This design comes from an exercise in tuning for small area on the open sky130 flow, not from production work. At most, simulation tests tie the RTL to the original design; equivalence was not proved. Not every run is shown, and edits may drop behaviour that the tests do not exercise. For run 20, only the layout was checked, not whether the RTL still works. No driver is modelled on the clock port, so clocking that relies on it looks cheaper here than on a real chip.

run_1/logic_types.png
The bar under the picture is 50 µm long.
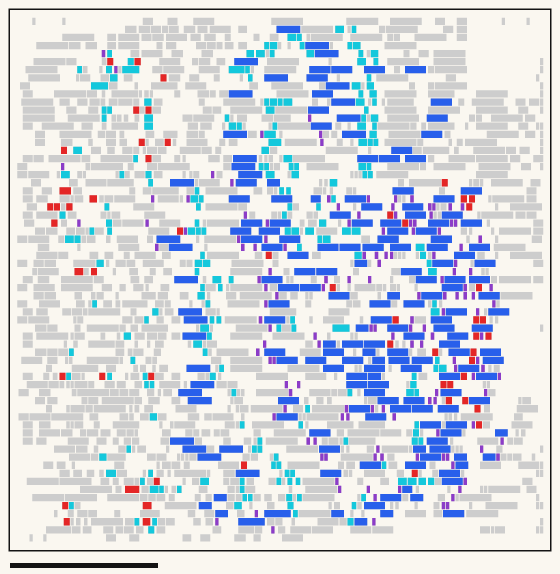
run_1/placement_by_type.png
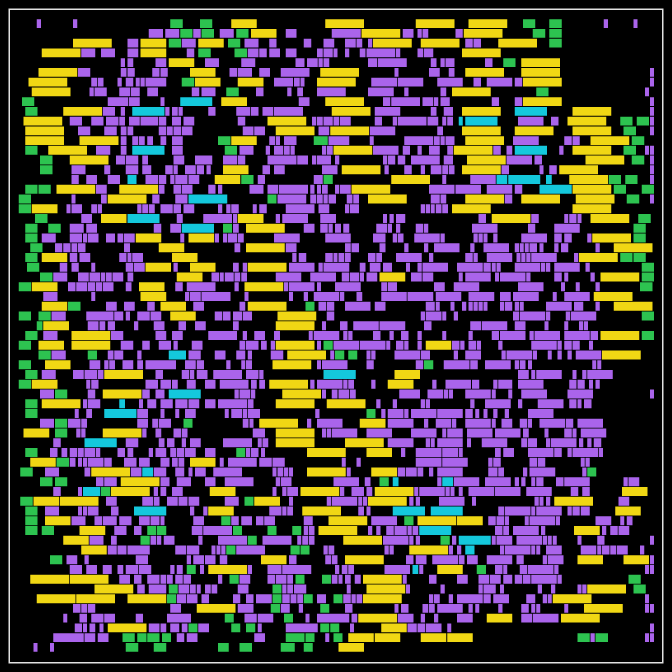
run_1/metal_density.png
The die is cut into 36 by 36 equal tiles; white is low, dark blue is high, scaled to the fullest tile. Values are wire area over tile area, all layers added.
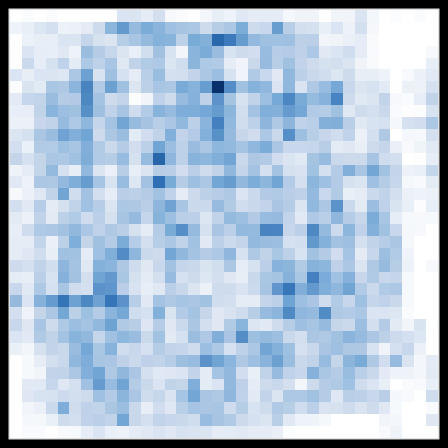
run_1/clocks.png
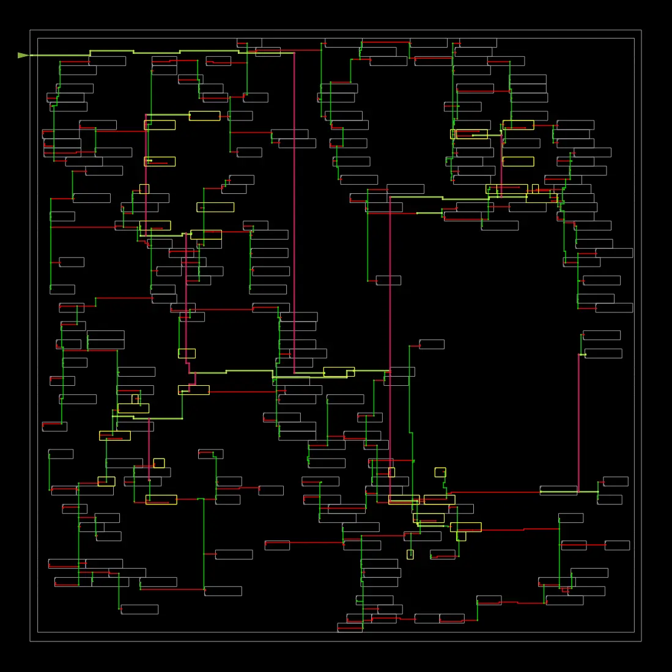
--- flow/design.v ---
module sqrt(input RESET, PREVIOUS, NEXT,CLK, input [31:0] N , input [31:0] DELTA , output [63:0] m);
    function automatic [32:0] radd;
        input [31:0] a;
        input [31:0] b;
        input        ci;
        integer i;
        reg k;
        begin
            k = ci;
            for (i = 0; i < 32; i = i + 1) begin
                radd[i] = a[i] ^ b[i] ^ k;
                k = (a[i] & b[i]) | (a[i] & k) | (b[i] & k);
            end
            radd[32] = k;
        end
    endfunction
    reg        done;
    reg [31:0] s;        
    reg [1:0]  ks;       
    reg [31:0] h;
    reg [31:0] l;
    reg [31:0] nn;       
    reg [30:0] dh;       
    reg [4:0]  it;
    reg [31:0] mr;
    assign m = {32'd0, mr};
    wire load   = PREVIOUS & NEXT;
    wire nxt    = NEXT & ~PREVIOUS;
    wire prv    = PREVIOUS & ~NEXT;
    wire active = load | ~done;
    reg  [32:0] sum;
    reg         cy17;
    reg         k;
    integer g;
    always @* begin
        k = 1'b0;
        cy17 = 1'b0;
        for (g = 0; g < 32; g = g + 1) begin
            sum[g] = h[g] ^ l[g] ^ k;
            k = (h[g] & l[g]) | (h[g] & k) | (l[g] & k);
            if (g == 16) cy17 = k;
        end
        sum[32] = k;
    end
    wire [31:0] c   = sum[32:1];
    wire [15:0] x   = c[15:0];
    wire pp1;
    wire pp2;
    wire pp3;
    wire pp4;
    wire pp5;
    wire pp6;
    wire pp7;
    wire pp8;
    wire pp9;
    wire pp10;
    wire pp11;
    wire pp12;
    wire pp13;
    wire pp14;
    wire pp15;
    wire pp16;
    wire pp17;
    wire pp18;
    wire pp19;
    wire pp20;
    wire pp21;
    wire pp22;
    wire pp23;
    wire pp24;
    wire pp25;
    wire pp26;
    wire pp27;
    wire pp28;
    wire pp29;
    wire pp30;
    wire pp31;
    wire pp32;
    wire pp33;
    wire pp34;
    wire pp35;
    wire pp36;
    wire pp37;
    wire pp38;
    wire pp39;
    wire pp40;
    wire pp41;
    wire pp42;
    wire pp43;
    wire pp44;
    wire pp45;
    wire pp46;
    wire pp47;
    wire pp48;
    wire pp49;
    wire pp50;
    wire pp51;
    wire pp52;
    wire pp53;
    wire pp54;
    wire pp55;
    wire pp56;
    wire pp57;
    wire pp58;
    wire pp59;
    wire pp60;
    wire pp61;
    wire pp62;
    wire pp63;
    wire pp64;
    wire pp65;
    wire pp66;
    wire pp67;
    wire pp68;
    wire pp69;
    wire pp70;
    wire pp71;
    wire pp72;
    wire pp73;
    wire pp74;
    wire pp75;
    wire pp76;
    wire pp77;
    wire pp78;
    wire pp79;
    wire pp80;
    wire pp81;
    wire pp82;
    wire pp83;
    wire pp84;
    wire pp85;
    wire pp86;
    wire pp87;
    wire pp88;
    wire pp89;
    wire pp90;
    wire pp91;
    wire pp92;
    wire pp93;
    wire pp94;
    wire pp95;
    wire pp96;
    wire pp97;
    wire pp98;
    wire pp99;
    wire pp100;
    wire pp101;
    wire pp102;
    wire pp103;
    wire pp104;
    wire pp105;
    wire pp106;
    wire pp107;
    wire pp108;
    wire pp109;
    wire pp110;
    wire pp111;
    wire pp112;
    wire pp113;
    wire pp114;
    wire pp115;
    wire pp116;
    wire pp117;
    wire pp118;
    wire pp119;
    wire pp120;
    wire hs121;
    wire hc122;
    wire hs123;
    wire hc124;
    wire hs125;
    wire hc126;
    wire fs127;
    wire fc128;
    wire hs129;
    wire hc130;
    wire fs131;
    wire fc132;
    wire hs133;
    wire hc134;
    wire fs135;
    wire fc136;
    wire fs137;
    wire fc138;
    wire hs139;
    wire hc140;
    wire fs141;
    wire fc142;
    wire fs143;
    wire fc144;
    wire hs145;
    wire hc146;
    wire fs147;
    wire fc148;
    wire fs149;
    wire fc150;
    wire fs151;
    wire fc152;
    wire fs153;
    wire fc154;
    wire fs155;
    wire fc156;
    wire fs157;
    wire fc158;
    wire fs159;
    wire fc160;
    wire fs161;
    wire fc162;
    wire fs163;
    wire fc164;
    wire fs165;
    wire fc166;
    wire fs167;
    wire fc168;
    wire fs169;
    wire fc170;
    wire fs171;
    wire fc172;
    wire fs173;
    wire fc174;
    wire fs175;
    wire fc176;
    wire hs177;
    wire hc178;
    wire hs179;
    wire hc180;
    wire fs181;
    wire fc182;
    wire hs183;
    wire hc184;
    wire fs185;
    wire fc186;
    wire hs187;
    wire hc188;
    wire fs189;
    wire fc190;
    wire fs191;
    wire fc192;
    wire fs193;
    wire fc194;
    wire fs195;
    wire fc196;
    wire fs197;
    wire fc198;
    wire fs199;
    wire fc200;
    wire fs201;
    wire fc202;
    wire fs203;
    wire fc204;
    wire fs205;
    wire fc206;
    wire fs207;
    wire fc208;
    wire fs209;
    wire fc210;
    wire fs211;
    wire fc212;
    wire fs213;
    wire fc214;
    wire fs215;
    wire fc216;
    wire fs217;
    wire fc218;
    wire fs219;
    wire fc220;
    wire fs221;
    wire fc222;
    wire fs223;
    wire fc224;
    wire fs225;
    wire fc226;
    wire fs227;
    wire fc228;
    wire fs229;
    wire fc230;
    wire fs231;
    wire fc232;
    wire fs233;
    wire fc234;
    wire fs235;
    wire fc236;
    wire fs237;
    wire fc238;
    wire fs239;
    wire fc240;
    wire fs241;
    wire fc242;
    wire fs243;
    wire fc244;
    wire fs245;
    wire fc246;
    wire fs247;
    wire fc248;
    wire fs249;
    wire fc250;
    wire fs251;
    wire fc252;
    wire hs253;
    wire hc254;
    wire hs255;
    wire hc256;
    wire fs257;
    wire fc258;
    wire fs259;
    wire fc260;
    wire fs261;
    wire fc262;
    wire fs263;
    wire fc264;
    wire fs265;
    wire fc266;
    wire fs267;
    wire fc268;
    wire fs269;
    wire fc270;
    wire fs271;
    wire fc272;
    wire fs273;
    wire fc274;
    wire fs275;
    wire fc276;
    wire fs277;
    wire fc278;
    wire fs279;
    wire fc280;
    wire fs281;
    wire fc282;
    wire fs283;
    wire fc284;
    wire fs285;
    wire fc286;
    wire fs287;
    wire fc288;
    wire fs289;
    wire fc290;
    wire fs291;
    wire fc292;
    wire fs293;
    wire fc294;
    wire fs295;
    wire fc296;
    wire fs297;
    wire fc298;
    wire fs299;
    wire fc300;
    wire fs301;
    wire fc302;
    wire hs303;
    wire hc304;
    wire hs305;
    wire hc306;
    wire fs307;
    wire fc308;
    wire fs309;
    wire fc310;
    wire fs311;
    wire fc312;
    wire fs313;
    wire fc314;
    wire fs315;
    wire fc316;
    wire fs317;
    wire fc318;
    wire fs319;
    wire fc320;
    wire fs321;
    wire fc322;
    wire fs323;
    wire fc324;
    wire fs325;
    wire fc326;
    wire fs327;
    wire fc328;
    wire fs329;
    wire fc330;
    wire fs331;
    wire fc332;
    wire fs333;
    wire fc334;
    wire fs335;
    wire fc336;
    wire fs337;
    wire fc338;
    wire fs339;
    wire fc340;
    wire fs341;
    wire fc342;
    wire fs343;
    wire fc344;
    wire fs345;
    wire fc346;
    wire fs347;
    wire fc348;
    wire fs349;
    wire fc350;
    wire fs351;
    wire fc352;
    wire fs353;
    wire fc354;
    wire fs355;
    wire fc356;
    wire fs357;
    wire fc358;
    wire fs359;
    wire fc360;
    wire cc361;
    wire cc362;
    wire cc363;
    wire cc364;
    wire cc365;
    wire cc366;
    wire cc367;
    wire cc368;
    wire cc369;
    wire cc370;
    wire cc371;
    wire cc372;
    wire cc373;
    wire cc374;
    wire cc375;
    wire cc376;
    wire cc377;
    wire cc378;
    wire cc379;
    wire cc380;
    wire cc381;
    wire cc382;
    wire cc383;
    wire cc384;
    wire cc385;
    wire cc386;
    wire cc387;
    wire cc388;
    wire cc389;
    wire cc390;
    wire cc391;
    wire cc392;
    assign pp1 = x[0] & x[1];
    assign pp2 = x[0] & x[2];
    assign pp3 = x[0] & x[3];
    assign pp4 = x[0] & x[4];
    assign pp5 = x[0] & x[5];
    assign pp6 = x[0] & x[6];
    assign pp7 = x[0] & x[7];
    assign pp8 = x[0] & x[8];
    assign pp9 = x[0] & x[9];
    assign pp10 = x[0] & x[10];
    assign pp11 = x[0] & x[11];
    assign pp12 = x[0] & x[12];
    assign pp13 = x[0] & x[13];
    assign pp14 = x[0] & x[14];
    assign pp15 = x[0] & x[15];
    assign pp16 = x[1] & x[2];
    assign pp17 = x[1] & x[3];
    assign pp18 = x[1] & x[4];
    assign pp19 = x[1] & x[5];
    assign pp20 = x[1] & x[6];
    assign pp21 = x[1] & x[7];
    assign pp22 = x[1] & x[8];
    assign pp23 = x[1] & x[9];
    assign pp24 = x[1] & x[10];
    assign pp25 = x[1] & x[11];
    assign pp26 = x[1] & x[12];
    assign pp27 = x[1] & x[13];
    assign pp28 = x[1] & x[14];
    assign pp29 = x[1] & x[15];
    assign pp30 = x[2] & x[3];
    assign pp31 = x[2] & x[4];
    assign pp32 = x[2] & x[5];
    assign pp33 = x[2] & x[6];
    assign pp34 = x[2] & x[7];
    assign pp35 = x[2] & x[8];
    assign pp36 = x[2] & x[9];
    assign pp37 = x[2] & x[10];
    assign pp38 = x[2] & x[11];
    assign pp39 = x[2] & x[12];
    assign pp40 = x[2] & x[13];
    assign pp41 = x[2] & x[14];
    assign pp42 = x[2] & x[15];
    assign pp43 = x[3] & x[4];
    assign pp44 = x[3] & x[5];
    assign pp45 = x[3] & x[6];
    assign pp46 = x[3] & x[7];
    assign pp47 = x[3] & x[8];
    assign pp48 = x[3] & x[9];
    assign pp49 = x[3] & x[10];
    assign pp50 = x[3] & x[11];
    assign pp51 = x[3] & x[12];
    assign pp52 = x[3] & x[13];
    assign pp53 = x[3] & x[14];
    assign pp54 = x[3] & x[15];
    assign pp55 = x[4] & x[5];
    assign pp56 = x[4] & x[6];
    assign pp57 = x[4] & x[7];
    assign pp58 = x[4] & x[8];
    assign pp59 = x[4] & x[9];
    assign pp60 = x[4] & x[10];
    assign pp61 = x[4] & x[11];
    assign pp62 = x[4] & x[12];
    assign pp63 = x[4] & x[13];
    assign pp64 = x[4] & x[14];
    assign pp65 = x[4] & x[15];
    assign pp66 = x[5] & x[6];
    assign pp67 = x[5] & x[7];
    assign pp68 = x[5] & x[8];
    assign pp69 = x[5] & x[9];
    assign pp70 = x[5] & x[10];
    assign pp71 = x[5] & x[11];
    assign pp72 = x[5] & x[12];
    assign pp73 = x[5] & x[13];
    assign pp74 = x[5] & x[14];
    assign pp75 = x[5] & x[15];
    assign pp76 = x[6] & x[7];
    assign pp77 = x[6] & x[8];
    assign pp78 = x[6] & x[9];
    assign pp79 = x[6] & x[10];
    assign pp80 = x[6] & x[11];
    assign pp81 = x[6] & x[12];
    assign pp82 = x[6] & x[13];
    assign pp83 = x[6] & x[14];
    assign pp84 = x[6] & x[15];
    assign pp85 = x[7] & x[8];
    assign pp86 = x[7] & x[9];
    assign pp87 = x[7] & x[10];
    assign pp88 = x[7] & x[11];
    assign pp89 = x[7] & x[12];
    assign pp90 = x[7] & x[13];
    assign pp91 = x[7] & x[14];
    assign pp92 = x[7] & x[15];
    assign pp93 = x[8] & x[9];
    assign pp94 = x[8] & x[10];
    assign pp95 = x[8] & x[11];
    assign pp96 = x[8] & x[12];
    assign pp97 = x[8] & x[13];
    assign pp98 = x[8] & x[14];
    assign pp99 = x[8] & x[15];
    assign pp100 = x[9] & x[10];
    assign pp101 = x[9] & x[11];
    assign pp102 = x[9] & x[12];
    assign pp103 = x[9] & x[13];
    assign pp104 = x[9] & x[14];
    assign pp105 = x[9] & x[15];
    assign pp106 = x[10] & x[11];
    assign pp107 = x[10] & x[12];
    assign pp108 = x[10] & x[13];
    assign pp109 = x[10] & x[14];
    assign pp110 = x[10] & x[15];
    assign pp111 = x[11] & x[12];
    assign pp112 = x[11] & x[13];
    assign pp113 = x[11] & x[14];
    assign pp114 = x[11] & x[15];
    assign pp115 = x[12] & x[13];
    assign pp116 = x[12] & x[14];
    assign pp117 = x[12] & x[15];
    assign pp118 = x[13] & x[14];
    assign pp119 = x[13] & x[15];
    assign pp120 = x[14] & x[15];
    assign hs121 = pp15 ^ pp28;
    assign hc122 = pp15 & pp28;
    assign hs123 = pp9 ^ pp22;
    assign hc124 = pp9 & pp22;
    assign hs125 = pp10 ^ pp23;
    assign hc126 = pp10 & pp23;
    assign fs127 = pp11 ^ pp24 ^ pp36;
    assign fc128 = (pp11 & pp24) | (pp11 & pp36) | (pp24 & pp36);
    assign hs129 = pp47 ^ pp57;
    assign hc130 = pp47 & pp57;
    assign fs131 = pp12 ^ pp25 ^ pp37;
    assign fc132 = (pp12 & pp25) | (pp12 & pp37) | (pp25 & pp37);
    assign hs133 = pp48 ^ pp58;
    assign hc134 = pp48 & pp58;
    assign fs135 = pp13 ^ pp26 ^ pp38;
    assign fc136 = (pp13 & pp26) | (pp13 & pp38) | (pp26 & pp38);
    assign fs137 = pp49 ^ pp59 ^ pp68;
    assign fc138 = (pp49 & pp59) | (pp49 & pp68) | (pp59 & pp68);
    assign hs139 = pp76 ^ x[7];
    assign hc140 = pp76 & x[7];
    assign fs141 = pp14 ^ pp27 ^ pp39;
    assign fc142 = (pp14 & pp27) | (pp14 & pp39) | (pp27 & pp39);
    assign fs143 = pp50 ^ pp60 ^ pp69;
    assign fc144 = (pp50 & pp60) | (pp50 & pp69) | (pp60 & pp69);
    assign hs145 = pp77 ^ nn[15];
    assign hc146 = pp77 & nn[15];
    assign fs147 = pp40 ^ pp51 ^ pp61;
    assign fc148 = (pp40 & pp51) | (pp40 & pp61) | (pp51 & pp61);
    assign fs149 = pp70 ^ pp78 ^ pp85;
    assign fc150 = (pp70 & pp78) | (pp70 & pp85) | (pp78 & pp85);
    assign fs151 = x[8] ^ nn[16] ^ hs121;
    assign fc152 = (x[8] & nn[16]) | (x[8] & hs121) | (nn[16] & hs121);
    assign fs153 = pp29 ^ pp41 ^ pp52;
    assign fc154 = (pp29 & pp41) | (pp29 & pp52) | (pp41 & pp52);
    assign fs155 = pp62 ^ pp71 ^ pp79;
    assign fc156 = (pp62 & pp71) | (pp62 & pp79) | (pp71 & pp79);
    assign fs157 = pp86 ^ nn[17] ^ hc122;
    assign fc158 = (pp86 & nn[17]) | (pp86 & hc122) | (nn[17] & hc122);
    assign fs159 = pp42 ^ pp53 ^ pp63;
    assign fc160 = (pp42 & pp53) | (pp42 & pp63) | (pp53 & pp63);
    assign fs161 = pp72 ^ pp80 ^ pp87;
    assign fc162 = (pp72 & pp80) | (pp72 & pp87) | (pp80 & pp87);
    assign fs163 = pp93 ^ x[9] ^ nn[18];
    assign fc164 = (pp93 & x[9]) | (pp93 & nn[18]) | (x[9] & nn[18]);
    assign fs165 = pp54 ^ pp64 ^ pp73;
    assign fc166 = (pp54 & pp64) | (pp54 & pp73) | (pp64 & pp73);
    assign fs167 = pp81 ^ pp88 ^ pp94;
    assign fc168 = (pp81 & pp88) | (pp81 & pp94) | (pp88 & pp94);
    assign fs169 = pp65 ^ pp74 ^ pp82;
    assign fc170 = (pp65 & pp74) | (pp65 & pp82) | (pp74 & pp82);
    assign fs171 = pp89 ^ pp95 ^ pp100;
    assign fc172 = (pp89 & pp95) | (pp89 & pp100) | (pp95 & pp100);
    assign fs173 = pp75 ^ pp83 ^ pp90;
    assign fc174 = (pp75 & pp83) | (pp75 & pp90) | (pp83 & pp90);
    assign fs175 = pp84 ^ pp91 ^ pp97;
    assign fc176 = (pp84 & pp91) | (pp84 & pp97) | (pp91 & pp97);
    assign hs177 = pp5 ^ pp18;
    assign hc178 = pp5 & pp18;
    assign hs179 = pp6 ^ pp19;
    assign hc180 = pp6 & pp19;
    assign fs181 = pp7 ^ pp20 ^ pp32;
    assign fc182 = (pp7 & pp20) | (pp7 & pp32) | (pp20 & pp32);
    assign hs183 = pp43 ^ x[4];
    assign hc184 = pp43 & x[4];
    assign fs185 = pp8 ^ pp21 ^ pp33;
    assign fc186 = (pp8 & pp21) | (pp8 & pp33) | (pp21 & pp33);
    assign hs187 = pp44 ^ nn[9];
    assign hc188 = pp44 & nn[9];
    assign fs189 = pp34 ^ pp45 ^ pp55;
    assign fc190 = (pp34 & pp45) | (pp34 & pp55) | (pp45 & pp55);
    assign fs191 = x[5] ^ nn[10] ^ hs123;
    assign fc192 = (x[5] & nn[10]) | (x[5] & hs123) | (nn[10] & hs123);
    assign fs193 = pp35 ^ pp46 ^ pp56;
    assign fc194 = (pp35 & pp46) | (pp35 & pp56) | (pp46 & pp56);
    assign fs195 = nn[11] ^ hc124 ^ hs125;
    assign fc196 = (nn[11] & hc124) | (nn[11] & hs125) | (hc124 & hs125);
    assign fs197 = pp66 ^ x[6] ^ nn[12];
    assign fc198 = (pp66 & x[6]) | (pp66 & nn[12]) | (x[6] & nn[12]);
    assign fs199 = hc126 ^ fs127 ^ hs129;
    assign fc200 = (hc126 & fs127) | (hc126 & hs129) | (fs127 & hs129);
    assign fs201 = pp67 ^ nn[13] ^ fc128;
    assign fc202 = (pp67 & nn[13]) | (pp67 & fc128) | (nn[13] & fc128);
    assign fs203 = hc130 ^ fs131 ^ hs133;
    assign fc204 = (hc130 & fs131) | (hc130 & hs133) | (fs131 & hs133);
    assign fs205 = nn[14] ^ fc132 ^ hc134;
    assign fc206 = (nn[14] & fc132) | (nn[14] & hc134) | (fc132 & hc134);
    assign fs207 = fs135 ^ fs137 ^ hs139;
    assign fc208 = (fs135 & fs137) | (fs135 & hs139) | (fs137 & hs139);
    assign fs209 = fc136 ^ fc138 ^ hc140;
    assign fc210 = (fc136 & fc138) | (fc136 & hc140) | (fc138 & hc140);
    assign fs211 = fs141 ^ fs143 ^ hs145;
    assign fc212 = (fs141 & fs143) | (fs141 & hs145) | (fs143 & hs145);
    assign fs213 = fc142 ^ fc144 ^ hc146;
    assign fc214 = (fc142 & fc144) | (fc142 & hc146) | (fc144 & hc146);
    assign fs215 = fs147 ^ fs149 ^ fs151;
    assign fc216 = (fs147 & fs149) | (fs147 & fs151) | (fs149 & fs151);
    assign fs217 = fc148 ^ fc150 ^ fc152;
    assign fc218 = (fc148 & fc150) | (fc148 & fc152) | (fc150 & fc152);
    assign fs219 = fs153 ^ fs155 ^ fs157;
    assign fc220 = (fs153 & fs155) | (fs153 & fs157) | (fs155 & fs157);
    assign fs221 = fc154 ^ fc156 ^ fc158;
    assign fc222 = (fc154 & fc156) | (fc154 & fc158) | (fc156 & fc158);
    assign fs223 = fs159 ^ fs161 ^ fs163;
    assign fc224 = (fs159 & fs161) | (fs159 & fs163) | (fs161 & fs163);
    assign fs225 = nn[19] ^ fc160 ^ fc162;
    assign fc226 = (nn[19] & fc160) | (nn[19] & fc162) | (fc160 & fc162);
    assign fs227 = fc164 ^ fs165 ^ fs167;
    assign fc228 = (fc164 & fs165) | (fc164 & fs167) | (fs165 & fs167);
    assign fs229 = x[10] ^ nn[20] ^ fc166;
    assign fc230 = (x[10] & nn[20]) | (x[10] & fc166) | (nn[20] & fc166);
    assign fs231 = fc168 ^ fs169 ^ fs171;
    assign fc232 = (fc168 & fs169) | (fc168 & fs171) | (fs169 & fs171);
    assign fs233 = pp96 ^ pp101 ^ nn[21];
    assign fc234 = (pp96 & pp101) | (pp96 & nn[21]) | (pp101 & nn[21]);
    assign fs235 = fc170 ^ fc172 ^ fs173;
    assign fc236 = (fc170 & fc172) | (fc170 & fs173) | (fc172 & fs173);
    assign fs237 = pp102 ^ pp106 ^ x[11];
    assign fc238 = (pp102 & pp106) | (pp102 & x[11]) | (pp106 & x[11]);
    assign fs239 = nn[22] ^ fc174 ^ fs175;
    assign fc240 = (nn[22] & fc174) | (nn[22] & fs175) | (fc174 & fs175);
    assign fs241 = pp92 ^ pp98 ^ pp103;
    assign fc242 = (pp92 & pp98) | (pp92 & pp103) | (pp98 & pp103);
    assign fs243 = pp107 ^ nn[23] ^ fc176;
    assign fc244 = (pp107 & nn[23]) | (pp107 & fc176) | (nn[23] & fc176);
    assign fs245 = pp99 ^ pp104 ^ pp108;
    assign fc246 = (pp99 & pp104) | (pp99 & pp108) | (pp104 & pp108);
    assign fs247 = pp111 ^ x[12] ^ nn[24];
    assign fc248 = (pp111 & x[12]) | (pp111 & nn[24]) | (x[12] & nn[24]);
    assign fs249 = pp105 ^ pp109 ^ pp112;
    assign fc250 = (pp105 & pp109) | (pp105 & pp112) | (pp109 & pp112);
    assign fs251 = pp110 ^ pp113 ^ pp115;
    assign fc252 = (pp110 & pp113) | (pp110 & pp115) | (pp113 & pp115);
    assign hs253 = pp3 ^ pp16;
    assign hc254 = pp3 & pp16;
    assign hs255 = pp4 ^ pp17;
    assign hc256 = pp4 & pp17;
    assign fs257 = pp30 ^ x[3] ^ nn[6];
    assign fc258 = (pp30 & x[3]) | (pp30 & nn[6]) | (x[3] & nn[6]);
    assign fs259 = pp31 ^ nn[7] ^ hc178;
    assign fc260 = (pp31 & nn[7]) | (pp31 & hc178) | (nn[7] & hc178);
    assign fs261 = nn[8] ^ hc180 ^ fs181;
    assign fc262 = (nn[8] & hc180) | (nn[8] & fs181) | (hc180 & fs181);
    assign fs263 = fc182 ^ hc184 ^ fs185;
    assign fc264 = (fc182 & hc184) | (fc182 & fs185) | (hc184 & fs185);
    assign fs265 = fc186 ^ hc188 ^ fs189;
    assign fc266 = (fc186 & hc188) | (fc186 & fs189) | (hc188 & fs189);
    assign fs267 = fc190 ^ fc192 ^ fs193;
    assign fc268 = (fc190 & fc192) | (fc190 & fs193) | (fc192 & fs193);
    assign fs269 = fc194 ^ fc196 ^ fs197;
    assign fc270 = (fc194 & fc196) | (fc194 & fs197) | (fc196 & fs197);
    assign fs271 = fc198 ^ fc200 ^ fs201;
    assign fc272 = (fc198 & fc200) | (fc198 & fs201) | (fc200 & fs201);
    assign fs273 = fc202 ^ fc204 ^ fs205;
    assign fc274 = (fc202 & fc204) | (fc202 & fs205) | (fc204 & fs205);
    assign fs275 = fc206 ^ fc208 ^ fs209;
    assign fc276 = (fc206 & fc208) | (fc206 & fs209) | (fc208 & fs209);
    assign fs277 = fc210 ^ fc212 ^ fs213;
    assign fc278 = (fc210 & fc212) | (fc210 & fs213) | (fc212 & fs213);
    assign fs279 = fc214 ^ fc216 ^ fs217;
    assign fc280 = (fc214 & fc216) | (fc214 & fs217) | (fc216 & fs217);
    assign fs281 = fc218 ^ fc220 ^ fs221;
    assign fc282 = (fc218 & fc220) | (fc218 & fs221) | (fc220 & fs221);
    assign fs283 = fc222 ^ fc224 ^ fs225;
    assign fc284 = (fc222 & fc224) | (fc222 & fs225) | (fc224 & fs225);
    assign fs285 = fc226 ^ fc228 ^ fs229;
    assign fc286 = (fc226 & fc228) | (fc226 & fs229) | (fc228 & fs229);
    assign fs287 = fc230 ^ fc232 ^ fs233;
    assign fc288 = (fc230 & fc232) | (fc230 & fs233) | (fc232 & fs233);
    assign fs289 = fc234 ^ fc236 ^ fs237;
    assign fc290 = (fc234 & fc236) | (fc234 & fs237) | (fc236 & fs237);
    assign fs291 = fc238 ^ fc240 ^ fs241;
    assign fc292 = (fc238 & fc240) | (fc238 & fs241) | (fc240 & fs241);
    assign fs293 = fc242 ^ fc244 ^ fs245;
    assign fc294 = (fc242 & fc244) | (fc242 & fs245) | (fc244 & fs245);
    assign fs295 = nn[25] ^ fc246 ^ fc248;
    assign fc296 = (nn[25] & fc246) | (nn[25] & fc248) | (fc246 & fc248);
    assign fs297 = x[13] ^ nn[26] ^ fc250;
    assign fc298 = (x[13] & nn[26]) | (x[13] & fc250) | (nn[26] & fc250);
    assign fs299 = pp114 ^ pp116 ^ nn[27];
    assign fc300 = (pp114 & pp116) | (pp114 & nn[27]) | (pp116 & nn[27]);
    assign fs301 = pp117 ^ pp118 ^ x[14];
    assign fc302 = (pp117 & pp118) | (pp117 & x[14]) | (pp118 & x[14]);
    assign hs303 = pp1 ^ x[1];
    assign hc304 = pp1 & x[1];
    assign hs305 = pp2 ^ nn[3];
    assign hc306 = pp2 & nn[3];
    assign fs307 = x[2] ^ nn[4] ^ hs253;
    assign fc308 = (x[2] & nn[4]) | (x[2] & hs253) | (nn[4] & hs253);
    assign fs309 = nn[5] ^ hc254 ^ hs255;
    assign fc310 = (nn[5] & hc254) | (nn[5] & hs255) | (hc254 & hs255);
    assign fs311 = hs177 ^ hc256 ^ fs257;
    assign fc312 = (hs177 & hc256) | (hs177 & fs257) | (hc256 & fs257);
    assign fs313 = hs179 ^ fc258 ^ fs259;
    assign fc314 = (hs179 & fc258) | (hs179 & fs259) | (fc258 & fs259);
    assign fs315 = hs183 ^ fc260 ^ fs261;
    assign fc316 = (hs183 & fc260) | (hs183 & fs261) | (fc260 & fs261);
    assign fs317 = hs187 ^ fc262 ^ fs263;
    assign fc318 = (hs187 & fc262) | (hs187 & fs263) | (fc262 & fs263);
    assign fs319 = fs191 ^ fc264 ^ fs265;
    assign fc320 = (fs191 & fc264) | (fs191 & fs265) | (fc264 & fs265);
    assign fs321 = fs195 ^ fc266 ^ fs267;
    assign fc322 = (fs195 & fc266) | (fs195 & fs267) | (fc266 & fs267);
    assign fs323 = fs199 ^ fc268 ^ fs269;
    assign fc324 = (fs199 & fc268) | (fs199 & fs269) | (fc268 & fs269);
    assign fs325 = fs203 ^ fc270 ^ fs271;
    assign fc326 = (fs203 & fc270) | (fs203 & fs271) | (fc270 & fs271);
    assign fs327 = fs207 ^ fc272 ^ fs273;
    assign fc328 = (fs207 & fc272) | (fs207 & fs273) | (fc272 & fs273);
    assign fs329 = fs211 ^ fc274 ^ fs275;
    assign fc330 = (fs211 & fc274) | (fs211 & fs275) | (fc274 & fs275);
    assign fs331 = fs215 ^ fc276 ^ fs277;
    assign fc332 = (fs215 & fc276) | (fs215 & fs277) | (fc276 & fs277);
    assign fs333 = fs219 ^ fc278 ^ fs279;
    assign fc334 = (fs219 & fc278) | (fs219 & fs279) | (fc278 & fs279);
    assign fs335 = fs223 ^ fc280 ^ fs281;
    assign fc336 = (fs223 & fc280) | (fs223 & fs281) | (fc280 & fs281);
    assign fs337 = fs227 ^ fc282 ^ fs283;
    assign fc338 = (fs227 & fc282) | (fs227 & fs283) | (fc282 & fs283);
    assign fs339 = fs231 ^ fc284 ^ fs285;
    assign fc340 = (fs231 & fc284) | (fs231 & fs285) | (fc284 & fs285);
    assign fs341 = fs235 ^ fc286 ^ fs287;
    assign fc342 = (fs235 & fc286) | (fs235 & fs287) | (fc286 & fs287);
    assign fs343 = fs239 ^ fc288 ^ fs289;
    assign fc344 = (fs239 & fc288) | (fs239 & fs289) | (fc288 & fs289);
    assign fs345 = fs243 ^ fc290 ^ fs291;
    assign fc346 = (fs243 & fc290) | (fs243 & fs291) | (fc290 & fs291);
    assign fs347 = fs247 ^ fc292 ^ fs293;
    assign fc348 = (fs247 & fc292) | (fs247 & fs293) | (fc292 & fs293);
    assign fs349 = fs249 ^ fc294 ^ fs295;
    assign fc350 = (fs249 & fc294) | (fs249 & fs295) | (fc294 & fs295);
    assign fs351 = fs251 ^ fc296 ^ fs297;
    assign fc352 = (fs251 & fc296) | (fs251 & fs297) | (fc296 & fs297);
    assign fs353 = fc252 ^ fc298 ^ fs299;
    assign fc354 = (fc252 & fc298) | (fc252 & fs299) | (fc298 & fs299);
    assign fs355 = nn[28] ^ fc300 ^ fs301;
    assign fc356 = (nn[28] & fc300) | (nn[28] & fs301) | (fc300 & fs301);
    assign fs357 = pp119 ^ nn[29] ^ fc302;
    assign fc358 = (pp119 & nn[29]) | (pp119 & fc302) | (nn[29] & fc302);
    assign fs359 = pp120 ^ x[15] ^ nn[30];
    assign fc360 = (pp120 & x[15]) | (pp120 & nn[30]) | (x[15] & nn[30]);
    assign cc361 = x[0] & nn[0];
    assign cc362 = nn[1] & cc361;
    assign cc363 = (nn[2] & hs303) | (nn[2] & cc362) | (hs303 & cc362);
    assign cc364 = (hc304 & hs305) | (hc304 & cc363) | (hs305 & cc363);
    assign cc365 = (hc306 & fs307) | (hc306 & cc364) | (fs307 & cc364);
    assign cc366 = (fc308 & fs309) | (fc308 & cc365) | (fs309 & cc365);
    assign cc367 = (fc310 & fs311) | (fc310 & cc366) | (fs311 & cc366);
    assign cc368 = (fc312 & fs313) | (fc312 & cc367) | (fs313 & cc367);
    assign cc369 = (fc314 & fs315) | (fc314 & cc368) | (fs315 & cc368);
    assign cc370 = (fc316 & fs317) | (fc316 & cc369) | (fs317 & cc369);
    assign cc371 = (fc318 & fs319) | (fc318 & cc370) | (fs319 & cc370);
    assign cc372 = (fc320 & fs321) | (fc320 & cc371) | (fs321 & cc371);
    assign cc373 = (fc322 & fs323) | (fc322 & cc372) | (fs323 & cc372);
    assign cc374 = (fc324 & fs325) | (fc324 & cc373) | (fs325 & cc373);
    assign cc375 = (fc326 & fs327) | (fc326 & cc374) | (fs327 & cc374);
    assign cc376 = (fc328 & fs329) | (fc328 & cc375) | (fs329 & cc375);
    assign cc377 = (fc330 & fs331) | (fc330 & cc376) | (fs331 & cc376);
    assign cc378 = (fc332 & fs333) | (fc332 & cc377) | (fs333 & cc377);
    assign cc379 = (fc334 & fs335) | (fc334 & cc378) | (fs335 & cc378);
    assign cc380 = (fc336 & fs337) | (fc336 & cc379) | (fs337 & cc379);
    assign cc381 = (fc338 & fs339) | (fc338 & cc380) | (fs339 & cc380);
    assign cc382 = (fc340 & fs341) | (fc340 & cc381) | (fs341 & cc381);
    assign cc383 = (fc342 & fs343) | (fc342 & cc382) | (fs343 & cc382);
    assign cc384 = (fc344 & fs345) | (fc344 & cc383) | (fs345 & cc383);
    assign cc385 = (fc346 & fs347) | (fc346 & cc384) | (fs347 & cc384);
    assign cc386 = (fc348 & fs349) | (fc348 & cc385) | (fs349 & cc385);
    assign cc387 = (fc350 & fs351) | (fc350 & cc386) | (fs351 & cc386);
    assign cc388 = (fc352 & fs353) | (fc352 & cc387) | (fs353 & cc387);
    assign cc389 = (fc354 & fs355) | (fc354 & cc388) | (fs355 & cc388);
    assign cc390 = (fc356 & fs357) | (fc356 & cc389) | (fs357 & cc389);
    assign cc391 = (fc358 & fs359) | (fc358 & cc390) | (fs359 & cc390);
    assign cc392 = (nn[31] & fc360) | (nn[31] & cc391) | (fc360 & cc391);
    wire big = (|h[31:17]) | (|l[31:17]) | cy17;
    wire gt  = big | cc392;
    wire [31:0] dpre  = load ? DELTA : {1'b0, dh};
    wire [31:0] duse  = RESET ? 32'd1 : {1'b0, dpre[31:1]};
    wire [4:0] itpre = load ? 5'd0 : it;
    wire [31:0] xb   = load ? N : s;
    wire        kinc = load | (ks == 2'd0);
    wire        kd2  = ~load & (ks == 2'd1);
    wire        kd1  = ~load & ks[1];
    reg  [31:0] bk;
    reg         p1, z1;
    integer i;
    always @* begin
        bk[0] = xb[0] ^ kd1;
        p1 = 1'b1;
        z1 = 1'b1;
        for (i = 1; i < 32; i = i + 1) begin
            bk[i] = xb[i] ^ ((kinc & p1) | ((kd2 | (kd1 & ~xb[0])) & z1));
            p1 = p1 & xb[i];
            z1 = z1 & ~xb[i];
        end
    end
    wire [31:0] b = (RESET & ~load) ? 32'd1 : bk;
    wire [32:0] asum = radd(b, duse ^ {32{~nxt}}, ~nxt);
    wire [31:0] a    = asum[31:0];
    reg [31:0] nnx;
    reg        q1, q0;
    integer j;
    always @* begin
        q1 = 1'b1;
        q0 = 1'b1;
        for (j = 0; j < 32; j = j + 1) begin
            nnx[j] = ~N[j] ^ ((nxt & q0) | (prv & q1));
            q1 = q1 & ~N[j];
            q0 = q0 & N[j];
        end
    end
    always @(posedge CLK) begin
        nn <= nnx;
        dh <= dpre[31:1];
        it <= itpre + 5'd1;
        if (NEXT | PREVIOUS) begin
            s  <= N;
            ks <= {load, prv};
        end
        if (active) begin
            done <= RESET | (itpre == 5'd17);
            mr   <= RESET ? 32'd1 : c;
            if (nxt) begin
                h <= a;
                l <= b;
            end else if (PREVIOUS) begin
                h <= b;
                l <= a;
            end else if (gt) begin
                h <= c;
            end else begin
                l <= c;
            end
        end
    end
endmodule
--- flow/run.sh ---
#!/bin/bash
# synth_recipe.tcl (not shown) runs the flow's synth.tcl, then flattens the netlist and writes it again
# the make line also repeats each setting of config.mk as NAME=value (left out here)
make -C /OpenROAD-flow-scripts/flow DESIGN_CONFIG=/design/flow/config.mk WORK_HOME=/design/flow/orfs CLKGATE_MAP_FILE= SYNTH_SCRIPT=/design/flow/synth_recipe.tcl finish
--- flow/config.mk ---
export PLATFORM = sky130hd
export DESIGN_NAME = sqrt
export DESIGN_NICKNAME = sqrt
export VERILOG_FILES = /design/flow/design.v
export SDC_FILE = /design/flow/constraint.sdc
export NUM_CORES = 4
export LEC_CHECK = 0
export CAP_MARGIN = 20
export CORE_MARGIN = 2
export CORE_UTILIZATION = 50
export CTS_CLUSTER_DIAMETER = 50
export CTS_CLUSTER_SIZE = 10
export SLEW_MARGIN = 20
--- flow/constraint.sdc ---
create_clock -name core_clock -period 15.0 [get_ports {CLK}]
set_input_delay 3.0000 -clock core_clock [delete_from_list [all_inputs] [get_ports {CLK}]]
set_output_delay 3.0000 -clock core_clock [all_outputs]
set_load 0.01 [all_outputs]
==> metrics.md, run 1 <==
| Metric | Value |
|---|---|
| Status | no timing/DRC/antenna violations |
| Synth area leader | edfxtp_1 |
| YS warnings | 1 |
| Finished Cell Area | 17920 µm² |
| CTS Sinks | 198 |
| CP Data Arrival Time | 15.05 ns |
| Fin. Hold Viols | 0 |
| #MultiIn Comb | 1134 |
| Largest family of logic cells by synthesized area | adder cells |
| Non-clock inverter count | 143 |
| Class of the worst hold path | register to register |
| CP Max Fanout | 4 |
| Final clock-cell share | 3.337% |
| Post-cts resize count | 7 |
| WL met3 | 2.114 mm |
| Initial core utilization | 50.45% |
| Synth top area share | 24.84% |
| Final core occ | 57.09% |
| Via/cell ratio | 5.482 |
| Vias in the first global route | 11050 |
| Top post-synthesis cells by area | edfxtp_1, fa_1, dfxtp_1 |
| Post-synth EDFFs | 131 |
| Grt met2 use | 35.71% |
| Share of cells above drive strength 1 | 13.07% |
| Setup CP Type | primary input to register |
| Placed inst area | 17260 µm² |
| Met2 wire length | 16.77 mm |
| DRT Pass-1 Iters | 6 |
| Clk slew on worst S/H paths | 0.08 ns |
| Hold Buf Count CTS | 0 |
| RSZ-0062 raised after global routing | true |
| Max layer used | met4 |
| Largest net degree at the start of global routing | 76 |
| GR Util met1 | 38.64% |
| Die height | 182.0 µm |
| Sequential share of the synthesized area | 33.31% |
| Post-Synth Simple-Gate Area | 16.03% |
| First-pass GRT wire length | 62.45 mm |
| Min Tclk post-route | 14.87 ns |
| Site row count | 65 |
| Die Wd | 182.0 µm |
| Crit share post-route | 99.15% |
| Grt met3 use | 3.871% |
| Main synth FF type | edfxtp_1 |
| GR peak layer | met1 |
| Initial DRC count | 833 |
| Dpl cells | 2027 |
| Synth-to-layout area growth | 13.17% |
| Non-clock buffer share | 7.798% |
| Fmax | 67.24 MHz |
-- logic_types.png (at the start) --
| family | colour | cells |
|---|---|---|
| and/or cells | red | 54 |
| aoi and oai cells | cyan | 209 |
| fa/ha/maj cells | blue | 183 |
| inv cells | purple | 143 |
final non-filler cell total: 2062
most common cell after layout, fill and taps aside: nor2_1
fraction of area in multi-input gates: 53.63%

-- placement_by_type.png (at the start) --
| class | colour | cells | share of their area |
|---|---|---|---|
| combinational and other logic | purple | 1277 | 58% |
| clock drivers and dummy loads | cyan | 32 | 3.4% |
| sequential cells | yellow | 198 | 30% |
| remaining buffers and delay cells | green | 153 | 8.0% |

-- metal_density.png (at the start) --
emptiest ninth of the die: upper right
fullest tile: 0.71
tiles over half the peak: 6.2%
global-route usage over all layers: 24.64%
via count: 11300
total wire length: 39.25 mm

-- clocks.png (at the start) --
CTS Buf Count: 17
CLK BUF: 22

run 1: critical path: cells and delay by family:
kind            cells  cell delay, ns
simple gates        3            0.24
mux                 2            0.19
buf+inv             1            0.10
fa+ha+maj          32           11.25
compound gates      3            0.26
run 1: cells in the mapped netlist, drive strengths merged (6+ instances only):
library cell / count
nor4: 18
nor2: 173
o21ai: 49
nand2b: 55
o22ai: 8
a31oi: 10
ha: 22
a21oi: 75
mux2: 34
nor3b: 6
xnor2: 73
mux2i: 52
a211oi: 6
edfxtp: 131
nand3b: 6
inv: 143
nand4: 9
or2: 32
a22oi: 8
fa: 159
nor2b: 41
buf: 65
clkbuf: 68
nor3: 25
dfxtp: 67
nand3: 22
o211ai: 16
a221oi: 14
xor2: 32
and2: 8
nand2: 81
run 1: worst paths after layout:
check	to	slack (ns)	from	cells past startpoint
worst min-delay path	it[0]	0.43	it[0]	1
worst min register to register	it[0]	0.43	it[0]	1
worst max-delay path	l[30]	0.13	PREVIOUS	41
worst max register to register	l[16]	1.80	h[1]	33
run 1: registers in the layout, indices dropped and copies added (netlist names):
signal	cells
h	32
l	32
mr	32
nn	32
s	32
dh	30
it	5
ks	2
done	1
==> run 2, diff against run 1 <==
--- a/flow/design.v
+++ b/flow/design.v
@@ -19,4 +19,5 @@
     reg [1:0]  ks;       
-    reg [31:0] h;
-    reg [31:0] l;
+    reg [31:0] A;
+    reg [31:0] B;
+    reg        o;
     reg [31:0] nn;       
@@ -38,4 +39,4 @@
         for (g = 0; g < 32; g = g + 1) begin
-            sum[g] = h[g] ^ l[g] ^ k;
-            k = (h[g] & l[g]) | (h[g] & k) | (l[g] & k);
+            sum[g] = A[g] ^ B[g] ^ k;
+            k = (A[g] & B[g]) | (A[g] & k) | (B[g] & k);
             if (g == 16) cy17 = k;
@@ -830,3 +831,3 @@
     assign cc392 = (nn[31] & fc360) | (nn[31] & cc391) | (fc360 & cc391);
-    wire big = (|h[31:17]) | (|l[31:17]) | cy17;
+    wire big = (|A[31:17]) | (|B[31:17]) | cy17;
     wire gt  = big | cc392;
@@ -835,20 +836,24 @@
     wire [4:0] itpre = load ? 5'd0 : it;
-    wire [31:0] xb   = load ? N : s;
-    wire        kinc = load | (ks == 2'd0);
-    wire        kd2  = ~load & (ks == 2'd1);
-    wire        kd1  = ~load & ks[1];
-    reg  [31:0] bk;
-    reg         p1, z1;
+    wire        kinc = (ks == 2'd0);
+    wire        kd2  = (ks == 2'd1);
+    wire        kd1  = ks[1];
+    reg  [31:0] sk;
+    reg  [31:0] n2;
+    reg         p1, z1, p2;
     integer i;
     always @* begin
-        bk[0] = xb[0] ^ kd1;
+        sk[0] = s[0] ^ kd1;
+        n2[0] = N[0];
         p1 = 1'b1;
         z1 = 1'b1;
+        p2 = 1'b1;
         for (i = 1; i < 32; i = i + 1) begin
-            bk[i] = xb[i] ^ ((kinc & p1) | ((kd2 | (kd1 & ~xb[0])) & z1));
-            p1 = p1 & xb[i];
-            z1 = z1 & ~xb[i];
+            sk[i] = s[i] ^ ((kinc & p1) | ((kd2 | (kd1 & ~s[0])) & z1));
+            n2[i] = N[i] ^ p2;
+            p1 = p1 & s[i];
+            z1 = z1 & ~s[i];
+            p2 = p2 & N[i];
         end
     end
-    wire [31:0] b = (RESET & ~load) ? 32'd1 : bk;
+    wire [31:0] b = load ? n2 : RESET ? 32'd1 : sk;
     wire [32:0] asum = radd(b, duse ^ {32{~nxt}}, ~nxt);
@@ -878,12 +883,10 @@
             mr   <= RESET ? 32'd1 : c;
-            if (nxt) begin
-                h <= a;
-                l <= b;
-            end else if (PREVIOUS) begin
-                h <= b;
-                l <= a;
-            end else if (gt) begin
-                h <= c;
+            if (NEXT | PREVIOUS) begin
+                A <= a;
+                B <= b;
+                o <= nxt;
+            end else if (gt == o) begin
+                A <= c;
             end else begin
-                l <= c;
+                B <= c;
             end
--- a/flow/config.mk
+++ b/flow/config.mk
@@ -10,4 +10,6 @@
 export CORE_UTILIZATION = 50
-export CTS_CLUSTER_DIAMETER = 50
-export CTS_CLUSTER_SIZE = 10
+export CTS_BUF_LIST = sky130_fd_sc_hd__clkbuf_8
+export CTS_CLUSTER_DIAMETER = 60
+export CTS_CLUSTER_SIZE = 16
+export SETUP_SLACK_MARGIN = 0.1
 export SLEW_MARGIN = 20
run_2/metal_density.png
The die is cut into 36 by 36 equal tiles; white is low, dark blue is high, scaled to the fullest tile. Values are wire area over tile area, all layers added.
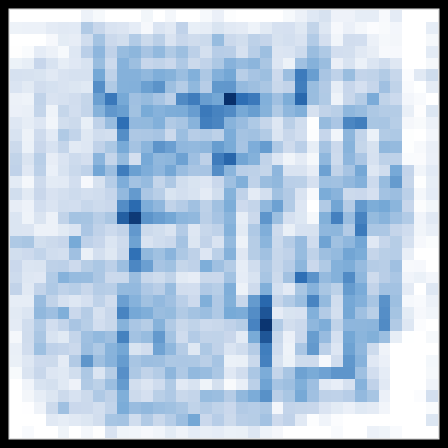
nearly empty tiles: 7.9%
fullest tile: 0.69
tiles over half the peak: 9.5%
densest ninth of the die: top centre
mean over tiles: 0.19
global-route usage over all layers: 24.60%
total wire length: 37.05 mm
WL per Instance: 19.13 µm

run_2/placement_by_type.png
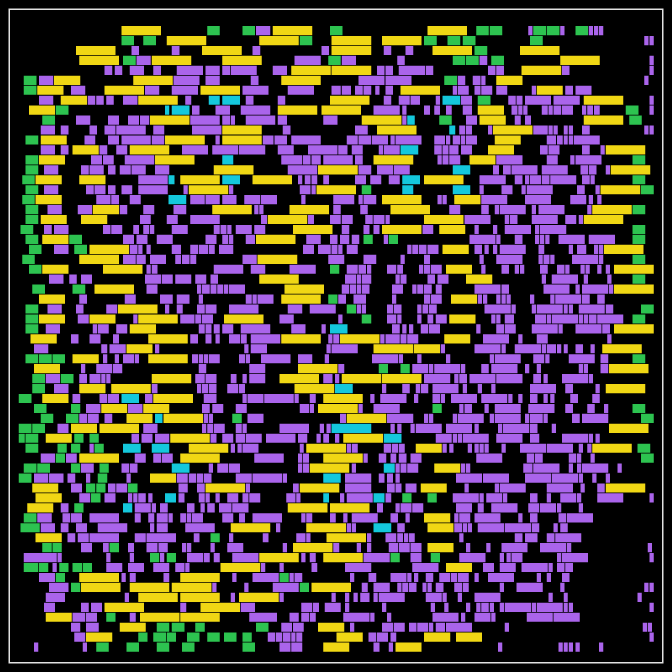
| class | colour | cells | share of their area |
|---|---|---|---|
| combinational and other logic | purple | 1168 | 58% |
| clock drivers and dummy loads | cyan | 32 | 2.2% |
| sequential cells | yellow | 199 | 32% |
| remaining buffers and delay cells | green | 147 | 8.1% |
Seq/total area: 31.05%
Core ar.: 29800 µm²
final core occ: 57.34%
Finished Cell Area: 17090 µm²
site row count: 63

==> metrics.md, run 2 <==
| Metric | Value |
|---|---|
| Worst-Skew Late Latency | 0.48 ns (was 0.45 ns) |
| Fin. Hold Viols | 0 (unchanged) |
| Main synth FF type | edfxtp_1 (unchanged) |
| GR peak layer | met2 (was met1) |
| Min Tclk post-route | 15.41 ns (was 14.87 ns) |
| Hold Crit Start | it[0] (unchanged) |
| Post-synth EDFFs | 132 (was 131) |
| Status | failed layout checks (was no timing/DRC/antenna violations) |
| Synth-to-layout area growth | 12.40% (was 13.17%) |
| Grt met3 use | 3.751% (was 3.871%) |
| Max layer used | met4 (unchanged) |
| Grt met2 use | 38.58% (was 35.71%) |
| Commonest cells post-synth | fa_1, inv_1, edfxtp_1, nor2_1, nand2_1 (was nor2_1, fa_1, inv_1, edfxtp_1, nand2_1) |
| Via/cell ratio | 5.465 (was 5.482) |
| Top-count cell post-synth | fa_1 (was nor2_1) |
| Post-cts resize count | 11 (was 7) |
| Synth top area share | 26.08% (was 24.84%) |
| Residual DRC | 0 (unchanged) |
| Share of cells above drive strength 1 | 13.58% (was 13.07%) |
| SO Faults | negative setup slack |
| Vias in the first global route | 10640 (was 11050) |
| Fmax | 64.89 MHz (was 67.24 MHz) |
| Die Wd | 178.4 µm (was 182.0 µm) |
| Initial DRC count | 729 (was 833) |
| Sequential share of the synthesized area | 34.90% (was 33.31%) |
| Clk slew on worst S/H paths | 0.11 ns (was 0.08 ns) |
| Crit share post-route | 102.7% (was 99.15%) |
| Final setup margin | -0.4111 ns (was 0.1279 ns) |
| Finish-stage setup viols | 2 (was 0) |
| DRT Pass-1 Iters | 6 (unchanged) |
| Die height | 178.4 µm (was 182.0 µm) |
| Top post-synthesis cells by area | edfxtp_1, fa_1, dfxtp_1 (unchanged) |
| GR Util met1 | 35.72% (was 38.64%) |
| Reg-to-reg startpoint | ks[1] (was h[1]) |
| Initial core utilization | 51.02% (was 50.45%) |
| CP Data Arrival Time | 15.66 ns (was 15.05 ns) |
| Via count | 10580 (was 11300) |
| Post-Synth Simple-Gate Area | 15.00% (was 16.03%) |
| Setup CP Type | primary input to register (unchanged) |
| Placed inst area | 16670 µm² (was 17260 µm²) |
| YS warnings | 1 (unchanged) |
| CP Launch Point | PREVIOUS (unchanged) |
| CTS Buf Count | 17 (unchanged) |
| CTS Sinks | 199 (was 198) |
| Largest net degree at the start of global routing | 70 (was 76) |
| Met2 wire length | 16.96 mm (was 16.77 mm) |
| Mux contribution to synthesized area | 4.453% (was 5.728%) |
| RSZ-0062 raised after global routing | true (unchanged) |
| Largest family of logic cells by synthesized area | adder cells (unchanged) |
| First-pass GRT wire length | 59.00 mm (was 62.45 mm) |
| Class of the worst hold path | register to register (unchanged) |
run_2/logic_types.png
The bar under the picture is 50 µm long.
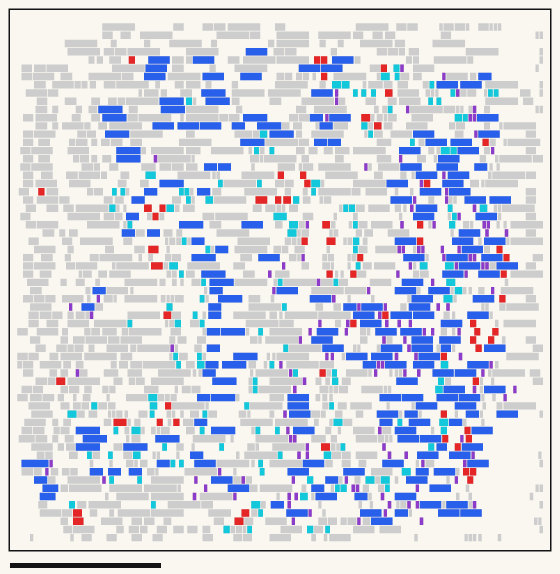
| family | colour | cells |
|---|---|---|
| and/or cells | red | 64 |
| fa/ha/maj cells | blue | 210 |
| aoi and oai cells | cyan | 136 |
| inv cells | purple | 140 |
most common cell after layout, fill and taps aside: inv_1
fraction of area in multi-input gates: 52.96%
final non-filler cell total: 1936

-- run 2: cell type report --
cell class / count / area, µm² / area share (%)
Multi-Input combinational cell: 1028 / 9049 / 52.96
Sequential cell: 199 / 5305 / 31.05
Timing Repair Buffer: 147 / 1350 / 7.901
Inverter: 140 / 525.5 / 3.076
Tap cell: 390 / 488.0 / 2.856
Clock buffer: 18 / 247.7 / 1.450
Clock inverter: 14 / 121.4 / 0.7103
-- run 2: worst max-delay path, delay by kind of cell --
family / cells / cell delay, ns
fa+ha+maj: 31 / 11.23
compound gates: 3 / 0.59
simple gates: 5 / 0.55
xor+xnor: 1 / 0.19
buf+inv: 1 / 0.10
-- run 2: logic make-up (layout without fill, tap and decap cells) --
| kind of cell | after synthesis | after routing |
|---|---|---|
| xor+xnor | 103 | 103 |
| compound gates | 171 | 171 |
| mux | 61 | 61 |
| other cells | 1 | 32 |
| simple gates | 451 | 451 |
| fa+ha+maj | 210 | 210 |
| flops | 199 | 199 |
| buf+inv | 250 | 319 |
-- run 2: path summary, 6_finish.rpt --
kind                 to  slack (ns)  cells after the start
setup reg to reg  A[31]        1.86                     39
hold / removal    it[0]        0.44                      1
hold reg to reg   it[0]        0.44                      1
setup / recovery  A[31]       -0.41                     41
run_2/clocks.png
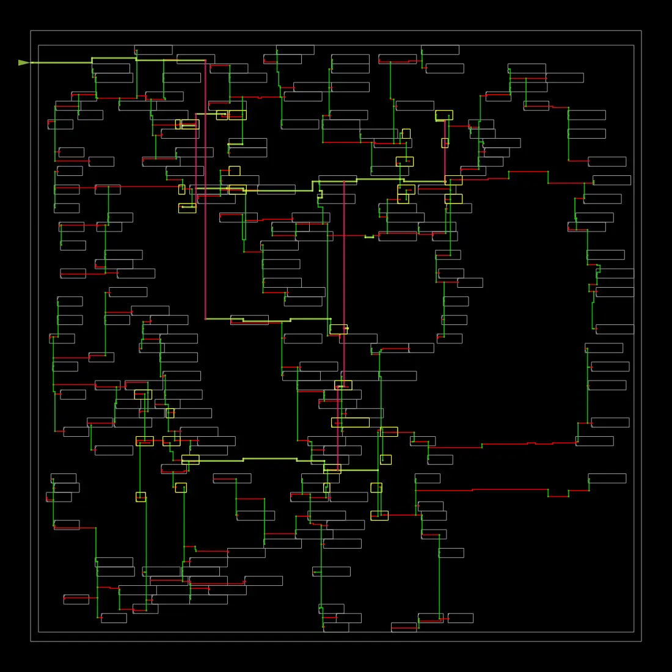

==> run 3, diff against run 2 <==
==> flow/flow/run.sh (new file) <==
#!/bin/bash
# Standard ORFS layout with two changes: ports are buffered with the smallest
# buffer, and clock tree synthesis inserts no dummy loads.
set -euo pipefail
bash standard.sh \
  BUFFER_PORTS_ARGS="-buffer_cell sky130_fd_sc_hd__buf_1" \
  CTS_ARGS="-sink_clustering_enable -repair_clock_nets -sink_clustering_size 16 -sink_clustering_max_diameter 60 -buf_list {sky130_fd_sc_hd__clkbuf_8} -dont_use_dummy_load" \
  finish > flow_make.log 2>&1
==> flow/standard.sh (new file) <==
#!/bin/bash
# synth_recipe.tcl (not shown) runs the flow's synth.tcl, then flattens the netlist and writes it again
# the make line also repeats each setting of config.mk as NAME=value (left out here)
make -C /OpenROAD-flow-scripts/flow DESIGN_CONFIG=/design/flow/config.mk WORK_HOME=/design/flow/orfs CLKGATE_MAP_FILE= SYNTH_SCRIPT=/design/flow/synth_recipe.tcl "${@:-finish}"
removed: flow/run.sh
run_3/clocks.png
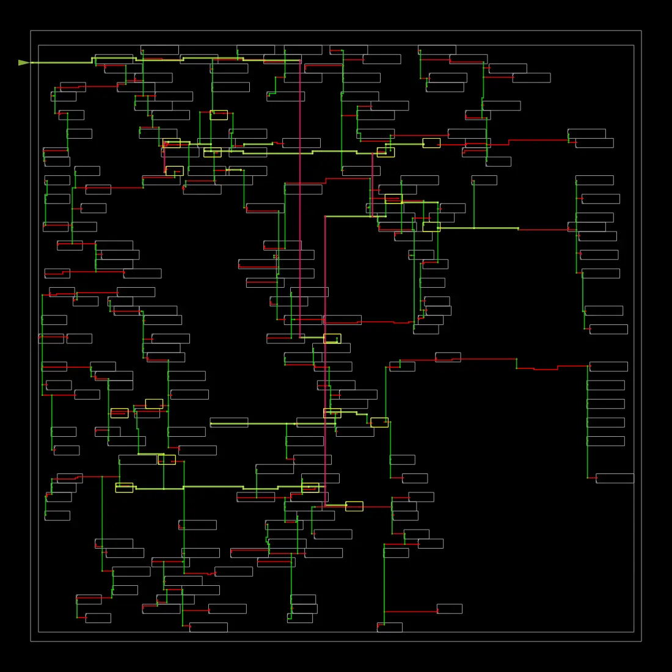
Worst-Skew Late Latency: 0.49 ns
final sequential cell count: 199

run_3/placement_by_type.png
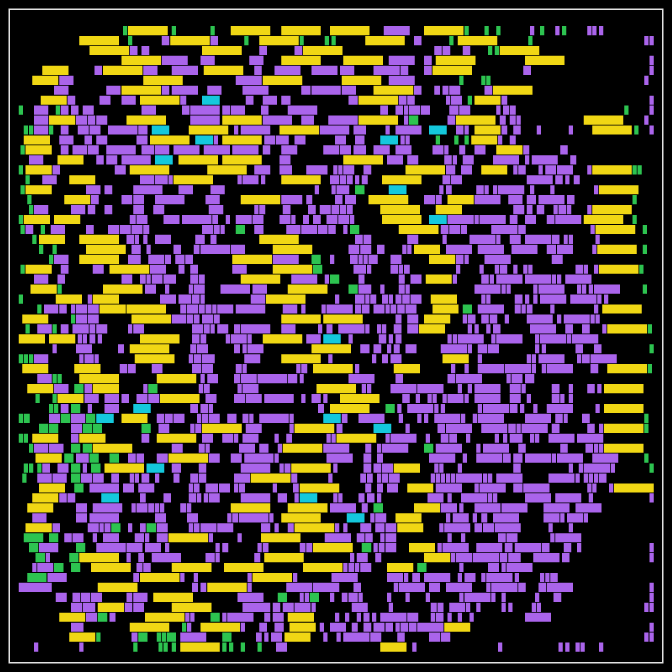
| class | colour | cells | share of their area |
|---|---|---|---|
| combinational and other logic | purple | 1168 | 60% |
| clock drivers | cyan | 17 | 1.5% |
| remaining buffers and delay cells | green | 147 | 4.8% |
| sequential cells | yellow | 199 | 33% |
Seq/total area: 32.43%
final core occ: 54.90%
Finished Cell Area: 16360 µm²

run_3/metal_density.png
The die is cut into 36 by 36 equal tiles; white is low, dark blue is high, scaled to the fullest tile. Values are wire area over tile area, all layers added.
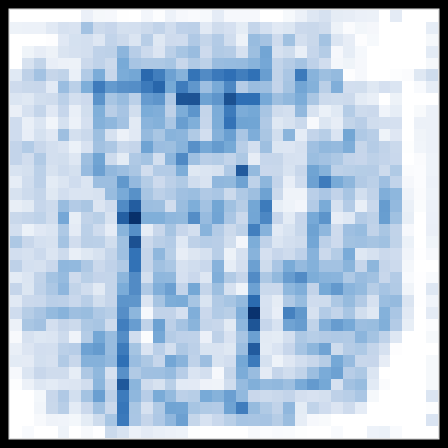
mean over tiles: 0.18
tiles over half the peak: 11%
nearly empty tiles: 10%
densest ninth of the die: top centre

==> metrics.md, run 3 <==
| Metric | Value |
|---|---|
| Main synth FF type | edfxtp_1 (unchanged) |
| CP Data Arrival Time | 15.72 ns (was 15.66 ns) |
| Via count | 10570 (was 10580) |
| Post-synth EDFFs | 132 (unchanged) |
| RSZ-0062 raised after global routing | true (unchanged) |
| Synth area leader | edfxtp_1 (unchanged) |
| SO Faults | negative setup slack (unchanged) |
| Crit share post-route | 103.3% (was 102.7%) |
| Share of cells above drive strength 1 | 12.74% (was 13.58%) |
| CTS Buf Count | 17 (unchanged) |
| Initial DRC count | 852 (was 729) |
| CP delay by family, top | adder cells (unchanged) |
| Largest net degree at the start of global routing | 71 (was 70) |
| Sequential share of the synthesized area | 34.90% (unchanged) |
| Initial core utilization | 51.02% (unchanged) |
| Reg2reg setup slack | 1.82 ns (was 1.86 ns) |
| Via/cell ratio | 5.501 (was 5.465) |
| Post-Synth Simple-Gate Area | 15.00% (unchanged) |
| Top-count cell post-synth | fa_1 (unchanged) |
| Final setup margin | -0.4954 ns (was -0.4111 ns) |
| Global-route usage over all layers | 24.29% (was 24.60%) |
| YS warnings | 1 (unchanged) |
| Post-cts resize count | 6 (was 11) |
| Die Wd | 178.4 µm (unchanged) |
| Most common cell after layout, fill and taps aside | inv_1 (unchanged) |
| Fmax | 64.54 MHz (was 64.89 MHz) |
| Hold Buf Count CTS | 0 (unchanged) |
| CP Launch Point | PREVIOUS (unchanged) |
| DRT Pass-1 Iters | 7 (was 6) |
| R2R cell count | 39 (unchanged) |
| Grt met3 use | 3.815% (was 3.751%) |
| Reg-to-reg startpoint | ks[1] (unchanged) |
| Status | failed layout checks (unchanged) |
| Class of the worst hold path | register to register (unchanged) |
| Finish-stage setup viols | 2 (unchanged) |
| CP Max Fanout | 5 (was 4) |
| Register area | 5305 µm² (unchanged) |
| Synth top area share | 26.08% (unchanged) |
| Grt met2 use | 37.73% (was 38.58%) |
| Site row count | 63 (unchanged) |
| CTS Sinks | 199 (unchanged) |
| Mux contribution to synthesized area | 4.453% (unchanged) |
| Top post-synthesis cells by area | edfxtp_1, fa_1, dfxtp_1 (unchanged) |
| Total wire length | 36.80 mm (was 37.05 mm) |
-- run 3: cell counts after synthesis --
Identical to the previous run, type by type.
-- run 3: area by class of cell --
type,instances,share of cell area (%)
repair buffers,147,4.643
clock buffers,17,1.430
inverters,140,3.212
well taps,390,2.983
multi-input cells,1028,55.30
flip-flops and latches,199,32.43
-- run 3: how the worst min path moves through the flow --
stage                     startpoint     to  slack, ns  cells past startpoint
after floorplan                it[0]  it[0]       0.39                      1
after global placement         it[0]  it[0]       0.40                      1
after detailed placement       it[0]  it[0]       0.40                      1
after CTS                      it[0]  it[0]       0.43                      1
after global routing           it[0]  it[0]       0.46                      1
final                          it[0]  it[0]       0.43                      1
-- run 3: stage by stage --
| step | std cells | TNS (ns) |
|---|---|---|
| 6_report | 1921 | -0.5773 |
| 4_1_cts | 1919 | -0.4902 |
| 3_3_place_gp | 1900 | -1.741 |
| 5_1_grt | 1921 | -1.005 |
| 2_1_floorplan | 1477 | -0.7655 |
| 3_5_place_dp | 1900 | -1.846 |
-- run 3: routing by layer --
layer | vias up | routed length, µm
li1 | 4915 | -
met1 | 5260 | 17280
met2 | 344 | 16780
met3 | 49 | 1914
met4 | 0 | 821
met5 | - | 0
==> run 4: a larger rewrite; changed files in full <==
removed: flow/flow/run.sh
removed: flow/standard.sh
==> flow/design.v <==
module sqrt(input RESET, PREVIOUS, NEXT,CLK, input [31:0] N , input [31:0] DELTA , output [63:0] m);
    reg        done;
    reg [31:0] s;        
    reg [1:0]  ks;       
    reg [31:0] A;
    reg [31:0] B;
    reg        o;
    reg [31:0] nq;       
    reg        pcn;      
    reg        nz;       
    reg [30:0] dh;       
    reg [4:0]  it;
    reg [31:0] mr;
    assign m = {32'd0, mr};
    wire load   = PREVIOUS & NEXT;
    wire nxt    = NEXT & ~PREVIOUS;
    wire prv    = PREVIOUS & ~NEXT;
    wire active = load | ~done;
    wire [32:0] sum;
    wire [32:0] sk_c;
    assign sk_c[0] = 1'b0;
    genvar g;
    generate
        for (g = 0; g < 32; g = g + 1) begin : add_hl
            sqrt_fa u_fa (.a(A[g]), .b(B[g]), .c(sk_c[g]), .s(sum[g]), .co(sk_c[g+1]));
        end
    endgenerate
    assign sum[32] = sk_c[32];
    wire cy17 = sk_c[17];
    wire [31:0] c   = sum[32:1];
    wire [15:0] x   = c[15:0];
    wire [15:0] xn  = ~x;
    wire pp1;
    wire pp2;
    wire pp3;
    wire pp4;
    wire pp5;
    wire pp6;
    wire pp7;
    wire pp8;
    wire pp9;
    wire pp10;
    wire pp11;
    wire pp12;
    wire pp13;
    wire pp14;
    wire pp15;
    wire pp16;
    wire pp17;
    wire pp18;
    wire pp19;
    wire pp20;
    wire pp21;
    wire pp22;
    wire pp23;
    wire pp24;
    wire pp25;
    wire pp26;
    wire pp27;
    wire pp28;
    wire pp29;
    wire pp30;
    wire pp31;
    wire pp32;
    wire pp33;
    wire pp34;
    wire pp35;
    wire pp36;
    wire pp37;
    wire pp38;
    wire pp39;
    wire pp40;
    wire pp41;
    wire pp42;
    wire pp43;
    wire pp44;
    wire pp45;
    wire pp46;
    wire pp47;
    wire pp48;
    wire pp49;
    wire pp50;
    wire pp51;
    wire pp52;
    wire pp53;
    wire pp54;
    wire pp55;
    wire pp56;
    wire pp57;
    wire pp58;
    wire pp59;
    wire pp60;
    wire pp61;
    wire pp62;
    wire pp63;
    wire pp64;
    wire pp65;
    wire pp66;
    wire pp67;
    wire pp68;
    wire pp69;
    wire pp70;
    wire pp71;
    wire pp72;
    wire pp73;
    wire pp74;
    wire pp75;
    wire pp76;
    wire pp77;
    wire pp78;
    wire pp79;
    wire pp80;
    wire pp81;
    wire pp82;
    wire pp83;
    wire pp84;
    wire pp85;
    wire pp86;
    wire pp87;
    wire pp88;
    wire pp89;
    wire pp90;
    wire pp91;
    wire pp92;
    wire pp93;
    wire pp94;
    wire pp95;
    wire pp96;
    wire pp97;
    wire pp98;
    wire pp99;
    wire pp100;
    wire pp101;
    wire pp102;
    wire pp103;
    wire pp104;
    wire pp105;
    wire pp106;
    wire pp107;
    wire pp108;
    wire pp109;
    wire pp110;
    wire pp111;
    wire pp112;
    wire pp113;
    wire pp114;
    wire pp115;
    wire pp116;
    wire pp117;
    wire pp118;
    wire pp119;
    wire pp120;
    wire hs121;
    wire hc122;
    wire hs123;
    wire hc124;
    wire hs125;
    wire hc126;
    wire fs127;
    wire fc128;
    wire hs129;
    wire hc130;
    wire fs131;
    wire fc132;
    wire hs133;
    wire hc134;
    wire fs135;
    wire fc136;
    wire fs137;
    wire fc138;
    wire hs139;
    wire hc140;
    wire fs141;
    wire fc142;
    wire fs143;
    wire fc144;
    wire hs145;
    wire hc146;
    wire fs147;
    wire fc148;
    wire fs149;
    wire fc150;
    wire fs151;
    wire fc152;
    wire fs153;
    wire fc154;
    wire fs155;
    wire fc156;
    wire fs157;
    wire fc158;
    wire fs159;
    wire fc160;
    wire fs161;
    wire fc162;
    wire fs163;
    wire fc164;
    wire fs165;
    wire fc166;
    wire fs167;
    wire fc168;
    wire fs169;
    wire fc170;
    wire fs171;
    wire fc172;
    wire fs173;
    wire fc174;
    wire fs175;
    wire fc176;
    wire hs177;
    wire hc178;
    wire hs179;
    wire hc180;
    wire fs181;
    wire fc182;
    wire hs183;
    wire hc184;
    wire fs185;
    wire fc186;
    wire hs187;
    wire hc188;
    wire fs189;
    wire fc190;
    wire fs191;
    wire fc192;
    wire fs193;
    wire fc194;
    wire fs195;
    wire fc196;
    wire fs197;
    wire fc198;
    wire fs199;
    wire fc200;
    wire fs201;
    wire fc202;
    wire fs203;
    wire fc204;
    wire fs205;
    wire fc206;
    wire fs207;
    wire fc208;
    wire fs209;
    wire fc210;
    wire fs211;
    wire fc212;
    wire fs213;
    wire fc214;
    wire fs215;
    wire fc216;
    wire fs217;
    wire fc218;
    wire fs219;
    wire fc220;
    wire fs221;
    wire fc222;
    wire fs223;
    wire fc224;
    wire fs225;
    wire fc226;
    wire fs227;
    wire fc228;
    wire fs229;
    wire fc230;
    wire fs231;
    wire fc232;
    wire fs233;
    wire fc234;
    wire fs235;
    wire fc236;
    wire fs237;
    wire fc238;
    wire fs239;
    wire fc240;
    wire fs241;
    wire fc242;
    wire fs243;
    wire fc244;
    wire fs245;
    wire fc246;
    wire fs247;
    wire fc248;
    wire fs249;
    wire fc250;
    wire fs251;
    wire fc252;
    wire hs253;
    wire hc254;
    wire hs255;
    wire hc256;
    wire fs257;
    wire fc258;
    wire fs259;
    wire fc260;
    wire fs261;
    wire fc262;
    wire fs263;
    wire fc264;
    wire fs265;
    wire fc266;
    wire fs267;
    wire fc268;
    wire fs269;
    wire fc270;
    wire fs271;
    wire fc272;
    wire fs273;
    wire fc274;
    wire fs275;
    wire fc276;
    wire fs277;
    wire fc278;
    wire fs279;
    wire fc280;
    wire fs281;
    wire fc282;
    wire fs283;
    wire fc284;
    wire fs285;
    wire fc286;
    wire fs287;
    wire fc288;
    wire fs289;
    wire fc290;
    wire fs291;
    wire fc292;
    wire fs293;
    wire fc294;
    wire fs295;
    wire fc296;
    wire fs297;
    wire fc298;
    wire fs299;
    wire fc300;
    wire fs301;
    wire fc302;
    wire hs303;
    wire hc304;
    wire hs305;
    wire hc306;
    wire hs307;
    wire hc308;
    wire fs309;
    wire fc310;
    wire fs311;
    wire fc312;
    wire fs313;
    wire fc314;
    wire fs315;
    wire fc316;
    wire fs317;
    wire fc318;
    wire fs319;
    wire fc320;
    wire fs321;
    wire fc322;
    wire fs323;
    wire fc324;
    wire fs325;
    wire fc326;
    wire fs327;
    wire fc328;
    wire fs329;
    wire fc330;
    wire fs331;
    wire fc332;
    wire fs333;
    wire fc334;
    wire fs335;
    wire fc336;
    wire fs337;
    wire fc338;
    wire fs339;
    wire fc340;
    wire fs341;
    wire fc342;
    wire fs343;
    wire fc344;
    wire fs345;
    wire fc346;
    wire fs347;
    wire fc348;
    wire fs349;
    wire fc350;
    wire fs351;
    wire fc352;
    wire fs353;
    wire fc354;
    wire fs355;
    wire fc356;
    wire fs357;
    wire fc358;
    wire fs359;
    wire fc360;
    wire fs361;
    wire fc362;
    wire cc363;
    wire cc364;
    wire cc365;
    wire cc366;
    wire cc367;
    wire cc368;
    wire cc369;
    wire cc370;
    wire cc371;
    wire cc372;
    wire cc373;
    wire cc374;
    wire cc375;
    wire cc376;
    wire cc377;
    wire cc378;
    wire cc379;
    wire cc380;
    wire cc381;
    wire cc382;
    wire cc383;
    wire cc384;
    wire cc385;
    wire cc386;
    wire cc387;
    wire cc388;
    wire cc389;
    wire cc390;
    wire cc391;
    wire cc392;
    wire cc393;
    wire cc394;
    assign pp1 = ~(x[0] & x[1]);
    assign pp2 = ~(x[0] & x[2]);
    assign pp3 = ~(x[0] & x[3]);
    assign pp4 = ~(x[0] & x[4]);
    assign pp5 = ~(x[0] & x[5]);
    assign pp6 = ~(x[0] & x[6]);
    assign pp7 = ~(x[0] & x[7]);
    assign pp8 = ~(x[0] & x[8]);
    assign pp9 = ~(x[0] & x[9]);
    assign pp10 = ~(x[0] & x[10]);
    assign pp11 = ~(x[0] & x[11]);
    assign pp12 = ~(x[0] & x[12]);
    assign pp13 = ~(x[0] & x[13]);
    assign pp14 = ~(x[0] & x[14]);
    assign pp15 = ~(x[0] & x[15]);
    assign pp16 = ~(x[1] & x[2]);
    assign pp17 = ~(x[1] & x[3]);
    assign pp18 = ~(x[1] & x[4]);
    assign pp19 = ~(x[1] & x[5]);
    assign pp20 = ~(x[1] & x[6]);
    assign pp21 = ~(x[1] & x[7]);
    assign pp22 = ~(x[1] & x[8]);
    assign pp23 = ~(x[1] & x[9]);
    assign pp24 = ~(x[1] & x[10]);
    assign pp25 = ~(x[1] & x[11]);
    assign pp26 = ~(x[1] & x[12]);
    assign pp27 = ~(x[1] & x[13]);
    assign pp28 = ~(x[1] & x[14]);
    assign pp29 = ~(x[1] & x[15]);
    assign pp30 = ~(x[2] & x[3]);
    assign pp31 = ~(x[2] & x[4]);
    assign pp32 = ~(x[2] & x[5]);
    assign pp33 = ~(x[2] & x[6]);
    assign pp34 = ~(x[2] & x[7]);
    assign pp35 = ~(x[2] & x[8]);
    assign pp36 = ~(x[2] & x[9]);
    assign pp37 = ~(x[2] & x[10]);
    assign pp38 = ~(x[2] & x[11]);
    assign pp39 = ~(x[2] & x[12]);
    assign pp40 = ~(x[2] & x[13]);
    assign pp41 = ~(x[2] & x[14]);
    assign pp42 = ~(x[2] & x[15]);
    assign pp43 = ~(x[3] & x[4]);
    assign pp44 = ~(x[3] & x[5]);
    assign pp45 = ~(x[3] & x[6]);
    assign pp46 = ~(x[3] & x[7]);
    assign pp47 = ~(x[3] & x[8]);
    assign pp48 = ~(x[3] & x[9]);
    assign pp49 = ~(x[3] & x[10]);
    assign pp50 = ~(x[3] & x[11]);
    assign pp51 = ~(x[3] & x[12]);
    assign pp52 = ~(x[3] & x[13]);
    assign pp53 = ~(x[3] & x[14]);
    assign pp54 = ~(x[3] & x[15]);
    assign pp55 = ~(x[4] & x[5]);
    assign pp56 = ~(x[4] & x[6]);
    assign pp57 = ~(x[4] & x[7]);
    assign pp58 = ~(x[4] & x[8]);
    assign pp59 = ~(x[4] & x[9]);
    assign pp60 = ~(x[4] & x[10]);
    assign pp61 = ~(x[4] & x[11]);
    assign pp62 = ~(x[4] & x[12]);
    assign pp63 = ~(x[4] & x[13]);
    assign pp64 = ~(x[4] & x[14]);
    assign pp65 = ~(x[4] & x[15]);
    assign pp66 = ~(x[5] & x[6]);
    assign pp67 = ~(x[5] & x[7]);
    assign pp68 = ~(x[5] & x[8]);
    assign pp69 = ~(x[5] & x[9]);
    assign pp70 = ~(x[5] & x[10]);
    assign pp71 = ~(x[5] & x[11]);
    assign pp72 = ~(x[5] & x[12]);
    assign pp73 = ~(x[5] & x[13]);
    assign pp74 = ~(x[5] & x[14]);
    assign pp75 = ~(x[5] & x[15]);
    assign pp76 = ~(x[6] & x[7]);
    assign pp77 = ~(x[6] & x[8]);
    assign pp78 = ~(x[6] & x[9]);
    assign pp79 = ~(x[6] & x[10]);
    assign pp80 = ~(x[6] & x[11]);
    assign pp81 = ~(x[6] & x[12]);
    assign pp82 = ~(x[6] & x[13]);
    assign pp83 = ~(x[6] & x[14]);
    assign pp84 = ~(x[6] & x[15]);
    assign pp85 = ~(x[7] & x[8]);
    assign pp86 = ~(x[7] & x[9]);
    assign pp87 = ~(x[7] & x[10]);
    assign pp88 = ~(x[7] & x[11]);
    assign pp89 = ~(x[7] & x[12]);
    assign pp90 = ~(x[7] & x[13]);
    assign pp91 = ~(x[7] & x[14]);
    assign pp92 = ~(x[7] & x[15]);
    assign pp93 = ~(x[8] & x[9]);
    assign pp94 = ~(x[8] & x[10]);
    assign pp95 = ~(x[8] & x[11]);
    assign pp96 = ~(x[8] & x[12]);
    assign pp97 = ~(x[8] & x[13]);
    assign pp98 = ~(x[8] & x[14]);
    assign pp99 = ~(x[8] & x[15]);
    assign pp100 = ~(x[9] & x[10]);
    assign pp101 = ~(x[9] & x[11]);
    assign pp102 = ~(x[9] & x[12]);
    assign pp103 = ~(x[9] & x[13]);
    assign pp104 = ~(x[9] & x[14]);
    assign pp105 = ~(x[9] & x[15]);
    assign pp106 = ~(x[10] & x[11]);
    assign pp107 = ~(x[10] & x[12]);
    assign pp108 = ~(x[10] & x[13]);
    assign pp109 = ~(x[10] & x[14]);
    assign pp110 = ~(x[10] & x[15]);
    assign pp111 = ~(x[11] & x[12]);
    assign pp112 = ~(x[11] & x[13]);
    assign pp113 = ~(x[11] & x[14]);
    assign pp114 = ~(x[11] & x[15]);
    assign pp115 = ~(x[12] & x[13]);
    assign pp116 = ~(x[12] & x[14]);
    assign pp117 = ~(x[12] & x[15]);
    assign pp118 = ~(x[13] & x[14]);
    assign pp119 = ~(x[13] & x[15]);
    assign pp120 = ~(x[14] & x[15]);
    assign hs121 = ~(pp15 ^ pp28);
    assign hc122 = pp15 | pp28;
    assign hs123 = ~(pp9 ^ pp22);
    assign hc124 = pp9 | pp22;
    assign hs125 = ~(pp10 ^ pp23);
    assign hc126 = pp10 | pp23;
    sqrt_fa u_fs127 (.a(pp11), .b(pp24), .c(pp36), .s(fs127), .co(fc128));
    assign hs129 = ~(pp47 ^ pp57);
    assign hc130 = pp47 | pp57;
    sqrt_fa u_fs131 (.a(pp12), .b(pp25), .c(pp37), .s(fs131), .co(fc132));
    assign hs133 = ~(pp48 ^ pp58);
    assign hc134 = pp48 | pp58;
    sqrt_fa u_fs135 (.a(pp13), .b(pp26), .c(pp38), .s(fs135), .co(fc136));
    sqrt_fa u_fs137 (.a(pp49), .b(pp59), .c(pp68), .s(fs137), .co(fc138));
    assign hs139 = ~(pp76 ^ xn[7]);
    assign hc140 = pp76 | xn[7];
    sqrt_fa u_fs141 (.a(pp14), .b(pp27), .c(pp39), .s(fs141), .co(fc142));
    sqrt_fa u_fs143 (.a(pp50), .b(pp60), .c(pp69), .s(fs143), .co(fc144));
    assign hs145 = ~(pp77 ^ nq[15]);
    assign hc146 = pp77 | nq[15];
    sqrt_fa u_fs147 (.a(pp40), .b(pp51), .c(pp61), .s(fs147), .co(fc148));
    sqrt_fa u_fs149 (.a(pp70), .b(pp78), .c(pp85), .s(fs149), .co(fc150));
    sqrt_fa u_fs151 (.a(xn[8]), .b(nq[16]), .c(hs121), .s(fs151), .co(fc152));
    sqrt_fa u_fs153 (.a(pp29), .b(pp41), .c(pp52), .s(fs153), .co(fc154));
    sqrt_fa u_fs155 (.a(pp62), .b(pp71), .c(pp79), .s(fs155), .co(fc156));
    sqrt_fa u_fs157 (.a(pp86), .b(nq[17]), .c(hc122), .s(fs157), .co(fc158));
    sqrt_fa u_fs159 (.a(pp42), .b(pp53), .c(pp63), .s(fs159), .co(fc160));
    sqrt_fa u_fs161 (.a(pp72), .b(pp80), .c(pp87), .s(fs161), .co(fc162));
    sqrt_fa u_fs163 (.a(pp93), .b(xn[9]), .c(nq[18]), .s(fs163), .co(fc164));
    sqrt_fa u_fs165 (.a(pp54), .b(pp64), .c(pp73), .s(fs165), .co(fc166));
    sqrt_fa u_fs167 (.a(pp81), .b(pp88), .c(pp94), .s(fs167), .co(fc168));
    sqrt_fa u_fs169 (.a(pp65), .b(pp74), .c(pp82), .s(fs169), .co(fc170));
    sqrt_fa u_fs171 (.a(pp89), .b(pp95), .c(pp100), .s(fs171), .co(fc172));
    sqrt_fa u_fs173 (.a(pp75), .b(pp83), .c(pp90), .s(fs173), .co(fc174));
    sqrt_fa u_fs175 (.a(pp84), .b(pp91), .c(pp97), .s(fs175), .co(fc176));
    assign hs177 = ~(pp5 ^ pp18);
    assign hc178 = pp5 | pp18;
    assign hs179 = ~(pp6 ^ pp19);
    assign hc180 = pp6 | pp19;
    sqrt_fa u_fs181 (.a(pp7), .b(pp20), .c(pp32), .s(fs181), .co(fc182));
    assign hs183 = ~(pp43 ^ xn[4]);
    assign hc184 = pp43 | xn[4];
    sqrt_fa u_fs185 (.a(pp8), .b(pp21), .c(pp33), .s(fs185), .co(fc186));
    assign hs187 = ~(pp44 ^ nq[9]);
    assign hc188 = pp44 | nq[9];
    sqrt_fa u_fs189 (.a(pp34), .b(pp45), .c(pp55), .s(fs189), .co(fc190));
    sqrt_fa u_fs191 (.a(xn[5]), .b(nq[10]), .c(hs123), .s(fs191), .co(fc192));
    sqrt_fa u_fs193 (.a(pp35), .b(pp46), .c(pp56), .s(fs193), .co(fc194));
    sqrt_fa u_fs195 (.a(nq[11]), .b(hc124), .c(hs125), .s(fs195), .co(fc196));
    sqrt_fa u_fs197 (.a(pp66), .b(xn[6]), .c(nq[12]), .s(fs197), .co(fc198));
    sqrt_fa u_fs199 (.a(hc126), .b(fs127), .c(hs129), .s(fs199), .co(fc200));
    sqrt_fa u_fs201 (.a(pp67), .b(nq[13]), .c(fc128), .s(fs201), .co(fc202));
    sqrt_fa u_fs203 (.a(hc130), .b(fs131), .c(hs133), .s(fs203), .co(fc204));
    sqrt_fa u_fs205 (.a(nq[14]), .b(fc132), .c(hc134), .s(fs205), .co(fc206));
    sqrt_fa u_fs207 (.a(fs135), .b(fs137), .c(hs139), .s(fs207), .co(fc208));
    sqrt_fa u_fs209 (.a(fc136), .b(fc138), .c(hc140), .s(fs209), .co(fc210));
    sqrt_fa u_fs211 (.a(fs141), .b(fs143), .c(hs145), .s(fs211), .co(fc212));
    sqrt_fa u_fs213 (.a(fc142), .b(fc144), .c(hc146), .s(fs213), .co(fc214));
    sqrt_fa u_fs215 (.a(fs147), .b(fs149), .c(fs151), .s(fs215), .co(fc216));
    sqrt_fa u_fs217 (.a(fc148), .b(fc150), .c(fc152), .s(fs217), .co(fc218));
    sqrt_fa u_fs219 (.a(fs153), .b(fs155), .c(fs157), .s(fs219), .co(fc220));
    sqrt_fa u_fs221 (.a(fc154), .b(fc156), .c(fc158), .s(fs221), .co(fc222));
    sqrt_fa u_fs223 (.a(fs159), .b(fs161), .c(fs163), .s(fs223), .co(fc224));
    sqrt_fa u_fs225 (.a(nq[19]), .b(fc160), .c(fc162), .s(fs225), .co(fc226));
    sqrt_fa u_fs227 (.a(fc164), .b(fs165), .c(fs167), .s(fs227), .co(fc228));
    sqrt_fa u_fs229 (.a(xn[10]), .b(nq[20]), .c(fc166), .s(fs229), .co(fc230));
    sqrt_fa u_fs231 (.a(fc168), .b(fs169), .c(fs171), .s(fs231), .co(fc232));
    sqrt_fa u_fs233 (.a(pp96), .b(pp101), .c(nq[21]), .s(fs233), .co(fc234));
    sqrt_fa u_fs235 (.a(fc170), .b(fc172), .c(fs173), .s(fs235), .co(fc236));
    sqrt_fa u_fs237 (.a(pp102), .b(pp106), .c(xn[11]), .s(fs237), .co(fc238));
    sqrt_fa u_fs239 (.a(nq[22]), .b(fc174), .c(fs175), .s(fs239), .co(fc240));
    sqrt_fa u_fs241 (.a(pp92), .b(pp98), .c(pp103), .s(fs241), .co(fc242));
    sqrt_fa u_fs243 (.a(pp107), .b(nq[23]), .c(fc176), .s(fs243), .co(fc244));
    sqrt_fa u_fs245 (.a(pp99), .b(pp104), .c(pp108), .s(fs245), .co(fc246));
    sqrt_fa u_fs247 (.a(pp111), .b(xn[12]), .c(nq[24]), .s(fs247), .co(fc248));
    sqrt_fa u_fs249 (.a(pp105), .b(pp109), .c(pp112), .s(fs249), .co(fc250));
    sqrt_fa u_fs251 (.a(pp110), .b(pp113), .c(pp115), .s(fs251), .co(fc252));
    assign hs253 = ~(pp3 ^ pp16);
    assign hc254 = pp3 | pp16;
    assign hs255 = ~(pp4 ^ pp17);
    assign hc256 = pp4 | pp17;
    sqrt_fa u_fs257 (.a(pp30), .b(xn[3]), .c(nq[6]), .s(fs257), .co(fc258));
    sqrt_fa u_fs259 (.a(pp31), .b(nq[7]), .c(hc178), .s(fs259), .co(fc260));
    sqrt_fa u_fs261 (.a(nq[8]), .b(hc180), .c(fs181), .s(fs261), .co(fc262));
    sqrt_fa u_fs263 (.a(fc182), .b(hc184), .c(fs185), .s(fs263), .co(fc264));
    sqrt_fa u_fs265 (.a(fc186), .b(hc188), .c(fs189), .s(fs265), .co(fc266));
    sqrt_fa u_fs267 (.a(fc190), .b(fc192), .c(fs193), .s(fs267), .co(fc268));
    sqrt_fa u_fs269 (.a(fc194), .b(fc196), .c(fs197), .s(fs269), .co(fc270));
    sqrt_fa u_fs271 (.a(fc198), .b(fc200), .c(fs201), .s(fs271), .co(fc272));
    sqrt_fa u_fs273 (.a(fc202), .b(fc204), .c(fs205), .s(fs273), .co(fc274));
    sqrt_fa u_fs275 (.a(fc206), .b(fc208), .c(fs209), .s(fs275), .co(fc276));
    sqrt_fa u_fs277 (.a(fc210), .b(fc212), .c(fs213), .s(fs277), .co(fc278));
    sqrt_fa u_fs279 (.a(fc214), .b(fc216), .c(fs217), .s(fs279), .co(fc280));
    sqrt_fa u_fs281 (.a(fc218), .b(fc220), .c(fs221), .s(fs281), .co(fc282));
    sqrt_fa u_fs283 (.a(fc222), .b(fc224), .c(fs225), .s(fs283), .co(fc284));
    sqrt_fa u_fs285 (.a(fc226), .b(fc228), .c(fs229), .s(fs285), .co(fc286));
    sqrt_fa u_fs287 (.a(fc230), .b(fc232), .c(fs233), .s(fs287), .co(fc288));
    sqrt_fa u_fs289 (.a(fc234), .b(fc236), .c(fs237), .s(fs289), .co(fc290));
    sqrt_fa u_fs291 (.a(fc238), .b(fc240), .c(fs241), .s(fs291), .co(fc292));
    sqrt_fa u_fs293 (.a(fc242), .b(fc244), .c(fs245), .s(fs293), .co(fc294));
    sqrt_fa u_fs295 (.a(nq[25]), .b(fc246), .c(fc248), .s(fs295), .co(fc296));
    sqrt_fa u_fs297 (.a(xn[13]), .b(nq[26]), .c(fc250), .s(fs297), .co(fc298));
    sqrt_fa u_fs299 (.a(pp114), .b(pp116), .c(nq[27]), .s(fs299), .co(fc300));
    sqrt_fa u_fs301 (.a(pp117), .b(pp118), .c(xn[14]), .s(fs301), .co(fc302));
    assign hs303 = ~(xn[0] ^ nq[0]);
    assign hc304 = xn[0] | nq[0];
    assign hs305 = ~(pp1 ^ xn[1]);
    assign hc306 = pp1 | xn[1];
    assign hs307 = ~(pp2 ^ nq[3]);
    assign hc308 = pp2 | nq[3];
    sqrt_fa u_fs309 (.a(xn[2]), .b(nq[4]), .c(hs253), .s(fs309), .co(fc310));
    sqrt_fa u_fs311 (.a(nq[5]), .b(hc254), .c(hs255), .s(fs311), .co(fc312));
    sqrt_fa u_fs313 (.a(hs177), .b(hc256), .c(fs257), .s(fs313), .co(fc314));
    sqrt_fa u_fs315 (.a(hs179), .b(fc258), .c(fs259), .s(fs315), .co(fc316));
    sqrt_fa u_fs317 (.a(hs183), .b(fc260), .c(fs261), .s(fs317), .co(fc318));
    sqrt_fa u_fs319 (.a(hs187), .b(fc262), .c(fs263), .s(fs319), .co(fc320));
    sqrt_fa u_fs321 (.a(fs191), .b(fc264), .c(fs265), .s(fs321), .co(fc322));
    sqrt_fa u_fs323 (.a(fs195), .b(fc266), .c(fs267), .s(fs323), .co(fc324));
    sqrt_fa u_fs325 (.a(fs199), .b(fc268), .c(fs269), .s(fs325), .co(fc326));
    sqrt_fa u_fs327 (.a(fs203), .b(fc270), .c(fs271), .s(fs327), .co(fc328));
    sqrt_fa u_fs329 (.a(fs207), .b(fc272), .c(fs273), .s(fs329), .co(fc330));
    sqrt_fa u_fs331 (.a(fs211), .b(fc274), .c(fs275), .s(fs331), .co(fc332));
    sqrt_fa u_fs333 (.a(fs215), .b(fc276), .c(fs277), .s(fs333), .co(fc334));
    sqrt_fa u_fs335 (.a(fs219), .b(fc278), .c(fs279), .s(fs335), .co(fc336));
    sqrt_fa u_fs337 (.a(fs223), .b(fc280), .c(fs281), .s(fs337), .co(fc338));
    sqrt_fa u_fs339 (.a(fs227), .b(fc282), .c(fs283), .s(fs339), .co(fc340));
    sqrt_fa u_fs341 (.a(fs231), .b(fc284), .c(fs285), .s(fs341), .co(fc342));
    sqrt_fa u_fs343 (.a(fs235), .b(fc286), .c(fs287), .s(fs343), .co(fc344));
    sqrt_fa u_fs345 (.a(fs239), .b(fc288), .c(fs289), .s(fs345), .co(fc346));
    sqrt_fa u_fs347 (.a(fs243), .b(fc290), .c(fs291), .s(fs347), .co(fc348));
    sqrt_fa u_fs349 (.a(fs247), .b(fc292), .c(fs293), .s(fs349), .co(fc350));
    sqrt_fa u_fs351 (.a(fs249), .b(fc294), .c(fs295), .s(fs351), .co(fc352));
    sqrt_fa u_fs353 (.a(fs251), .b(fc296), .c(fs297), .s(fs353), .co(fc354));
    sqrt_fa u_fs355 (.a(fc252), .b(fc298), .c(fs299), .s(fs355), .co(fc356));
    sqrt_fa u_fs357 (.a(nq[28]), .b(fc300), .c(fs301), .s(fs357), .co(fc358));
    sqrt_fa u_fs359 (.a(pp119), .b(nq[29]), .c(fc302), .s(fs359), .co(fc360));
    sqrt_fa u_fs361 (.a(pp120), .b(xn[15]), .c(nq[30]), .s(fs361), .co(fc362));
    assign cc363 = pcn | hs303;
    assign cc364 = (nq[1] & hc304) | (nq[1] & cc363) | (hc304 & cc363);
    assign cc365 = (nq[2] & hs305) | (nq[2] & cc364) | (hs305 & cc364);
    assign cc366 = (hc306 & hs307) | (hc306 & cc365) | (hs307 & cc365);
    assign cc367 = (hc308 & fs309) | (hc308 & cc366) | (fs309 & cc366);
    assign cc368 = (fc310 & fs311) | (fc310 & cc367) | (fs311 & cc367);
    assign cc369 = (fc312 & fs313) | (fc312 & cc368) | (fs313 & cc368);
    assign cc370 = (fc314 & fs315) | (fc314 & cc369) | (fs315 & cc369);
    assign cc371 = (fc316 & fs317) | (fc316 & cc370) | (fs317 & cc370);
    assign cc372 = (fc318 & fs319) | (fc318 & cc371) | (fs319 & cc371);
    assign cc373 = (fc320 & fs321) | (fc320 & cc372) | (fs321 & cc372);
    assign cc374 = (fc322 & fs323) | (fc322 & cc373) | (fs323 & cc373);
    assign cc375 = (fc324 & fs325) | (fc324 & cc374) | (fs325 & cc374);
    assign cc376 = (fc326 & fs327) | (fc326 & cc375) | (fs327 & cc375);
    assign cc377 = (fc328 & fs329) | (fc328 & cc376) | (fs329 & cc376);
    assign cc378 = (fc330 & fs331) | (fc330 & cc377) | (fs331 & cc377);
    assign cc379 = (fc332 & fs333) | (fc332 & cc378) | (fs333 & cc378);
    assign cc380 = (fc334 & fs335) | (fc334 & cc379) | (fs335 & cc379);
    assign cc381 = (fc336 & fs337) | (fc336 & cc380) | (fs337 & cc380);
    assign cc382 = (fc338 & fs339) | (fc338 & cc381) | (fs339 & cc381);
    assign cc383 = (fc340 & fs341) | (fc340 & cc382) | (fs341 & cc382);
    assign cc384 = (fc342 & fs343) | (fc342 & cc383) | (fs343 & cc383);
    assign cc385 = (fc344 & fs345) | (fc344 & cc384) | (fs345 & cc384);
    assign cc386 = (fc346 & fs347) | (fc346 & cc385) | (fs347 & cc385);
    assign cc387 = (fc348 & fs349) | (fc348 & cc386) | (fs349 & cc386);
    assign cc388 = (fc350 & fs351) | (fc350 & cc387) | (fs351 & cc387);
    assign cc389 = (fc352 & fs353) | (fc352 & cc388) | (fs353 & cc388);
    assign cc390 = (fc354 & fs355) | (fc354 & cc389) | (fs355 & cc389);
    assign cc391 = (fc356 & fs357) | (fc356 & cc390) | (fs357 & cc390);
    assign cc392 = (fc358 & fs359) | (fc358 & cc391) | (fs359 & cc391);
    assign cc393 = (fc360 & fs361) | (fc360 & cc392) | (fs361 & cc392);
    assign cc394 = (nq[31] & fc362) | (nq[31] & cc393) | (fc362 & cc393);
    wire big = (|A[31:17]) | (|B[31:17]) | cy17;
    wire gt  = big | ((~(cc394)) & ~nz);
    wire [31:0] dpre  = load ? DELTA : {1'b0, dh};
    wire [31:0] duse  = RESET ? 32'd1 : {1'b0, dpre[31:1]};
    wire [4:0] itpre = load ? 5'd0 : it;
    wire        kinc = (ks == 2'd0);
    wire        kd2  = (ks == 2'd1);
    wire        kd1  = ks[1];
    reg  [31:0] sk;
    reg  [31:0] n2;
    reg         p1, z1, p2;
    integer i;
    always @* begin
        sk[0] = s[0] ^ kd1;
        n2[0] = N[0];
        p1 = 1'b1;
        z1 = 1'b1;
        p2 = 1'b1;
        for (i = 1; i < 32; i = i + 1) begin
            sk[i] = s[i] ^ ((kinc & p1) | ((kd2 | (kd1 & ~s[0])) & z1));
            n2[i] = N[i] ^ p2;
            p1 = p1 & s[i];
            z1 = z1 & ~s[i];
            p2 = p2 & N[i];
        end
    end
    wire [31:0] b = load ? n2 : RESET ? 32'd1 : sk;
    localparam K = 22;
    wire [31:0] a;
    wire [32:0] a_c;
    wire [31:0] dx = duse ^ {32{~nxt}};
    wire [31:K] t;
    wire [32:K] t_c;
    wire [32:K] t_p;
    assign a_c[0] = ~nxt;
    generate
        for (g = 0; g < K; g = g + 1) begin : add_a
            sqrt_fa u_fa (.a(b[g]), .b(dx[g]), .c(a_c[g]), .s(a[g]), .co(a_c[g+1]));
        end
        sqrt_ha u_ha (.a(b[K]), .b(dx[K]), .s(t[K]), .co(t_c[K+1]));
        for (g = K + 1; g < 32; g = g + 1) begin : add_t
            sqrt_fa u_fa (.a(b[g]), .b(dx[g]), .c(t_c[g]), .s(t[g]), .co(t_c[g+1]));
        end
        assign t_p[K] = a_c[K];
        for (g = K; g < 32; g = g + 1) begin : inc_t
            assign a[g]     = t[g] ^ t_p[g];
            assign t_p[g+1] = t_p[g] & t[g];
        end
    endgenerate
    reg [31:0] nnx;
    reg        q0;
    integer j;
    always @* begin
        q0 = nxt;
        for (j = 0; j < 32; j = j + 1) begin
            nnx[j] = N[j] ^ q0;
            q0 = q0 & N[j];
        end
    end
    always @(posedge CLK) begin
        nq <= nnx;
        pcn <= ~prv;
        nz <= prv & ~|N;
        dh <= dpre[31:1];
        it <= itpre + 5'd1;
        if (NEXT | PREVIOUS) begin
            s  <= N;
            ks <= {load, prv};
        end
        if (active) begin
            done <= RESET | (itpre == 5'd17);
            mr   <= RESET ? 32'd1 : c;
            if (NEXT | PREVIOUS) begin
                A <= a;
                B <= b;
                o <= nxt;
            end else if (gt == o) begin
                A <= c;
            end else begin
                B <= c;
            end
        end
    end
endmodule
module sqrt_fa(input a, b, c, output s, co);
    assign s  = a ^ b ^ c;
    assign co = (a & b) | (a & c) | (b & c);
endmodule
module sqrt_ha(input a, b, output s, co);
    assign s  = a ^ b;
    assign co = a & b;
endmodule
==> flow/run.sh <==
#!/bin/bash
# synth_recipe.tcl (not shown) runs the flow's synth.tcl, then flattens the netlist and writes it again
# the make line also repeats each setting of config.mk as NAME=value (left out here)
make -C /OpenROAD-flow-scripts/flow DESIGN_CONFIG=/design/flow/config.mk WORK_HOME=/design/flow/orfs CLKGATE_MAP_FILE= SYNTH_SCRIPT=/design/flow/synth_recipe.tcl finish
==> flow/config.mk <==
export PLATFORM = sky130hd
export DESIGN_NAME = sqrt
export DESIGN_NICKNAME = sqrt
export VERILOG_FILES = /design/flow/design.v
export SDC_FILE = /design/flow/constraint.sdc
export NUM_CORES = 4
export LEC_CHECK = 0
export CAP_MARGIN = 20
export CORE_MARGIN = 2
export CORE_UTILIZATION = 50
export CTS_BUF_LIST = sky130_fd_sc_hd__clkbuf_8
export CTS_CLUSTER_DIAMETER = 60
export CTS_CLUSTER_SIZE = 16
export SETUP_SLACK_MARGIN = 0.1
export SLEW_MARGIN = 20
export SYNTH_HIERARCHICAL = 1
export SYNTH_MINIMUM_KEEP_SIZE = 0
run_4/metal_density.png
The die is cut into 35 by 35 equal tiles; white is low, dark blue is high, scaled to the fullest tile. Values are wire area over tile area, all layers added.
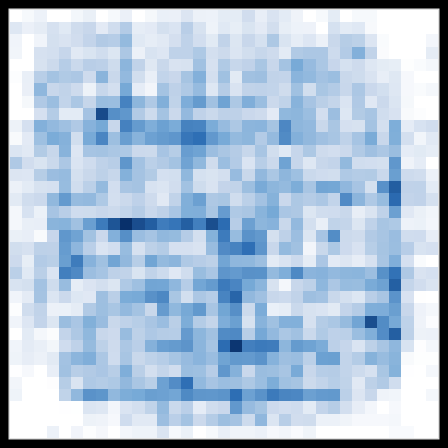
tiles over half the peak: 13%
fullest tile: 0.67
mean over tiles: 0.19
nearly empty tiles: 8.2%
WL per Instance: 19.83 µm
via count: 9995

run_4/clocks.png
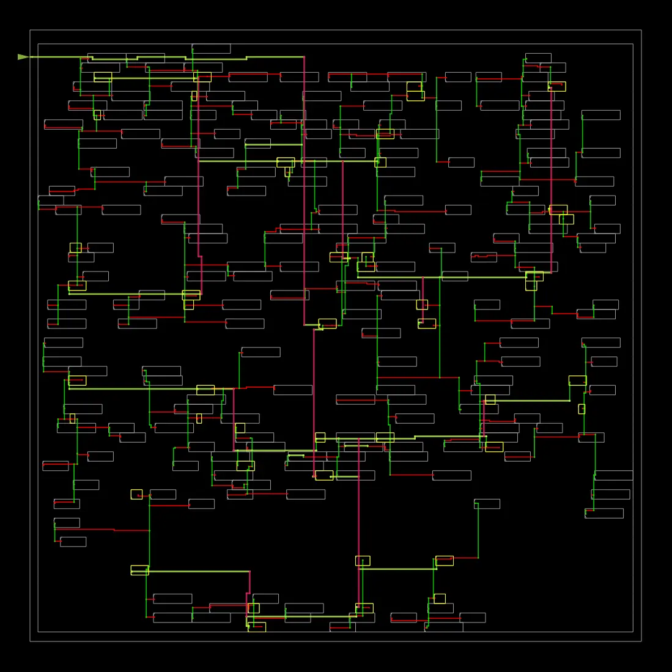
final sequential cell count: 201
CTS Buf Count: 25
CTS Sinks: 201
CLK BUF: 25

==> metrics.md, run 4 <==
| Metric | Value |
|---|---|
| Main synth FF type | edfxtp_1 (unchanged) |
| Clk slew on worst S/H paths | 0.10 ns (about the same) |
| Die Wd | 175.4 µm (was 178.4 µm) |
| Synth-to-layout area growth | 12.12% (was 7.614%) |
| Max layer used | met5 (was met4) |
| Reg2reg setup slack | 1.09 ns (was 1.82 ns) |
| Sequential share of the synthesized area | 36.41% (was 34.90%) |
| Dpl cells | 1780 (was 1900) |
| CP delay by family, top | adder cells (unchanged) |
| CP Data Arrival Time | 14.73 ns (was 15.72 ns) |
| Capture point of the worst reg-to-reg path | B[30] (was A[31]) |
| Worst hold path depth | 1 (unchanged) |
| First-pass GRT wire length | 57.33 mm (was 58.10 mm) |
| Placed inst area | 15960 µm² (was 16070 µm²) |
| Initial DRC count | 705 (was 852) |
| Grt met2 use | 40.26% (was 37.73%) |
| Worst-Skew Late Latency | 0.59 ns (was 0.49 ns) |
| GR peak layer | met2 (unchanged) |
| Via/cell ratio | 5.474 (was 5.501) |
| Site row count | 62 (was 63) |
| Vias in the first global route | 10210 (was 10600) |
| Residual DRC | 0 (unchanged) |
| Post-cts resize count | 0 (was 6) |
| Fin. Hold Viols | 0 (unchanged) |
| RSZ-0062 raised after global routing | false (was true) |
| Most common cell after layout, fill and taps aside | nand2_1 (was inv_1) |
| Hold Crit Start | it[0] (unchanged) |
| Global-route usage over all layers | 24.36% (was 24.29%) |
| YS warnings | 7 (was 1) |
| DRT Pass-1 Iters | 6 (was 7) |
| Largest net degree at the start of global routing | 58 (was 71) |
| Top-count cell post-synth | nand2_1 (was fa_1) |
| Grt met3 use | 4.329% (was 3.815%) |
| Crit share post-route | 95.96% (was 103.3%) |
| GR Util met1 | 33.06% (was 35.15%) |
| Hold path endpoint | it[0] (unchanged) |
| Total wire length | 36.21 mm (was 36.80 mm) |
| WP depth | 36 (was 41) |
| Setup CP Type | primary input to register (unchanged) |
| R2R cell count | 33 (was 39) |
| CP Max Fanout | 5 (unchanged) |
| Routed metal-1 wire length | 15.15 mm (was 17.28 mm) |
| Status | no timing/DRC/antenna violations (was failed layout checks) |
| Fmax | 69.47 MHz (was 64.54 MHz) |
| Post-synth EDFFs | 132 (unchanged) |
run_4/placement_by_type.png
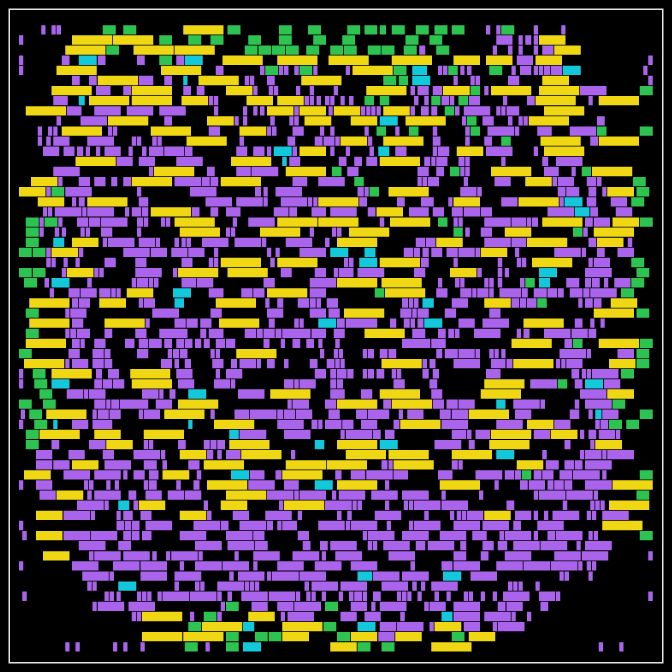
| class | colour | cells | share of their area |
|---|---|---|---|
| sequential cells | yellow | 201 | 33% |
| clock drivers and dummy loads | cyan | 46 | 3.1% |
| combinational and other logic | purple | 1069 | 56% |
| remaining buffers and delay cells | green | 126 | 7.4% |
final core occ: 57.19%
Finished Cell Area: 16460 µm²
Core ar.: 28780 µm²
Seq/total area: 32.47%

## run 4: stage by stage
step | hold slack (ns) | setup slack [ns]
finish | 0.4175 | 0.6053
global placement | 0.3901 | 0.03634
floorplan | 0.3778 | 0.4781
global route | 0.4444 | 0.2240
CTS | 0.4197 | 0.6006
detailed placement | 0.3941 | -0.03566
## run 4: layout make-up
type / count / area (µm²)
clock buffer: 25 / 344.1
clock inverter: 21 / 158.9
fill: 2488 / 12320
inverter: 54 / 203.9
multi-input combinational: 1015 / 8742
sequential: 201 / 5345
tap: 384 / 480.5
timing repair buffer: 126 / 1186
## run 4: cells by family (layout without fill, tap and decap cells)
kind of cell | Yosys count | count (layout) | share of synthesized area [%]
xor gates and xnor gates | 66 | 66 | 3.937
DFF | 201 | 201 | 36.41
AOI/OAI and AO/OA | 125 | 125 | 6.093
and+or+nand+nor | 502 | 502 | 15.68
buffers and inverters | 157 | 226 | 4.977
muxes | 30 | 30 | 2.318
other | 1 | 33 | 0.02554
adders and majority gates | 259 | 259 | 30.56
run_4/logic_types.png
The bar under the picture is 50 µm long.
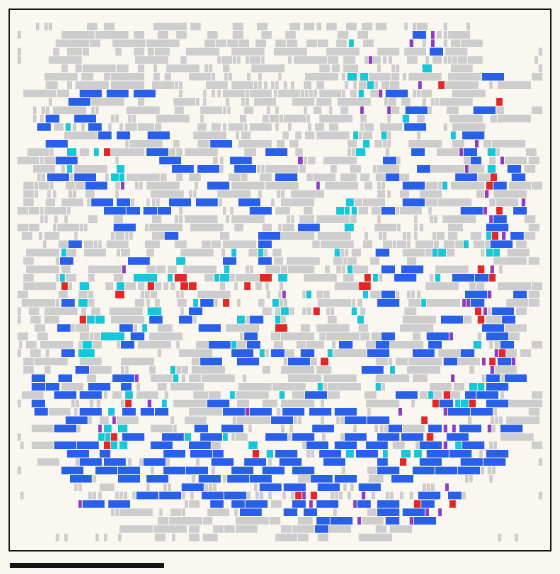

==> run 5, diff against run 4 <==
==> flow/flow/run.sh (new file) <==
#!/bin/bash
# Standard ORFS layout with two changes: ports are buffered with the smallest
# buffer, and clock tree synthesis inserts no dummy loads.
set -euo pipefail
bash standard.sh \
  BUFFER_PORTS_ARGS="-buffer_cell sky130_fd_sc_hd__buf_1" \
  CTS_ARGS="-sink_clustering_enable -repair_clock_nets -sink_clustering_size 16 -sink_clustering_max_diameter 60 -buf_list {sky130_fd_sc_hd__clkbuf_8} -dont_use_dummy_load" \
  finish > flow_make.log 2>&1
==> flow/standard.sh (new file) <==
#!/bin/bash
# synth_recipe.tcl (not shown) runs the flow's synth.tcl, then flattens the netlist and writes it again
# the make line also repeats each setting of config.mk as NAME=value (left out here)
make -C /OpenROAD-flow-scripts/flow DESIGN_CONFIG=/design/flow/config.mk WORK_HOME=/design/flow/orfs CLKGATE_MAP_FILE= SYNTH_SCRIPT=/design/flow/synth_recipe.tcl "${@:-finish}"
removed: flow/run.sh
run_5/logic_types.png
The bar under the picture is 50 µm long.
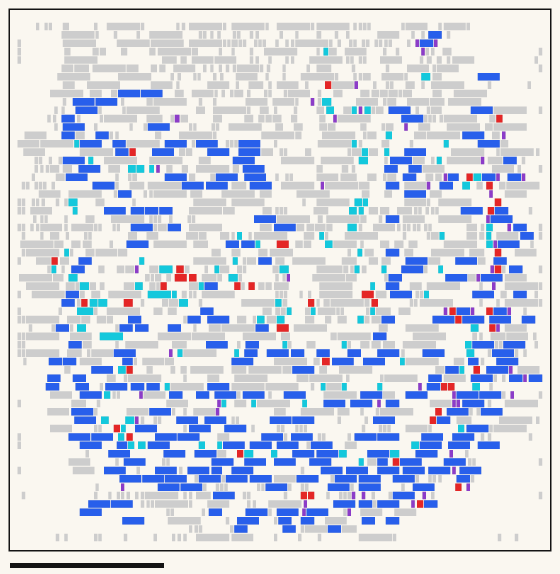
| family | colour | cells |
|---|---|---|
| and/or cells | red | 42 |
| inv cells | purple | 54 |
| fa/ha/maj cells | blue | 259 |
| aoi and oai cells | cyan | 102 |
final non-filler cell total: 1803
fraction of area in multi-input gates: 55.71%
most common cell after layout, fill and taps aside: nand2_1

run_5/placement_by_type.png
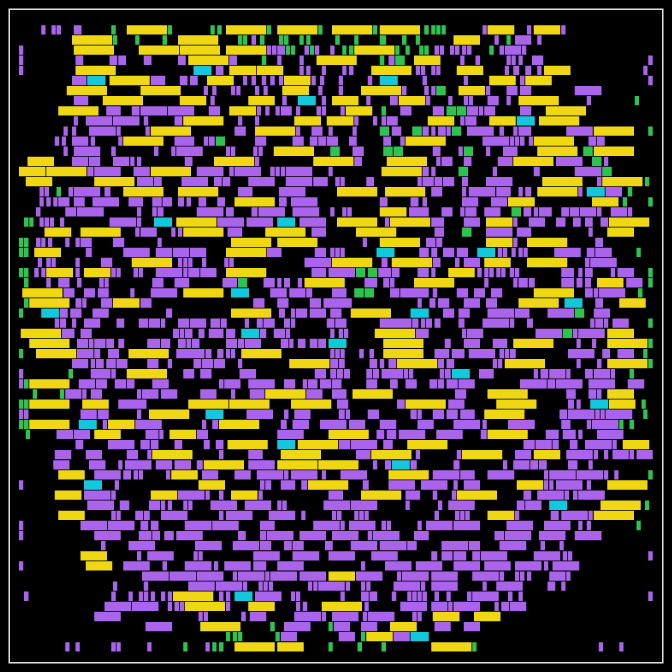
| class | colour | cells | share of their area |
|---|---|---|---|
| combinational and other logic | purple | 1069 | 59% |
| remaining buffers and delay cells | green | 123 | 3.7% |
| clock drivers | cyan | 26 | 2.4% |
| sequential cells | yellow | 201 | 35% |
final core occ: 54.48%
Finished Cell Area: 15680 µm²
site row count: 62

run_5/wires.png
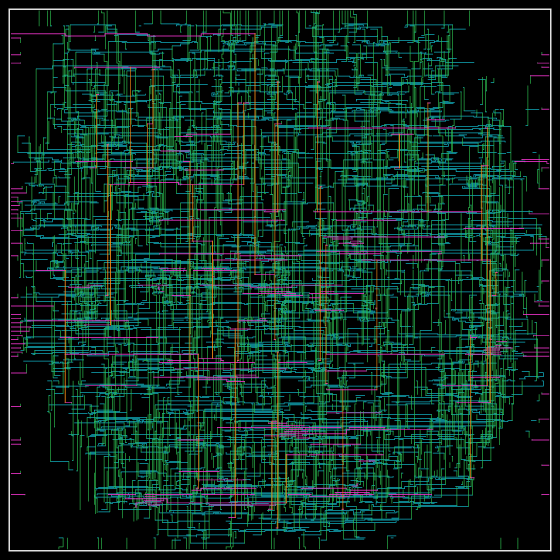
| layer | colour | wire length |
|---|---|---|
| metal 1 | cyan | 15300 µm |
| metal 4 | orange | 1360 µm |
| metal 2 | green | 17800 µm |
| metal 3 | magenta | 2100 µm |
via count: 9949
total wire length: 36.58 mm

==> metrics.md, run 5 <==
| Metric | Value |
|---|---|
| CTS Sinks | 201 (unchanged) |
| Class of the worst hold path | register to register (unchanged) |
| YS warnings | 7 (unchanged) |
| Synth top area share | 27.00% (unchanged) |
| Hold Buf Count CTS | 0 (unchanged) |
| Grt met2 use | 40.93% (was 40.26%) |
| Synth-to-layout area growth | 6.800% (was 12.12%) |
| Met2 wire length | 17.78 mm (was 17.65 mm) |
| Finish-stage setup viols | 0 (unchanged) |
| Global-route usage over all layers | 24.84% (was 24.36%) |
| Routed metal-1 wire length | 15.34 mm (was 15.15 mm) |
| CTS Buf Count | 26 (was 25) |
| Clk slew on worst S/H paths | 0.10 ns (about the same) |
| Min Tclk post-route | 14.06 ns (was 14.39 ns) |
| Grt met3 use | 2.900% (was 4.329%) |
| Sequential share of the synthesized area | 36.41% (unchanged) |
| Max layer used | met4 (was met5) |
| Synth area leader | edfxtp_1 (unchanged) |
| Via/cell ratio | 5.518 (was 5.474) |
| Main synth FF type | edfxtp_1 (unchanged) |
| Final setup margin | 0.9359 ns (was 0.6053 ns) |
| Synth Area in Compound Gates | 6.093% (unchanged) |
| DRT Pass-1 Iters | 5 (was 6) |
| CP delay by family, top | adder cells (unchanged) |
| Setup TNS | 0 ns (unchanged) |
| Worst-Skew Late Latency | 0.58 ns (was 0.59 ns) |
| Die height | 175.4 µm (unchanged) |
| Largest net degree at the start of global routing | 79 (was 58) |
| Status | no timing/DRC/antenna violations (unchanged) |
| Initial DRC count | 633 (was 705) |
| Post-Synth XOR/XNOR Area | 3.937% (unchanged) |
| Largest family of logic cells by synthesized area | adder cells (unchanged) |
| GR Util met1 | 34.16% (was 33.06%) |
| WL per Instance | 20.29 µm (was 19.83 µm) |
| Worst hold margin | 0.4153 ns (was 0.4175 ns) |
| Initial core utilization | 51.01% (unchanged) |
| First-pass GRT wire length | 58.28 mm (was 57.33 mm) |
| Dpl ws | 0.3235 ns (was -0.03566 ns) |
==> run 5: cell counts after synthesis <==
Identical to the previous run, type by type.
==> run 5: worst paths after layout <==
kind | slack, ns | endpoint | start | depth (start not counted)
max | 0.94 | A[31] | PREVIOUS | 36
max reg2reg | 1.14 | B[30] | A[0] | 33
min | 0.42 | it[0] | it[0] | 1
min reg2reg | 0.42 | it[0] | it[0] | 1
==> run 5: cells by family (layout without fill, tap and decap cells) <==
logic type                 Yosys count  after routing
and+or+nand+nor                    502            502
adders and majority gates          259            259
DFF                                201            201
buffers and inverters              157            203
AOI/OAI and AO/OA                  125            125
xor gates and xnor gates            66             66
muxes                               30             30
other                                1             33
==> run 5: metrics by stage <==
stage,area (µm²),instances
6_report,15680,1803
5_1_grt,15680,1803
4_1_cts,15680,1803
3_5_place_dp,15320,1777
3_3_place_gp,15320,1777
2_1_floorplan,14800,1373
==> run 5: area by class of cell <==
cell class	count	area [µm²]
Fill cell	2559	13100
Multi-Input combinational cell	1015	8736
Sequential cell	201	5345
Timing Repair Buffer	123	556.8
Tap cell	384	480.5
Clock buffer	26	357.8
Inverter	54	203.9
run_5/metal_density.png
The die is cut into 35 by 35 equal tiles; white is low, dark blue is high, scaled to the fullest tile. Values are wire area over tile area, all layers added.
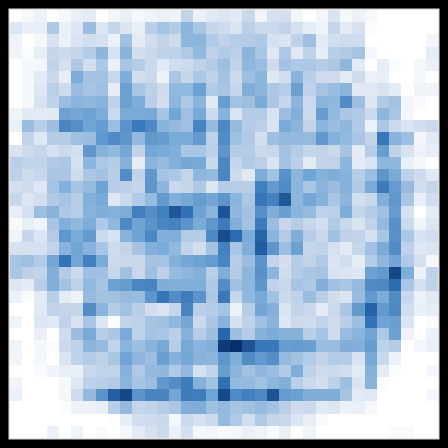

==> run 6, diff against run 5 <==
--- a/flow/design.v
+++ b/flow/design.v
@@ -2,4 +2,3 @@
     reg        done;
-    reg [31:0] s;        
-    reg [1:0]  ks;       
+    reg [31:0] s;
     reg [31:0] A;
@@ -8,3 +7,4 @@
     reg [31:0] nq;       
-    reg        pcn;      
+    reg        pcn;
+    reg        p2n;
     reg        nz;       
@@ -338,6 +338,6 @@
     wire hc306;
-    wire hs307;
-    wire hc308;
-    wire fs309;
-    wire fc310;
+    wire fs307;
+    wire fc308;
+    wire hs309;
+    wire hc310;
     wire fs311;
@@ -394,4 +394,4 @@
     wire fc362;
-    wire cc363;
-    wire cc364;
+    wire fs363;
+    wire fc364;
     wire cc365;
@@ -426,2 +426,4 @@
     wire cc394;
+    wire cc395;
+    wire cc396;
     assign pp1 = ~(x[0] & x[1]);
@@ -652,67 +654,68 @@
     assign hc304 = xn[0] | nq[0];
-    assign hs305 = ~(pp1 ^ xn[1]);
-    assign hc306 = pp1 | xn[1];
-    assign hs307 = ~(pp2 ^ nq[3]);
-    assign hc308 = pp2 | nq[3];
-    sqrt_fa u_fs309 (.a(xn[2]), .b(nq[4]), .c(hs253), .s(fs309), .co(fc310));
-    sqrt_fa u_fs311 (.a(nq[5]), .b(hc254), .c(hs255), .s(fs311), .co(fc312));
-    sqrt_fa u_fs313 (.a(hs177), .b(hc256), .c(fs257), .s(fs313), .co(fc314));
-    sqrt_fa u_fs315 (.a(hs179), .b(fc258), .c(fs259), .s(fs315), .co(fc316));
-    sqrt_fa u_fs317 (.a(hs183), .b(fc260), .c(fs261), .s(fs317), .co(fc318));
-    sqrt_fa u_fs319 (.a(hs187), .b(fc262), .c(fs263), .s(fs319), .co(fc320));
-    sqrt_fa u_fs321 (.a(fs191), .b(fc264), .c(fs265), .s(fs321), .co(fc322));
-    sqrt_fa u_fs323 (.a(fs195), .b(fc266), .c(fs267), .s(fs323), .co(fc324));
-    sqrt_fa u_fs325 (.a(fs199), .b(fc268), .c(fs269), .s(fs325), .co(fc326));
-    sqrt_fa u_fs327 (.a(fs203), .b(fc270), .c(fs271), .s(fs327), .co(fc328));
-    sqrt_fa u_fs329 (.a(fs207), .b(fc272), .c(fs273), .s(fs329), .co(fc330));
-    sqrt_fa u_fs331 (.a(fs211), .b(fc274), .c(fs275), .s(fs331), .co(fc332));
-    sqrt_fa u_fs333 (.a(fs215), .b(fc276), .c(fs277), .s(fs333), .co(fc334));
-    sqrt_fa u_fs335 (.a(fs219), .b(fc278), .c(fs279), .s(fs335), .co(fc336));
-    sqrt_fa u_fs337 (.a(fs223), .b(fc280), .c(fs281), .s(fs337), .co(fc338));
-    sqrt_fa u_fs339 (.a(fs227), .b(fc282), .c(fs283), .s(fs339), .co(fc340));
-    sqrt_fa u_fs341 (.a(fs231), .b(fc284), .c(fs285), .s(fs341), .co(fc342));
-    sqrt_fa u_fs343 (.a(fs235), .b(fc286), .c(fs287), .s(fs343), .co(fc344));
-    sqrt_fa u_fs345 (.a(fs239), .b(fc288), .c(fs289), .s(fs345), .co(fc346));
-    sqrt_fa u_fs347 (.a(fs243), .b(fc290), .c(fs291), .s(fs347), .co(fc348));
-    sqrt_fa u_fs349 (.a(fs247), .b(fc292), .c(fs293), .s(fs349), .co(fc350));
-    sqrt_fa u_fs351 (.a(fs249), .b(fc294), .c(fs295), .s(fs351), .co(fc352));
-    sqrt_fa u_fs353 (.a(fs251), .b(fc296), .c(fs297), .s(fs353), .co(fc354));
-    sqrt_fa u_fs355 (.a(fc252), .b(fc298), .c(fs299), .s(fs355), .co(fc356));
-    sqrt_fa u_fs357 (.a(nq[28]), .b(fc300), .c(fs301), .s(fs357), .co(fc358));
-    sqrt_fa u_fs359 (.a(pp119), .b(nq[29]), .c(fc302), .s(fs359), .co(fc360));
-    sqrt_fa u_fs361 (.a(pp120), .b(xn[15]), .c(nq[30]), .s(fs361), .co(fc362));
-    assign cc363 = pcn | hs303;
-    assign cc364 = (nq[1] & hc304) | (nq[1] & cc363) | (hc304 & cc363);
-    assign cc365 = (nq[2] & hs305) | (nq[2] & cc364) | (hs305 & cc364);
-    assign cc366 = (hc306 & hs307) | (hc306 & cc365) | (hs307 & cc365);
-    assign cc367 = (hc308 & fs309) | (hc308 & cc366) | (fs309 & cc366);
-    assign cc368 = (fc310 & fs311) | (fc310 & cc367) | (fs311 & cc367);
-    assign cc369 = (fc312 & fs313) | (fc312 & cc368) | (fs313 & cc368);
-    assign cc370 = (fc314 & fs315) | (fc314 & cc369) | (fs315 & cc369);
-    assign cc371 = (fc316 & fs317) | (fc316 & cc370) | (fs317 & cc370);
-    assign cc372 = (fc318 & fs319) | (fc318 & cc371) | (fs319 & cc371);
-    assign cc373 = (fc320 & fs321) | (fc320 & cc372) | (fs321 & cc372);
-    assign cc374 = (fc322 & fs323) | (fc322 & cc373) | (fs323 & cc373);
-    assign cc375 = (fc324 & fs325) | (fc324 & cc374) | (fs325 & cc374);
-    assign cc376 = (fc326 & fs327) | (fc326 & cc375) | (fs327 & cc375);
-    assign cc377 = (fc328 & fs329) | (fc328 & cc376) | (fs329 & cc376);
-    assign cc378 = (fc330 & fs331) | (fc330 & cc377) | (fs331 & cc377);
-    assign cc379 = (fc332 & fs333) | (fc332 & cc378) | (fs333 & cc378);
-    assign cc380 = (fc334 & fs335) | (fc334 & cc379) | (fs335 & cc379);
-    assign cc381 = (fc336 & fs337) | (fc336 & cc380) | (fs337 & cc380);
-    assign cc382 = (fc338 & fs339) | (fc338 & cc381) | (fs339 & cc381);
-    assign cc383 = (fc340 & fs341) | (fc340 & cc382) | (fs341 & cc382);
-    assign cc384 = (fc342 & fs343) | (fc342 & cc383) | (fs343 & cc383);
-    assign cc385 = (fc344 & fs345) | (fc344 & cc384) | (fs345 & cc384);
-    assign cc386 = (fc346 & fs347) | (fc346 & cc385) | (fs347 & cc385);
-    assign cc387 = (fc348 & fs349) | (fc348 & cc386) | (fs349 & cc386);
-    assign cc388 = (fc350 & fs351) | (fc350 & cc387) | (fs351 & cc387);
-    assign cc389 = (fc352 & fs353) | (fc352 & cc388) | (fs353 & cc388);
-    assign cc390 = (fc354 & fs355) | (fc354 & cc389) | (fs355 & cc389);
-    assign cc391 = (fc356 & fs357) | (fc356 & cc390) | (fs357 & cc390);
-    assign cc392 = (fc358 & fs359) | (fc358 & cc391) | (fs359 & cc391);
-    assign cc393 = (fc360 & fs361) | (fc360 & cc392) | (fs361 & cc392);
-    assign cc394 = (nq[31] & fc362) | (nq[31] & cc393) | (fc362 & cc393);
+    assign hs305 = ~(nq[1] ^ p2n);
+    assign hc306 = nq[1] | p2n;
+    sqrt_fa u_fs307 (.a(pp1), .b(xn[1]), .c(nq[2]), .s(fs307), .co(fc308));
+    assign hs309 = ~(pp2 ^ nq[3]);
+    assign hc310 = pp2 | nq[3];
+    sqrt_fa u_fs311 (.a(xn[2]), .b(nq[4]), .c(hs253), .s(fs311), .co(fc312));
+    sqrt_fa u_fs313 (.a(nq[5]), .b(hc254), .c(hs255), .s(fs313), .co(fc314));
+    sqrt_fa u_fs315 (.a(hs177), .b(hc256), .c(fs257), .s(fs315), .co(fc316));
+    sqrt_fa u_fs317 (.a(hs179), .b(fc258), .c(fs259), .s(fs317), .co(fc318));
+    sqrt_fa u_fs319 (.a(hs183), .b(fc260), .c(fs261), .s(fs319), .co(fc320));
+    sqrt_fa u_fs321 (.a(hs187), .b(fc262), .c(fs263), .s(fs321), .co(fc322));
+    sqrt_fa u_fs323 (.a(fs191), .b(fc264), .c(fs265), .s(fs323), .co(fc324));
+    sqrt_fa u_fs325 (.a(fs195), .b(fc266), .c(fs267), .s(fs325), .co(fc326));
+    sqrt_fa u_fs327 (.a(fs199), .b(fc268), .c(fs269), .s(fs327), .co(fc328));
+    sqrt_fa u_fs329 (.a(fs203), .b(fc270), .c(fs271), .s(fs329), .co(fc330));
+    sqrt_fa u_fs331 (.a(fs207), .b(fc272), .c(fs273), .s(fs331), .co(fc332));
+    sqrt_fa u_fs333 (.a(fs211), .b(fc274), .c(fs275), .s(fs333), .co(fc334));
+    sqrt_fa u_fs335 (.a(fs215), .b(fc276), .c(fs277), .s(fs335), .co(fc336));
+    sqrt_fa u_fs337 (.a(fs219), .b(fc278), .c(fs279), .s(fs337), .co(fc338));
+    sqrt_fa u_fs339 (.a(fs223), .b(fc280), .c(fs281), .s(fs339), .co(fc340));
+    sqrt_fa u_fs341 (.a(fs227), .b(fc282), .c(fs283), .s(fs341), .co(fc342));
+    sqrt_fa u_fs343 (.a(fs231), .b(fc284), .c(fs285), .s(fs343), .co(fc344));
+    sqrt_fa u_fs345 (.a(fs235), .b(fc286), .c(fs287), .s(fs345), .co(fc346));
+    sqrt_fa u_fs347 (.a(fs239), .b(fc288), .c(fs289), .s(fs347), .co(fc348));
+    sqrt_fa u_fs349 (.a(fs243), .b(fc290), .c(fs291), .s(fs349), .co(fc350));
+    sqrt_fa u_fs351 (.a(fs247), .b(fc292), .c(fs293), .s(fs351), .co(fc352));
+    sqrt_fa u_fs353 (.a(fs249), .b(fc294), .c(fs295), .s(fs353), .co(fc354));
+    sqrt_fa u_fs355 (.a(fs251), .b(fc296), .c(fs297), .s(fs355), .co(fc356));
+    sqrt_fa u_fs357 (.a(fc252), .b(fc298), .c(fs299), .s(fs357), .co(fc358));
+    sqrt_fa u_fs359 (.a(nq[28]), .b(fc300), .c(fs301), .s(fs359), .co(fc360));
+    sqrt_fa u_fs361 (.a(pp119), .b(nq[29]), .c(fc302), .s(fs361), .co(fc362));
+    sqrt_fa u_fs363 (.a(pp120), .b(xn[15]), .c(nq[30]), .s(fs363), .co(fc364));
+    assign cc365 = pcn | hs303;
+    assign cc366 = (hc304 & hs305) | (hc304 & cc365) | (hs305 & cc365);
+    assign cc367 = (hc306 & fs307) | (hc306 & cc366) | (fs307 & cc366);
+    assign cc368 = (fc308 & hs309) | (fc308 & cc367) | (hs309 & cc367);
+    assign cc369 = (hc310 & fs311) | (hc310 & cc368) | (fs311 & cc368);
+    assign cc370 = (fc312 & fs313) | (fc312 & cc369) | (fs313 & cc369);
+    assign cc371 = (fc314 & fs315) | (fc314 & cc370) | (fs315 & cc370);
+    assign cc372 = (fc316 & fs317) | (fc316 & cc371) | (fs317 & cc371);
+    assign cc373 = (fc318 & fs319) | (fc318 & cc372) | (fs319 & cc372);
+    assign cc374 = (fc320 & fs321) | (fc320 & cc373) | (fs321 & cc373);
+    assign cc375 = (fc322 & fs323) | (fc322 & cc374) | (fs323 & cc374);
+    assign cc376 = (fc324 & fs325) | (fc324 & cc375) | (fs325 & cc375);
+    assign cc377 = (fc326 & fs327) | (fc326 & cc376) | (fs327 & cc376);
+    assign cc378 = (fc328 & fs329) | (fc328 & cc377) | (fs329 & cc377);
+    assign cc379 = (fc330 & fs331) | (fc330 & cc378) | (fs331 & cc378);
+    assign cc380 = (fc332 & fs333) | (fc332 & cc379) | (fs333 & cc379);
+    assign cc381 = (fc334 & fs335) | (fc334 & cc380) | (fs335 & cc380);
+    assign cc382 = (fc336 & fs337) | (fc336 & cc381) | (fs337 & cc381);
+    assign cc383 = (fc338 & fs339) | (fc338 & cc382) | (fs339 & cc382);
+    assign cc384 = (fc340 & fs341) | (fc340 & cc383) | (fs341 & cc383);
+    assign cc385 = (fc342 & fs343) | (fc342 & cc384) | (fs343 & cc384);
+    assign cc386 = (fc344 & fs345) | (fc344 & cc385) | (fs345 & cc385);
+    assign cc387 = (fc346 & fs347) | (fc346 & cc386) | (fs347 & cc386);
+    assign cc388 = (fc348 & fs349) | (fc348 & cc387) | (fs349 & cc387);
+    assign cc389 = (fc350 & fs351) | (fc350 & cc388) | (fs351 & cc388);
+    assign cc390 = (fc352 & fs353) | (fc352 & cc389) | (fs353 & cc389);
+    assign cc391 = (fc354 & fs355) | (fc354 & cc390) | (fs355 & cc390);
+    assign cc392 = (fc356 & fs357) | (fc356 & cc391) | (fs357 & cc391);
+    assign cc393 = (fc358 & fs359) | (fc358 & cc392) | (fs359 & cc392);
+    assign cc394 = (fc360 & fs361) | (fc360 & cc393) | (fs361 & cc393);
+    assign cc395 = (fc362 & fs363) | (fc362 & cc394) | (fs363 & cc394);
+    assign cc396 = (nq[31] & fc364) | (nq[31] & cc395) | (fc364 & cc395);
     wire big = (|A[31:17]) | (|B[31:17]) | cy17;
-    wire gt  = big | ((~(cc394)) & ~nz);
+    wire gt  = big | ((~(cc396)) & ~nz);
     wire [31:0] dpre  = load ? DELTA : {1'b0, dh};
@@ -720,24 +723,16 @@
     wire [4:0] itpre = load ? 5'd0 : it;
-    wire        kinc = (ks == 2'd0);
-    wire        kd2  = (ks == 2'd1);
-    wire        kd1  = ks[1];
-    reg  [31:0] sk;
-    reg  [31:0] n2;
-    reg         p1, z1, p2;
+    reg  [31:0] sw;
+    reg         p1, z1;
     integer i;
     always @* begin
-        sk[0] = s[0] ^ kd1;
-        n2[0] = N[0];
+        sw[0] = N[0] ^ load;
         p1 = 1'b1;
         z1 = 1'b1;
-        p2 = 1'b1;
         for (i = 1; i < 32; i = i + 1) begin
-            sk[i] = s[i] ^ ((kinc & p1) | ((kd2 | (kd1 & ~s[0])) & z1));
-            n2[i] = N[i] ^ p2;
-            p1 = p1 & s[i];
-            z1 = z1 & ~s[i];
-            p2 = p2 & N[i];
+            sw[i] = N[i] ^ ((nxt & p1) | ((prv | (load & ~N[0])) & z1));
+            p1 = p1 & N[i];
+            z1 = z1 & ~N[i];
         end
     end
-    wire [31:0] b = load ? n2 : RESET ? 32'd1 : sk;
+    wire [31:0] b = load ? u : RESET ? 32'd1 : s;
     localparam K = 22;
@@ -764,3 +759,3 @@
     endgenerate
-    reg [31:0] nnx;
+    reg [31:0] u;
     reg        q0;
@@ -768,5 +763,6 @@
     always @* begin
-        q0 = nxt;
-        for (j = 0; j < 32; j = j + 1) begin
-            nnx[j] = N[j] ^ q0;
+        u[0] = N[0] ^ nxt;
+        q0 = (nxt & N[0]) | load;
+        for (j = 1; j < 32; j = j + 1) begin
+            u[j] = N[j] ^ q0;
             q0 = q0 & N[j];
@@ -775,5 +771,6 @@
     always @(posedge CLK) begin
-        nq <= nnx;
+        nq <= u;
         pcn <= ~prv;
-        nz <= prv & ~|N;
+        p2n <= ~load;
+        nz <= (prv & ~|N) | (load & q0);
         dh <= dpre[31:1];
@@ -781,4 +778,3 @@
         if (NEXT | PREVIOUS) begin
-            s  <= N;
-            ks <= {load, prv};
+            s  <= sw;
         end
==> flow/flow/run.sh (replaced) <==
#!/bin/bash
# Standard ORFS layout with three changes: ports are buffered with the smallest
# buffer, clock tree synthesis inserts no dummy loads, and after clock tree
# synthesis the clock buffers whose flip-flop clock pins see a slow slew are
# upsized (flow/post_cts.tcl).
set -euo pipefail
here=$(pwd)
bash standard.sh \
  BUFFER_PORTS_ARGS="-buffer_cell sky130_fd_sc_hd__buf_1" \
  CTS_ARGS="-sink_clustering_enable -repair_clock_nets -sink_clustering_size 16 -sink_clustering_max_diameter 60 -buf_list {sky130_fd_sc_hd__clkbuf_8} -dont_use_dummy_load" \
  POST_CTS_TCL="$here/flow/post_cts.tcl" \
  finish > flow_make.log 2>&1
==> flow/flow/post_cts.tcl (new file) <==
# Upsize the clock buffers that drive flip-flop clock pins with a slow slew.
estimate_parasitics -placement
foreach pass {1 2 3} {
  set todo {}
  foreach p [get_pins -hierarchical */CLK] {
    if {[get_property $p slew_max] > 0.100} {
      set net [get_nets -of_objects $p]
      foreach d [get_pins -of_objects $net -filter "direction == output"] {
        lappend todo [get_full_name [get_cells -of_objects $d]]
      }
    }
  }
  set n 0
  foreach i [lsort -unique $todo] {
    set ref [get_property [get_cells $i] ref_name]
    set to ""
    if {$ref eq "sky130_fd_sc_hd__clkbuf_4"} { set to sky130_fd_sc_hd__clkbuf_8 }
    if {$ref eq "sky130_fd_sc_hd__clkbuf_8"} { set to sky130_fd_sc_hd__clkbuf_16 }
    if {$to ne ""} { replace_cell [get_cells $i] $to; incr n }
  }
  puts "post_cts pass $pass: upsized $n clock buffers"
  if {$n == 0} { break }
  estimate_parasitics -placement
}
detailed_placement
--- a/flow/config.mk
+++ b/flow/config.mk
@@ -7,5 +7,5 @@
 export LEC_CHECK = 0
-export CAP_MARGIN = 20
+export CAP_MARGIN = 5
 export CORE_MARGIN = 2
-export CORE_UTILIZATION = 50
+export CORE_UTILIZATION = 60
 export CTS_BUF_LIST = sky130_fd_sc_hd__clkbuf_8
@@ -14,3 +14,3 @@
 export SETUP_SLACK_MARGIN = 0.1
-export SLEW_MARGIN = 20
+export SLEW_MARGIN = 5
 export SYNTH_HIERARCHICAL = 1
run_6/metal_density.png
The die is cut into 32 by 32 equal tiles; white is low, dark blue is high, scaled to the fullest tile. Values are wire area over tile area, all layers added.
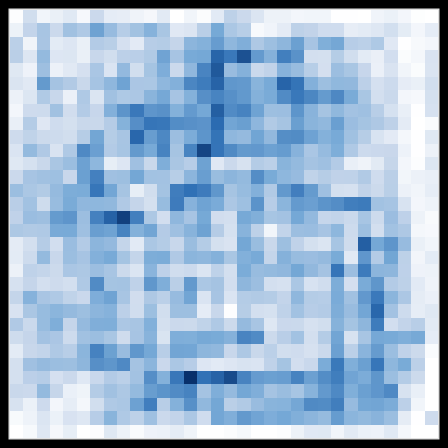
densest ninth of the die: top centre
mean over tiles: 0.23
nearly empty tiles: 3.0%
global-route usage over all layers: 29.60%
via count: 9967
WL per Instance: 19.83 µm
total wire length: 34.99 mm

run_6/placement_by_type.png
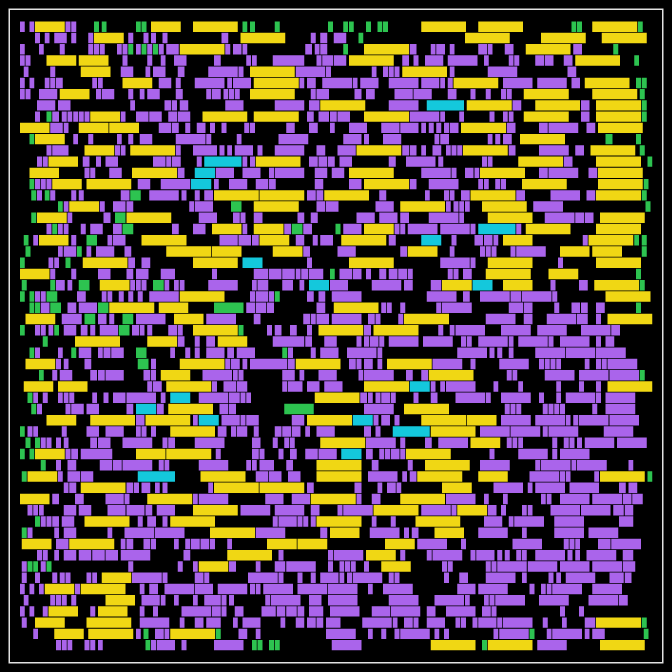
| class | colour | cells | share of their area |
|---|---|---|---|
| clock drivers | cyan | 17 | 2.0% |
| sequential cells | yellow | 200 | 36% |
| remaining buffers and delay cells | green | 116 | 3.6% |
| combinational and other logic | purple | 1111 | 58% |
final core occ: 64.44%
site row count: 56

run_6/wires.png
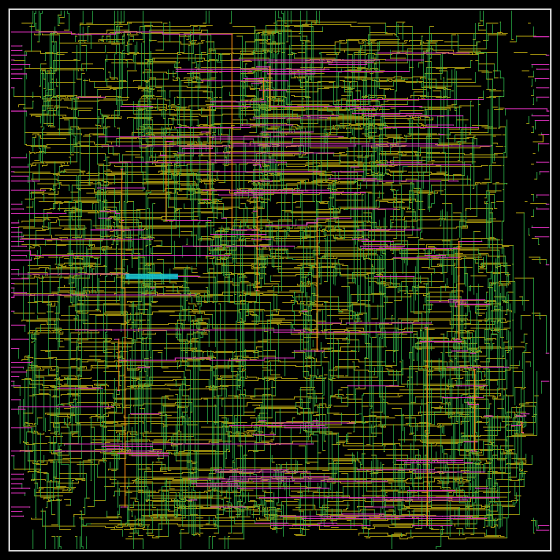
| layer | colour | wire length |
|---|---|---|
| metal 3 | magenta | 3250 µm |
| metal 5 | cyan | 13.8 µm |
| metal 4 | orange | 418 µm |
| metal 2 | green | 15500 µm |
| metal 1 | yellow | 15800 µm |

==> metrics.md, run 6 <==
| Metric | Value |
|---|---|
| Fmax | 69.24 MHz (was 71.10 MHz) |
| Multi-input gate area | 8289 µm² (was 8736 µm²) |
| Top-count cell post-synth | nand2_1 (unchanged) |
| Setup TNS | 0 ns (unchanged) |
| CTS Sinks | 200 (was 201) |
| Share of cells above drive strength 1 | 3.809% (was 7.963%) |
| Crit share post-route | 96.28% (was 93.76%) |
| Non-clock buffer share | 3.520% (was 3.551%) |
| Via/cell ratio | 5.647 (was 5.518) |
| Initial DRC count | 832 (was 633) |
| N_taps | 319 (was 384) |
| YS warnings | 7 (unchanged) |
| Placed inst area | 14740 µm² (was 15320 µm²) |
| RSZ-0062 raised after global routing | false (unchanged) |
| Largest class | multi-input combinational cells (unchanged) |
| Largest net degree at the start of global routing | 84 (was 79) |
| Status | no timing/DRC/antenna violations (unchanged) |
| Register area | 5305 µm² (was 5345 µm²) |
| CP Capture Point | A[31] (unchanged) |
| Finished Cell Area | 15030 µm² (was 15680 µm²) |
| CP Max Fanout | 2 (was 4) |
| Dpl ws | 0.1875 ns (was 0.3235 ns) |
| Final clock-cell share | 1.931% (was 2.282%) |
| Capture point of the worst reg-to-reg path | B[30] (unchanged) |
| Initial core utilization | 60.76% (was 51.01%) |
| Fillers | 1968 (was 2559) |
| #MultiIn Comb | 1054 (was 1015) |
| Residual DRC | 0 (unchanged) |
| Worst hold path depth | 1 (unchanged) |
| Post-synth EDFFs | 130 (was 132) |
| Die Wd | 157.7 µm (was 175.4 µm) |
| Die height | 157.7 µm (was 175.4 µm) |
| Hold path endpoint | it[0] (unchanged) |
## run 6: kinds of logic after synthesis
| logic type | share of synthesized area [%] |
|---|---|
| compound gates | 5.304 |
| xor+xnor | 3.954 |
| fa+ha+maj | 29.35 |
| buf+inv | 5.136 |
| flops | 37.42 |
| mux | 0.1412 |
| other cells | 0.02645 |
| simple gates | 18.67 |
## run 6: modules after synthesis (local to each module, per instance)
module / cells inside / area, µm²
sqrt: 1213 / 10780
sqrt_fa: 1 / 20.02
sqrt_ha: 1 / 12.51
## run 6: metal layers
| layer | vias up | global-route usage, % | part of all wire (%) |
|---|---|---|---|
| met5 | - | 0 | 0.037 |
| met4 | 2 | 6.017 | 1.2 |
| met3 | 34 | 6.871 | 9.3 |
| met2 | 420 | 44.29 | 44 |
| met1 | 4878 | 44.53 | 45 |
| li1 | 4633 | - | - |
## run 6: critical path, delay by kind of cell
| family | cells | cell delay, ns |
|---|---|---|
| adders and majority gates | 32 | 10.98 |
| and+or+nand+nor | 3 | 0.35 |
| xor gates and xnor gates | 1 | 0.15 |
| buffers and inverters | 1 | 0.08 |
| AOI/OAI and AO/OA | 1 | 0.08 |
==> run 7, diff against run 6 <==
--- a/flow/config.mk
+++ b/flow/config.mk
@@ -7,5 +7,5 @@
 export LEC_CHECK = 0
-export CAP_MARGIN = 5
+export CAP_MARGIN = 20
 export CORE_MARGIN = 2
-export CORE_UTILIZATION = 60
+export CORE_UTILIZATION = 50
 export CTS_BUF_LIST = sky130_fd_sc_hd__clkbuf_8
@@ -14,3 +14,3 @@
 export SETUP_SLACK_MARGIN = 0.1
-export SLEW_MARGIN = 5
+export SLEW_MARGIN = 20
 export SYNTH_HIERARCHICAL = 1
run_7/metal_density.png
The die is cut into 34 by 34 equal tiles; white is low, dark blue is high, scaled to the fullest tile. Values are wire area over tile area, all layers added.
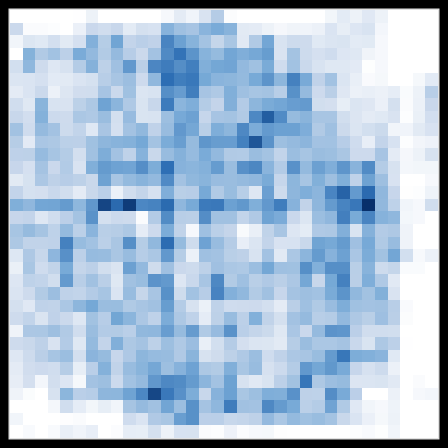
emptiest ninth of the die: upper right
tiles over half the peak: 14%
nearly empty tiles: 10%
fullest tile: 0.65
mean over tiles: 0.19

run_7/wires.png
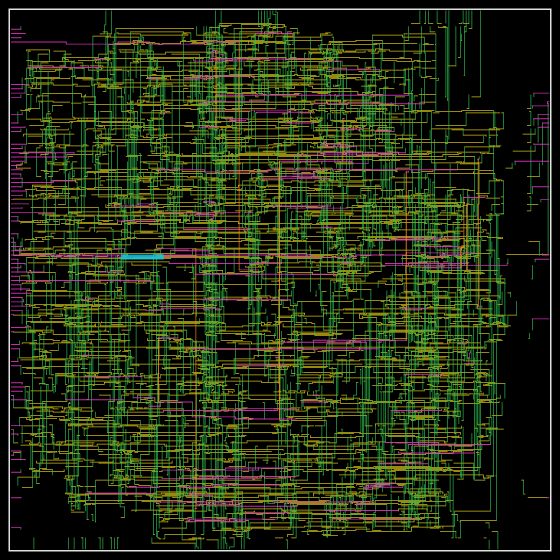
| layer | colour | wire length |
|---|---|---|
| metal 4 | orange | 442 µm |
| metal 1 | yellow | 17000 µm |
| metal 5 | cyan | 12.0 µm |
| metal 2 | green | 15900 µm |
| metal 3 | magenta | 2570 µm |
total wire length: 35.90 mm
WL per Instance: 19.68 µm

==> metrics.md, run 7 <==
| Metric | Value |
|---|---|
| Fmax | 69.40 MHz (was 69.24 MHz) |
| Final core occ | 54.15% (was 64.44%) |
| Class of the worst hold path | register to register (unchanged) |
| Dpl ws | 0.2116 ns (was 0.1875 ns) |
| Mux contribution to synthesized area | 0.1412% (unchanged) |
| Fin. Hold Viols | 0 (unchanged) |
| Setup CP Type | primary input to register (unchanged) |
| Global-route usage over all layers | 25.40% (was 29.60%) |
| Residual DRC | 0 (unchanged) |
| Crit share post-route | 96.06% (was 96.28%) |
| Clk slew on worst S/H paths | 0.09 ns (about the same) |
| Largest family of logic cells by synthesized area | adder cells (unchanged) |
| Initial core utilization | 50.89% (was 60.76%) |
| Fillers | 2571 (was 1968) |
| Via/cell ratio | 5.414 (was 5.647) |
| Final non-filler cell total | 1824 (was 1765) |
| Post-Synth Simple-Gate Area | 18.67% (unchanged) |
| Capture point of the worst reg-to-reg path | mr[30] (was B[30]) |
| Die height | 172.4 µm (was 157.7 µm) |
| Placed inst area | 14800 µm² (was 14740 µm²) |
| First-pass GRT wire length | 55.81 mm (was 54.73 mm) |
| Status | no timing/DRC/antenna violations (unchanged) |
| Post-Synth XOR/XNOR Area | 3.954% (unchanged) |
| CP Launch Point | NEXT (unchanged) |
| Top-count cell post-synth | nand2_1 (unchanged) |
| Setup TNS | 0 ns (unchanged) |
| Share of cells above drive strength 1 | 3.942% (was 3.809%) |
| Dpl cells | 1807 (was 1746) |
run_7/logic_types.png
The bar under the picture is 50 µm long.
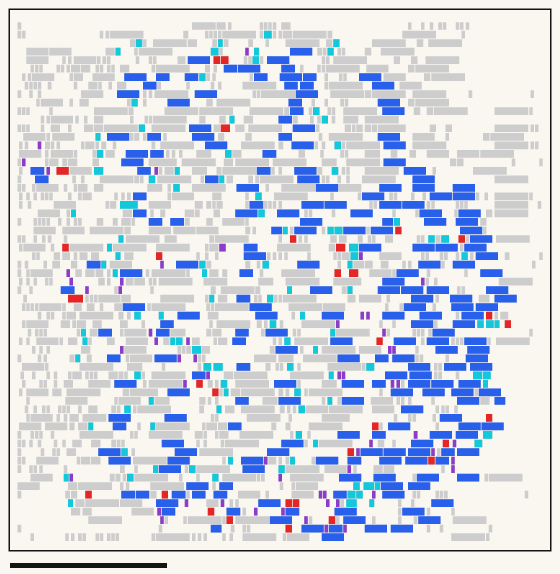
| family | colour | cells |
|---|---|---|
| inv cells | purple | 57 |
| fa/ha/maj cells | blue | 232 |
| and/or cells | red | 31 |
| aoi and oai cells | cyan | 107 |

-- run 7: cell counts after synthesis --
No cell type changed its count.
-- run 7: routing by layer --
layer | share of wire (%) | vias to the layer above | global-route usage, %
met5 | 0.031 | - | 0
met4 | 1.2 | 2 | 5.005
met3 | 7.2 | 26 | 4.738
met2 | 44 | 361 | 38.21
met1 | 47 | 4845 | 38.65
li1 | - | 4641 | -
-- run 7: critical path: cells and delay by family --
family / cells / cell delay, ns
simple gates: 3 / 0.33
buf+inv: 1 / 0.08
compound gates: 1 / 0.08
fa+ha+maj: 32 / 10.95
xor+xnor: 1 / 0.15
-- run 7: final cells by class --
class	instances	area share, %
multi-input combinational	1054	54.95
sequential	200	35.17
timing repair buffer	118	3.467
tap	378	3.135
clock buffer	17	1.850
inverter	57	1.435
==> run 8, diff against run 7 <==
--- a/flow/design.v
+++ b/flow/design.v
@@ -753,5 +753,5 @@
         end
-        assign t_p[K] = a_c[K];
+        assign t_p[K] = 1'b1;
         for (g = K; g < 32; g = g + 1) begin : inc_t
-            assign a[g]     = t[g] ^ t_p[g];
+            assign a[g]     = t[g] ^ (a_c[K] & t_p[g]);
             assign t_p[g+1] = t_p[g] & t[g];
--- a/flow/config.mk
+++ b/flow/config.mk
@@ -13,2 +13,3 @@
 export CTS_CLUSTER_SIZE = 16
+export GPL_TIMING_DRIVEN = 0
 export SETUP_SLACK_MARGIN = 0.1
run_8/placement_by_type.png
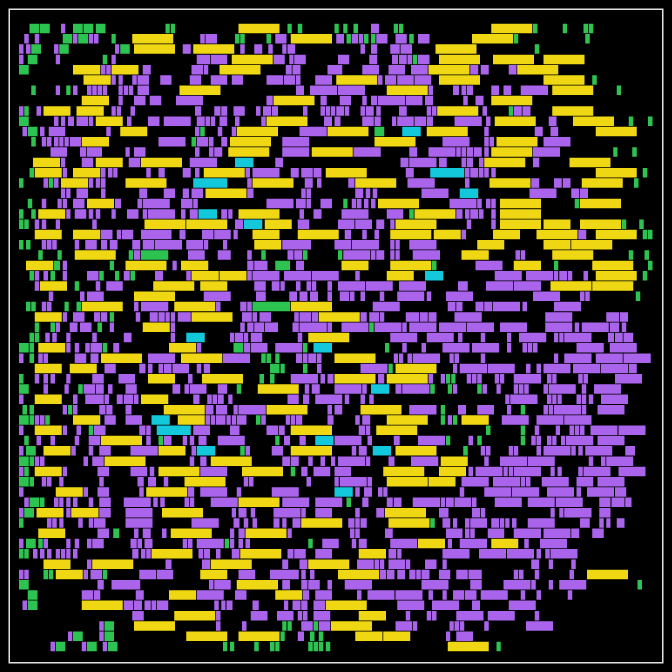
| class | colour | cells | share of their area |
|---|---|---|---|
| remaining buffers and delay cells | green | 204 | 6.3% |
| clock drivers | cyan | 17 | 1.8% |
| sequential cells | yellow | 200 | 35% |
| combinational and other logic | purple | 1100 | 56% |
Finished Cell Area: 15450 µm²
Seq/total area: 34.33%
site row count: 61

run_8/metal_density.png
The die is cut into 34 by 34 equal tiles; white is low, dark blue is high, scaled to the fullest tile. Values are wire area over tile area, all layers added.
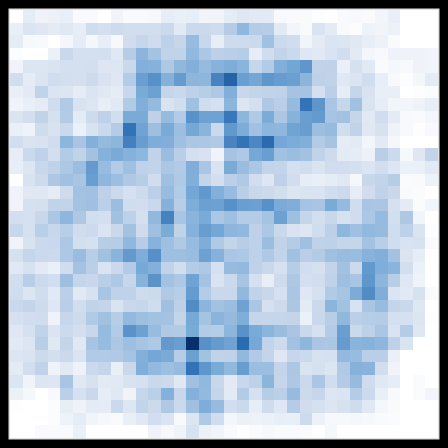
mean over tiles: 0.21
emptiest ninth of the die: upper right
fullest tile: 0.82
tiles over half the peak: 7.0%
nearly empty tiles: 6.7%

run_8/wires.png
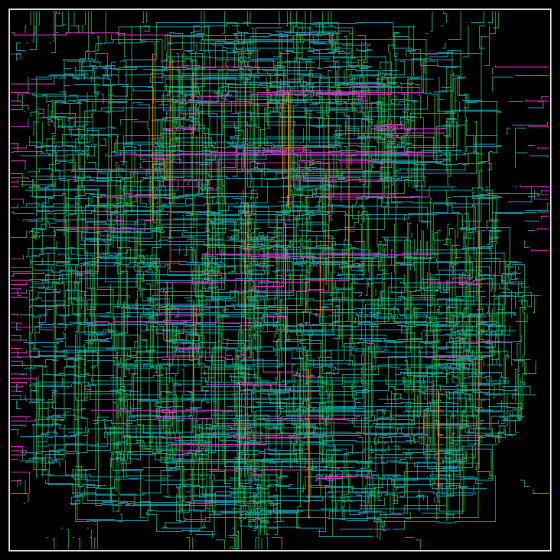
| layer | colour | wire length |
|---|---|---|
| metal 3 | magenta | 2760 µm |
| metal 4 | orange | 873 µm |
| metal 2 | green | 17100 µm |
| metal 1 | cyan | 17300 µm |
total wire length: 38.06 mm
WL per Instance: 20.04 µm
via count: 10240
global-route usage over all layers: 26.95%

==> metrics.md, run 8 <==
| Metric | Value |
|---|---|
| GR peak layer | met2 (was met1) |
| Initial core utilization | 50.90% (was 50.89%) |
| Cells after synthesis | 1370 (was 1383) |
| Adder-Cell Fraction of Synth Area | 28.72% (was 29.35%) |
| YS warnings | 7 (unchanged) |
| Final core occ | 55.62% (was 54.15%) |
| Commonest cells post-synth | nand2_1, fa_1, edfxtp_1, nor2_1, dfxtp_1 (unchanged) |
| Initial DRC count | 782 (was 792) |
| Die height | 172.2 µm (was 172.4 µm) |
| Largest family of logic cells by synthesized area | adder cells (unchanged) |
| Worst slew margin | 25.46% (was 21.66%) |
| Top-count cell post-synth | nand2_1 (unchanged) |
| Synth Area in Compound Gates | 5.469% (was 5.304%) |
| DRT Pass-1 Iters | 5 (was 7) |
| First-pass GRT wire length | 58.50 mm (was 55.81 mm) |
| Die Wd | 172.2 µm (was 172.4 µm) |
| Residual DRC | 0 (unchanged) |
| Largest net degree at the start of global routing | 42 (was 112) |
| Worst hold margin | 0.4130 ns (was 0.4160 ns) |
| GR Util met1 | 38.62% (was 38.65%) |
| CTS Sinks | 200 (unchanged) |
| Placed inst area | 15180 µm² (was 14800 µm²) |
| Most common cell after layout, fill and taps aside | nand2_1 (unchanged) |
| Status | no timing/DRC/antenna violations (unchanged) |
| Sequential share of the synthesized area | 37.52% (was 37.42%) |
| Dpl cells | 1882 (was 1807) |
| Vias in the first global route | 10070 (was 9741) |
| # diodes | 0 (unchanged) |
| RSZ-0062 raised after global routing | false (unchanged) |
| Grt met2 use | 42.05% (was 38.21%) |
| Mux contribution to synthesized area | 0.2301% (was 0.1412%) |
| Post-Synth Simple-Gate Area | 18.68% (was 18.67%) |
| Min Tclk post-route | 14.55 ns (was 14.41 ns) |
| Final setup margin | 0.4502 ns (was 0.5910 ns) |
| Worst hold path depth | 1 (unchanged) |
| Setup CP Type | primary input to register (unchanged) |
| Post-synth EDFFs | 130 (unchanged) |
| Clk slew on worst S/H paths | 0.10 ns (was 0.09 ns) |
| Dpl ws | -0.03745 ns (was 0.2116 ns) |
| Final non-filler cell total | 1899 (was 1824) |
| Main synth FF type | edfxtp_1 (unchanged) |
| Setup TNS | 0 ns (unchanged) |
| Synth area leader | edfxtp_1 (unchanged) |
| Max layer used | met4 (was met5) |
| Class of the worst hold path | register to register (unchanged) |
| Fillers | 2618 (was 2571) |
| Core ar. | 27780 µm² (was 27860 µm²) |
| Worst-Skew Late Latency | 0.49 ns (about the same) |
| Via/cell ratio | 5.390 (was 5.414) |
| Share of cells above drive strength 1 | 5.062% (was 3.942%) |
| CP Data Arrival Time | 14.80 ns (was 14.61 ns) |
| Met2 wire length | 17.12 mm (was 15.88 mm) |
| Synth-to-layout area growth | 9.282% (was 6.407%) |
run 8: path summary, 6_finish.rpt:
kind,from,end
min,it[0],it[0]
min reg2reg,it[0],it[0]
max,RESET,A[30]
max reg2reg,A[0],B[30]
run 8: worst max-delay path: cells and delay by family:
family,cells,cell delay (ns)
fa+ha+maj,22,9.03
buf+inv,3,1.31
simple gates,4,0.75
compound gates,3,0.69
run 8: layout make-up:
| class | instances | area [µm²] | share of cell area (%) |
|---|---|---|---|
| Tap cell | 378 | 473.0 | 3.061 |
| Buffer | 102 | 509.2 | 3.296 |
| Sequential cell | 200 | 5305 | 34.33 |
| Multi-Input combinational cell | 1045 | 8253 | 53.41 |
| Inverter | 55 | 206.4 | 1.336 |
| Timing Repair Buffer | 102 | 437.9 | 2.834 |
| Clock buffer | 17 | 267.8 | 1.733 |
run_8/clocks.png
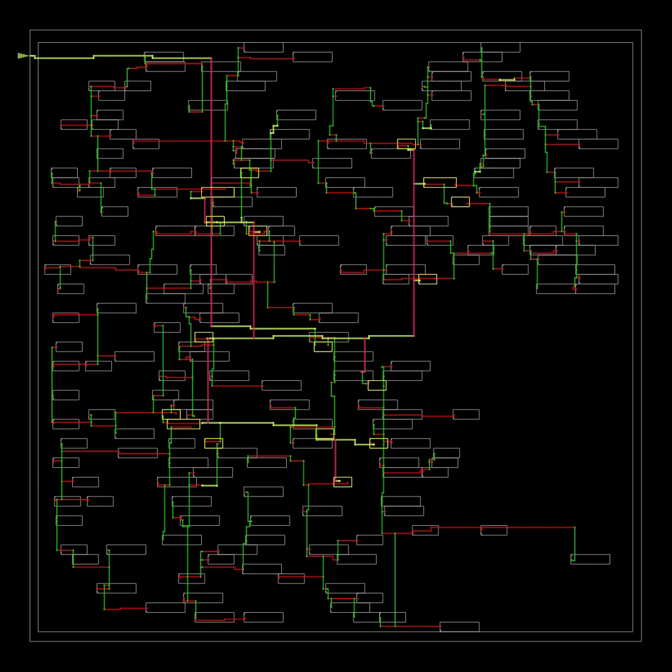

==> run 9, diff against run 8 <==
--- a/flow/config.mk
+++ b/flow/config.mk
@@ -13,3 +13,2 @@
 export CTS_CLUSTER_SIZE = 16
-export GPL_TIMING_DRIVEN = 0
 export SETUP_SLACK_MARGIN = 0.1
run_9/clocks.png
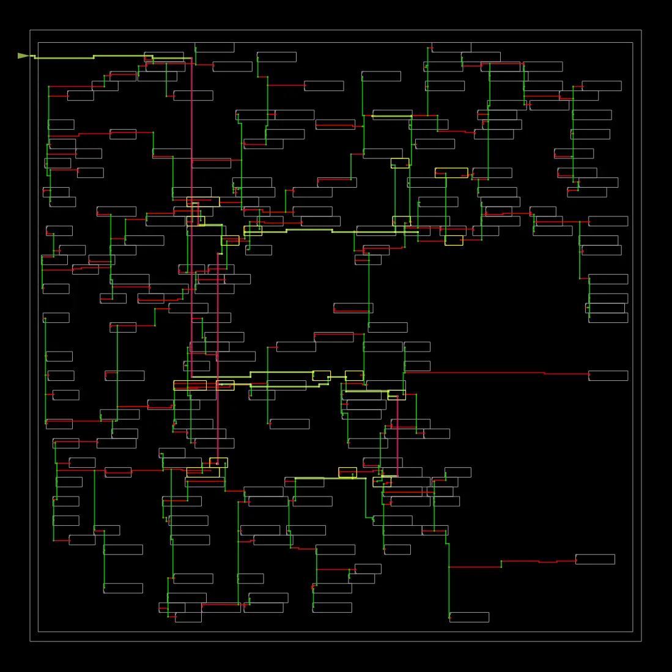
CTS Sinks: 200

run_9/metal_density.png
The die is cut into 34 by 34 equal tiles; white is low, dark blue is high, scaled to the fullest tile. Values are wire area over tile area, all layers added.
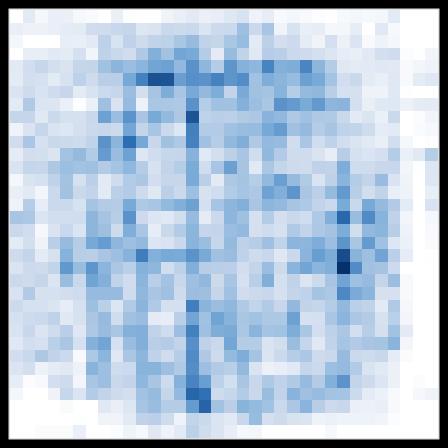
fullest tile: 0.73
mean over tiles: 0.19
densest ninth of the die: top centre
tiles over half the peak: 7.2%
nearly empty tiles: 9.2%
WL per Instance: 19.55 µm
total wire length: 35.40 mm
global-route usage over all layers: 25.05%
via count: 9693

run_9/wires.png
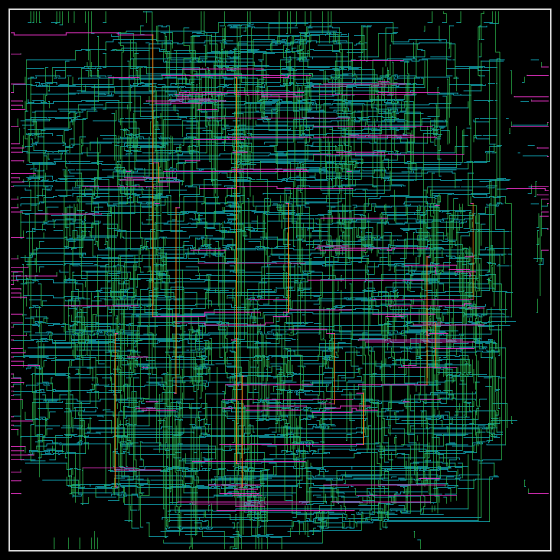
| layer | colour | wire length |
|---|---|---|
| metal 1 | cyan | 16800 µm |
| metal 4 | orange | 522 µm |
| metal 3 | magenta | 2310 µm |
| metal 2 | green | 15800 µm |

==> metrics.md, run 9 <==
| Metric | Value |
|---|---|
| Cells after synthesis | 1370 (unchanged) |
| Grt met3 use | 3.571% (was 5.219%) |
| Dpl ws | 0.5443 ns (was -0.03745 ns) |
| First-pass GRT wire length | 54.55 mm (was 58.50 mm) |
| Largest family of logic cells by synthesized area | adder cells (unchanged) |
| Post-synth EDFFs | 130 (unchanged) |
| DRT Pass-1 Iters | 5 (unchanged) |
| CP Max Fanout | 7 (was 10) |
| Worst hold path depth | 1 (unchanged) |
| Die height | 172.2 µm (unchanged) |
| Status | no timing/DRC/antenna violations (unchanged) |
| RSZ-0062 raised after global routing | false (unchanged) |
| Residual DRC | 0 (unchanged) |
| Routed metal-1 wire length | 16.78 mm (was 17.31 mm) |
| Max layer used | met4 (unchanged) |
| Grt met2 use | 38.05% (was 42.05%) |
| Clk slew on worst S/H paths | 0.10 ns (about the same) |
| Hold Crit Start | it[0] (unchanged) |
| R2R cell count | 34 (unchanged) |
| Capture point of the worst reg-to-reg path | B[30] (unchanged) |
| Synth area leader | edfxtp_1 (unchanged) |
| Synth Area in Compound Gates | 5.469% (unchanged) |
| Adder-Cell Fraction of Synth Area | 28.72% (unchanged) |
| Die Wd | 172.2 µm (unchanged) |
| Register area | 5305 µm² (unchanged) |
| Largest net degree at the start of global routing | 100 (was 42) |
| Crit share post-route | 93.95% (was 97.00%) |
| Dpl cells | 1794 (was 1882) |
| Final setup margin | 0.9069 ns (was 0.4502 ns) |
| Worst-Skew Late Latency | 0.48 ns (was 0.49 ns) |
| Vias in the first global route | 9537 (was 10070) |
| Multi-input gate area | 8255 µm² (was 8253 µm²) |
| Class of the worst hold path | register to register (unchanged) |
| Min Tclk post-route | 14.09 ns (was 14.55 ns) |
| Initial core utilization | 50.90% (unchanged) |
| Post-Synth Simple-Gate Area | 18.68% (unchanged) |
| Hold path endpoint | it[0] (unchanged) |
| Synth-to-layout area growth | 6.354% (was 9.282%) |
| Final non-filler cell total | 1811 (was 1899) |
| Fmax | 70.96 MHz (was 68.73 MHz) |
| Top post-synthesis cells by area | edfxtp_1, fa_1, dfxtp_1 (unchanged) |
[run 9: worst max-delay path by stage]
stage	startpoint	to	slack, ns	cells after the start
floorplan	PREVIOUS	A[31]	1.44	35
global placement	NEXT	A[30]	0.59	33
detailed placement	NEXT	A[30]	0.54	33
global route	NEXT	A[31]	0.58	33
finish	NEXT	A[30]	0.91	33
[run 9: layout make-up]
cell class | instances | share of cell area, %
repair buffers | 116 | 3.436
clock buffers | 17 | 1.855
flip-flops and latches | 200 | 35.28
inverters | 55 | 1.389
multi-input cells | 1045 | 54.90
well taps | 378 | 3.145
[run 9: kinds of logic (layout without fill, tap and decap cells)]
kind of cell	after synthesis	count (layout)
other	1	33
multiplexers	2	2
adder cells (fa/ha/maj)	224	224
AO/OA/AOI/OAI	122	122
flip-flops	200	200
XOR/XNOR	70	70
buffers and inverters	157	188
AND/OR/NAND/NOR	594	594
[run 9: stage by stage]
| stage | area (µm²) | util (%) |
|---|---|---|
| after floorplan | 14260 | - |
| after global placement | 14760 | 53.13 |
| after detailed placement | 14760 | 53.13 |
| after global routing | 15040 | 54.13 |
| final | 15040 | 54.13 |
==> run 10, diff against run 9 <==
--- a/flow/config.mk
+++ b/flow/config.mk
@@ -9,3 +9,3 @@
 export CORE_MARGIN = 2
-export CORE_UTILIZATION = 50
+export CORE_UTILIZATION = 65
 export CTS_BUF_LIST = sky130_fd_sc_hd__clkbuf_8
@@ -13,2 +13,4 @@
 export CTS_CLUSTER_SIZE = 16
+export GPL_ROUTABILITY_DRIVEN = 0
+export GPL_TIMING_DRIVEN = 0
 export SETUP_SLACK_MARGIN = 0.1
==> metrics.md, run 10 <==
| Metric | Value |
|---|---|
| R2R cell count | 34 (unchanged) |
| GR Util met1 | 48.22% (was 38.33%) |
| Grt met2 use | 51.40% (was 38.05%) |
| Plain + repair buffers | 206 (was 116) |
| Synth-to-layout area growth | 8.663% (was 6.354%) |
| DRT Pass-1 Iters | 5 (unchanged) |
| YS warnings | 7 (unchanged) |
| Synth area leader | edfxtp_1 (unchanged) |
| Fraction of area in multi-input gates | 53.71% (was 54.90%) |
| Sequential share of the synthesized area | 37.52% (unchanged) |
| Status | no timing/DRC/antenna violations (unchanged) |
| Final setup margin | 0.4457 ns (was 0.9069 ns) |
| # diodes | 1 (was 0) |
| First-pass GRT wire length | 56.09 mm (was 54.55 mm) |
| WL per Instance | 20.36 µm (was 19.55 µm) |
| Non-clock inverter count | 55 (unchanged) |
| Cells after synthesis | 1370 (unchanged) |
| CP Data Arrival Time | 14.78 ns (was 14.33 ns) |
| Fmax | 68.71 MHz (was 70.96 MHz) |
| Commonest cells post-synth | nand2_1, fa_1, edfxtp_1, nor2_1, dfxtp_1 (unchanged) |
| Setup TNS | 0 ns (unchanged) |
| RSZ-0062 raised after global routing | false (unchanged) |
| Placed inst area | 15090 µm² (was 14760 µm²) |
| Reg-to-reg startpoint | A[0] (unchanged) |
| Hold path endpoint | it[0] (unchanged) |
| N_taps | 275 (was 378) |
| CP delay by family, top | adder cells (unchanged) |
| Die height | 151.5 µm (was 172.2 µm) |
| Reg2reg setup slack | 0.82 ns (was 1.00 ns) |
| Top-count cell post-synth | nand2_1 (unchanged) |
| Crit share post-route | 97.03% (was 93.95%) |
| Top post-synthesis cells by area | edfxtp_1, fa_1, dfxtp_1 (unchanged) |
| Class of the worst hold path | register to register (unchanged) |
| WP depth | 33 (unchanged) |
| Setup CP Type | primary input to register (unchanged) |
| Largest class | multi-input combinational cells (unchanged) |
| #MultiIn Comb | 1045 (unchanged) |
| Final non-filler cell total | 1799 (was 1811) |
| Initial DRC count | 947 (was 824) |
| Clk slew on worst S/H paths | 0.10 ns (about the same) |
| Worst-Skew Late Latency | 0.49 ns (was 0.48 ns) |
==> run 10: kinds of logic (layout without fill, tap and decap cells) <==
family,Yosys count,after routing,synth area share [%]
buffers and inverters,157,278,5.017
AND/OR/NAND/NOR,594,594,18.68
adder cells (fa/ha/maj),224,224,28.72
other,1,34,0.02652
flip-flops,200,200,37.52
XOR/XNOR,70,70,4.336
AO/OA/AOI/OAI,122,122,5.469
multiplexers,2,2,0.2301
==> run 10: per-module statistics from Yosys (local to each module, per instance) <==
module / cells / flip-flops and latches
sqrt: 1200 / 200
sqrt_fa: 1 / 0
sqrt_ha: 1 / 0
==> run 10: per-layer routing <==
metal | part of all wire [%] | vias to the layer above
met3 | 11 | 60
met1 | 43 | 5085
met5 | 0 | -
met2 | 44 | 560
li1 | - | 4789
met4 | 2.3 | 0
run_10/placement_by_type.png
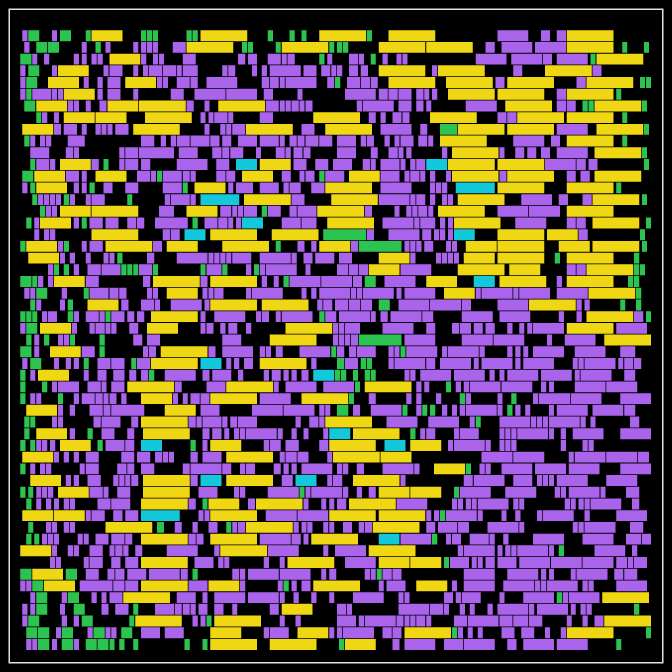
| class | colour | cells | share of their area |
|---|---|---|---|
| clock drivers | cyan | 17 | 1.8% |
| combinational and other logic | purple | 1100 | 56% |
| remaining buffers and delay cells | green | 206 | 6.6% |
| sequential cells | yellow | 200 | 35% |
site row count: 53
Finished Cell Area: 15360 µm²
final core occ: 72.63%
Core ar.: 21150 µm²

run_10/clocks.png
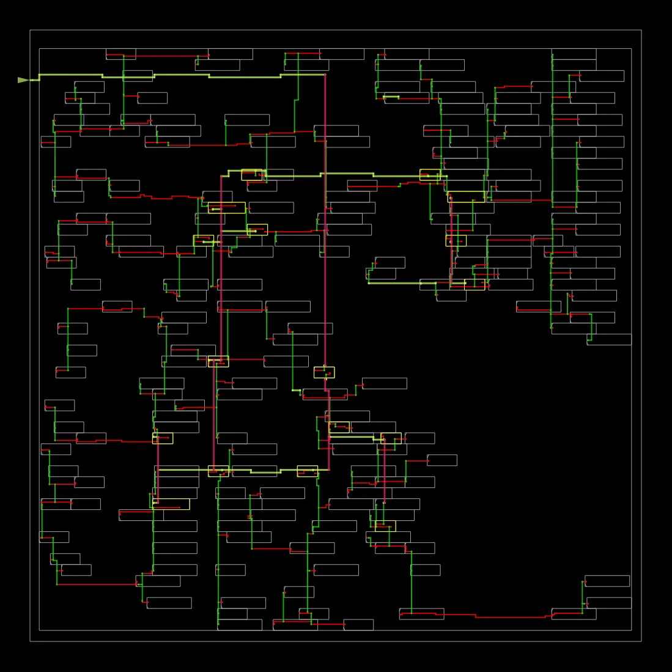
final sequential cell count: 200
clock skew: 0.03725 ns
CLK BUF: 17

run_10/metal_density.png
The die is cut into 30 by 30 equal tiles; white is low, dark blue is high, scaled to the fullest tile. Values are wire area over tile area, all layers added.
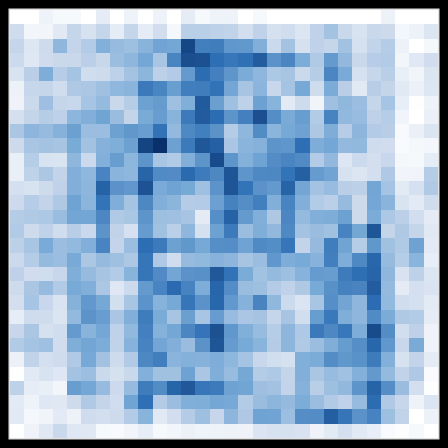
emptiest ninth of the die: upper right
nearly empty tiles: 3.0%
tiles over half the peak: 28%
fullest tile: 0.70

run_10/logic_types.png
The bar under the picture is 50 µm long.
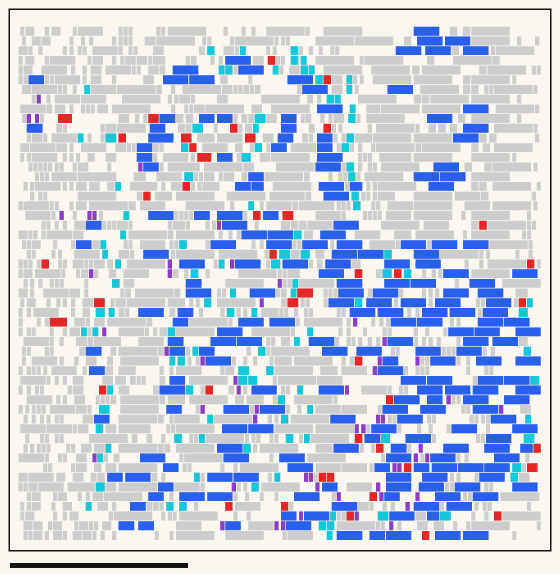

==> run 11, diff against run 10 <==
--- a/flow/design.v
+++ b/flow/design.v
@@ -19,7 +19,7 @@
     wire [32:0] sum;
-    wire [32:0] sk_c;
-    assign sk_c[0] = 1'b0;
+    wire [32:1] sk_c;
     genvar g;
     generate
-        for (g = 0; g < 32; g = g + 1) begin : add_hl
+        sqrt_ha u_ha0 (.a(A[0]), .b(B[0]), .s(sum[0]), .co(sk_c[1]));
+        for (g = 1; g < 32; g = g + 1) begin : add_hl
             sqrt_fa u_fa (.a(A[g]), .b(B[g]), .c(sk_c[g]), .s(sum[g]), .co(sk_c[g+1]));
--- a/flow/config.mk
+++ b/flow/config.mk
@@ -9,3 +9,3 @@
 export CORE_MARGIN = 2
-export CORE_UTILIZATION = 65
+export CORE_UTILIZATION = 50
 export CTS_BUF_LIST = sky130_fd_sc_hd__clkbuf_8
@@ -13,4 +13,2 @@
 export CTS_CLUSTER_SIZE = 16
-export GPL_ROUTABILITY_DRIVEN = 0
-export GPL_TIMING_DRIVEN = 0
 export SETUP_SLACK_MARGIN = 0.1
run_11/logic_types.png
The bar under the picture is 50 µm long.
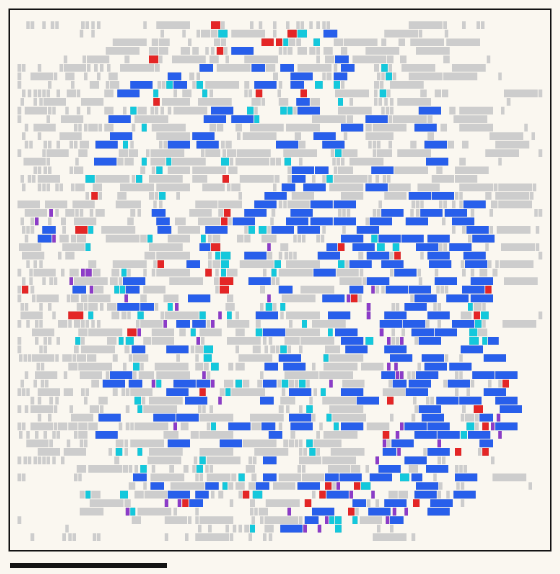
| family | colour | cells |
|---|---|---|
| aoi and oai cells | cyan | 111 |
| fa/ha/maj cells | blue | 224 |
| inv cells | purple | 55 |
| and/or cells | red | 43 |
fraction of area in multi-input gates: 55.01%
final non-filler cell total: 1806

run_11/metal_density.png
The die is cut into 34 by 34 equal tiles; white is low, dark blue is high, scaled to the fullest tile. Values are wire area over tile area, all layers added.
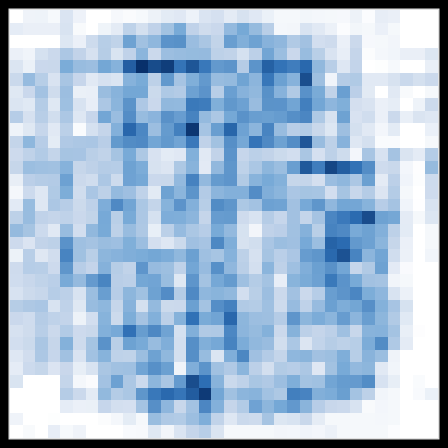
fullest tile: 0.61
nearly empty tiles: 8.1%
tiles over half the peak: 19%
emptiest ninth of the die: upper right
densest ninth of the die: top centre
mean over tiles: 0.19
total wire length: 35.58 mm
global-route usage over all layers: 25.41%
WL per Instance: 19.70 µm

==> metrics.md, run 11 <==
| Metric | Value |
|---|---|
| Grt met3 use | 4.532% (was 8.144%) |
| Core ar. | 27780 µm² (was 21150 µm²) |
| Largest family of logic cells by synthesized area | adder cells (unchanged) |
| Multi-input gate area | 8244 µm² (was 8253 µm²) |
| Routed metal-1 wire length | 16.51 mm (was 15.63 mm) |
| Seq/total area | 35.40% (was 34.53%) |
| Bufs and invs on worst path | 1 (was 4) |
| Final clock-cell share | 1.787% (was 1.743%) |
| Largest class | multi-input combinational cells (unchanged) |
| First-pass GRT wire length | 55.35 mm (was 56.09 mm) |
| Synth top area share | 27.62% (was 27.61%) |
| Fillers | 2621 (was 1589) |
| Setup TNS | 0 ns (unchanged) |
| Met2 wire length | 15.84 mm (was 16.27 mm) |
| Final sequential cell count | 200 (unchanged) |
| Die Wd | 172.1 µm (was 151.5 µm) |
| Top-count cell post-synth | nand2_1 (unchanged) |
| Status | no timing/DRC/antenna violations (unchanged) |
| Commonest cells post-synth | nand2_1, fa_1, edfxtp_1, nor2_1, dfxtp_1 (unchanged) |
| Main synth FF type | edfxtp_1 (unchanged) |
| RSZ-0062 raised after global routing | false (unchanged) |
| Die height | 172.1 µm (was 151.5 µm) |
| Final setup margin | 0.8802 ns (was 0.4457 ns) |
| Via/cell ratio | 5.443 (was 5.833) |
| Synth area leader | edfxtp_1 (unchanged) |
| #MultiIn Comb | 1044 (was 1045) |
| Sequential share of the synthesized area | 37.54% (was 37.52%) |
| Synth Area in Compound Gates | 5.471% (was 5.469%) |
run_11/clocks.png
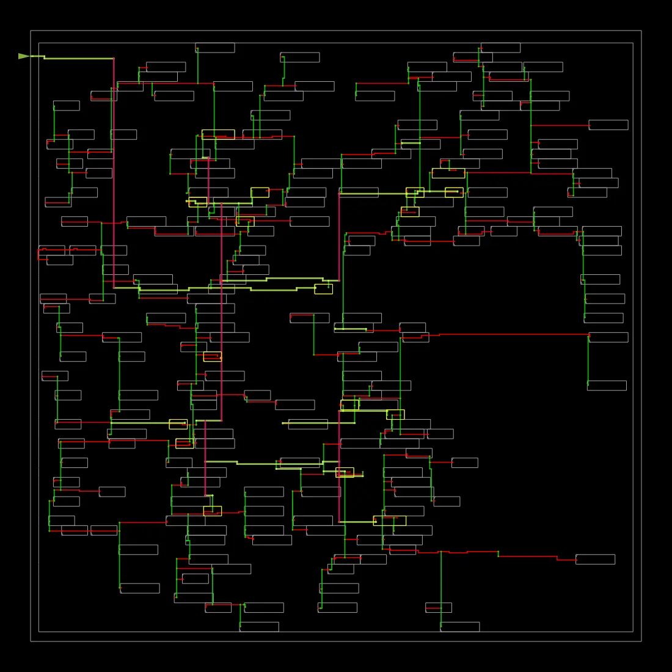
clock skew: 0.03074 ns
Worst-Skew Late Latency: 0.50 ns

[run 11: path summary, 6_finish.rpt]
| check | cells past startpoint | to | start | slack, ns |
|---|---|---|---|---|
| worst max register to register | 34 | B[30] | A[0] | 1.17 |
| worst max-delay path | 33 | A[30] | NEXT | 0.88 |
| worst min-delay path | 1 | it[0] | it[0] | 0.41 |
| worst min register to register | 1 | it[0] | it[0] | 0.41 |
[run 11: cell families after synthesis]
group	Yosys count
flops	200
other cells	1
fa+ha+maj	224
simple gates	594
mux	2
buf+inv	157
xor+xnor	70
compound gates	122
[run 11: per-stage QoR]
step	util [%]	std cells	area [µm²]
after global routing	53.94	1806	14990
after floorplan	-	1401	14250
after global placement	52.98	1789	14720
after detailed placement	52.98	1789	14720
final	53.94	1806	14990
[run 11: modules after synthesis (local to each module, per instance)]
module / flops+latches / area, µm²
sqrt_fa: 0 / 20.02
sqrt_ha: 0 / 12.51
sqrt: 200 / 10740
==> run 12, diff against run 11 <==
--- a/flow/design.v
+++ b/flow/design.v
@@ -19,7 +19,7 @@
     wire [32:0] sum;
-    wire [32:1] sk_c;
+    wire [32:0] sk_c;
+    assign sk_c[0] = 1'b0;
     genvar g;
     generate
-        sqrt_ha u_ha0 (.a(A[0]), .b(B[0]), .s(sum[0]), .co(sk_c[1]));
-        for (g = 1; g < 32; g = g + 1) begin : add_hl
+        for (g = 0; g < 32; g = g + 1) begin : add_hl
             sqrt_fa u_fa (.a(A[g]), .b(B[g]), .c(sk_c[g]), .s(sum[g]), .co(sk_c[g+1]));
--- a/flow/flow/run.sh
+++ b/flow/flow/run.sh
@@ -1,6 +1,7 @@
 #!/bin/bash
-# Standard ORFS layout with three changes: ports are buffered with the smallest
+# Standard ORFS layout with four changes: ports are buffered with the smallest
 # buffer, clock tree synthesis inserts no dummy loads, and after clock tree
 # synthesis the clock buffers whose flip-flop clock pins see a slow slew are
-# upsized (flow/post_cts.tcl).
+# upsized (flow/post_cts.tcl); the output ports tied low share one tie cell
+# (flow/post_floorplan.tcl).
 set -euo pipefail
@@ -11,2 +12,3 @@
   POST_CTS_TCL="$here/flow/post_cts.tcl" \
+  POST_FLOORPLAN_TCL="$here/flow/post_floorplan.tcl" \
   finish > flow_make.log 2>&1
==> flow/flow/post_floorplan.tcl (new file) <==
# The constant outputs: drive all output ports tied low from one tie cell
# instead of one tie cell per port.
set block [ord::get_db_block]
set keep_net ""
set moved 0
foreach inst [$block getInsts] {
  if {[[$inst getMaster] getName] ne "sky130_fd_sc_hd__conb_1"} { continue }
  set lo [$inst findITerm LO]
  set hi [$inst findITerm HI]
  if {$hi ne "NULL" && [$hi getNet] ne "NULL"} { continue }
  set net [$lo getNet]
  if {$net eq "NULL"} { continue }
  set bterms [$net getBTerms]
  if {[llength $bterms] != 1 || [llength [$net getITerms]] != 1} { continue }
  if {$keep_net eq ""} { set keep_net $net; continue }
  set bt [lindex $bterms 0]
  $bt disconnect
  $bt connect $keep_net
  odb::dbInst_destroy $inst
  odb::dbNet_destroy $net
  incr moved
}
puts "post_floorplan: moved $moved tied-low output ports onto one tie cell"
run_12/logic_types.png
The bar under the picture is 50 µm long.
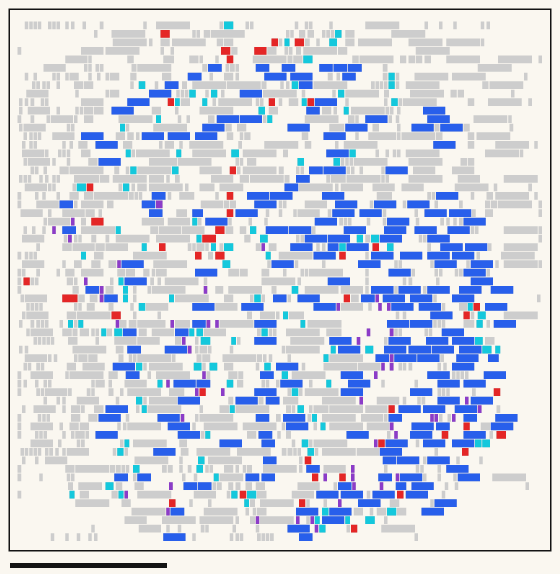
| family | colour | cells |
|---|---|---|
| inv cells | purple | 55 |
| fa/ha/maj cells | blue | 224 |
| aoi and oai cells | cyan | 111 |
| and/or cells | red | 43 |

run_12/placement_by_type.png
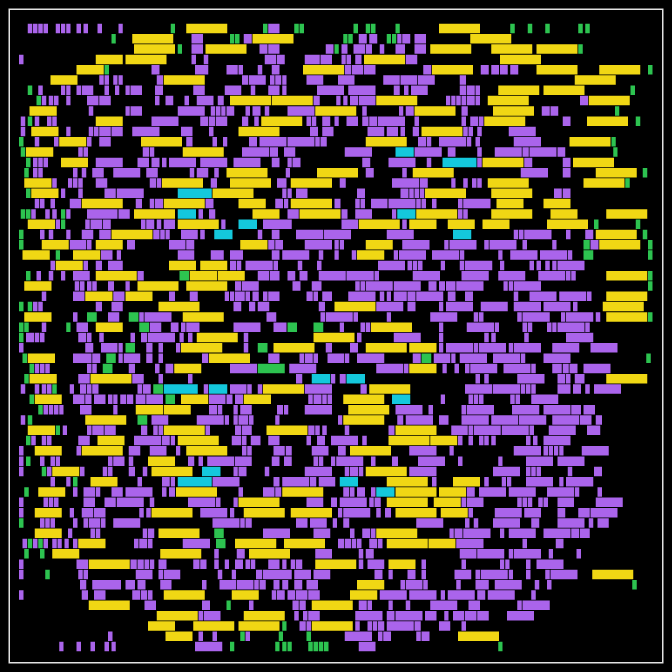
| class | colour | cells | share of their area |
|---|---|---|---|
| sequential cells | yellow | 200 | 36% |
| combinational and other logic | purple | 1100 | 58% |
| clock drivers | cyan | 17 | 1.9% |
| remaining buffers and delay cells | green | 116 | 3.5% |
Core ar.: 27780 µm²
final core occ: 54.13%
Finished Cell Area: 15040 µm²
Seq/total area: 35.28%
site row count: 61

==> metrics.md, run 12 <==
| Metric | Value |
|---|---|
| Adder-Cell Fraction of Synth Area | 28.72% (was 28.69%) |
| Setup TNS | 0 ns (unchanged) |
| CP Max Fanout | 7 (unchanged) |
| Initial core utilization | 50.90% (was 50.87%) |
| Global-route usage over all layers | 25.05% (was 25.41%) |
| GR peak layer | met1 (was met2) |
| Synth-to-layout area growth | 6.354% (was 6.038%) |
| Worst slew margin | 30.28% (was 28.21%) |
| Most common cell after layout, fill and taps aside | nand2_1 (unchanged) |
| Max layer used | met4 (unchanged) |
| Met2 wire length | 15.79 mm (was 15.84 mm) |
| Worst hold margin | 0.4180 ns (was 0.4144 ns) |
| Grt met2 use | 38.05% (was 38.68%) |
| Top post-synthesis cells by area | edfxtp_1, fa_1, dfxtp_1 (unchanged) |
| Main synth FF type | edfxtp_1 (unchanged) |
| Placed inst area | 14760 µm² (was 14720 µm²) |
| First-pass GRT wire length | 54.55 mm (was 55.35 mm) |
| Die Wd | 172.2 µm (was 172.1 µm) |
| Post-Synth Simple-Gate Area | 18.68% (was 18.69%) |
| Class of the worst hold path | register to register (unchanged) |
| Fin. Hold Viols | 0 (unchanged) |
| Dpl ws | 0.5443 ns (was 0.4814 ns) |
| Status | no timing/DRC/antenna violations (unchanged) |
==> run 12: cell types whose count changed in the layout (fill, tap and decap cells not counted), sizes merged <==
cell,before,now
buf,111,115
conb,32,33
fa,168,169
ha,52,51
==> run 12: critical path: cells and delay by family <==
| family | cells | cell delay, ns |
|---|---|---|
| AOI/OAI and AO/OA | 2 | 0.37 |
| and+or+nand+nor | 7 | 1.39 |
| adders and majority gates | 23 | 9.34 |
| buffers and inverters | 1 | 0.22 |
==> run 12: Yosys stat by module (local to each module, per instance) <==
module | times used | cell area (µm²) | cells
sqrt | 1 | 10740 | 1200
sqrt_fa | 169 | 20.02 | 1
sqrt_ha | 1 | 12.51 | 1
==> run 12: final timing paths <==
check	end	cells past startpoint	slack [ns]	from
max reg2reg	B[30]	34	1.00	A[0]
min	it[0]	1	0.42	it[0]
min reg2reg	it[0]	1	0.42	it[0]
max	A[30]	33	0.91	NEXT
==> run 12: final cells by class <==
class / instances / area (µm²)
Fill cell: 2611 / 12740
Multi-Input combinational cell: 1045 / 8255
Sequential cell: 200 / 5305
Timing Repair Buffer: 116 / 516.7
Tap cell: 378 / 473.0
Clock buffer: 17 / 279.0
Inverter: 55 / 209.0
==> run 13, diff against run 12 <==
==> flow/flow/post_floorplan.tcl (replaced) <==
# The constant outputs: drive all output ports tied low from one tie cell
# instead of one tie cell per port. Here each such port is driven by a
# buffer fed by its own tie cell; feed all those buffers from the first tie
# cell (global placement later removes the buffers).
set block [ord::get_db_block]
set keep_net ""
set moved 0
foreach inst [$block getInsts] {
  if {[[$inst getMaster] getName] ne "sky130_fd_sc_hd__conb_1"} { continue }
  set hi [$inst findITerm HI]
  if {$hi ne "NULL" && [$hi getNet] ne "NULL"} { continue }
  set lo [$inst findITerm LO]
  set net [$lo getNet]
  if {$net eq "NULL"} { continue }
  if {[llength [$net getBTerms]] != 0} { continue }
  set its [$net getITerms]
  if {[llength $its] != 2} { continue }
  set load ""
  foreach it $its { if {[$it getInst] ne $inst} { set load $it } }
  if {$load eq ""} { continue }
  set buf [$load getInst]
  if {![string match "sky130_fd_sc_hd__buf_*" [[$buf getMaster] getName]]} { continue }
  set out [$buf findITerm X]
  if {$out eq "NULL" || [$out getNet] eq "NULL"} { continue }
  set onet [$out getNet]
  if {[llength [$onet getBTerms]] != 1 || [llength [$onet getITerms]] != 1} { continue }
  if {$keep_net eq ""} { set keep_net $net; continue }
  $load disconnect
  $load connect $keep_net
  odb::dbInst_destroy $inst
  odb::dbNet_destroy $net
  incr moved
}
puts "post_floorplan: moved $moved tied-low output ports onto one tie cell"
run_13/metal_density.png
The die is cut into 34 by 34 equal tiles; white is low, dark blue is high, scaled to the fullest tile. Values are wire area over tile area, all layers added.
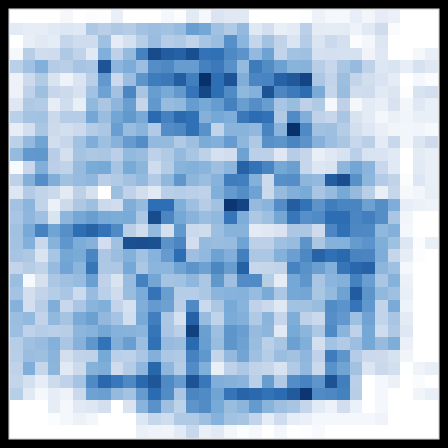
fullest tile: 0.54
mean over tiles: 0.19
nearly empty tiles: 9.4%

run_13/placement_by_type.png
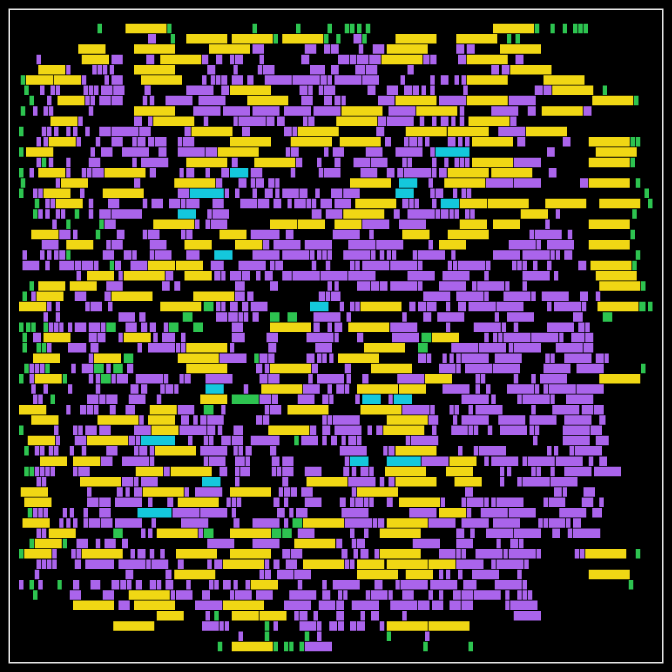
| class | colour | cells | share of their area |
|---|---|---|---|
| remaining buffers and delay cells | green | 119 | 3.7% |
| sequential cells | yellow | 200 | 37% |
| combinational and other logic | purple | 1069 | 58% |
| clock drivers | cyan | 17 | 2.0% |

run_13/wires.png
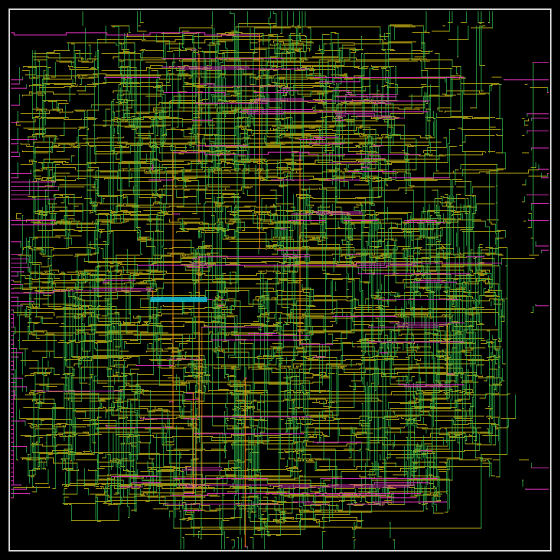
| layer | colour | wire length |
|---|---|---|
| metal 3 | magenta | 2550 µm |
| metal 4 | orange | 483 µm |
| metal 5 | cyan | 16.6 µm |
| metal 2 | green | 15500 µm |
| metal 1 | yellow | 16400 µm |
total wire length: 34.95 mm
WL per Instance: 19.59 µm
via count: 9704
global-route usage over all layers: 24.85%

==> metrics.md, run 13 <==
| Metric | Value |
|---|---|
| Share of cells above drive strength 1 | 4.270% (was 3.978%) |
| Crit share post-route | 93.70% (was 93.95%) |
| Status | no timing/DRC/antenna violations (unchanged) |
| Post-Synth XOR/XNOR Area | 4.336% (unchanged) |
| Setup TNS | 0 ns (unchanged) |
| YS warnings | 7 (unchanged) |
| Dpl ws | 0.5133 ns (was 0.5443 ns) |
| Top-count cell post-synth | nand2_1 (unchanged) |
| RSZ-0062 raised after global routing | false (unchanged) |
| Initial DRC count | 783 (was 824) |
| Min Tclk post-route | 14.06 ns (was 14.09 ns) |
| Finish-stage setup viols | 0 (unchanged) |
| Clk slew on worst S/H paths | 0.09 ns (was 0.10 ns) |
| Die height | 172.2 µm (unchanged) |
| Fin. Hold Viols | 0 (unchanged) |
| Site row count | 61 (unchanged) |
| Finished Cell Area | 14960 µm² (was 15040 µm²) |
| Bufs and invs on worst path | 1 (unchanged) |
| Largest net degree at the start of global routing | 82 (was 100) |
| Mux contribution to synthesized area | 0.2301% (unchanged) |
| Worst-Skew Late Latency | 0.49 ns (was 0.48 ns) |
| Post-Synth Simple-Gate Area | 18.68% (unchanged) |
| Hold path endpoint | it[0] (unchanged) |
==> run 13: cell count changes in the layout (fill, tap and decap cells not counted) <==
| cell | before | now |
|---|---|---|
| conb_1 | 33 | 2 |
| clkbuf_8 | 13 | 12 |
| buf_4 | 17 | 20 |
| diode_2 | 0 | 1 |
| clkbuf_16 | 4 | 5 |
==> run 13: modules after synthesis (local to each module, per instance) <==
module,cell area [µm²],cells
sqrt,10740,1200
sqrt_ha,12.51,1
sqrt_fa,20.02,1
==> run 13: worst max-delay path by stage <==
stage,to,cells after the start,slack (ns),start
final,A[30],33,0.94,NEXT
after global routing,A[30],33,0.62,NEXT
after detailed placement,A[31],33,0.51,NEXT
after global placement,A[30],33,0.60,NEXT
after floorplan,A[31],35,1.44,PREVIOUS
==> run 13: layout make-up <==
type,count,area [µm²]
Timing Repair Buffer,119,539.3
Antenna cell,1,2.502
Clock buffer,17,290.3
Fill cell,2545,12820
Multi-Input combinational cell,1014,8139
Tap cell,378,473.0
Inverter,55,209.0
Sequential cell,200,5305
==> run 13: per-layer routing <==
metal  vias up  track usage (%)  routed length (µm)
met1      4760            36.95               16420
met5         -                0                  16
met4         2            5.846                 482
met2       338            38.34               15470
li1       4573                -                   -
met3        31            4.166                2551
run_13/clocks.png
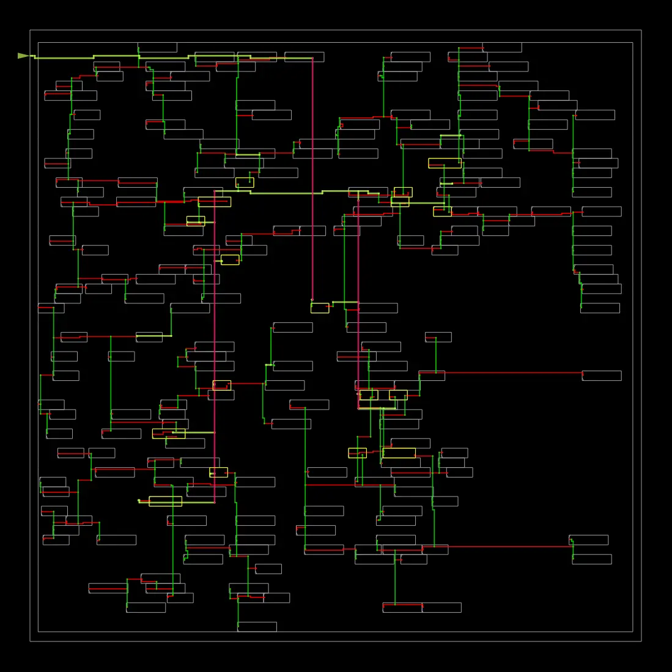

==> run 14, diff against run 13 <==
--- a/flow/design.v
+++ b/flow/design.v
@@ -19,7 +19,7 @@
     wire [32:0] sum;
-    wire [32:0] sk_c;
-    assign sk_c[0] = 1'b0;
+    wire [32:1] sk_c;
     genvar g;
     generate
-        for (g = 0; g < 32; g = g + 1) begin : add_hl
+        sqrt_ha u_ha0 (.a(A[0]), .b(B[0]), .s(sum[0]), .co(sk_c[1]));
+        for (g = 1; g < 32; g = g + 1) begin : add_hl
             sqrt_fa u_fa (.a(A[g]), .b(B[g]), .c(sk_c[g]), .s(sum[g]), .co(sk_c[g+1]));
run_14/clocks.png
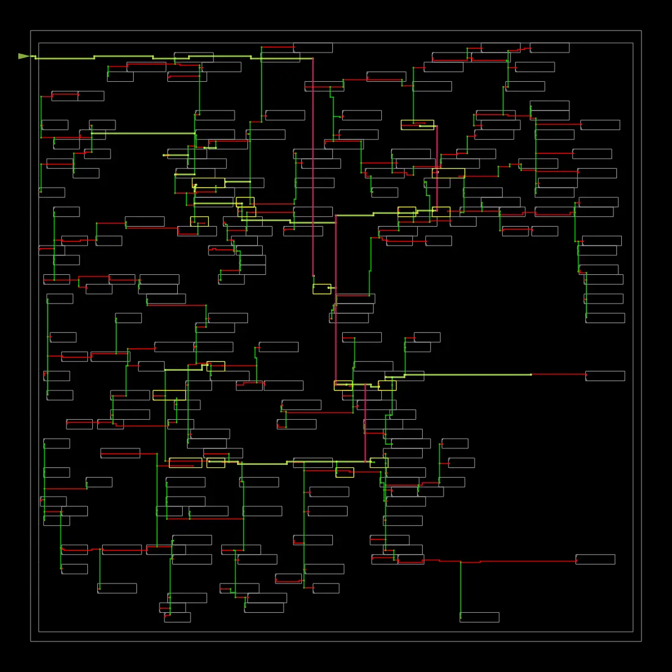
Worst-Skew Late Latency: 0.49 ns
clock skew: 0.03140 ns

run_14/wires.png
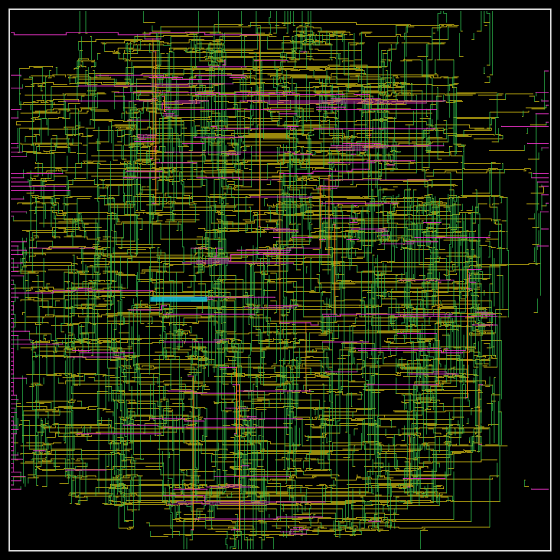
| layer | colour | wire length |
|---|---|---|
| metal 5 | cyan | 16.6 µm |
| metal 1 | yellow | 16400 µm |
| metal 3 | magenta | 2610 µm |
| metal 4 | orange | 547 µm |
| metal 2 | green | 15700 µm |
total wire length: 35.32 mm
global-route usage over all layers: 25.06%
via count: 9841

run_14/logic_types.png
The bar under the picture is 50 µm long.
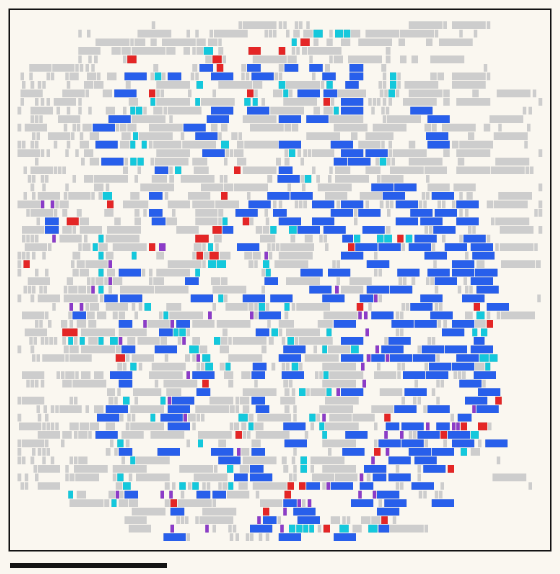
| family | colour | cells |
|---|---|---|
| fa/ha/maj cells | blue | 224 |
| and/or cells | red | 43 |
| inv cells | purple | 55 |
| aoi and oai cells | cyan | 111 |

==> metrics.md, run 14 <==
| Metric | Value |
|---|---|
| Capture point of the worst reg-to-reg path | B[30] (unchanged) |
| Worst hold margin | 0.4172 ns (was 0.4183 ns) |
| CP Data Arrival Time | 14.47 ns (was 14.31 ns) |
| Sequential share of the synthesized area | 37.54% (was 37.52%) |
| Die Wd | 172.1 µm (was 172.2 µm) |
| Placed inst area | 14640 µm² (was 14670 µm²) |
| Status | no timing/DRC/antenna violations (unchanged) |
| WL per Instance | 19.84 µm (was 19.59 µm) |
| # diodes | 0 (was 1) |
| Fmax | 70.30 MHz (was 71.15 MHz) |
| Min Tclk post-route | 14.22 ns (was 14.06 ns) |
| Synth area leader | edfxtp_1 (unchanged) |
| Share of cells above drive strength 1 | 4.137% (was 4.270%) |
| Dpl ws | 0.3936 ns (was 0.5133 ns) |
| Fin. Hold Viols | 0 (unchanged) |
| Cells after synthesis | 1370 (unchanged) |
| R2R cell count | 34 (unchanged) |
| Hold path endpoint | it[0] (unchanged) |
| Synth top area share | 27.62% (was 27.61%) |
| Setup CP Type | primary input to register (unchanged) |
| Finished Cell Area | 14930 µm² (was 14960 µm²) |
| DRT Pass-1 Iters | 5 (unchanged) |
| Class of the worst hold path | register to register (unchanged) |
| Synth-to-layout area growth | 5.640% (was 5.787%) |
| Setup TNS | 0 ns (unchanged) |
## run 14: layout make-up
| cell class | count | area [µm²] | area share [%] |
|---|---|---|---|
| inverters | 55 | 209.0 | 1.400 |
| well taps | 378 | 473.0 | 3.168 |
| flip-flops and latches | 200 | 5305 | 35.53 |
| clock buffers | 17 | 290.3 | 1.944 |
| repair buffers | 117 | 524.3 | 3.512 |
| multi-input cells | 1013 | 8128 | 54.44 |
## run 14: cell families (layout without fill, tap and decap cells)
group | Yosys count | count (layout) | synth area share, %
buf+inv | 157 | 189 | 5.020
other cells | 1 | 1 | 0.02653
fa+ha+maj | 224 | 224 | 28.69
simple gates | 594 | 594 | 18.69
flops | 200 | 200 | 37.54
compound gates | 122 | 122 | 5.472
mux | 2 | 2 | 0.2302
xor+xnor | 70 | 70 | 4.338
## run 14: per-module statistics from Yosys (local to each module, per instance)
module	area (µm²)	flops+latches	times used	cells
sqrt	10740	200	1	1200
sqrt_ha	12.51	0	2	1
sqrt_fa	20.02	0	168	1
## run 14: metal layers
layer / part of all wire (%) / track usage (%)
met1: 47 / 37.91
met5: 0.045 / 0
met3: 7.4 / 3.799
met4: 1.5 / 5.444
met2: 44 / 38.47
run_14/metal_density.png
The die is cut into 34 by 34 equal tiles; white is low, dark blue is high, scaled to the fullest tile. Values are wire area over tile area, all layers added.
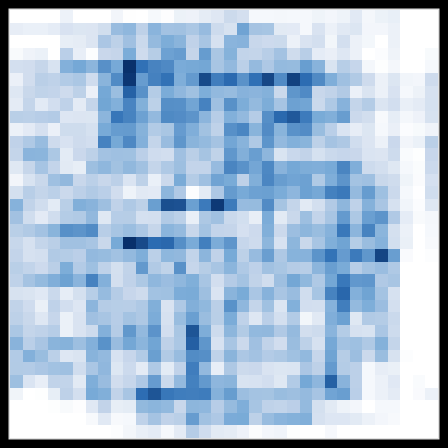

==> run 15, diff against run 14 <==
--- a/flow/design.v
+++ b/flow/design.v
@@ -11,3 +11,3 @@
     reg [30:0] dh;       
-    reg [4:0]  it;
+    reg [4:0]  it;       
     reg [31:0] mr;
@@ -22,3 +22,4 @@
     generate
-        sqrt_ha u_ha0 (.a(A[0]), .b(B[0]), .s(sum[0]), .co(sk_c[1]));
+        assign sum[0]  = 1'b0;    
+        assign sk_c[1] = A[0] & B[0];
         for (g = 1; g < 32; g = g + 1) begin : add_hl
@@ -722,3 +723,3 @@
     wire [31:0] duse  = RESET ? 32'd1 : {1'b0, dpre[31:1]};
-    wire [4:0] itpre = load ? 5'd0 : it;
+    wire [4:0] itpre = load ? 5'd1 : it;
     reg  [31:0] sw;
@@ -776,3 +777,3 @@
         dh <= dpre[31:1];
-        it <= itpre + 5'd1;
+        it <= {itpre[3:0], itpre[4] ^ itpre[2]};
         if (NEXT | PREVIOUS) begin
@@ -781,3 +782,3 @@
         if (active) begin
-            done <= RESET | (itpre == 5'd17);
+            done <= RESET | (itpre == 5'b10001);    
             mr   <= RESET ? 32'd1 : c;
run_15/metal_density.png
The die is cut into 34 by 34 equal tiles; white is low, dark blue is high, scaled to the fullest tile. Values are wire area over tile area, all layers added.
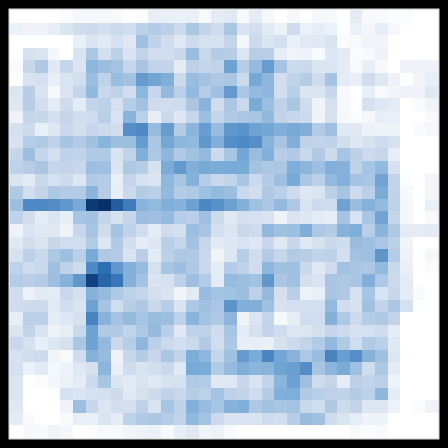
fullest tile: 0.80
mean over tiles: 0.19
nearly empty tiles: 10%
global-route usage over all layers: 25.01%
WL per Instance: 19.86 µm
via count: 9684
total wire length: 35.19 mm

run_15/clocks.png
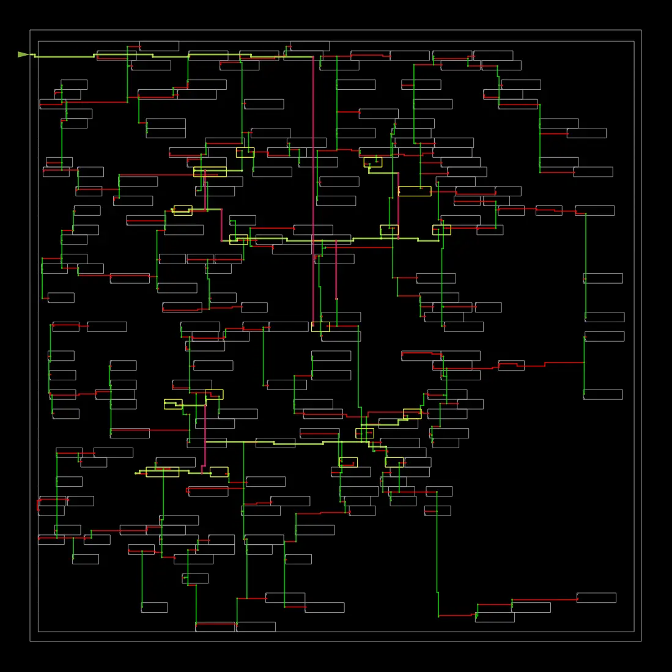
clock skew: 0.02542 ns

==> metrics.md, run 15 <==
| Metric | Value |
|---|---|
| Largest class | multi-input combinational cells (unchanged) |
| Post-Synth Simple-Gate Area | 18.81% (was 18.69%) |
| Worst hold margin | 0.4549 ns (was 0.4172 ns) |
| Fin. Hold Viols | 0 (unchanged) |
| Grt met2 use | 37.98% (was 38.47%) |
| Fmax | 71.42 MHz (was 70.30 MHz) |
| Post-synth EDFFs | 130 (unchanged) |
| Site row count | 61 (unchanged) |
| Commonest cells post-synth | nand2_1, fa_1, edfxtp_1, nor2_1, dfxtp_1 (unchanged) |
| Main synth FF type | edfxtp_1 (unchanged) |
| Fraction of area in multi-input gates | 54.51% (was 54.44%) |
| Worst-Skew Late Latency | 0.49 ns (about the same) |
| Worst slew margin | 32.56% (was 32.03%) |
| Multi-input gate area | 8102 µm² (was 8128 µm²) |
| WL met3 | 2.583 mm (was 2.613 mm) |
| Bufs and invs on worst path | 1 (unchanged) |
| Synth top area share | 27.73% (was 27.62%) |
| Synth Area in Compound Gates | 5.636% (was 5.471%) |
| Synth area leader | edfxtp_1 (unchanged) |
| Finish-stage setup viols | 0 (unchanged) |
| RSZ-0062 raised after global routing | false (unchanged) |
| GR peak layer | met2 (unchanged) |
| Fillers | 2621 (was 2547) |
| Setup TNS | 0 ns (unchanged) |
| CTS Sinks | 200 (unchanged) |
| Residual DRC | 0 (unchanged) |
| Status | no timing/DRC/antenna violations (unchanged) |
| Vias in the first global route | 9646 (was 9667) |
| Via/cell ratio | 5.465 (was 5.529) |
| Seq/total area | 35.70% (was 35.53%) |
| Routed metal-1 wire length | 16.32 mm (was 16.45 mm) |
| Non-clock buffer share | 3.401% (was 3.512%) |
| Adder-Cell Fraction of Synth Area | 28.53% (was 28.69%) |
| Class of the worst hold path | register to register (unchanged) |
| Top-count cell post-synth | nand2_1 (unchanged) |
| Most common cell after layout, fill and taps aside | nand2_1 (unchanged) |
| Final sequential cell count | 200 (unchanged) |
| Dpl cells | 1751 (was 1763) |
| Crit share post-route | 93.34% (was 94.83%) |
| Met2 wire length | 15.79 mm (was 15.70 mm) |
| First-pass GRT wire length | 54.56 mm (was 54.73 mm) |
| Max layer used | met5 (unchanged) |
| Sequential share of the synthesized area | 37.69% (was 37.54%) |
| Final core occ | 53.49% (was 53.74%) |
| Final clock-cell share | 1.802% (was 1.944%) |
| Largest net degree at the start of global routing | 114 (was 82) |
| CP delay by family, top | adder cells (unchanged) |
| Post-Synth XOR/XNOR Area | 4.231% (was 4.338%) |
| Top post-synthesis cells by area | edfxtp_1, fa_1, dfxtp_1 (unchanged) |
| Clk slew on worst S/H paths | 0.09 ns (about the same) |
| Plain + repair buffers | 113 (was 117) |
| DRT Pass-1 Iters | 5 (unchanged) |
run_15/logic_types.png
The bar under the picture is 50 µm long.
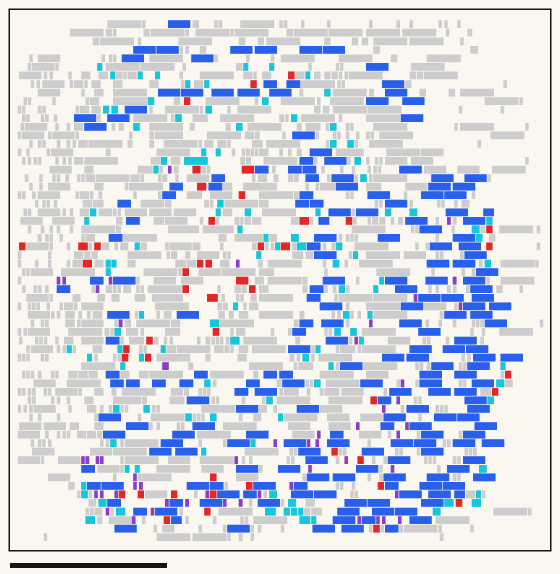
| family | colour | cells |
|---|---|---|
| fa/ha/maj cells | blue | 221 |
| aoi and oai cells | cyan | 110 |
| inv cells | purple | 53 |
| and/or cells | red | 46 |

-- run 15: logic make-up after synthesis --
kind of cell | Yosys count
and+or+nand+nor | 594
adders and majority gates | 221
AOI/OAI and AO/OA | 122
other | 1
xor gates and xnor gates | 68
muxes | 2
buffers and inverters | 150
DFF | 200
-- run 15: final timing paths --
path / from / endpoint / slack [ns] / cells after the start
max: NEXT / A[30] / 1.0 / 33
min: dh[4] / dh[3] / 0.45 / 2
max reg2reg: A[0] / B[30] / 1.41 / 34
min reg2reg: dh[4] / dh[3] / 0.45 / 2
-- run 15: worst register-to-register path: cells and delay by family, from the launching register on --
kind / cells / cell delay, ns
compound gates: 1 / 0.06
fa+ha+maj: 31 / 12.55
flops: 1 / 0.35
simple gates: 2 / 0.35
-- run 15: stage by stage --
stage          cell area (µm²)
5_1_grt                  14860
3_5_place_dp             14560
6_report                 14860
3_3_place_gp             14560
2_1_floorplan            14190
run_15/placement_by_type.png
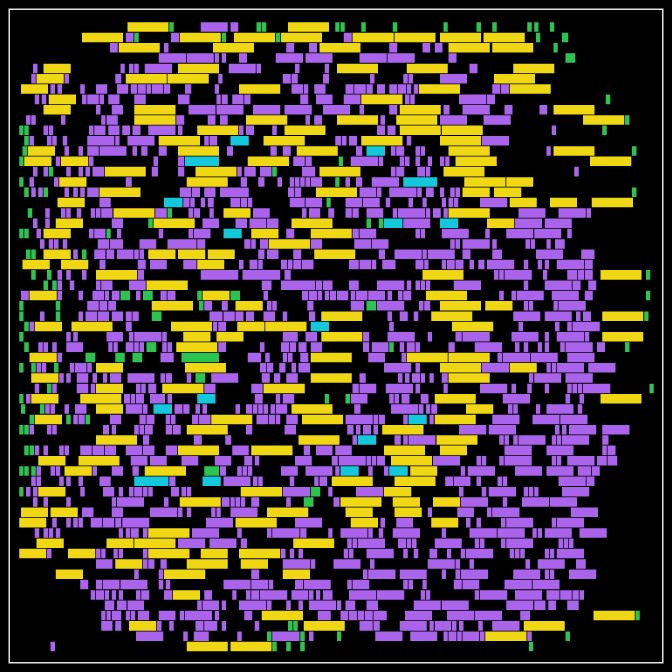

==> run 16, diff against run 15 <==
==> flow/flow/run.sh (replaced) <==
#!/bin/bash
# Standard ORFS layout with these changes:
#  - synthesis is the standard synthesis (synth_recipe.tcl), except that its
#    final ABC mapping uses flow/abc_area.script (area-oriented, no buffering);
#  - ports are buffered with the smallest buffer;
#  - clock tree synthesis inserts no dummy loads, and afterwards the clock
#    buffers whose flip-flop clock pins see a slow slew are upsized
#    (flow/post_cts.tcl);
#  - the output ports tied low share one tie cell (flow/post_floorplan.tcl).
set -euo pipefail
here=$(pwd)
cat > "$here/synth_abc.tcl" <<EOT
proc abc {args} {
  set i [lsearch -exact \$args -script]
  if {\$i >= 0} { lset args [expr {\$i + 1}] $here/flow/abc_area.script }
  yosys abc {*}\$args
}
source $here/synth_recipe.tcl
EOT
bash standard.sh \
  SYNTH_SCRIPT="$here/synth_abc.tcl" \
  BUFFER_PORTS_ARGS="-buffer_cell sky130_fd_sc_hd__buf_1" \
  CTS_ARGS="-sink_clustering_enable -repair_clock_nets -sink_clustering_size 16 -sink_clustering_max_diameter 60 -buf_list {sky130_fd_sc_hd__clkbuf_8} -dont_use_dummy_load" \
  POST_CTS_TCL="$here/flow/post_cts.tcl" \
  POST_FLOORPLAN_TCL="$here/flow/post_floorplan.tcl" \
  finish > flow_make.log 2>&1
==> flow/flow/abc_area.script (new file) <==
&get -n
&st
&dch
&nf
&st
&syn2
&if -g -K 6
&synch2
&nf
&st
&syn2
&if -g -K 6
&synch2
&nf
&st
&dch -f
&nf -a
&put
topo
stime -c
run_16/placement_by_type.png
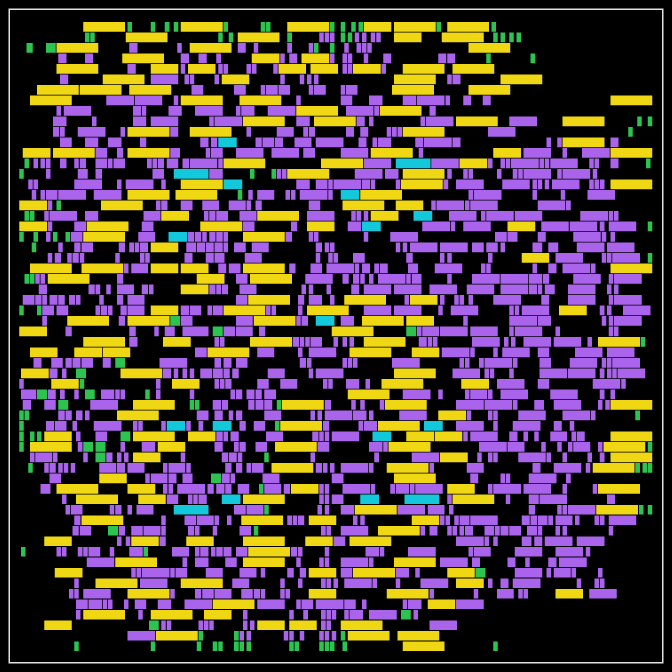
| class | colour | cells | share of their area |
|---|---|---|---|
| remaining buffers and delay cells | green | 116 | 3.6% |
| clock drivers | cyan | 17 | 2.0% |
| sequential cells | yellow | 200 | 37% |
| combinational and other logic | purple | 1024 | 57% |

run_16/logic_types.png
The bar under the picture is 50 µm long.
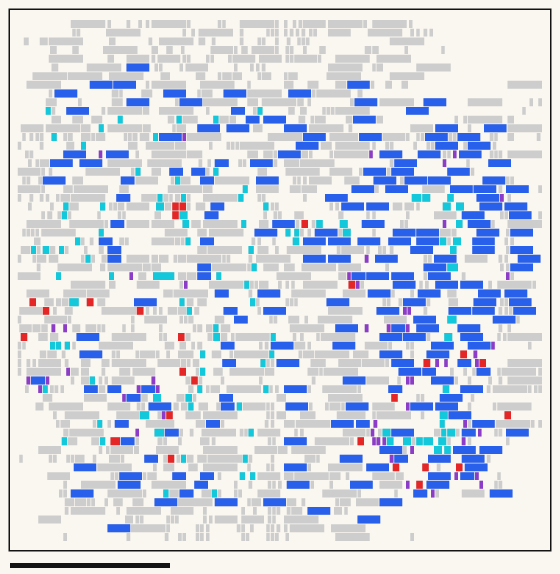
| family | colour | cells |
|---|---|---|
| and/or cells | red | 26 |
| aoi and oai cells | cyan | 103 |
| inv cells | purple | 53 |
| fa/ha/maj cells | blue | 217 |
final non-filler cell total: 1700
fraction of area in multi-input gates: 53.98%
most common cell after layout, fill and taps aside: nor2_1

==> metrics.md, run 16 <==
| Metric | Value |
|---|---|
| Synth top area share | 28.70% (was 27.73%) |
| CP Max Fanout | 7 (unchanged) |
| Main synth FF type | edfxtp_1 (unchanged) |
| Status | no timing/DRC/antenna violations (unchanged) |
| Clock skew | 0.02384 ns (was 0.02542 ns) |
| Residual DRC | 0 (unchanged) |
| Fin. Hold Viols | 0 (unchanged) |
| Setup TNS | 0 ns (unchanged) |
| Sequential share of the synthesized area | 39.01% (was 37.69%) |
| WP depth | 35 (was 33) |
| Grt met3 use | 3.975% (was 6.190%) |
| Fmax | 72.22 MHz (was 71.42 MHz) |
| GR peak layer | met2 (unchanged) |
| Core ar. | 26800 µm² (was 27780 µm²) |
| CP Data Arrival Time | 14.05 ns (was 14.25 ns) |
| Vias in the first global route | 9655 (was 9646) |
| Bufs and invs on worst path | 2 (was 1) |
| Top post-synthesis cells by area | edfxtp_1, fa_1, dfxtp_1 (unchanged) |
| Hold path endpoint | it[1] (was dh[3]) |
| Die height | 168.9 µm (was 171.8 µm) |
| Finished Cell Area | 14600 µm² (was 14860 µm²) |
| Met2 wire length | 15.91 mm (was 15.79 mm) |
| CTS Sinks | 200 (unchanged) |
| Initial DRC count | 649 (was 840) |
| Clk slew on worst S/H paths | 0.09 ns (about the same) |
| Post-synth EDFFs | 130 (unchanged) |
| Global-route usage over all layers | 24.73% (was 25.01%) |
| Top-count cell post-synth | nor2_1 (was nand2_1) |
| CP delay by family, top | adder cells (unchanged) |
| CP Capture Point | A[31] (was A[30]) |
| Reg-to-reg startpoint | B[0] (was A[0]) |
| First-pass GRT wire length | 53.50 mm (was 54.56 mm) |
| Worst hold margin | 0.4435 ns (was 0.4549 ns) |
| GR Util met1 | 35.13% (was 36.45%) |
| Worst hold path depth | 1 (was 2) |
| Site row count | 60 (was 61) |
| Max layer used | met4 (was met5) |
| Class of the worst hold path | register to register (unchanged) |
| YS warnings | 7 (unchanged) |
| RSZ-0062 raised after global routing | false (unchanged) |
| Synth area leader | edfxtp_1 (unchanged) |
| Via/cell ratio | 5.502 (was 5.465) |
| Commonest cells post-synth | nor2_1, fa_1, nand2_1, edfxtp_1, dfxtp_1 (was nand2_1, fa_1, edfxtp_1, nor2_1, dfxtp_1) |
| Dpl cells | 1681 (was 1751) |
| WL met3 | 1.841 mm (was 2.583 mm) |
| Setup CP Type | primary input to register (unchanged) |
| Cells after synthesis | 1256 (was 1358) |
| Reg2reg setup slack | 1.29 ns (was 1.41 ns) |
| Final core occ | 54.48% (was 53.49%) |
| R2R cell count | 34 (unchanged) |
| CP Launch Point | PREVIOUS (was NEXT) |
run_16/metal_density.png
The die is cut into 34 by 34 equal tiles; white is low, dark blue is high, scaled to the fullest tile. Values are wire area over tile area, all layers added.
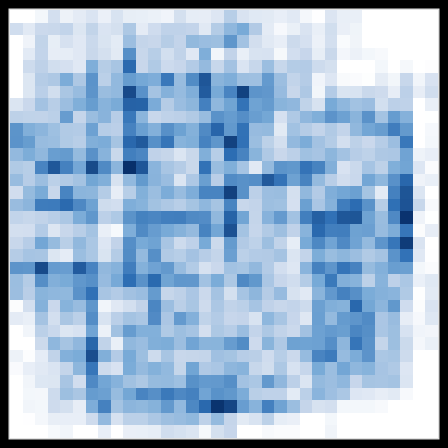
fullest tile: 0.54
tiles over half the peak: 23%
mean over tiles: 0.19
emptiest ninth of the die: upper right
nearly empty tiles: 8.4%

==> run 16: cell count changes after synthesis, moves of 18 or more <==
cell	change
nand3_1	-23
o21ba_1	+31
clkinv_1	+49
nor2_1	+188
and2_1	-18
nand2_1	-196
a21oi_1	+32
inv_1	-47
a31oi_1	-30
clkbuf_1	-51
==> run 16: logic make-up after synthesis <==
family | Yosys count | share of synthesized area (%)
AOI/OAI and AO/OA | 149 | 7.654
and+or+nand+nor | 535 | 16.39
DFF | 200 | 39.01
adders and majority gates | 217 | 29.24
buffers and inverters | 85 | 3.229
other | 1 | 0.02757
muxes | 1 | 0.07360
xor gates and xnor gates | 68 | 4.379
==> run 16: layout make-up <==
type,instances,area [µm²]
sequential,200,5305
clock buffer,17,279.0
fill,2395,12200
antenna,2,5.005
timing repair buffer,116,504.2
inverter,53,198.9
multi-input combinational,971,7883
tap,341,426.7
==> run 16: modules after synthesis, one instance, submodules excluded <==
| module | flops+latches | area [µm²] | copies in the design | cells inside |
|---|---|---|---|---|
| sqrt_ha | 0 | 12.51 | 1 | 1 |
| sqrt | 200 | 10220 | 1 | 1087 |
| sqrt_fa | 0 | 20.02 | 168 | 1 |
==> run 17, diff against run 16 <==
==> flow/flow/abc_area.script (replaced) <==
&get -n
&st
&syn2
&dch -f
&nf -a -R 1000
&st
&syn2
&dch -f
&nf -a -R 1000
&put
topo
stime -c
==> metrics.md, run 17 <==
| Metric | Value |
|---|---|
| Status | no timing/DRC/antenna violations (unchanged) |
| Worst-Skew Late Latency | 0.49 ns (about the same) |
| # diodes | 2 (unchanged) |
| Via count | 9297 (was 9354) |
| Initial DRC count | 725 (was 649) |
| Non-clock inverter count | 55 (was 53) |
| CP Data Arrival Time | 14.09 ns (was 14.05 ns) |
| Post-synth EDFFs | 130 (unchanged) |
| Final sequential cell count | 200 (unchanged) |
| Setup CP Type | primary input to register (unchanged) |
| Worst slew margin | 30.11% (was 35.03%) |
| Max layer used | met5 (was met4) |
| Top-count cell post-synth | nor2_1 (unchanged) |
| Placed inst area | 14240 µm² (was 14320 µm²) |
| Min Tclk post-route | 13.88 ns (was 13.85 ns) |
| DRT Pass-1 Iters | 5 (unchanged) |
| Largest family of logic cells by synthesized area | adder cells (unchanged) |
| Die height | 168.6 µm (was 168.9 µm) |
| WL per Instance | 19.32 µm (was 19.73 µm) |
| Residual DRC | 0 (unchanged) |
| WL met3 | 1.739 mm (was 1.841 mm) |
| Routed metal-1 wire length | 14.93 mm (was 15.32 mm) |
| Main synth FF type | edfxtp_1 (unchanged) |
| Most common cell after layout, fill and taps aside | nor2_1 (unchanged) |
| GR Util met1 | 34.68% (was 35.13%) |
| Final clock-cell share | 1.921% (was 1.911%) |
| Synth Area in Compound Gates | 7.409% (was 7.654%) |
| Site row count | 60 (unchanged) |
| CP Max Fanout | 6 (was 7) |
| Fmax | 72.02 MHz (was 72.22 MHz) |
| Largest class | multi-input combinational cells (unchanged) |
| CLK BUF | 17 (unchanged) |
| Largest net degree at the start of global routing | 75 (unchanged) |
| Setup TNS | 0 ns (unchanged) |
| Post-Synth Simple-Gate Area | 16.18% (was 16.39%) |
| Class of the worst hold path | register to register (unchanged) |
| Mux contribution to synthesized area | 0.1478% (was 0.07360%) |
| Synth-to-layout area growth | 7.224% (was 7.360%) |
| Dpl ws | 0.6681 ns (was 0.6991 ns) |
| Synth area leader | edfxtp_1 (unchanged) |
| GR peak layer | met2 (unchanged) |
| #MultiIn Comb | 956 (was 971) |
| Commonest cells post-synth | nor2_1, fa_1, nand2_1, edfxtp_1, dfxtp_1 (unchanged) |
| Register area | 5305 µm² (unchanged) |
| CTS Sinks | 200 (unchanged) |
| Post-Synth XOR/XNOR Area | 4.333% (was 4.379%) |
| Grt met3 use | 3.437% (was 3.975%) |
| Fin. Hold Viols | 0 (unchanged) |
| Non-clock buffer share | 3.317% (was 3.453%) |
| RSZ-0062 raised after global routing | false (unchanged) |
## run 17: cell count changes after synthesis, moves of 3 or more
cell	delta
nand3_1	-7
nor2_1	-7
a21oi_1	+6
nand2_1	-5
o21ai_0	+5
a211oi_1	-4
a221oi_1	+3
and4_1	+3
## run 17: per-module statistics from Yosys, one instance, submodules excluded
module | flops+latches | area [µm²]
sqrt_ha | 0 | 12.51
sqrt | 200 | 10170
sqrt_fa | 0 | 20.02
## run 17: worst max-delay path, delay by kind of cell
| kind | cells | cell delay, ns |
|---|---|---|
| buf+inv | 2 | 0.39 |
| simple gates | 8 | 1.15 |
| xor+xnor | 1 | 0.16 |
| compound gates | 1 | 0.08 |
| fa+ha+maj | 23 | 9.31 |
## run 17: path summary, 6_finish.rpt
| path | startpoint | to | slack [ns] | depth (start not counted) |
|---|---|---|---|---|
| worst min-delay path | it[0] | it[1] | 0.46 | 1 |
| worst max-delay path | PREVIOUS | A[31] | 1.12 | 35 |
| worst min register to register | it[0] | it[1] | 0.46 | 1 |
| worst max register to register | A[0] | B[30] | 1.43 | 34 |
run_17/clocks.png
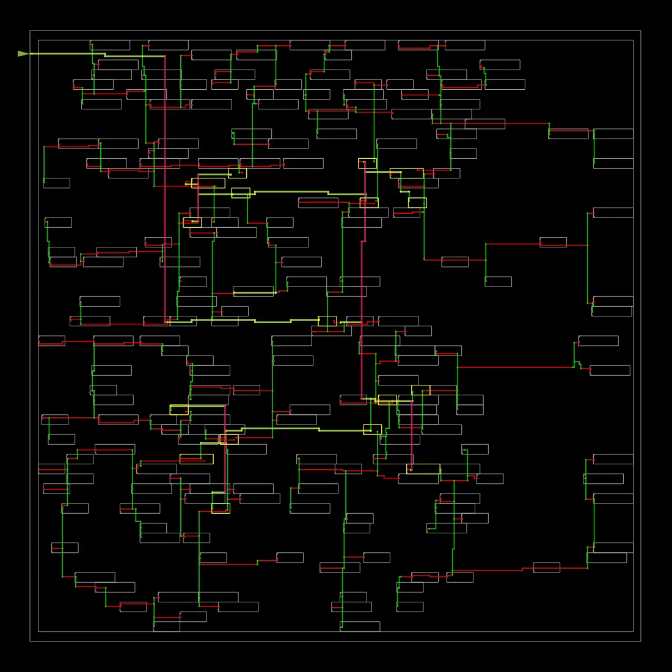
clock skew: 0.02498 ns

run_17/logic_types.png
The bar under the picture is 50 µm long.
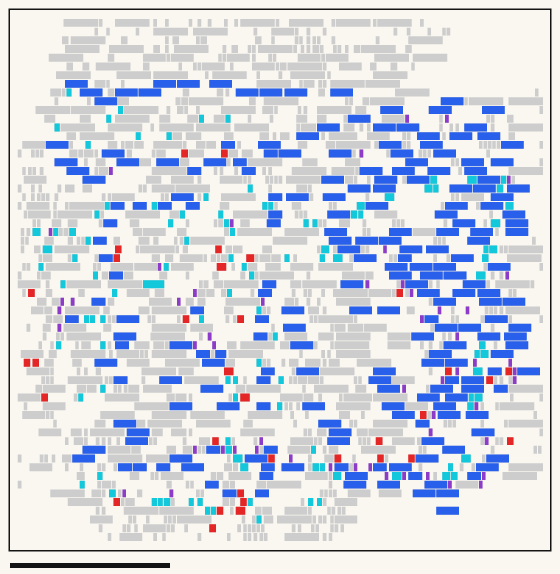
| family | colour | cells |
|---|---|---|
| and/or cells | red | 33 |
| inv cells | purple | 55 |
| fa/ha/maj cells | blue | 218 |
| aoi and oai cells | cyan | 110 |
final non-filler cell total: 1684
fraction of area in multi-input gates: 53.83%

run_17/metal_density.png
The die is cut into 34 by 34 equal tiles; white is low, dark blue is high, scaled to the fullest tile. Values are wire area over tile area, all layers added.
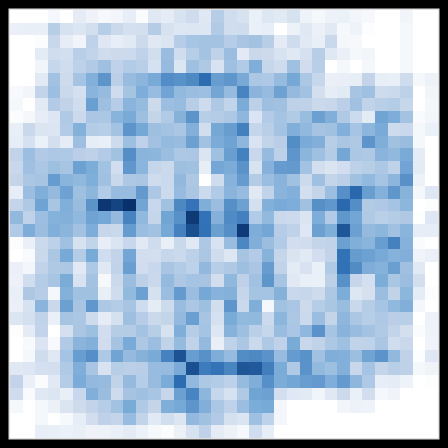
nearly empty tiles: 9.3%
mean over tiles: 0.18
tiles over half the peak: 12%
fullest tile: 0.61
emptiest ninth of the die: upper right

==> run 18, diff against run 17 <==
--- a/flow/config.mk
+++ b/flow/config.mk
@@ -9,3 +9,3 @@
 export CORE_MARGIN = 2
-export CORE_UTILIZATION = 50
+export CORE_UTILIZATION = 70
 export CTS_BUF_LIST = sky130_fd_sc_hd__clkbuf_8
run_18/wires.png
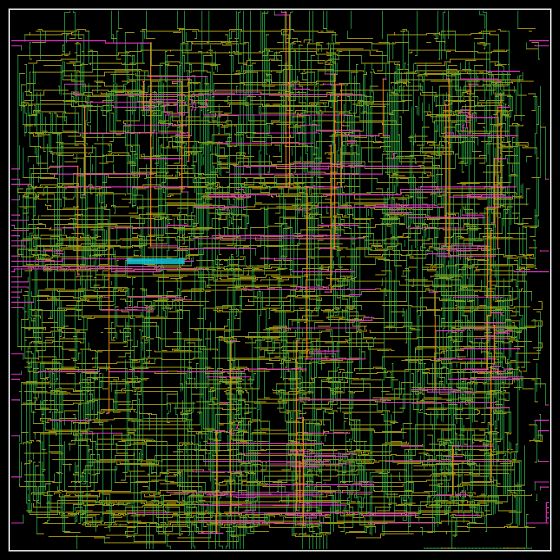
| layer | colour | wire length |
|---|---|---|
| metal 3 | magenta | 2470 µm |
| metal 2 | green | 15500 µm |
| metal 5 | cyan | 13.8 µm |
| metal 4 | orange | 956 µm |
| metal 1 | yellow | 12700 µm |

run_18/placement_by_type.png
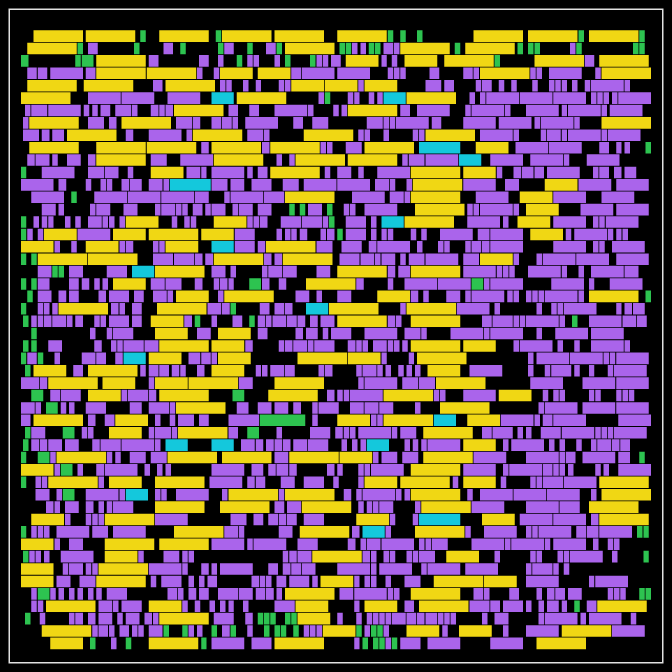
| class | colour | cells | share of their area |
|---|---|---|---|
| clock drivers | cyan | 17 | 1.9% |
| remaining buffers and delay cells | green | 111 | 3.5% |
| combinational and other logic | purple | 1011 | 57% |
| sequential cells | yellow | 200 | 38% |
Finished Cell Area: 14410 µm²
final core occ: 76.53%

==> metrics.md, run 18 <==
| Metric | Value |
|---|---|
| Status | no timing/DRC/antenna violations (unchanged) |
| R2R cell count | 34 (unchanged) |
| WL met3 | 2.467 mm (was 1.739 mm) |
| GR Util met1 | 45.18% (was 34.68%) |
| Reg-to-reg startpoint | A[0] (unchanged) |
| YS warnings | 7 (unchanged) |
| Post-synth EDFFs | 130 (unchanged) |
| Total wire length | 31.64 mm (was 32.54 mm) |
| Largest net degree at the start of global routing | 58 (was 75) |
| Grt met2 use | 54.85% (was 39.58%) |
| Die height | 143.1 µm (was 168.6 µm) |
| Most common cell after layout, fill and taps aside | nor2_1 (unchanged) |
| Core ar. | 18830 µm² (was 26800 µm²) |
| Initial core utilization | 71.92% (was 50.53%) |
| Routed metal-1 wire length | 12.75 mm (was 14.93 mm) |
| Final setup margin | 1.139 ns (was 1.115 ns) |
| Mux contribution to synthesized area | 0.1478% (unchanged) |
| Min Tclk post-route | 13.86 ns (was 13.88 ns) |
| Hold Crit Start | it[1] (was it[0]) |
| Setup TNS | 0 ns (unchanged) |
| Share of cells above drive strength 1 | 2.913% (was 3.057%) |
| Placed inst area | 14140 µm² (was 14240 µm²) |
| CTS Sinks | 200 (unchanged) |
| Sequential share of the synthesized area | 39.17% (unchanged) |
| Top-count cell post-synth | nor2_1 (unchanged) |
| Post-Synth XOR/XNOR Area | 4.333% (unchanged) |
| Max layer used | met5 (unchanged) |
| Site row count | 50 (was 60) |
| Fmax | 72.15 MHz (was 72.02 MHz) |
| GR peak layer | met2 (unchanged) |
| Via count | 9522 (was 9297) |
| Dpl cells | 1582 (was 1665) |
| Adder-Cell Fraction of Synth Area | 29.43% (unchanged) |
| Reg2reg setup slack | 1.30 ns (was 1.43 ns) |
| Initial DRC count | 681 (was 725) |
| WL per Instance | 19.77 µm (was 19.32 µm) |
| Class of the worst hold path | register to register (unchanged) |
| Crit share post-route | 92.40% (was 92.57%) |
| Worst slew margin | 30.23% (was 30.11%) |
| Worst hold path depth | 1 (unchanged) |
| Hold path endpoint | it[2] (was it[1]) |
| Grt met3 use | 4.997% (was 3.437%) |
| Met2 wire length | 15.45 mm (was 15.44 mm) |
run_18/clocks.png
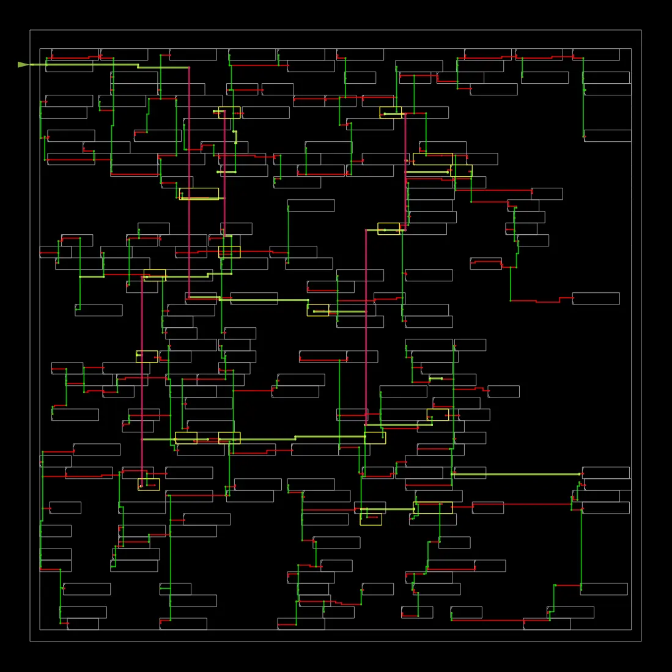
clock skew: 0.03313 ns

## run 18: area by class of cell
| class | instances | area, µm² |
|---|---|---|
| tap | 260 | 325.3 |
| multi-input combinational | 956 | 7818 |
| timing repair buffer | 111 | 486.7 |
| antenna | 1 | 2.502 |
| sequential | 200 | 5305 |
| inverter | 55 | 206.4 |
| fill | 1322 | 4419 |
| clock buffer | 17 | 267.8 |
## run 18: worst reg2reg max path, delay by kind of cell (launching register included)
kind	cells	cell delay [ns]
and+or+nand+nor	2	0.32
adders and majority gates	31	12.65
AOI/OAI and AO/OA	1	0.16
DFF	1	0.36
## run 18: worst max-delay path by stage
stage / from / endpoint / slack (ns) / cells past startpoint
2_1_floorplan: PREVIOUS / A[31] / 0.15 / 33
6_report: PREVIOUS / A[31] / 1.14 / 35
3_5_place_dp: PREVIOUS / A[31] / 0.72 / 35
3_3_place_gp: PREVIOUS / A[31] / 0.83 / 35
5_1_grt: PREVIOUS / A[31] / 0.69 / 35
run_18/metal_density.png
The die is cut into 29 by 29 equal tiles; white is low, dark blue is high, scaled to the fullest tile. Values are wire area over tile area, all layers added.
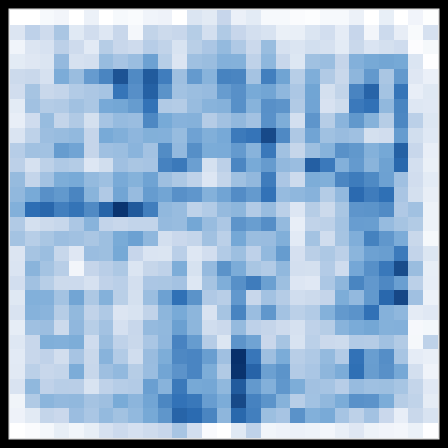

==> run 19, diff against run 18 <==
==> flow/run.sh (new file) <==
#!/bin/bash
# synth_recipe.tcl (not shown) runs the flow's synth.tcl, then flattens the netlist and writes it again
# the make line also repeats each setting of config.mk as NAME=value (left out here)
make -C /OpenROAD-flow-scripts/flow DESIGN_CONFIG=/design/flow/config.mk WORK_HOME=/design/flow/orfs CLKGATE_MAP_FILE= SYNTH_SCRIPT=/design/flow/synth_recipe.tcl finish
--- a/flow/config.mk
+++ b/flow/config.mk
@@ -9,6 +9,5 @@
 export CORE_MARGIN = 2
-export CORE_UTILIZATION = 70
-export CTS_BUF_LIST = sky130_fd_sc_hd__clkbuf_8
-export CTS_CLUSTER_DIAMETER = 60
-export CTS_CLUSTER_SIZE = 16
+export CORE_UTILIZATION = 50
+export CTS_CLUSTER_DIAMETER = 50
+export CTS_CLUSTER_SIZE = 10
 export SETUP_SLACK_MARGIN = 0.1
removed: flow/flow/run.sh
removed: flow/flow/abc_area.script
removed: flow/flow/post_cts.tcl
removed: flow/flow/post_floorplan.tcl
removed: flow/standard.sh
run_19/metal_density.png
The die is cut into 34 by 34 equal tiles; white is low, dark blue is high, scaled to the fullest tile. Values are wire area over tile area, all layers added.
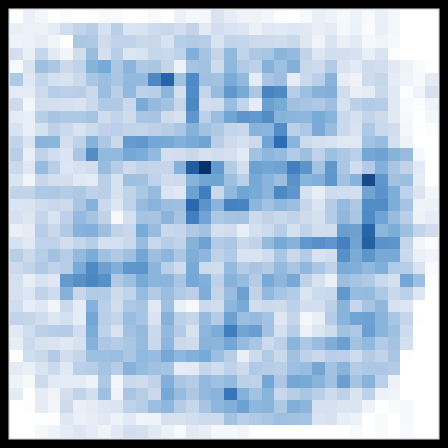
mean over tiles: 0.19
fullest tile: 0.70
densest ninth of the die: centre
nearly empty tiles: 7.2%
emptiest ninth of the die: upper right

run_19/clocks.png
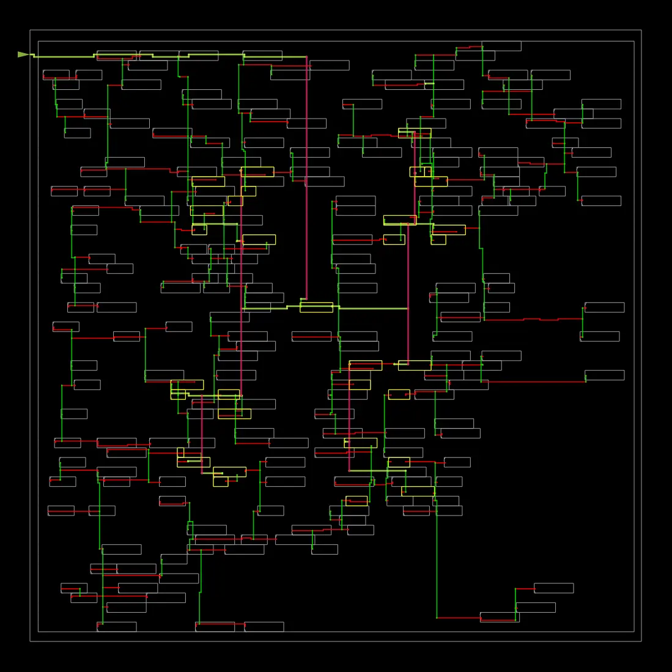
clock skew: 0.02393 ns
Worst-Skew Late Latency: 0.45 ns
CTS Buf Count: 17

==> metrics.md, run 19 <==
| Metric | Value |
|---|---|
| Clk slew on worst S/H paths | 0.09 ns (was 0.08 ns) |
| Post-Synth XOR/XNOR Area | 4.231% (was 4.333%) |
| Top post-synthesis cells by area | edfxtp_1, fa_1, dfxtp_1 (unchanged) |
| Initial DRC count | 781 (was 681) |
| Via count | 9868 (was 9522) |
| CLK BUF | 17 (unchanged) |
| Dpl ws | 0.4831 ns (was 0.7202 ns) |
| Post-cts resize count | 0 |
| #MultiIn Comb | 1039 (was 956) |
| Mux contribution to synthesized area | 0.1422% (was 0.1478%) |
| CTS Sinks | 200 (unchanged) |
| Final setup margin | 0.8710 ns (was 1.139 ns) |
| Grt met2 use | 39.41% (was 54.85%) |
| Die Wd | 171.8 µm (was 143.1 µm) |
| Final clock-cell share | 3.846% (was 1.858%) |
| First-pass GRT wire length | 56.36 mm (was 50.81 mm) |
| Setup TNS | 0 ns (unchanged) |
| CP Max Fanout | 7 (was 6) |
| GR Util met1 | 38.11% (was 45.18%) |
| Main synth FF type | edfxtp_1 (unchanged) |
| Largest class | multi-input combinational cells (unchanged) |
| Grt met3 use | 4.073% (was 4.997%) |
| N_taps | 378 (was 260) |
| Synth area leader | edfxtp_1 (unchanged) |
| Multi-input gate area | 8223 µm² (was 7818 µm²) |
| Synth Area in Compound Gates | 5.636% (was 7.409%) |
| Fin. Hold Viols | 0 (unchanged) |
| RSZ-0062 raised after global routing | false (unchanged) |
| # diodes | 0 (was 1) |
| Core ar. | 27780 µm² (was 18830 µm²) |
| Finished Cell Area | 15910 µm² (was 14410 µm²) |
| Die height | 171.8 µm (was 143.1 µm) |
| Final sequential cell count | 200 (unchanged) |
| Status | no timing/DRC/antenna violations (unchanged) |
| Global-route usage over all layers | 25.76% (was 33.15%) |
| Fmax | 70.78 MHz (was 72.15 MHz) |
| Post-synth EDFFs | 130 (unchanged) |
| Most common cell after layout, fill and taps aside | nand2_1 (was nor2_1) |
| Setup CP Type | primary input to register (unchanged) |
| Cells after synthesis | 1358 (was 1243) |
| GR peak layer | met2 (unchanged) |
| Fraction of area in multi-input gates | 51.68% (was 54.25%) |
| Placed inst area | 15290 µm² (was 14140 µm²) |
| Fillers | 2476 (was 1322) |
run_19/placement_by_type.png
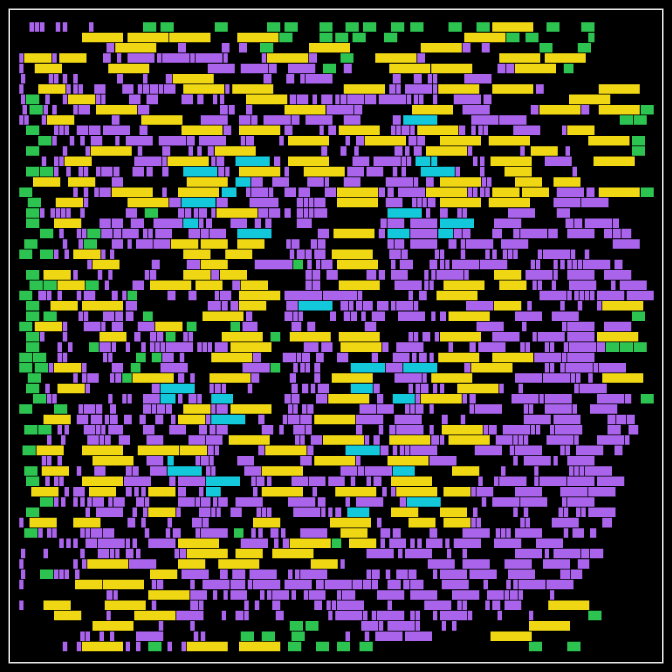
| class | colour | cells | share of their area |
|---|---|---|---|
| sequential cells | yellow | 200 | 34% |
| combinational and other logic | purple | 1092 | 55% |
| remaining buffers and delay cells | green | 114 | 7.1% |
| clock drivers and dummy loads | cyan | 32 | 4.0% |

==> run 19: cell count changes after synthesis, sizes merged, moves of 14 or more <==
cell,delta
a31oi,+32
nand2,+201
nor2,-181
clkinv,-51
buf,+14
o21ba,-31
nand3,+30
a21oi,-38
inv,+49
clkbuf,+51
==> run 19: critical path: cells and delay by family <==
family | cells | cell delay [ns]
adders and majority gates | 23 | 9.24
buffers and inverters | 1 | 0.59
AOI/OAI and AO/OA | 2 | 0.38
and+or+nand+nor | 7 | 1.12
==> run 19: per-layer routing <==
metal / vias up / wire length (µm)
met4: 0 / 804
met5: - / 0
li1: 4604 / -
met3: 45 / 2282
met2: 352 / 16000
met1: 4867 / 16810
==> run 19: final timing paths <==
kind | start | end | slack, ns | depth (start not counted)
min | dh[10] | dh[9] | 0.45 | 2
max | NEXT | A[30] | 0.87 | 33
max reg2reg | A[0] | B[30] | 1.33 | 34
min reg2reg | dh[10] | dh[9] | 0.45 | 2
run_19/logic_types.png
The bar under the picture is 50 µm long.
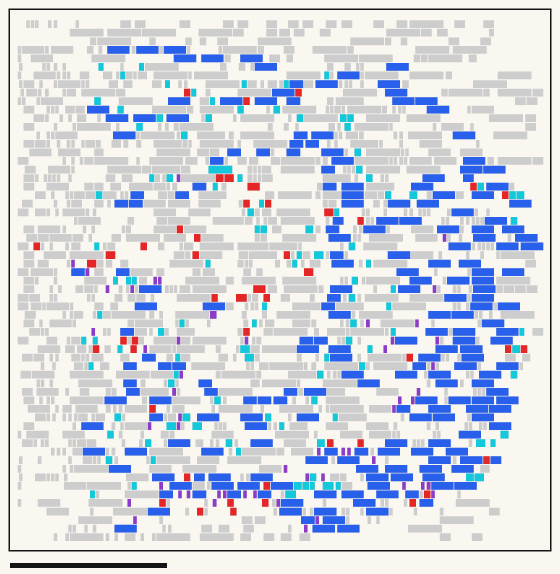

==> run 20: a larger rewrite; changed files in full <==
==> flow/design.v <==
module sqrt(input RESET, PREVIOUS, NEXT,CLK, input [31:0] N , input [31:0] DELTA , output reg [63:0] m);
    reg done;    
    reg [31:0] sqrt;
    reg [31:0] h;
    reg [31:0] l;
    reg [31:0] n;
    reg [31:0] delta;
    reg [4:0]  iterations;
    reg [63:0] current_sqrt;
    always @(posedge CLK) begin
        if(PREVIOUS && NEXT) begin
            n = N;
            delta = DELTA;    
            iterations = 0;
            done = 0;
            sqrt = n;
        end
        if(~done) begin
        current_sqrt = (h + l)/2;
        if(delta >= 0) begin
            if(current_sqrt * current_sqrt > n) begin
                    h = current_sqrt;
                    n = N; 
                    delta = delta / 2;
            end else begin
                    l = current_sqrt;
                    n = N; 
                    delta = delta / 2;    
            end
        end
        if(iterations == 17) begin
            done = 1;
            iterations = 0;
        end
        if(RESET) begin
            sqrt = 1;
            done = 1;
            delta = 1;
            current_sqrt = 1;
        end
             if(NEXT) begin
             h = sqrt + delta;
             l = sqrt;
             n = n+1;
             delta = delta;
             sqrt = (n+1);
        end
        if(PREVIOUS) begin
            h = sqrt;
            l = sqrt - delta;
            n = n - 1;
            delta = delta;
            sqrt = (n-1);
        end
         m = current_sqrt; 
         iterations = iterations +1; 
       end
    end
endmodule
==> flow/config.mk <==
export PLATFORM = sky130hd
export DESIGN_NAME = sqrt
export DESIGN_NICKNAME = sqrt
export VERILOG_FILES = /design/flow/design.v
export SDC_FILE = /design/flow/constraint.sdc
export NUM_CORES = 4
export LEC_CHECK = 0
export CAP_MARGIN = 20
export CORE_MARGIN = 2
export CORE_UTILIZATION = 50
export CTS_CLUSTER_DIAMETER = 50
export CTS_CLUSTER_SIZE = 10
export SLEW_MARGIN = 20
run_20/logic_types.png
The bar under the picture is 100 µm long.
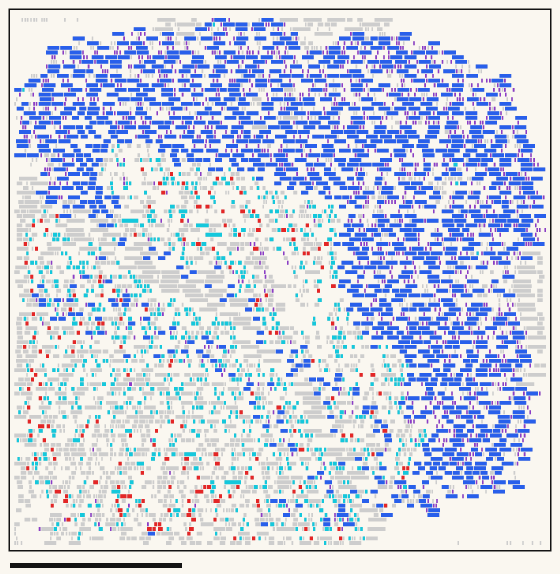
| family | colour | cells |
|---|---|---|
| and/or cells | red | 179 |
| aoi and oai cells | cyan | 776 |
| fa/ha/maj cells | blue | 1204 |
| inv cells | purple | 1081 |
final non-filler cell total: 6900
most common cell after layout, fill and taps aside: inv_1
fraction of area in multi-input gates: 74.91%

run_20/wires.png
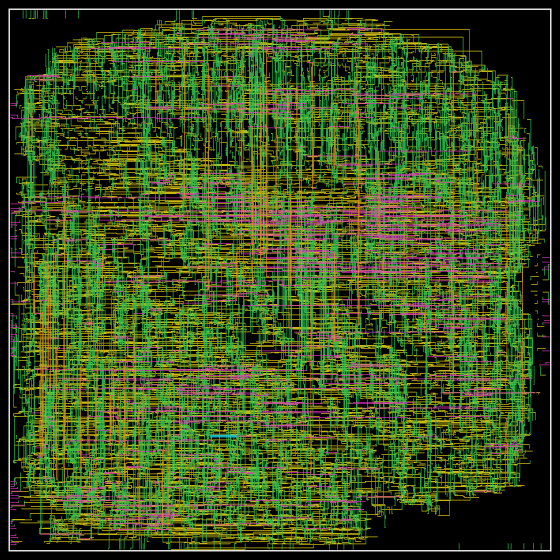
| layer | colour | wire length |
|---|---|---|
| metal 2 | green | 69.5 mm |
| metal 3 | magenta | 11100 µm |
| metal 5 | cyan | 13.8 µm |
| metal 1 | yellow | 65.0 mm |
| metal 4 | orange | 5970 µm |
total wire length: 151.6 mm
WL per Instance: 21.98 µm
global-route usage over all layers: 31.55%
via count: 39390

==> metrics.md, run 20 <==
| Metric | Value |
|---|---|
| Max layer used | met5 (was met4) |
| CLK BUF | 21 (was 17) |
| Final clock-cell share | 1.187% (was 3.846%) |
| GR peak layer | met2 (unchanged) |
| Main synth FF type | dfxtp_1 (was edfxtp_1) |
| Met2 wire length | 69.54 mm (was 16.00 mm) |
| CTS Sinks | 197 (was 200) |
| Synth top area share | 33.52% (was 27.73%) |
| Multi-input gate area | 38290 µm² (was 8223 µm²) |
| CP Data Arrival Time | 14.35 ns (about the same) |
| Initial core utilization | 50.57% (was 50.67%) |
| Top-count cell post-synth | inv_1 (was nand2_1) |
| Non-clock buffer share | 3.266% (was 6.889%) |
| # diodes | 0 (unchanged) |
| Setup TNS | 0 ns (unchanged) |
| CTS Buf Count | 17 (unchanged) |
| Largest class | multi-input combinational cells (unchanged) |
| GR Util met1 | 43.57% (was 38.11%) |
| Synth-to-layout area growth | 6.060% (was 13.03%) |
| Residual DRC | 0 (unchanged) |
| Clk slew on worst S/H paths | 0.09 ns (about the same) |
| Fillers | 9164 (was 2476) |
| Routed metal-1 wire length | 64.99 mm (was 16.81 mm) |
| Finish-stage setup viols | 0 (unchanged) |
| R2R cell count | 42 (was 34) |
| Fmax | 70.72 MHz (was 70.78 MHz) |
| Min Tclk post-route | 14.14 ns (was 14.13 ns) |
| Top post-synthesis cells by area | fa_1, ha_1, inv_1 (was edfxtp_1, fa_1, dfxtp_1) |
| WL met3 | 11.12 mm (was 2.282 mm) |
| Vias in the first global route | 39910 (was 9834) |
| Status | no timing/DRC/antenna violations (unchanged) |
| Die height | 314.5 µm (was 171.8 µm) |
| Class of the worst hold path | register to register (unchanged) |
| Worst hold path depth | 2 (unchanged) |
| Crit share post-route | 94.27% (was 94.19%) |
| Commonest cells post-synth | inv_1, fa_1, nand2_1, nor2_1, ha_1 (was nand2_1, fa_1, edfxtp_1, nor2_1, dfxtp_1) |
run_20/placement_by_type.png
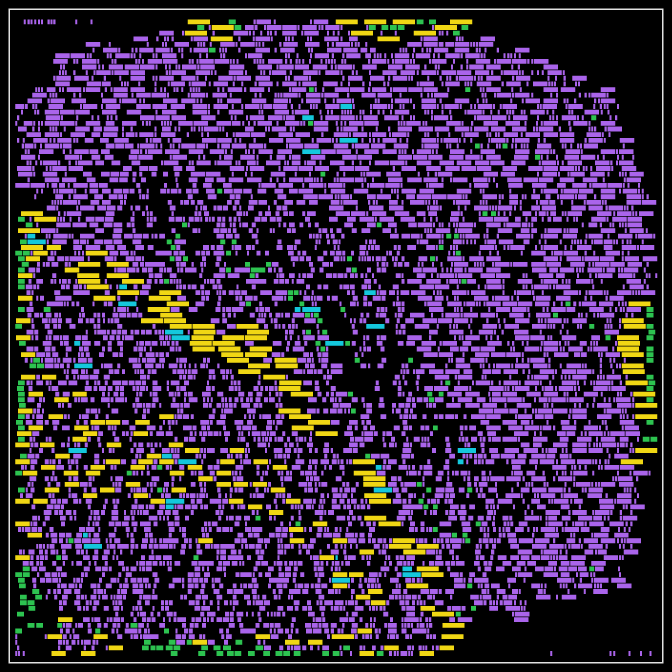
| class | colour | cells | share of their area |
|---|---|---|---|
| clock drivers and dummy loads | cyan | 32 | 1.2% |
| combinational and other logic | purple | 5218 | 86% |
| sequential cells | yellow | 197 | 9.9% |
| remaining buffers and delay cells | green | 188 | 3.4% |
final core occ: 53.63%
Seq/total area: 9.596%
Finished Cell Area: 51110 µm²
site row count: 113
Core ar.: 95290 µm²

[run 20: stage by stage]
step / utilization (%) / cell area, µm²
floorplan: - / 48310
global placement: 53.00 / 50500
detailed placement: 53.00 / 50500
CTS: 53.63 / 51110
global route: 53.63 / 51110
finish: 53.63 / 51110
[run 20: cell families (layout without fill, tap and decap cells)]
| logic type | count (synthesis) | after routing | synth area share, % |
|---|---|---|---|
| buffers and inverters | 1381 | 1301 | 11.14 |
| flip-flops | 197 | 197 | 10.18 |
| AND/OR/NAND/NOR | 1591 | 1591 | 15.47 |
| XOR/XNOR | 293 | 293 | 5.401 |
| multiplexers | 72 | 72 | 1.633 |
| adder cells (fa/ha/maj) | 1204 | 1204 | 43.83 |
| other | 1 | 32 | 0.007782 |
| AO/OA/AOI/OAI | 945 | 945 | 12.35 |

## re-timing with driven ports
The results above use ideal ports. As a check the final layouts listed here were re-extracted and re-timed, cells and wires unchanged.
Step 1 assumes that a clkbuf_16 drives the clock port and a buf_2 every other input.
Step 2 adds t to the input delays and takes it off the output delays; t is the mean of the earliest and latest rising clock arrival at the registers after step 1. Input paths then give back, and output paths get back, about the clock's delay inside the block.
Slacks: ideal ports / drivers / drivers and shift; pairs: ideal ports / drivers.
run | t (ns) | setup slack, ns | worst register clock-pin slew, ns
run 1 | 0.500 | 0.128 / 0.140 / -0.360 | 0.08 / 0.08
run 2 | 0.520 | -0.411 / -0.403 / -0.923 | 0.12 / 0.12
run 3 | 0.520 | -0.495 / -0.490 / -1.010 | 0.12 / 0.12
run 4 | 0.611 | 0.605 / 0.624 / 0.013 | 0.10 / 0.10
run 5 | 0.603 | 0.936 / 0.954 / 0.351 | 0.10 / 0.10
run 6 | 0.512 | 0.558 / 0.576 / 0.064 | 0.10 / 0.10
run 7 | 0.518 | 0.591 / 0.609 / 0.091 | 0.10 / 0.10
run 8 | 0.518 | 0.450 / 0.468 / -0.049 | 0.10 / 0.10
run 9 | 0.514 | 0.907 / 0.934 / 0.420 | 0.10 / 0.10
run 10 | 0.517 | 0.446 / 0.471 / -0.046 | 0.10 / 0.10
run 11 | 0.528 | 0.880 / 0.901 / 0.374 | 0.10 / 0.10
run 12 | 0.514 | 0.907 / 0.934 / 0.420 | 0.10 / 0.10
run 13 | 0.517 | 0.945 / 0.966 / 0.449 | 0.09 / 0.09
run 14 | 0.514 | 0.776 / 0.793 / 0.279 | 0.09 / 0.09
run 15 | 0.524 | 0.999 / 1.023 / 0.499 | 0.10 / 0.10
run 16 | 0.523 | 1.153 / 1.179 / 0.656 | 0.10 / 0.10
run 17 | 0.517 | 1.115 / 1.136 / 0.619 | 0.10 / 0.10
run 18 | 0.512 | 1.139 / 1.157 / 0.645 | 0.10 / 0.10
run 19 | 0.490 | 0.871 / 0.897 / 0.407 | 0.09 / 0.09
run 20 | 0.581 | 0.859 / 0.859 / 0.859 | 0.10 / 0.10
Met with ideal ports but missed after step 2: setup timing in run 1, run 8 and run 10. The setup slack of run 4, which loses most, moves by +0.019 ns with the drivers and by -0.592 ns with both steps.
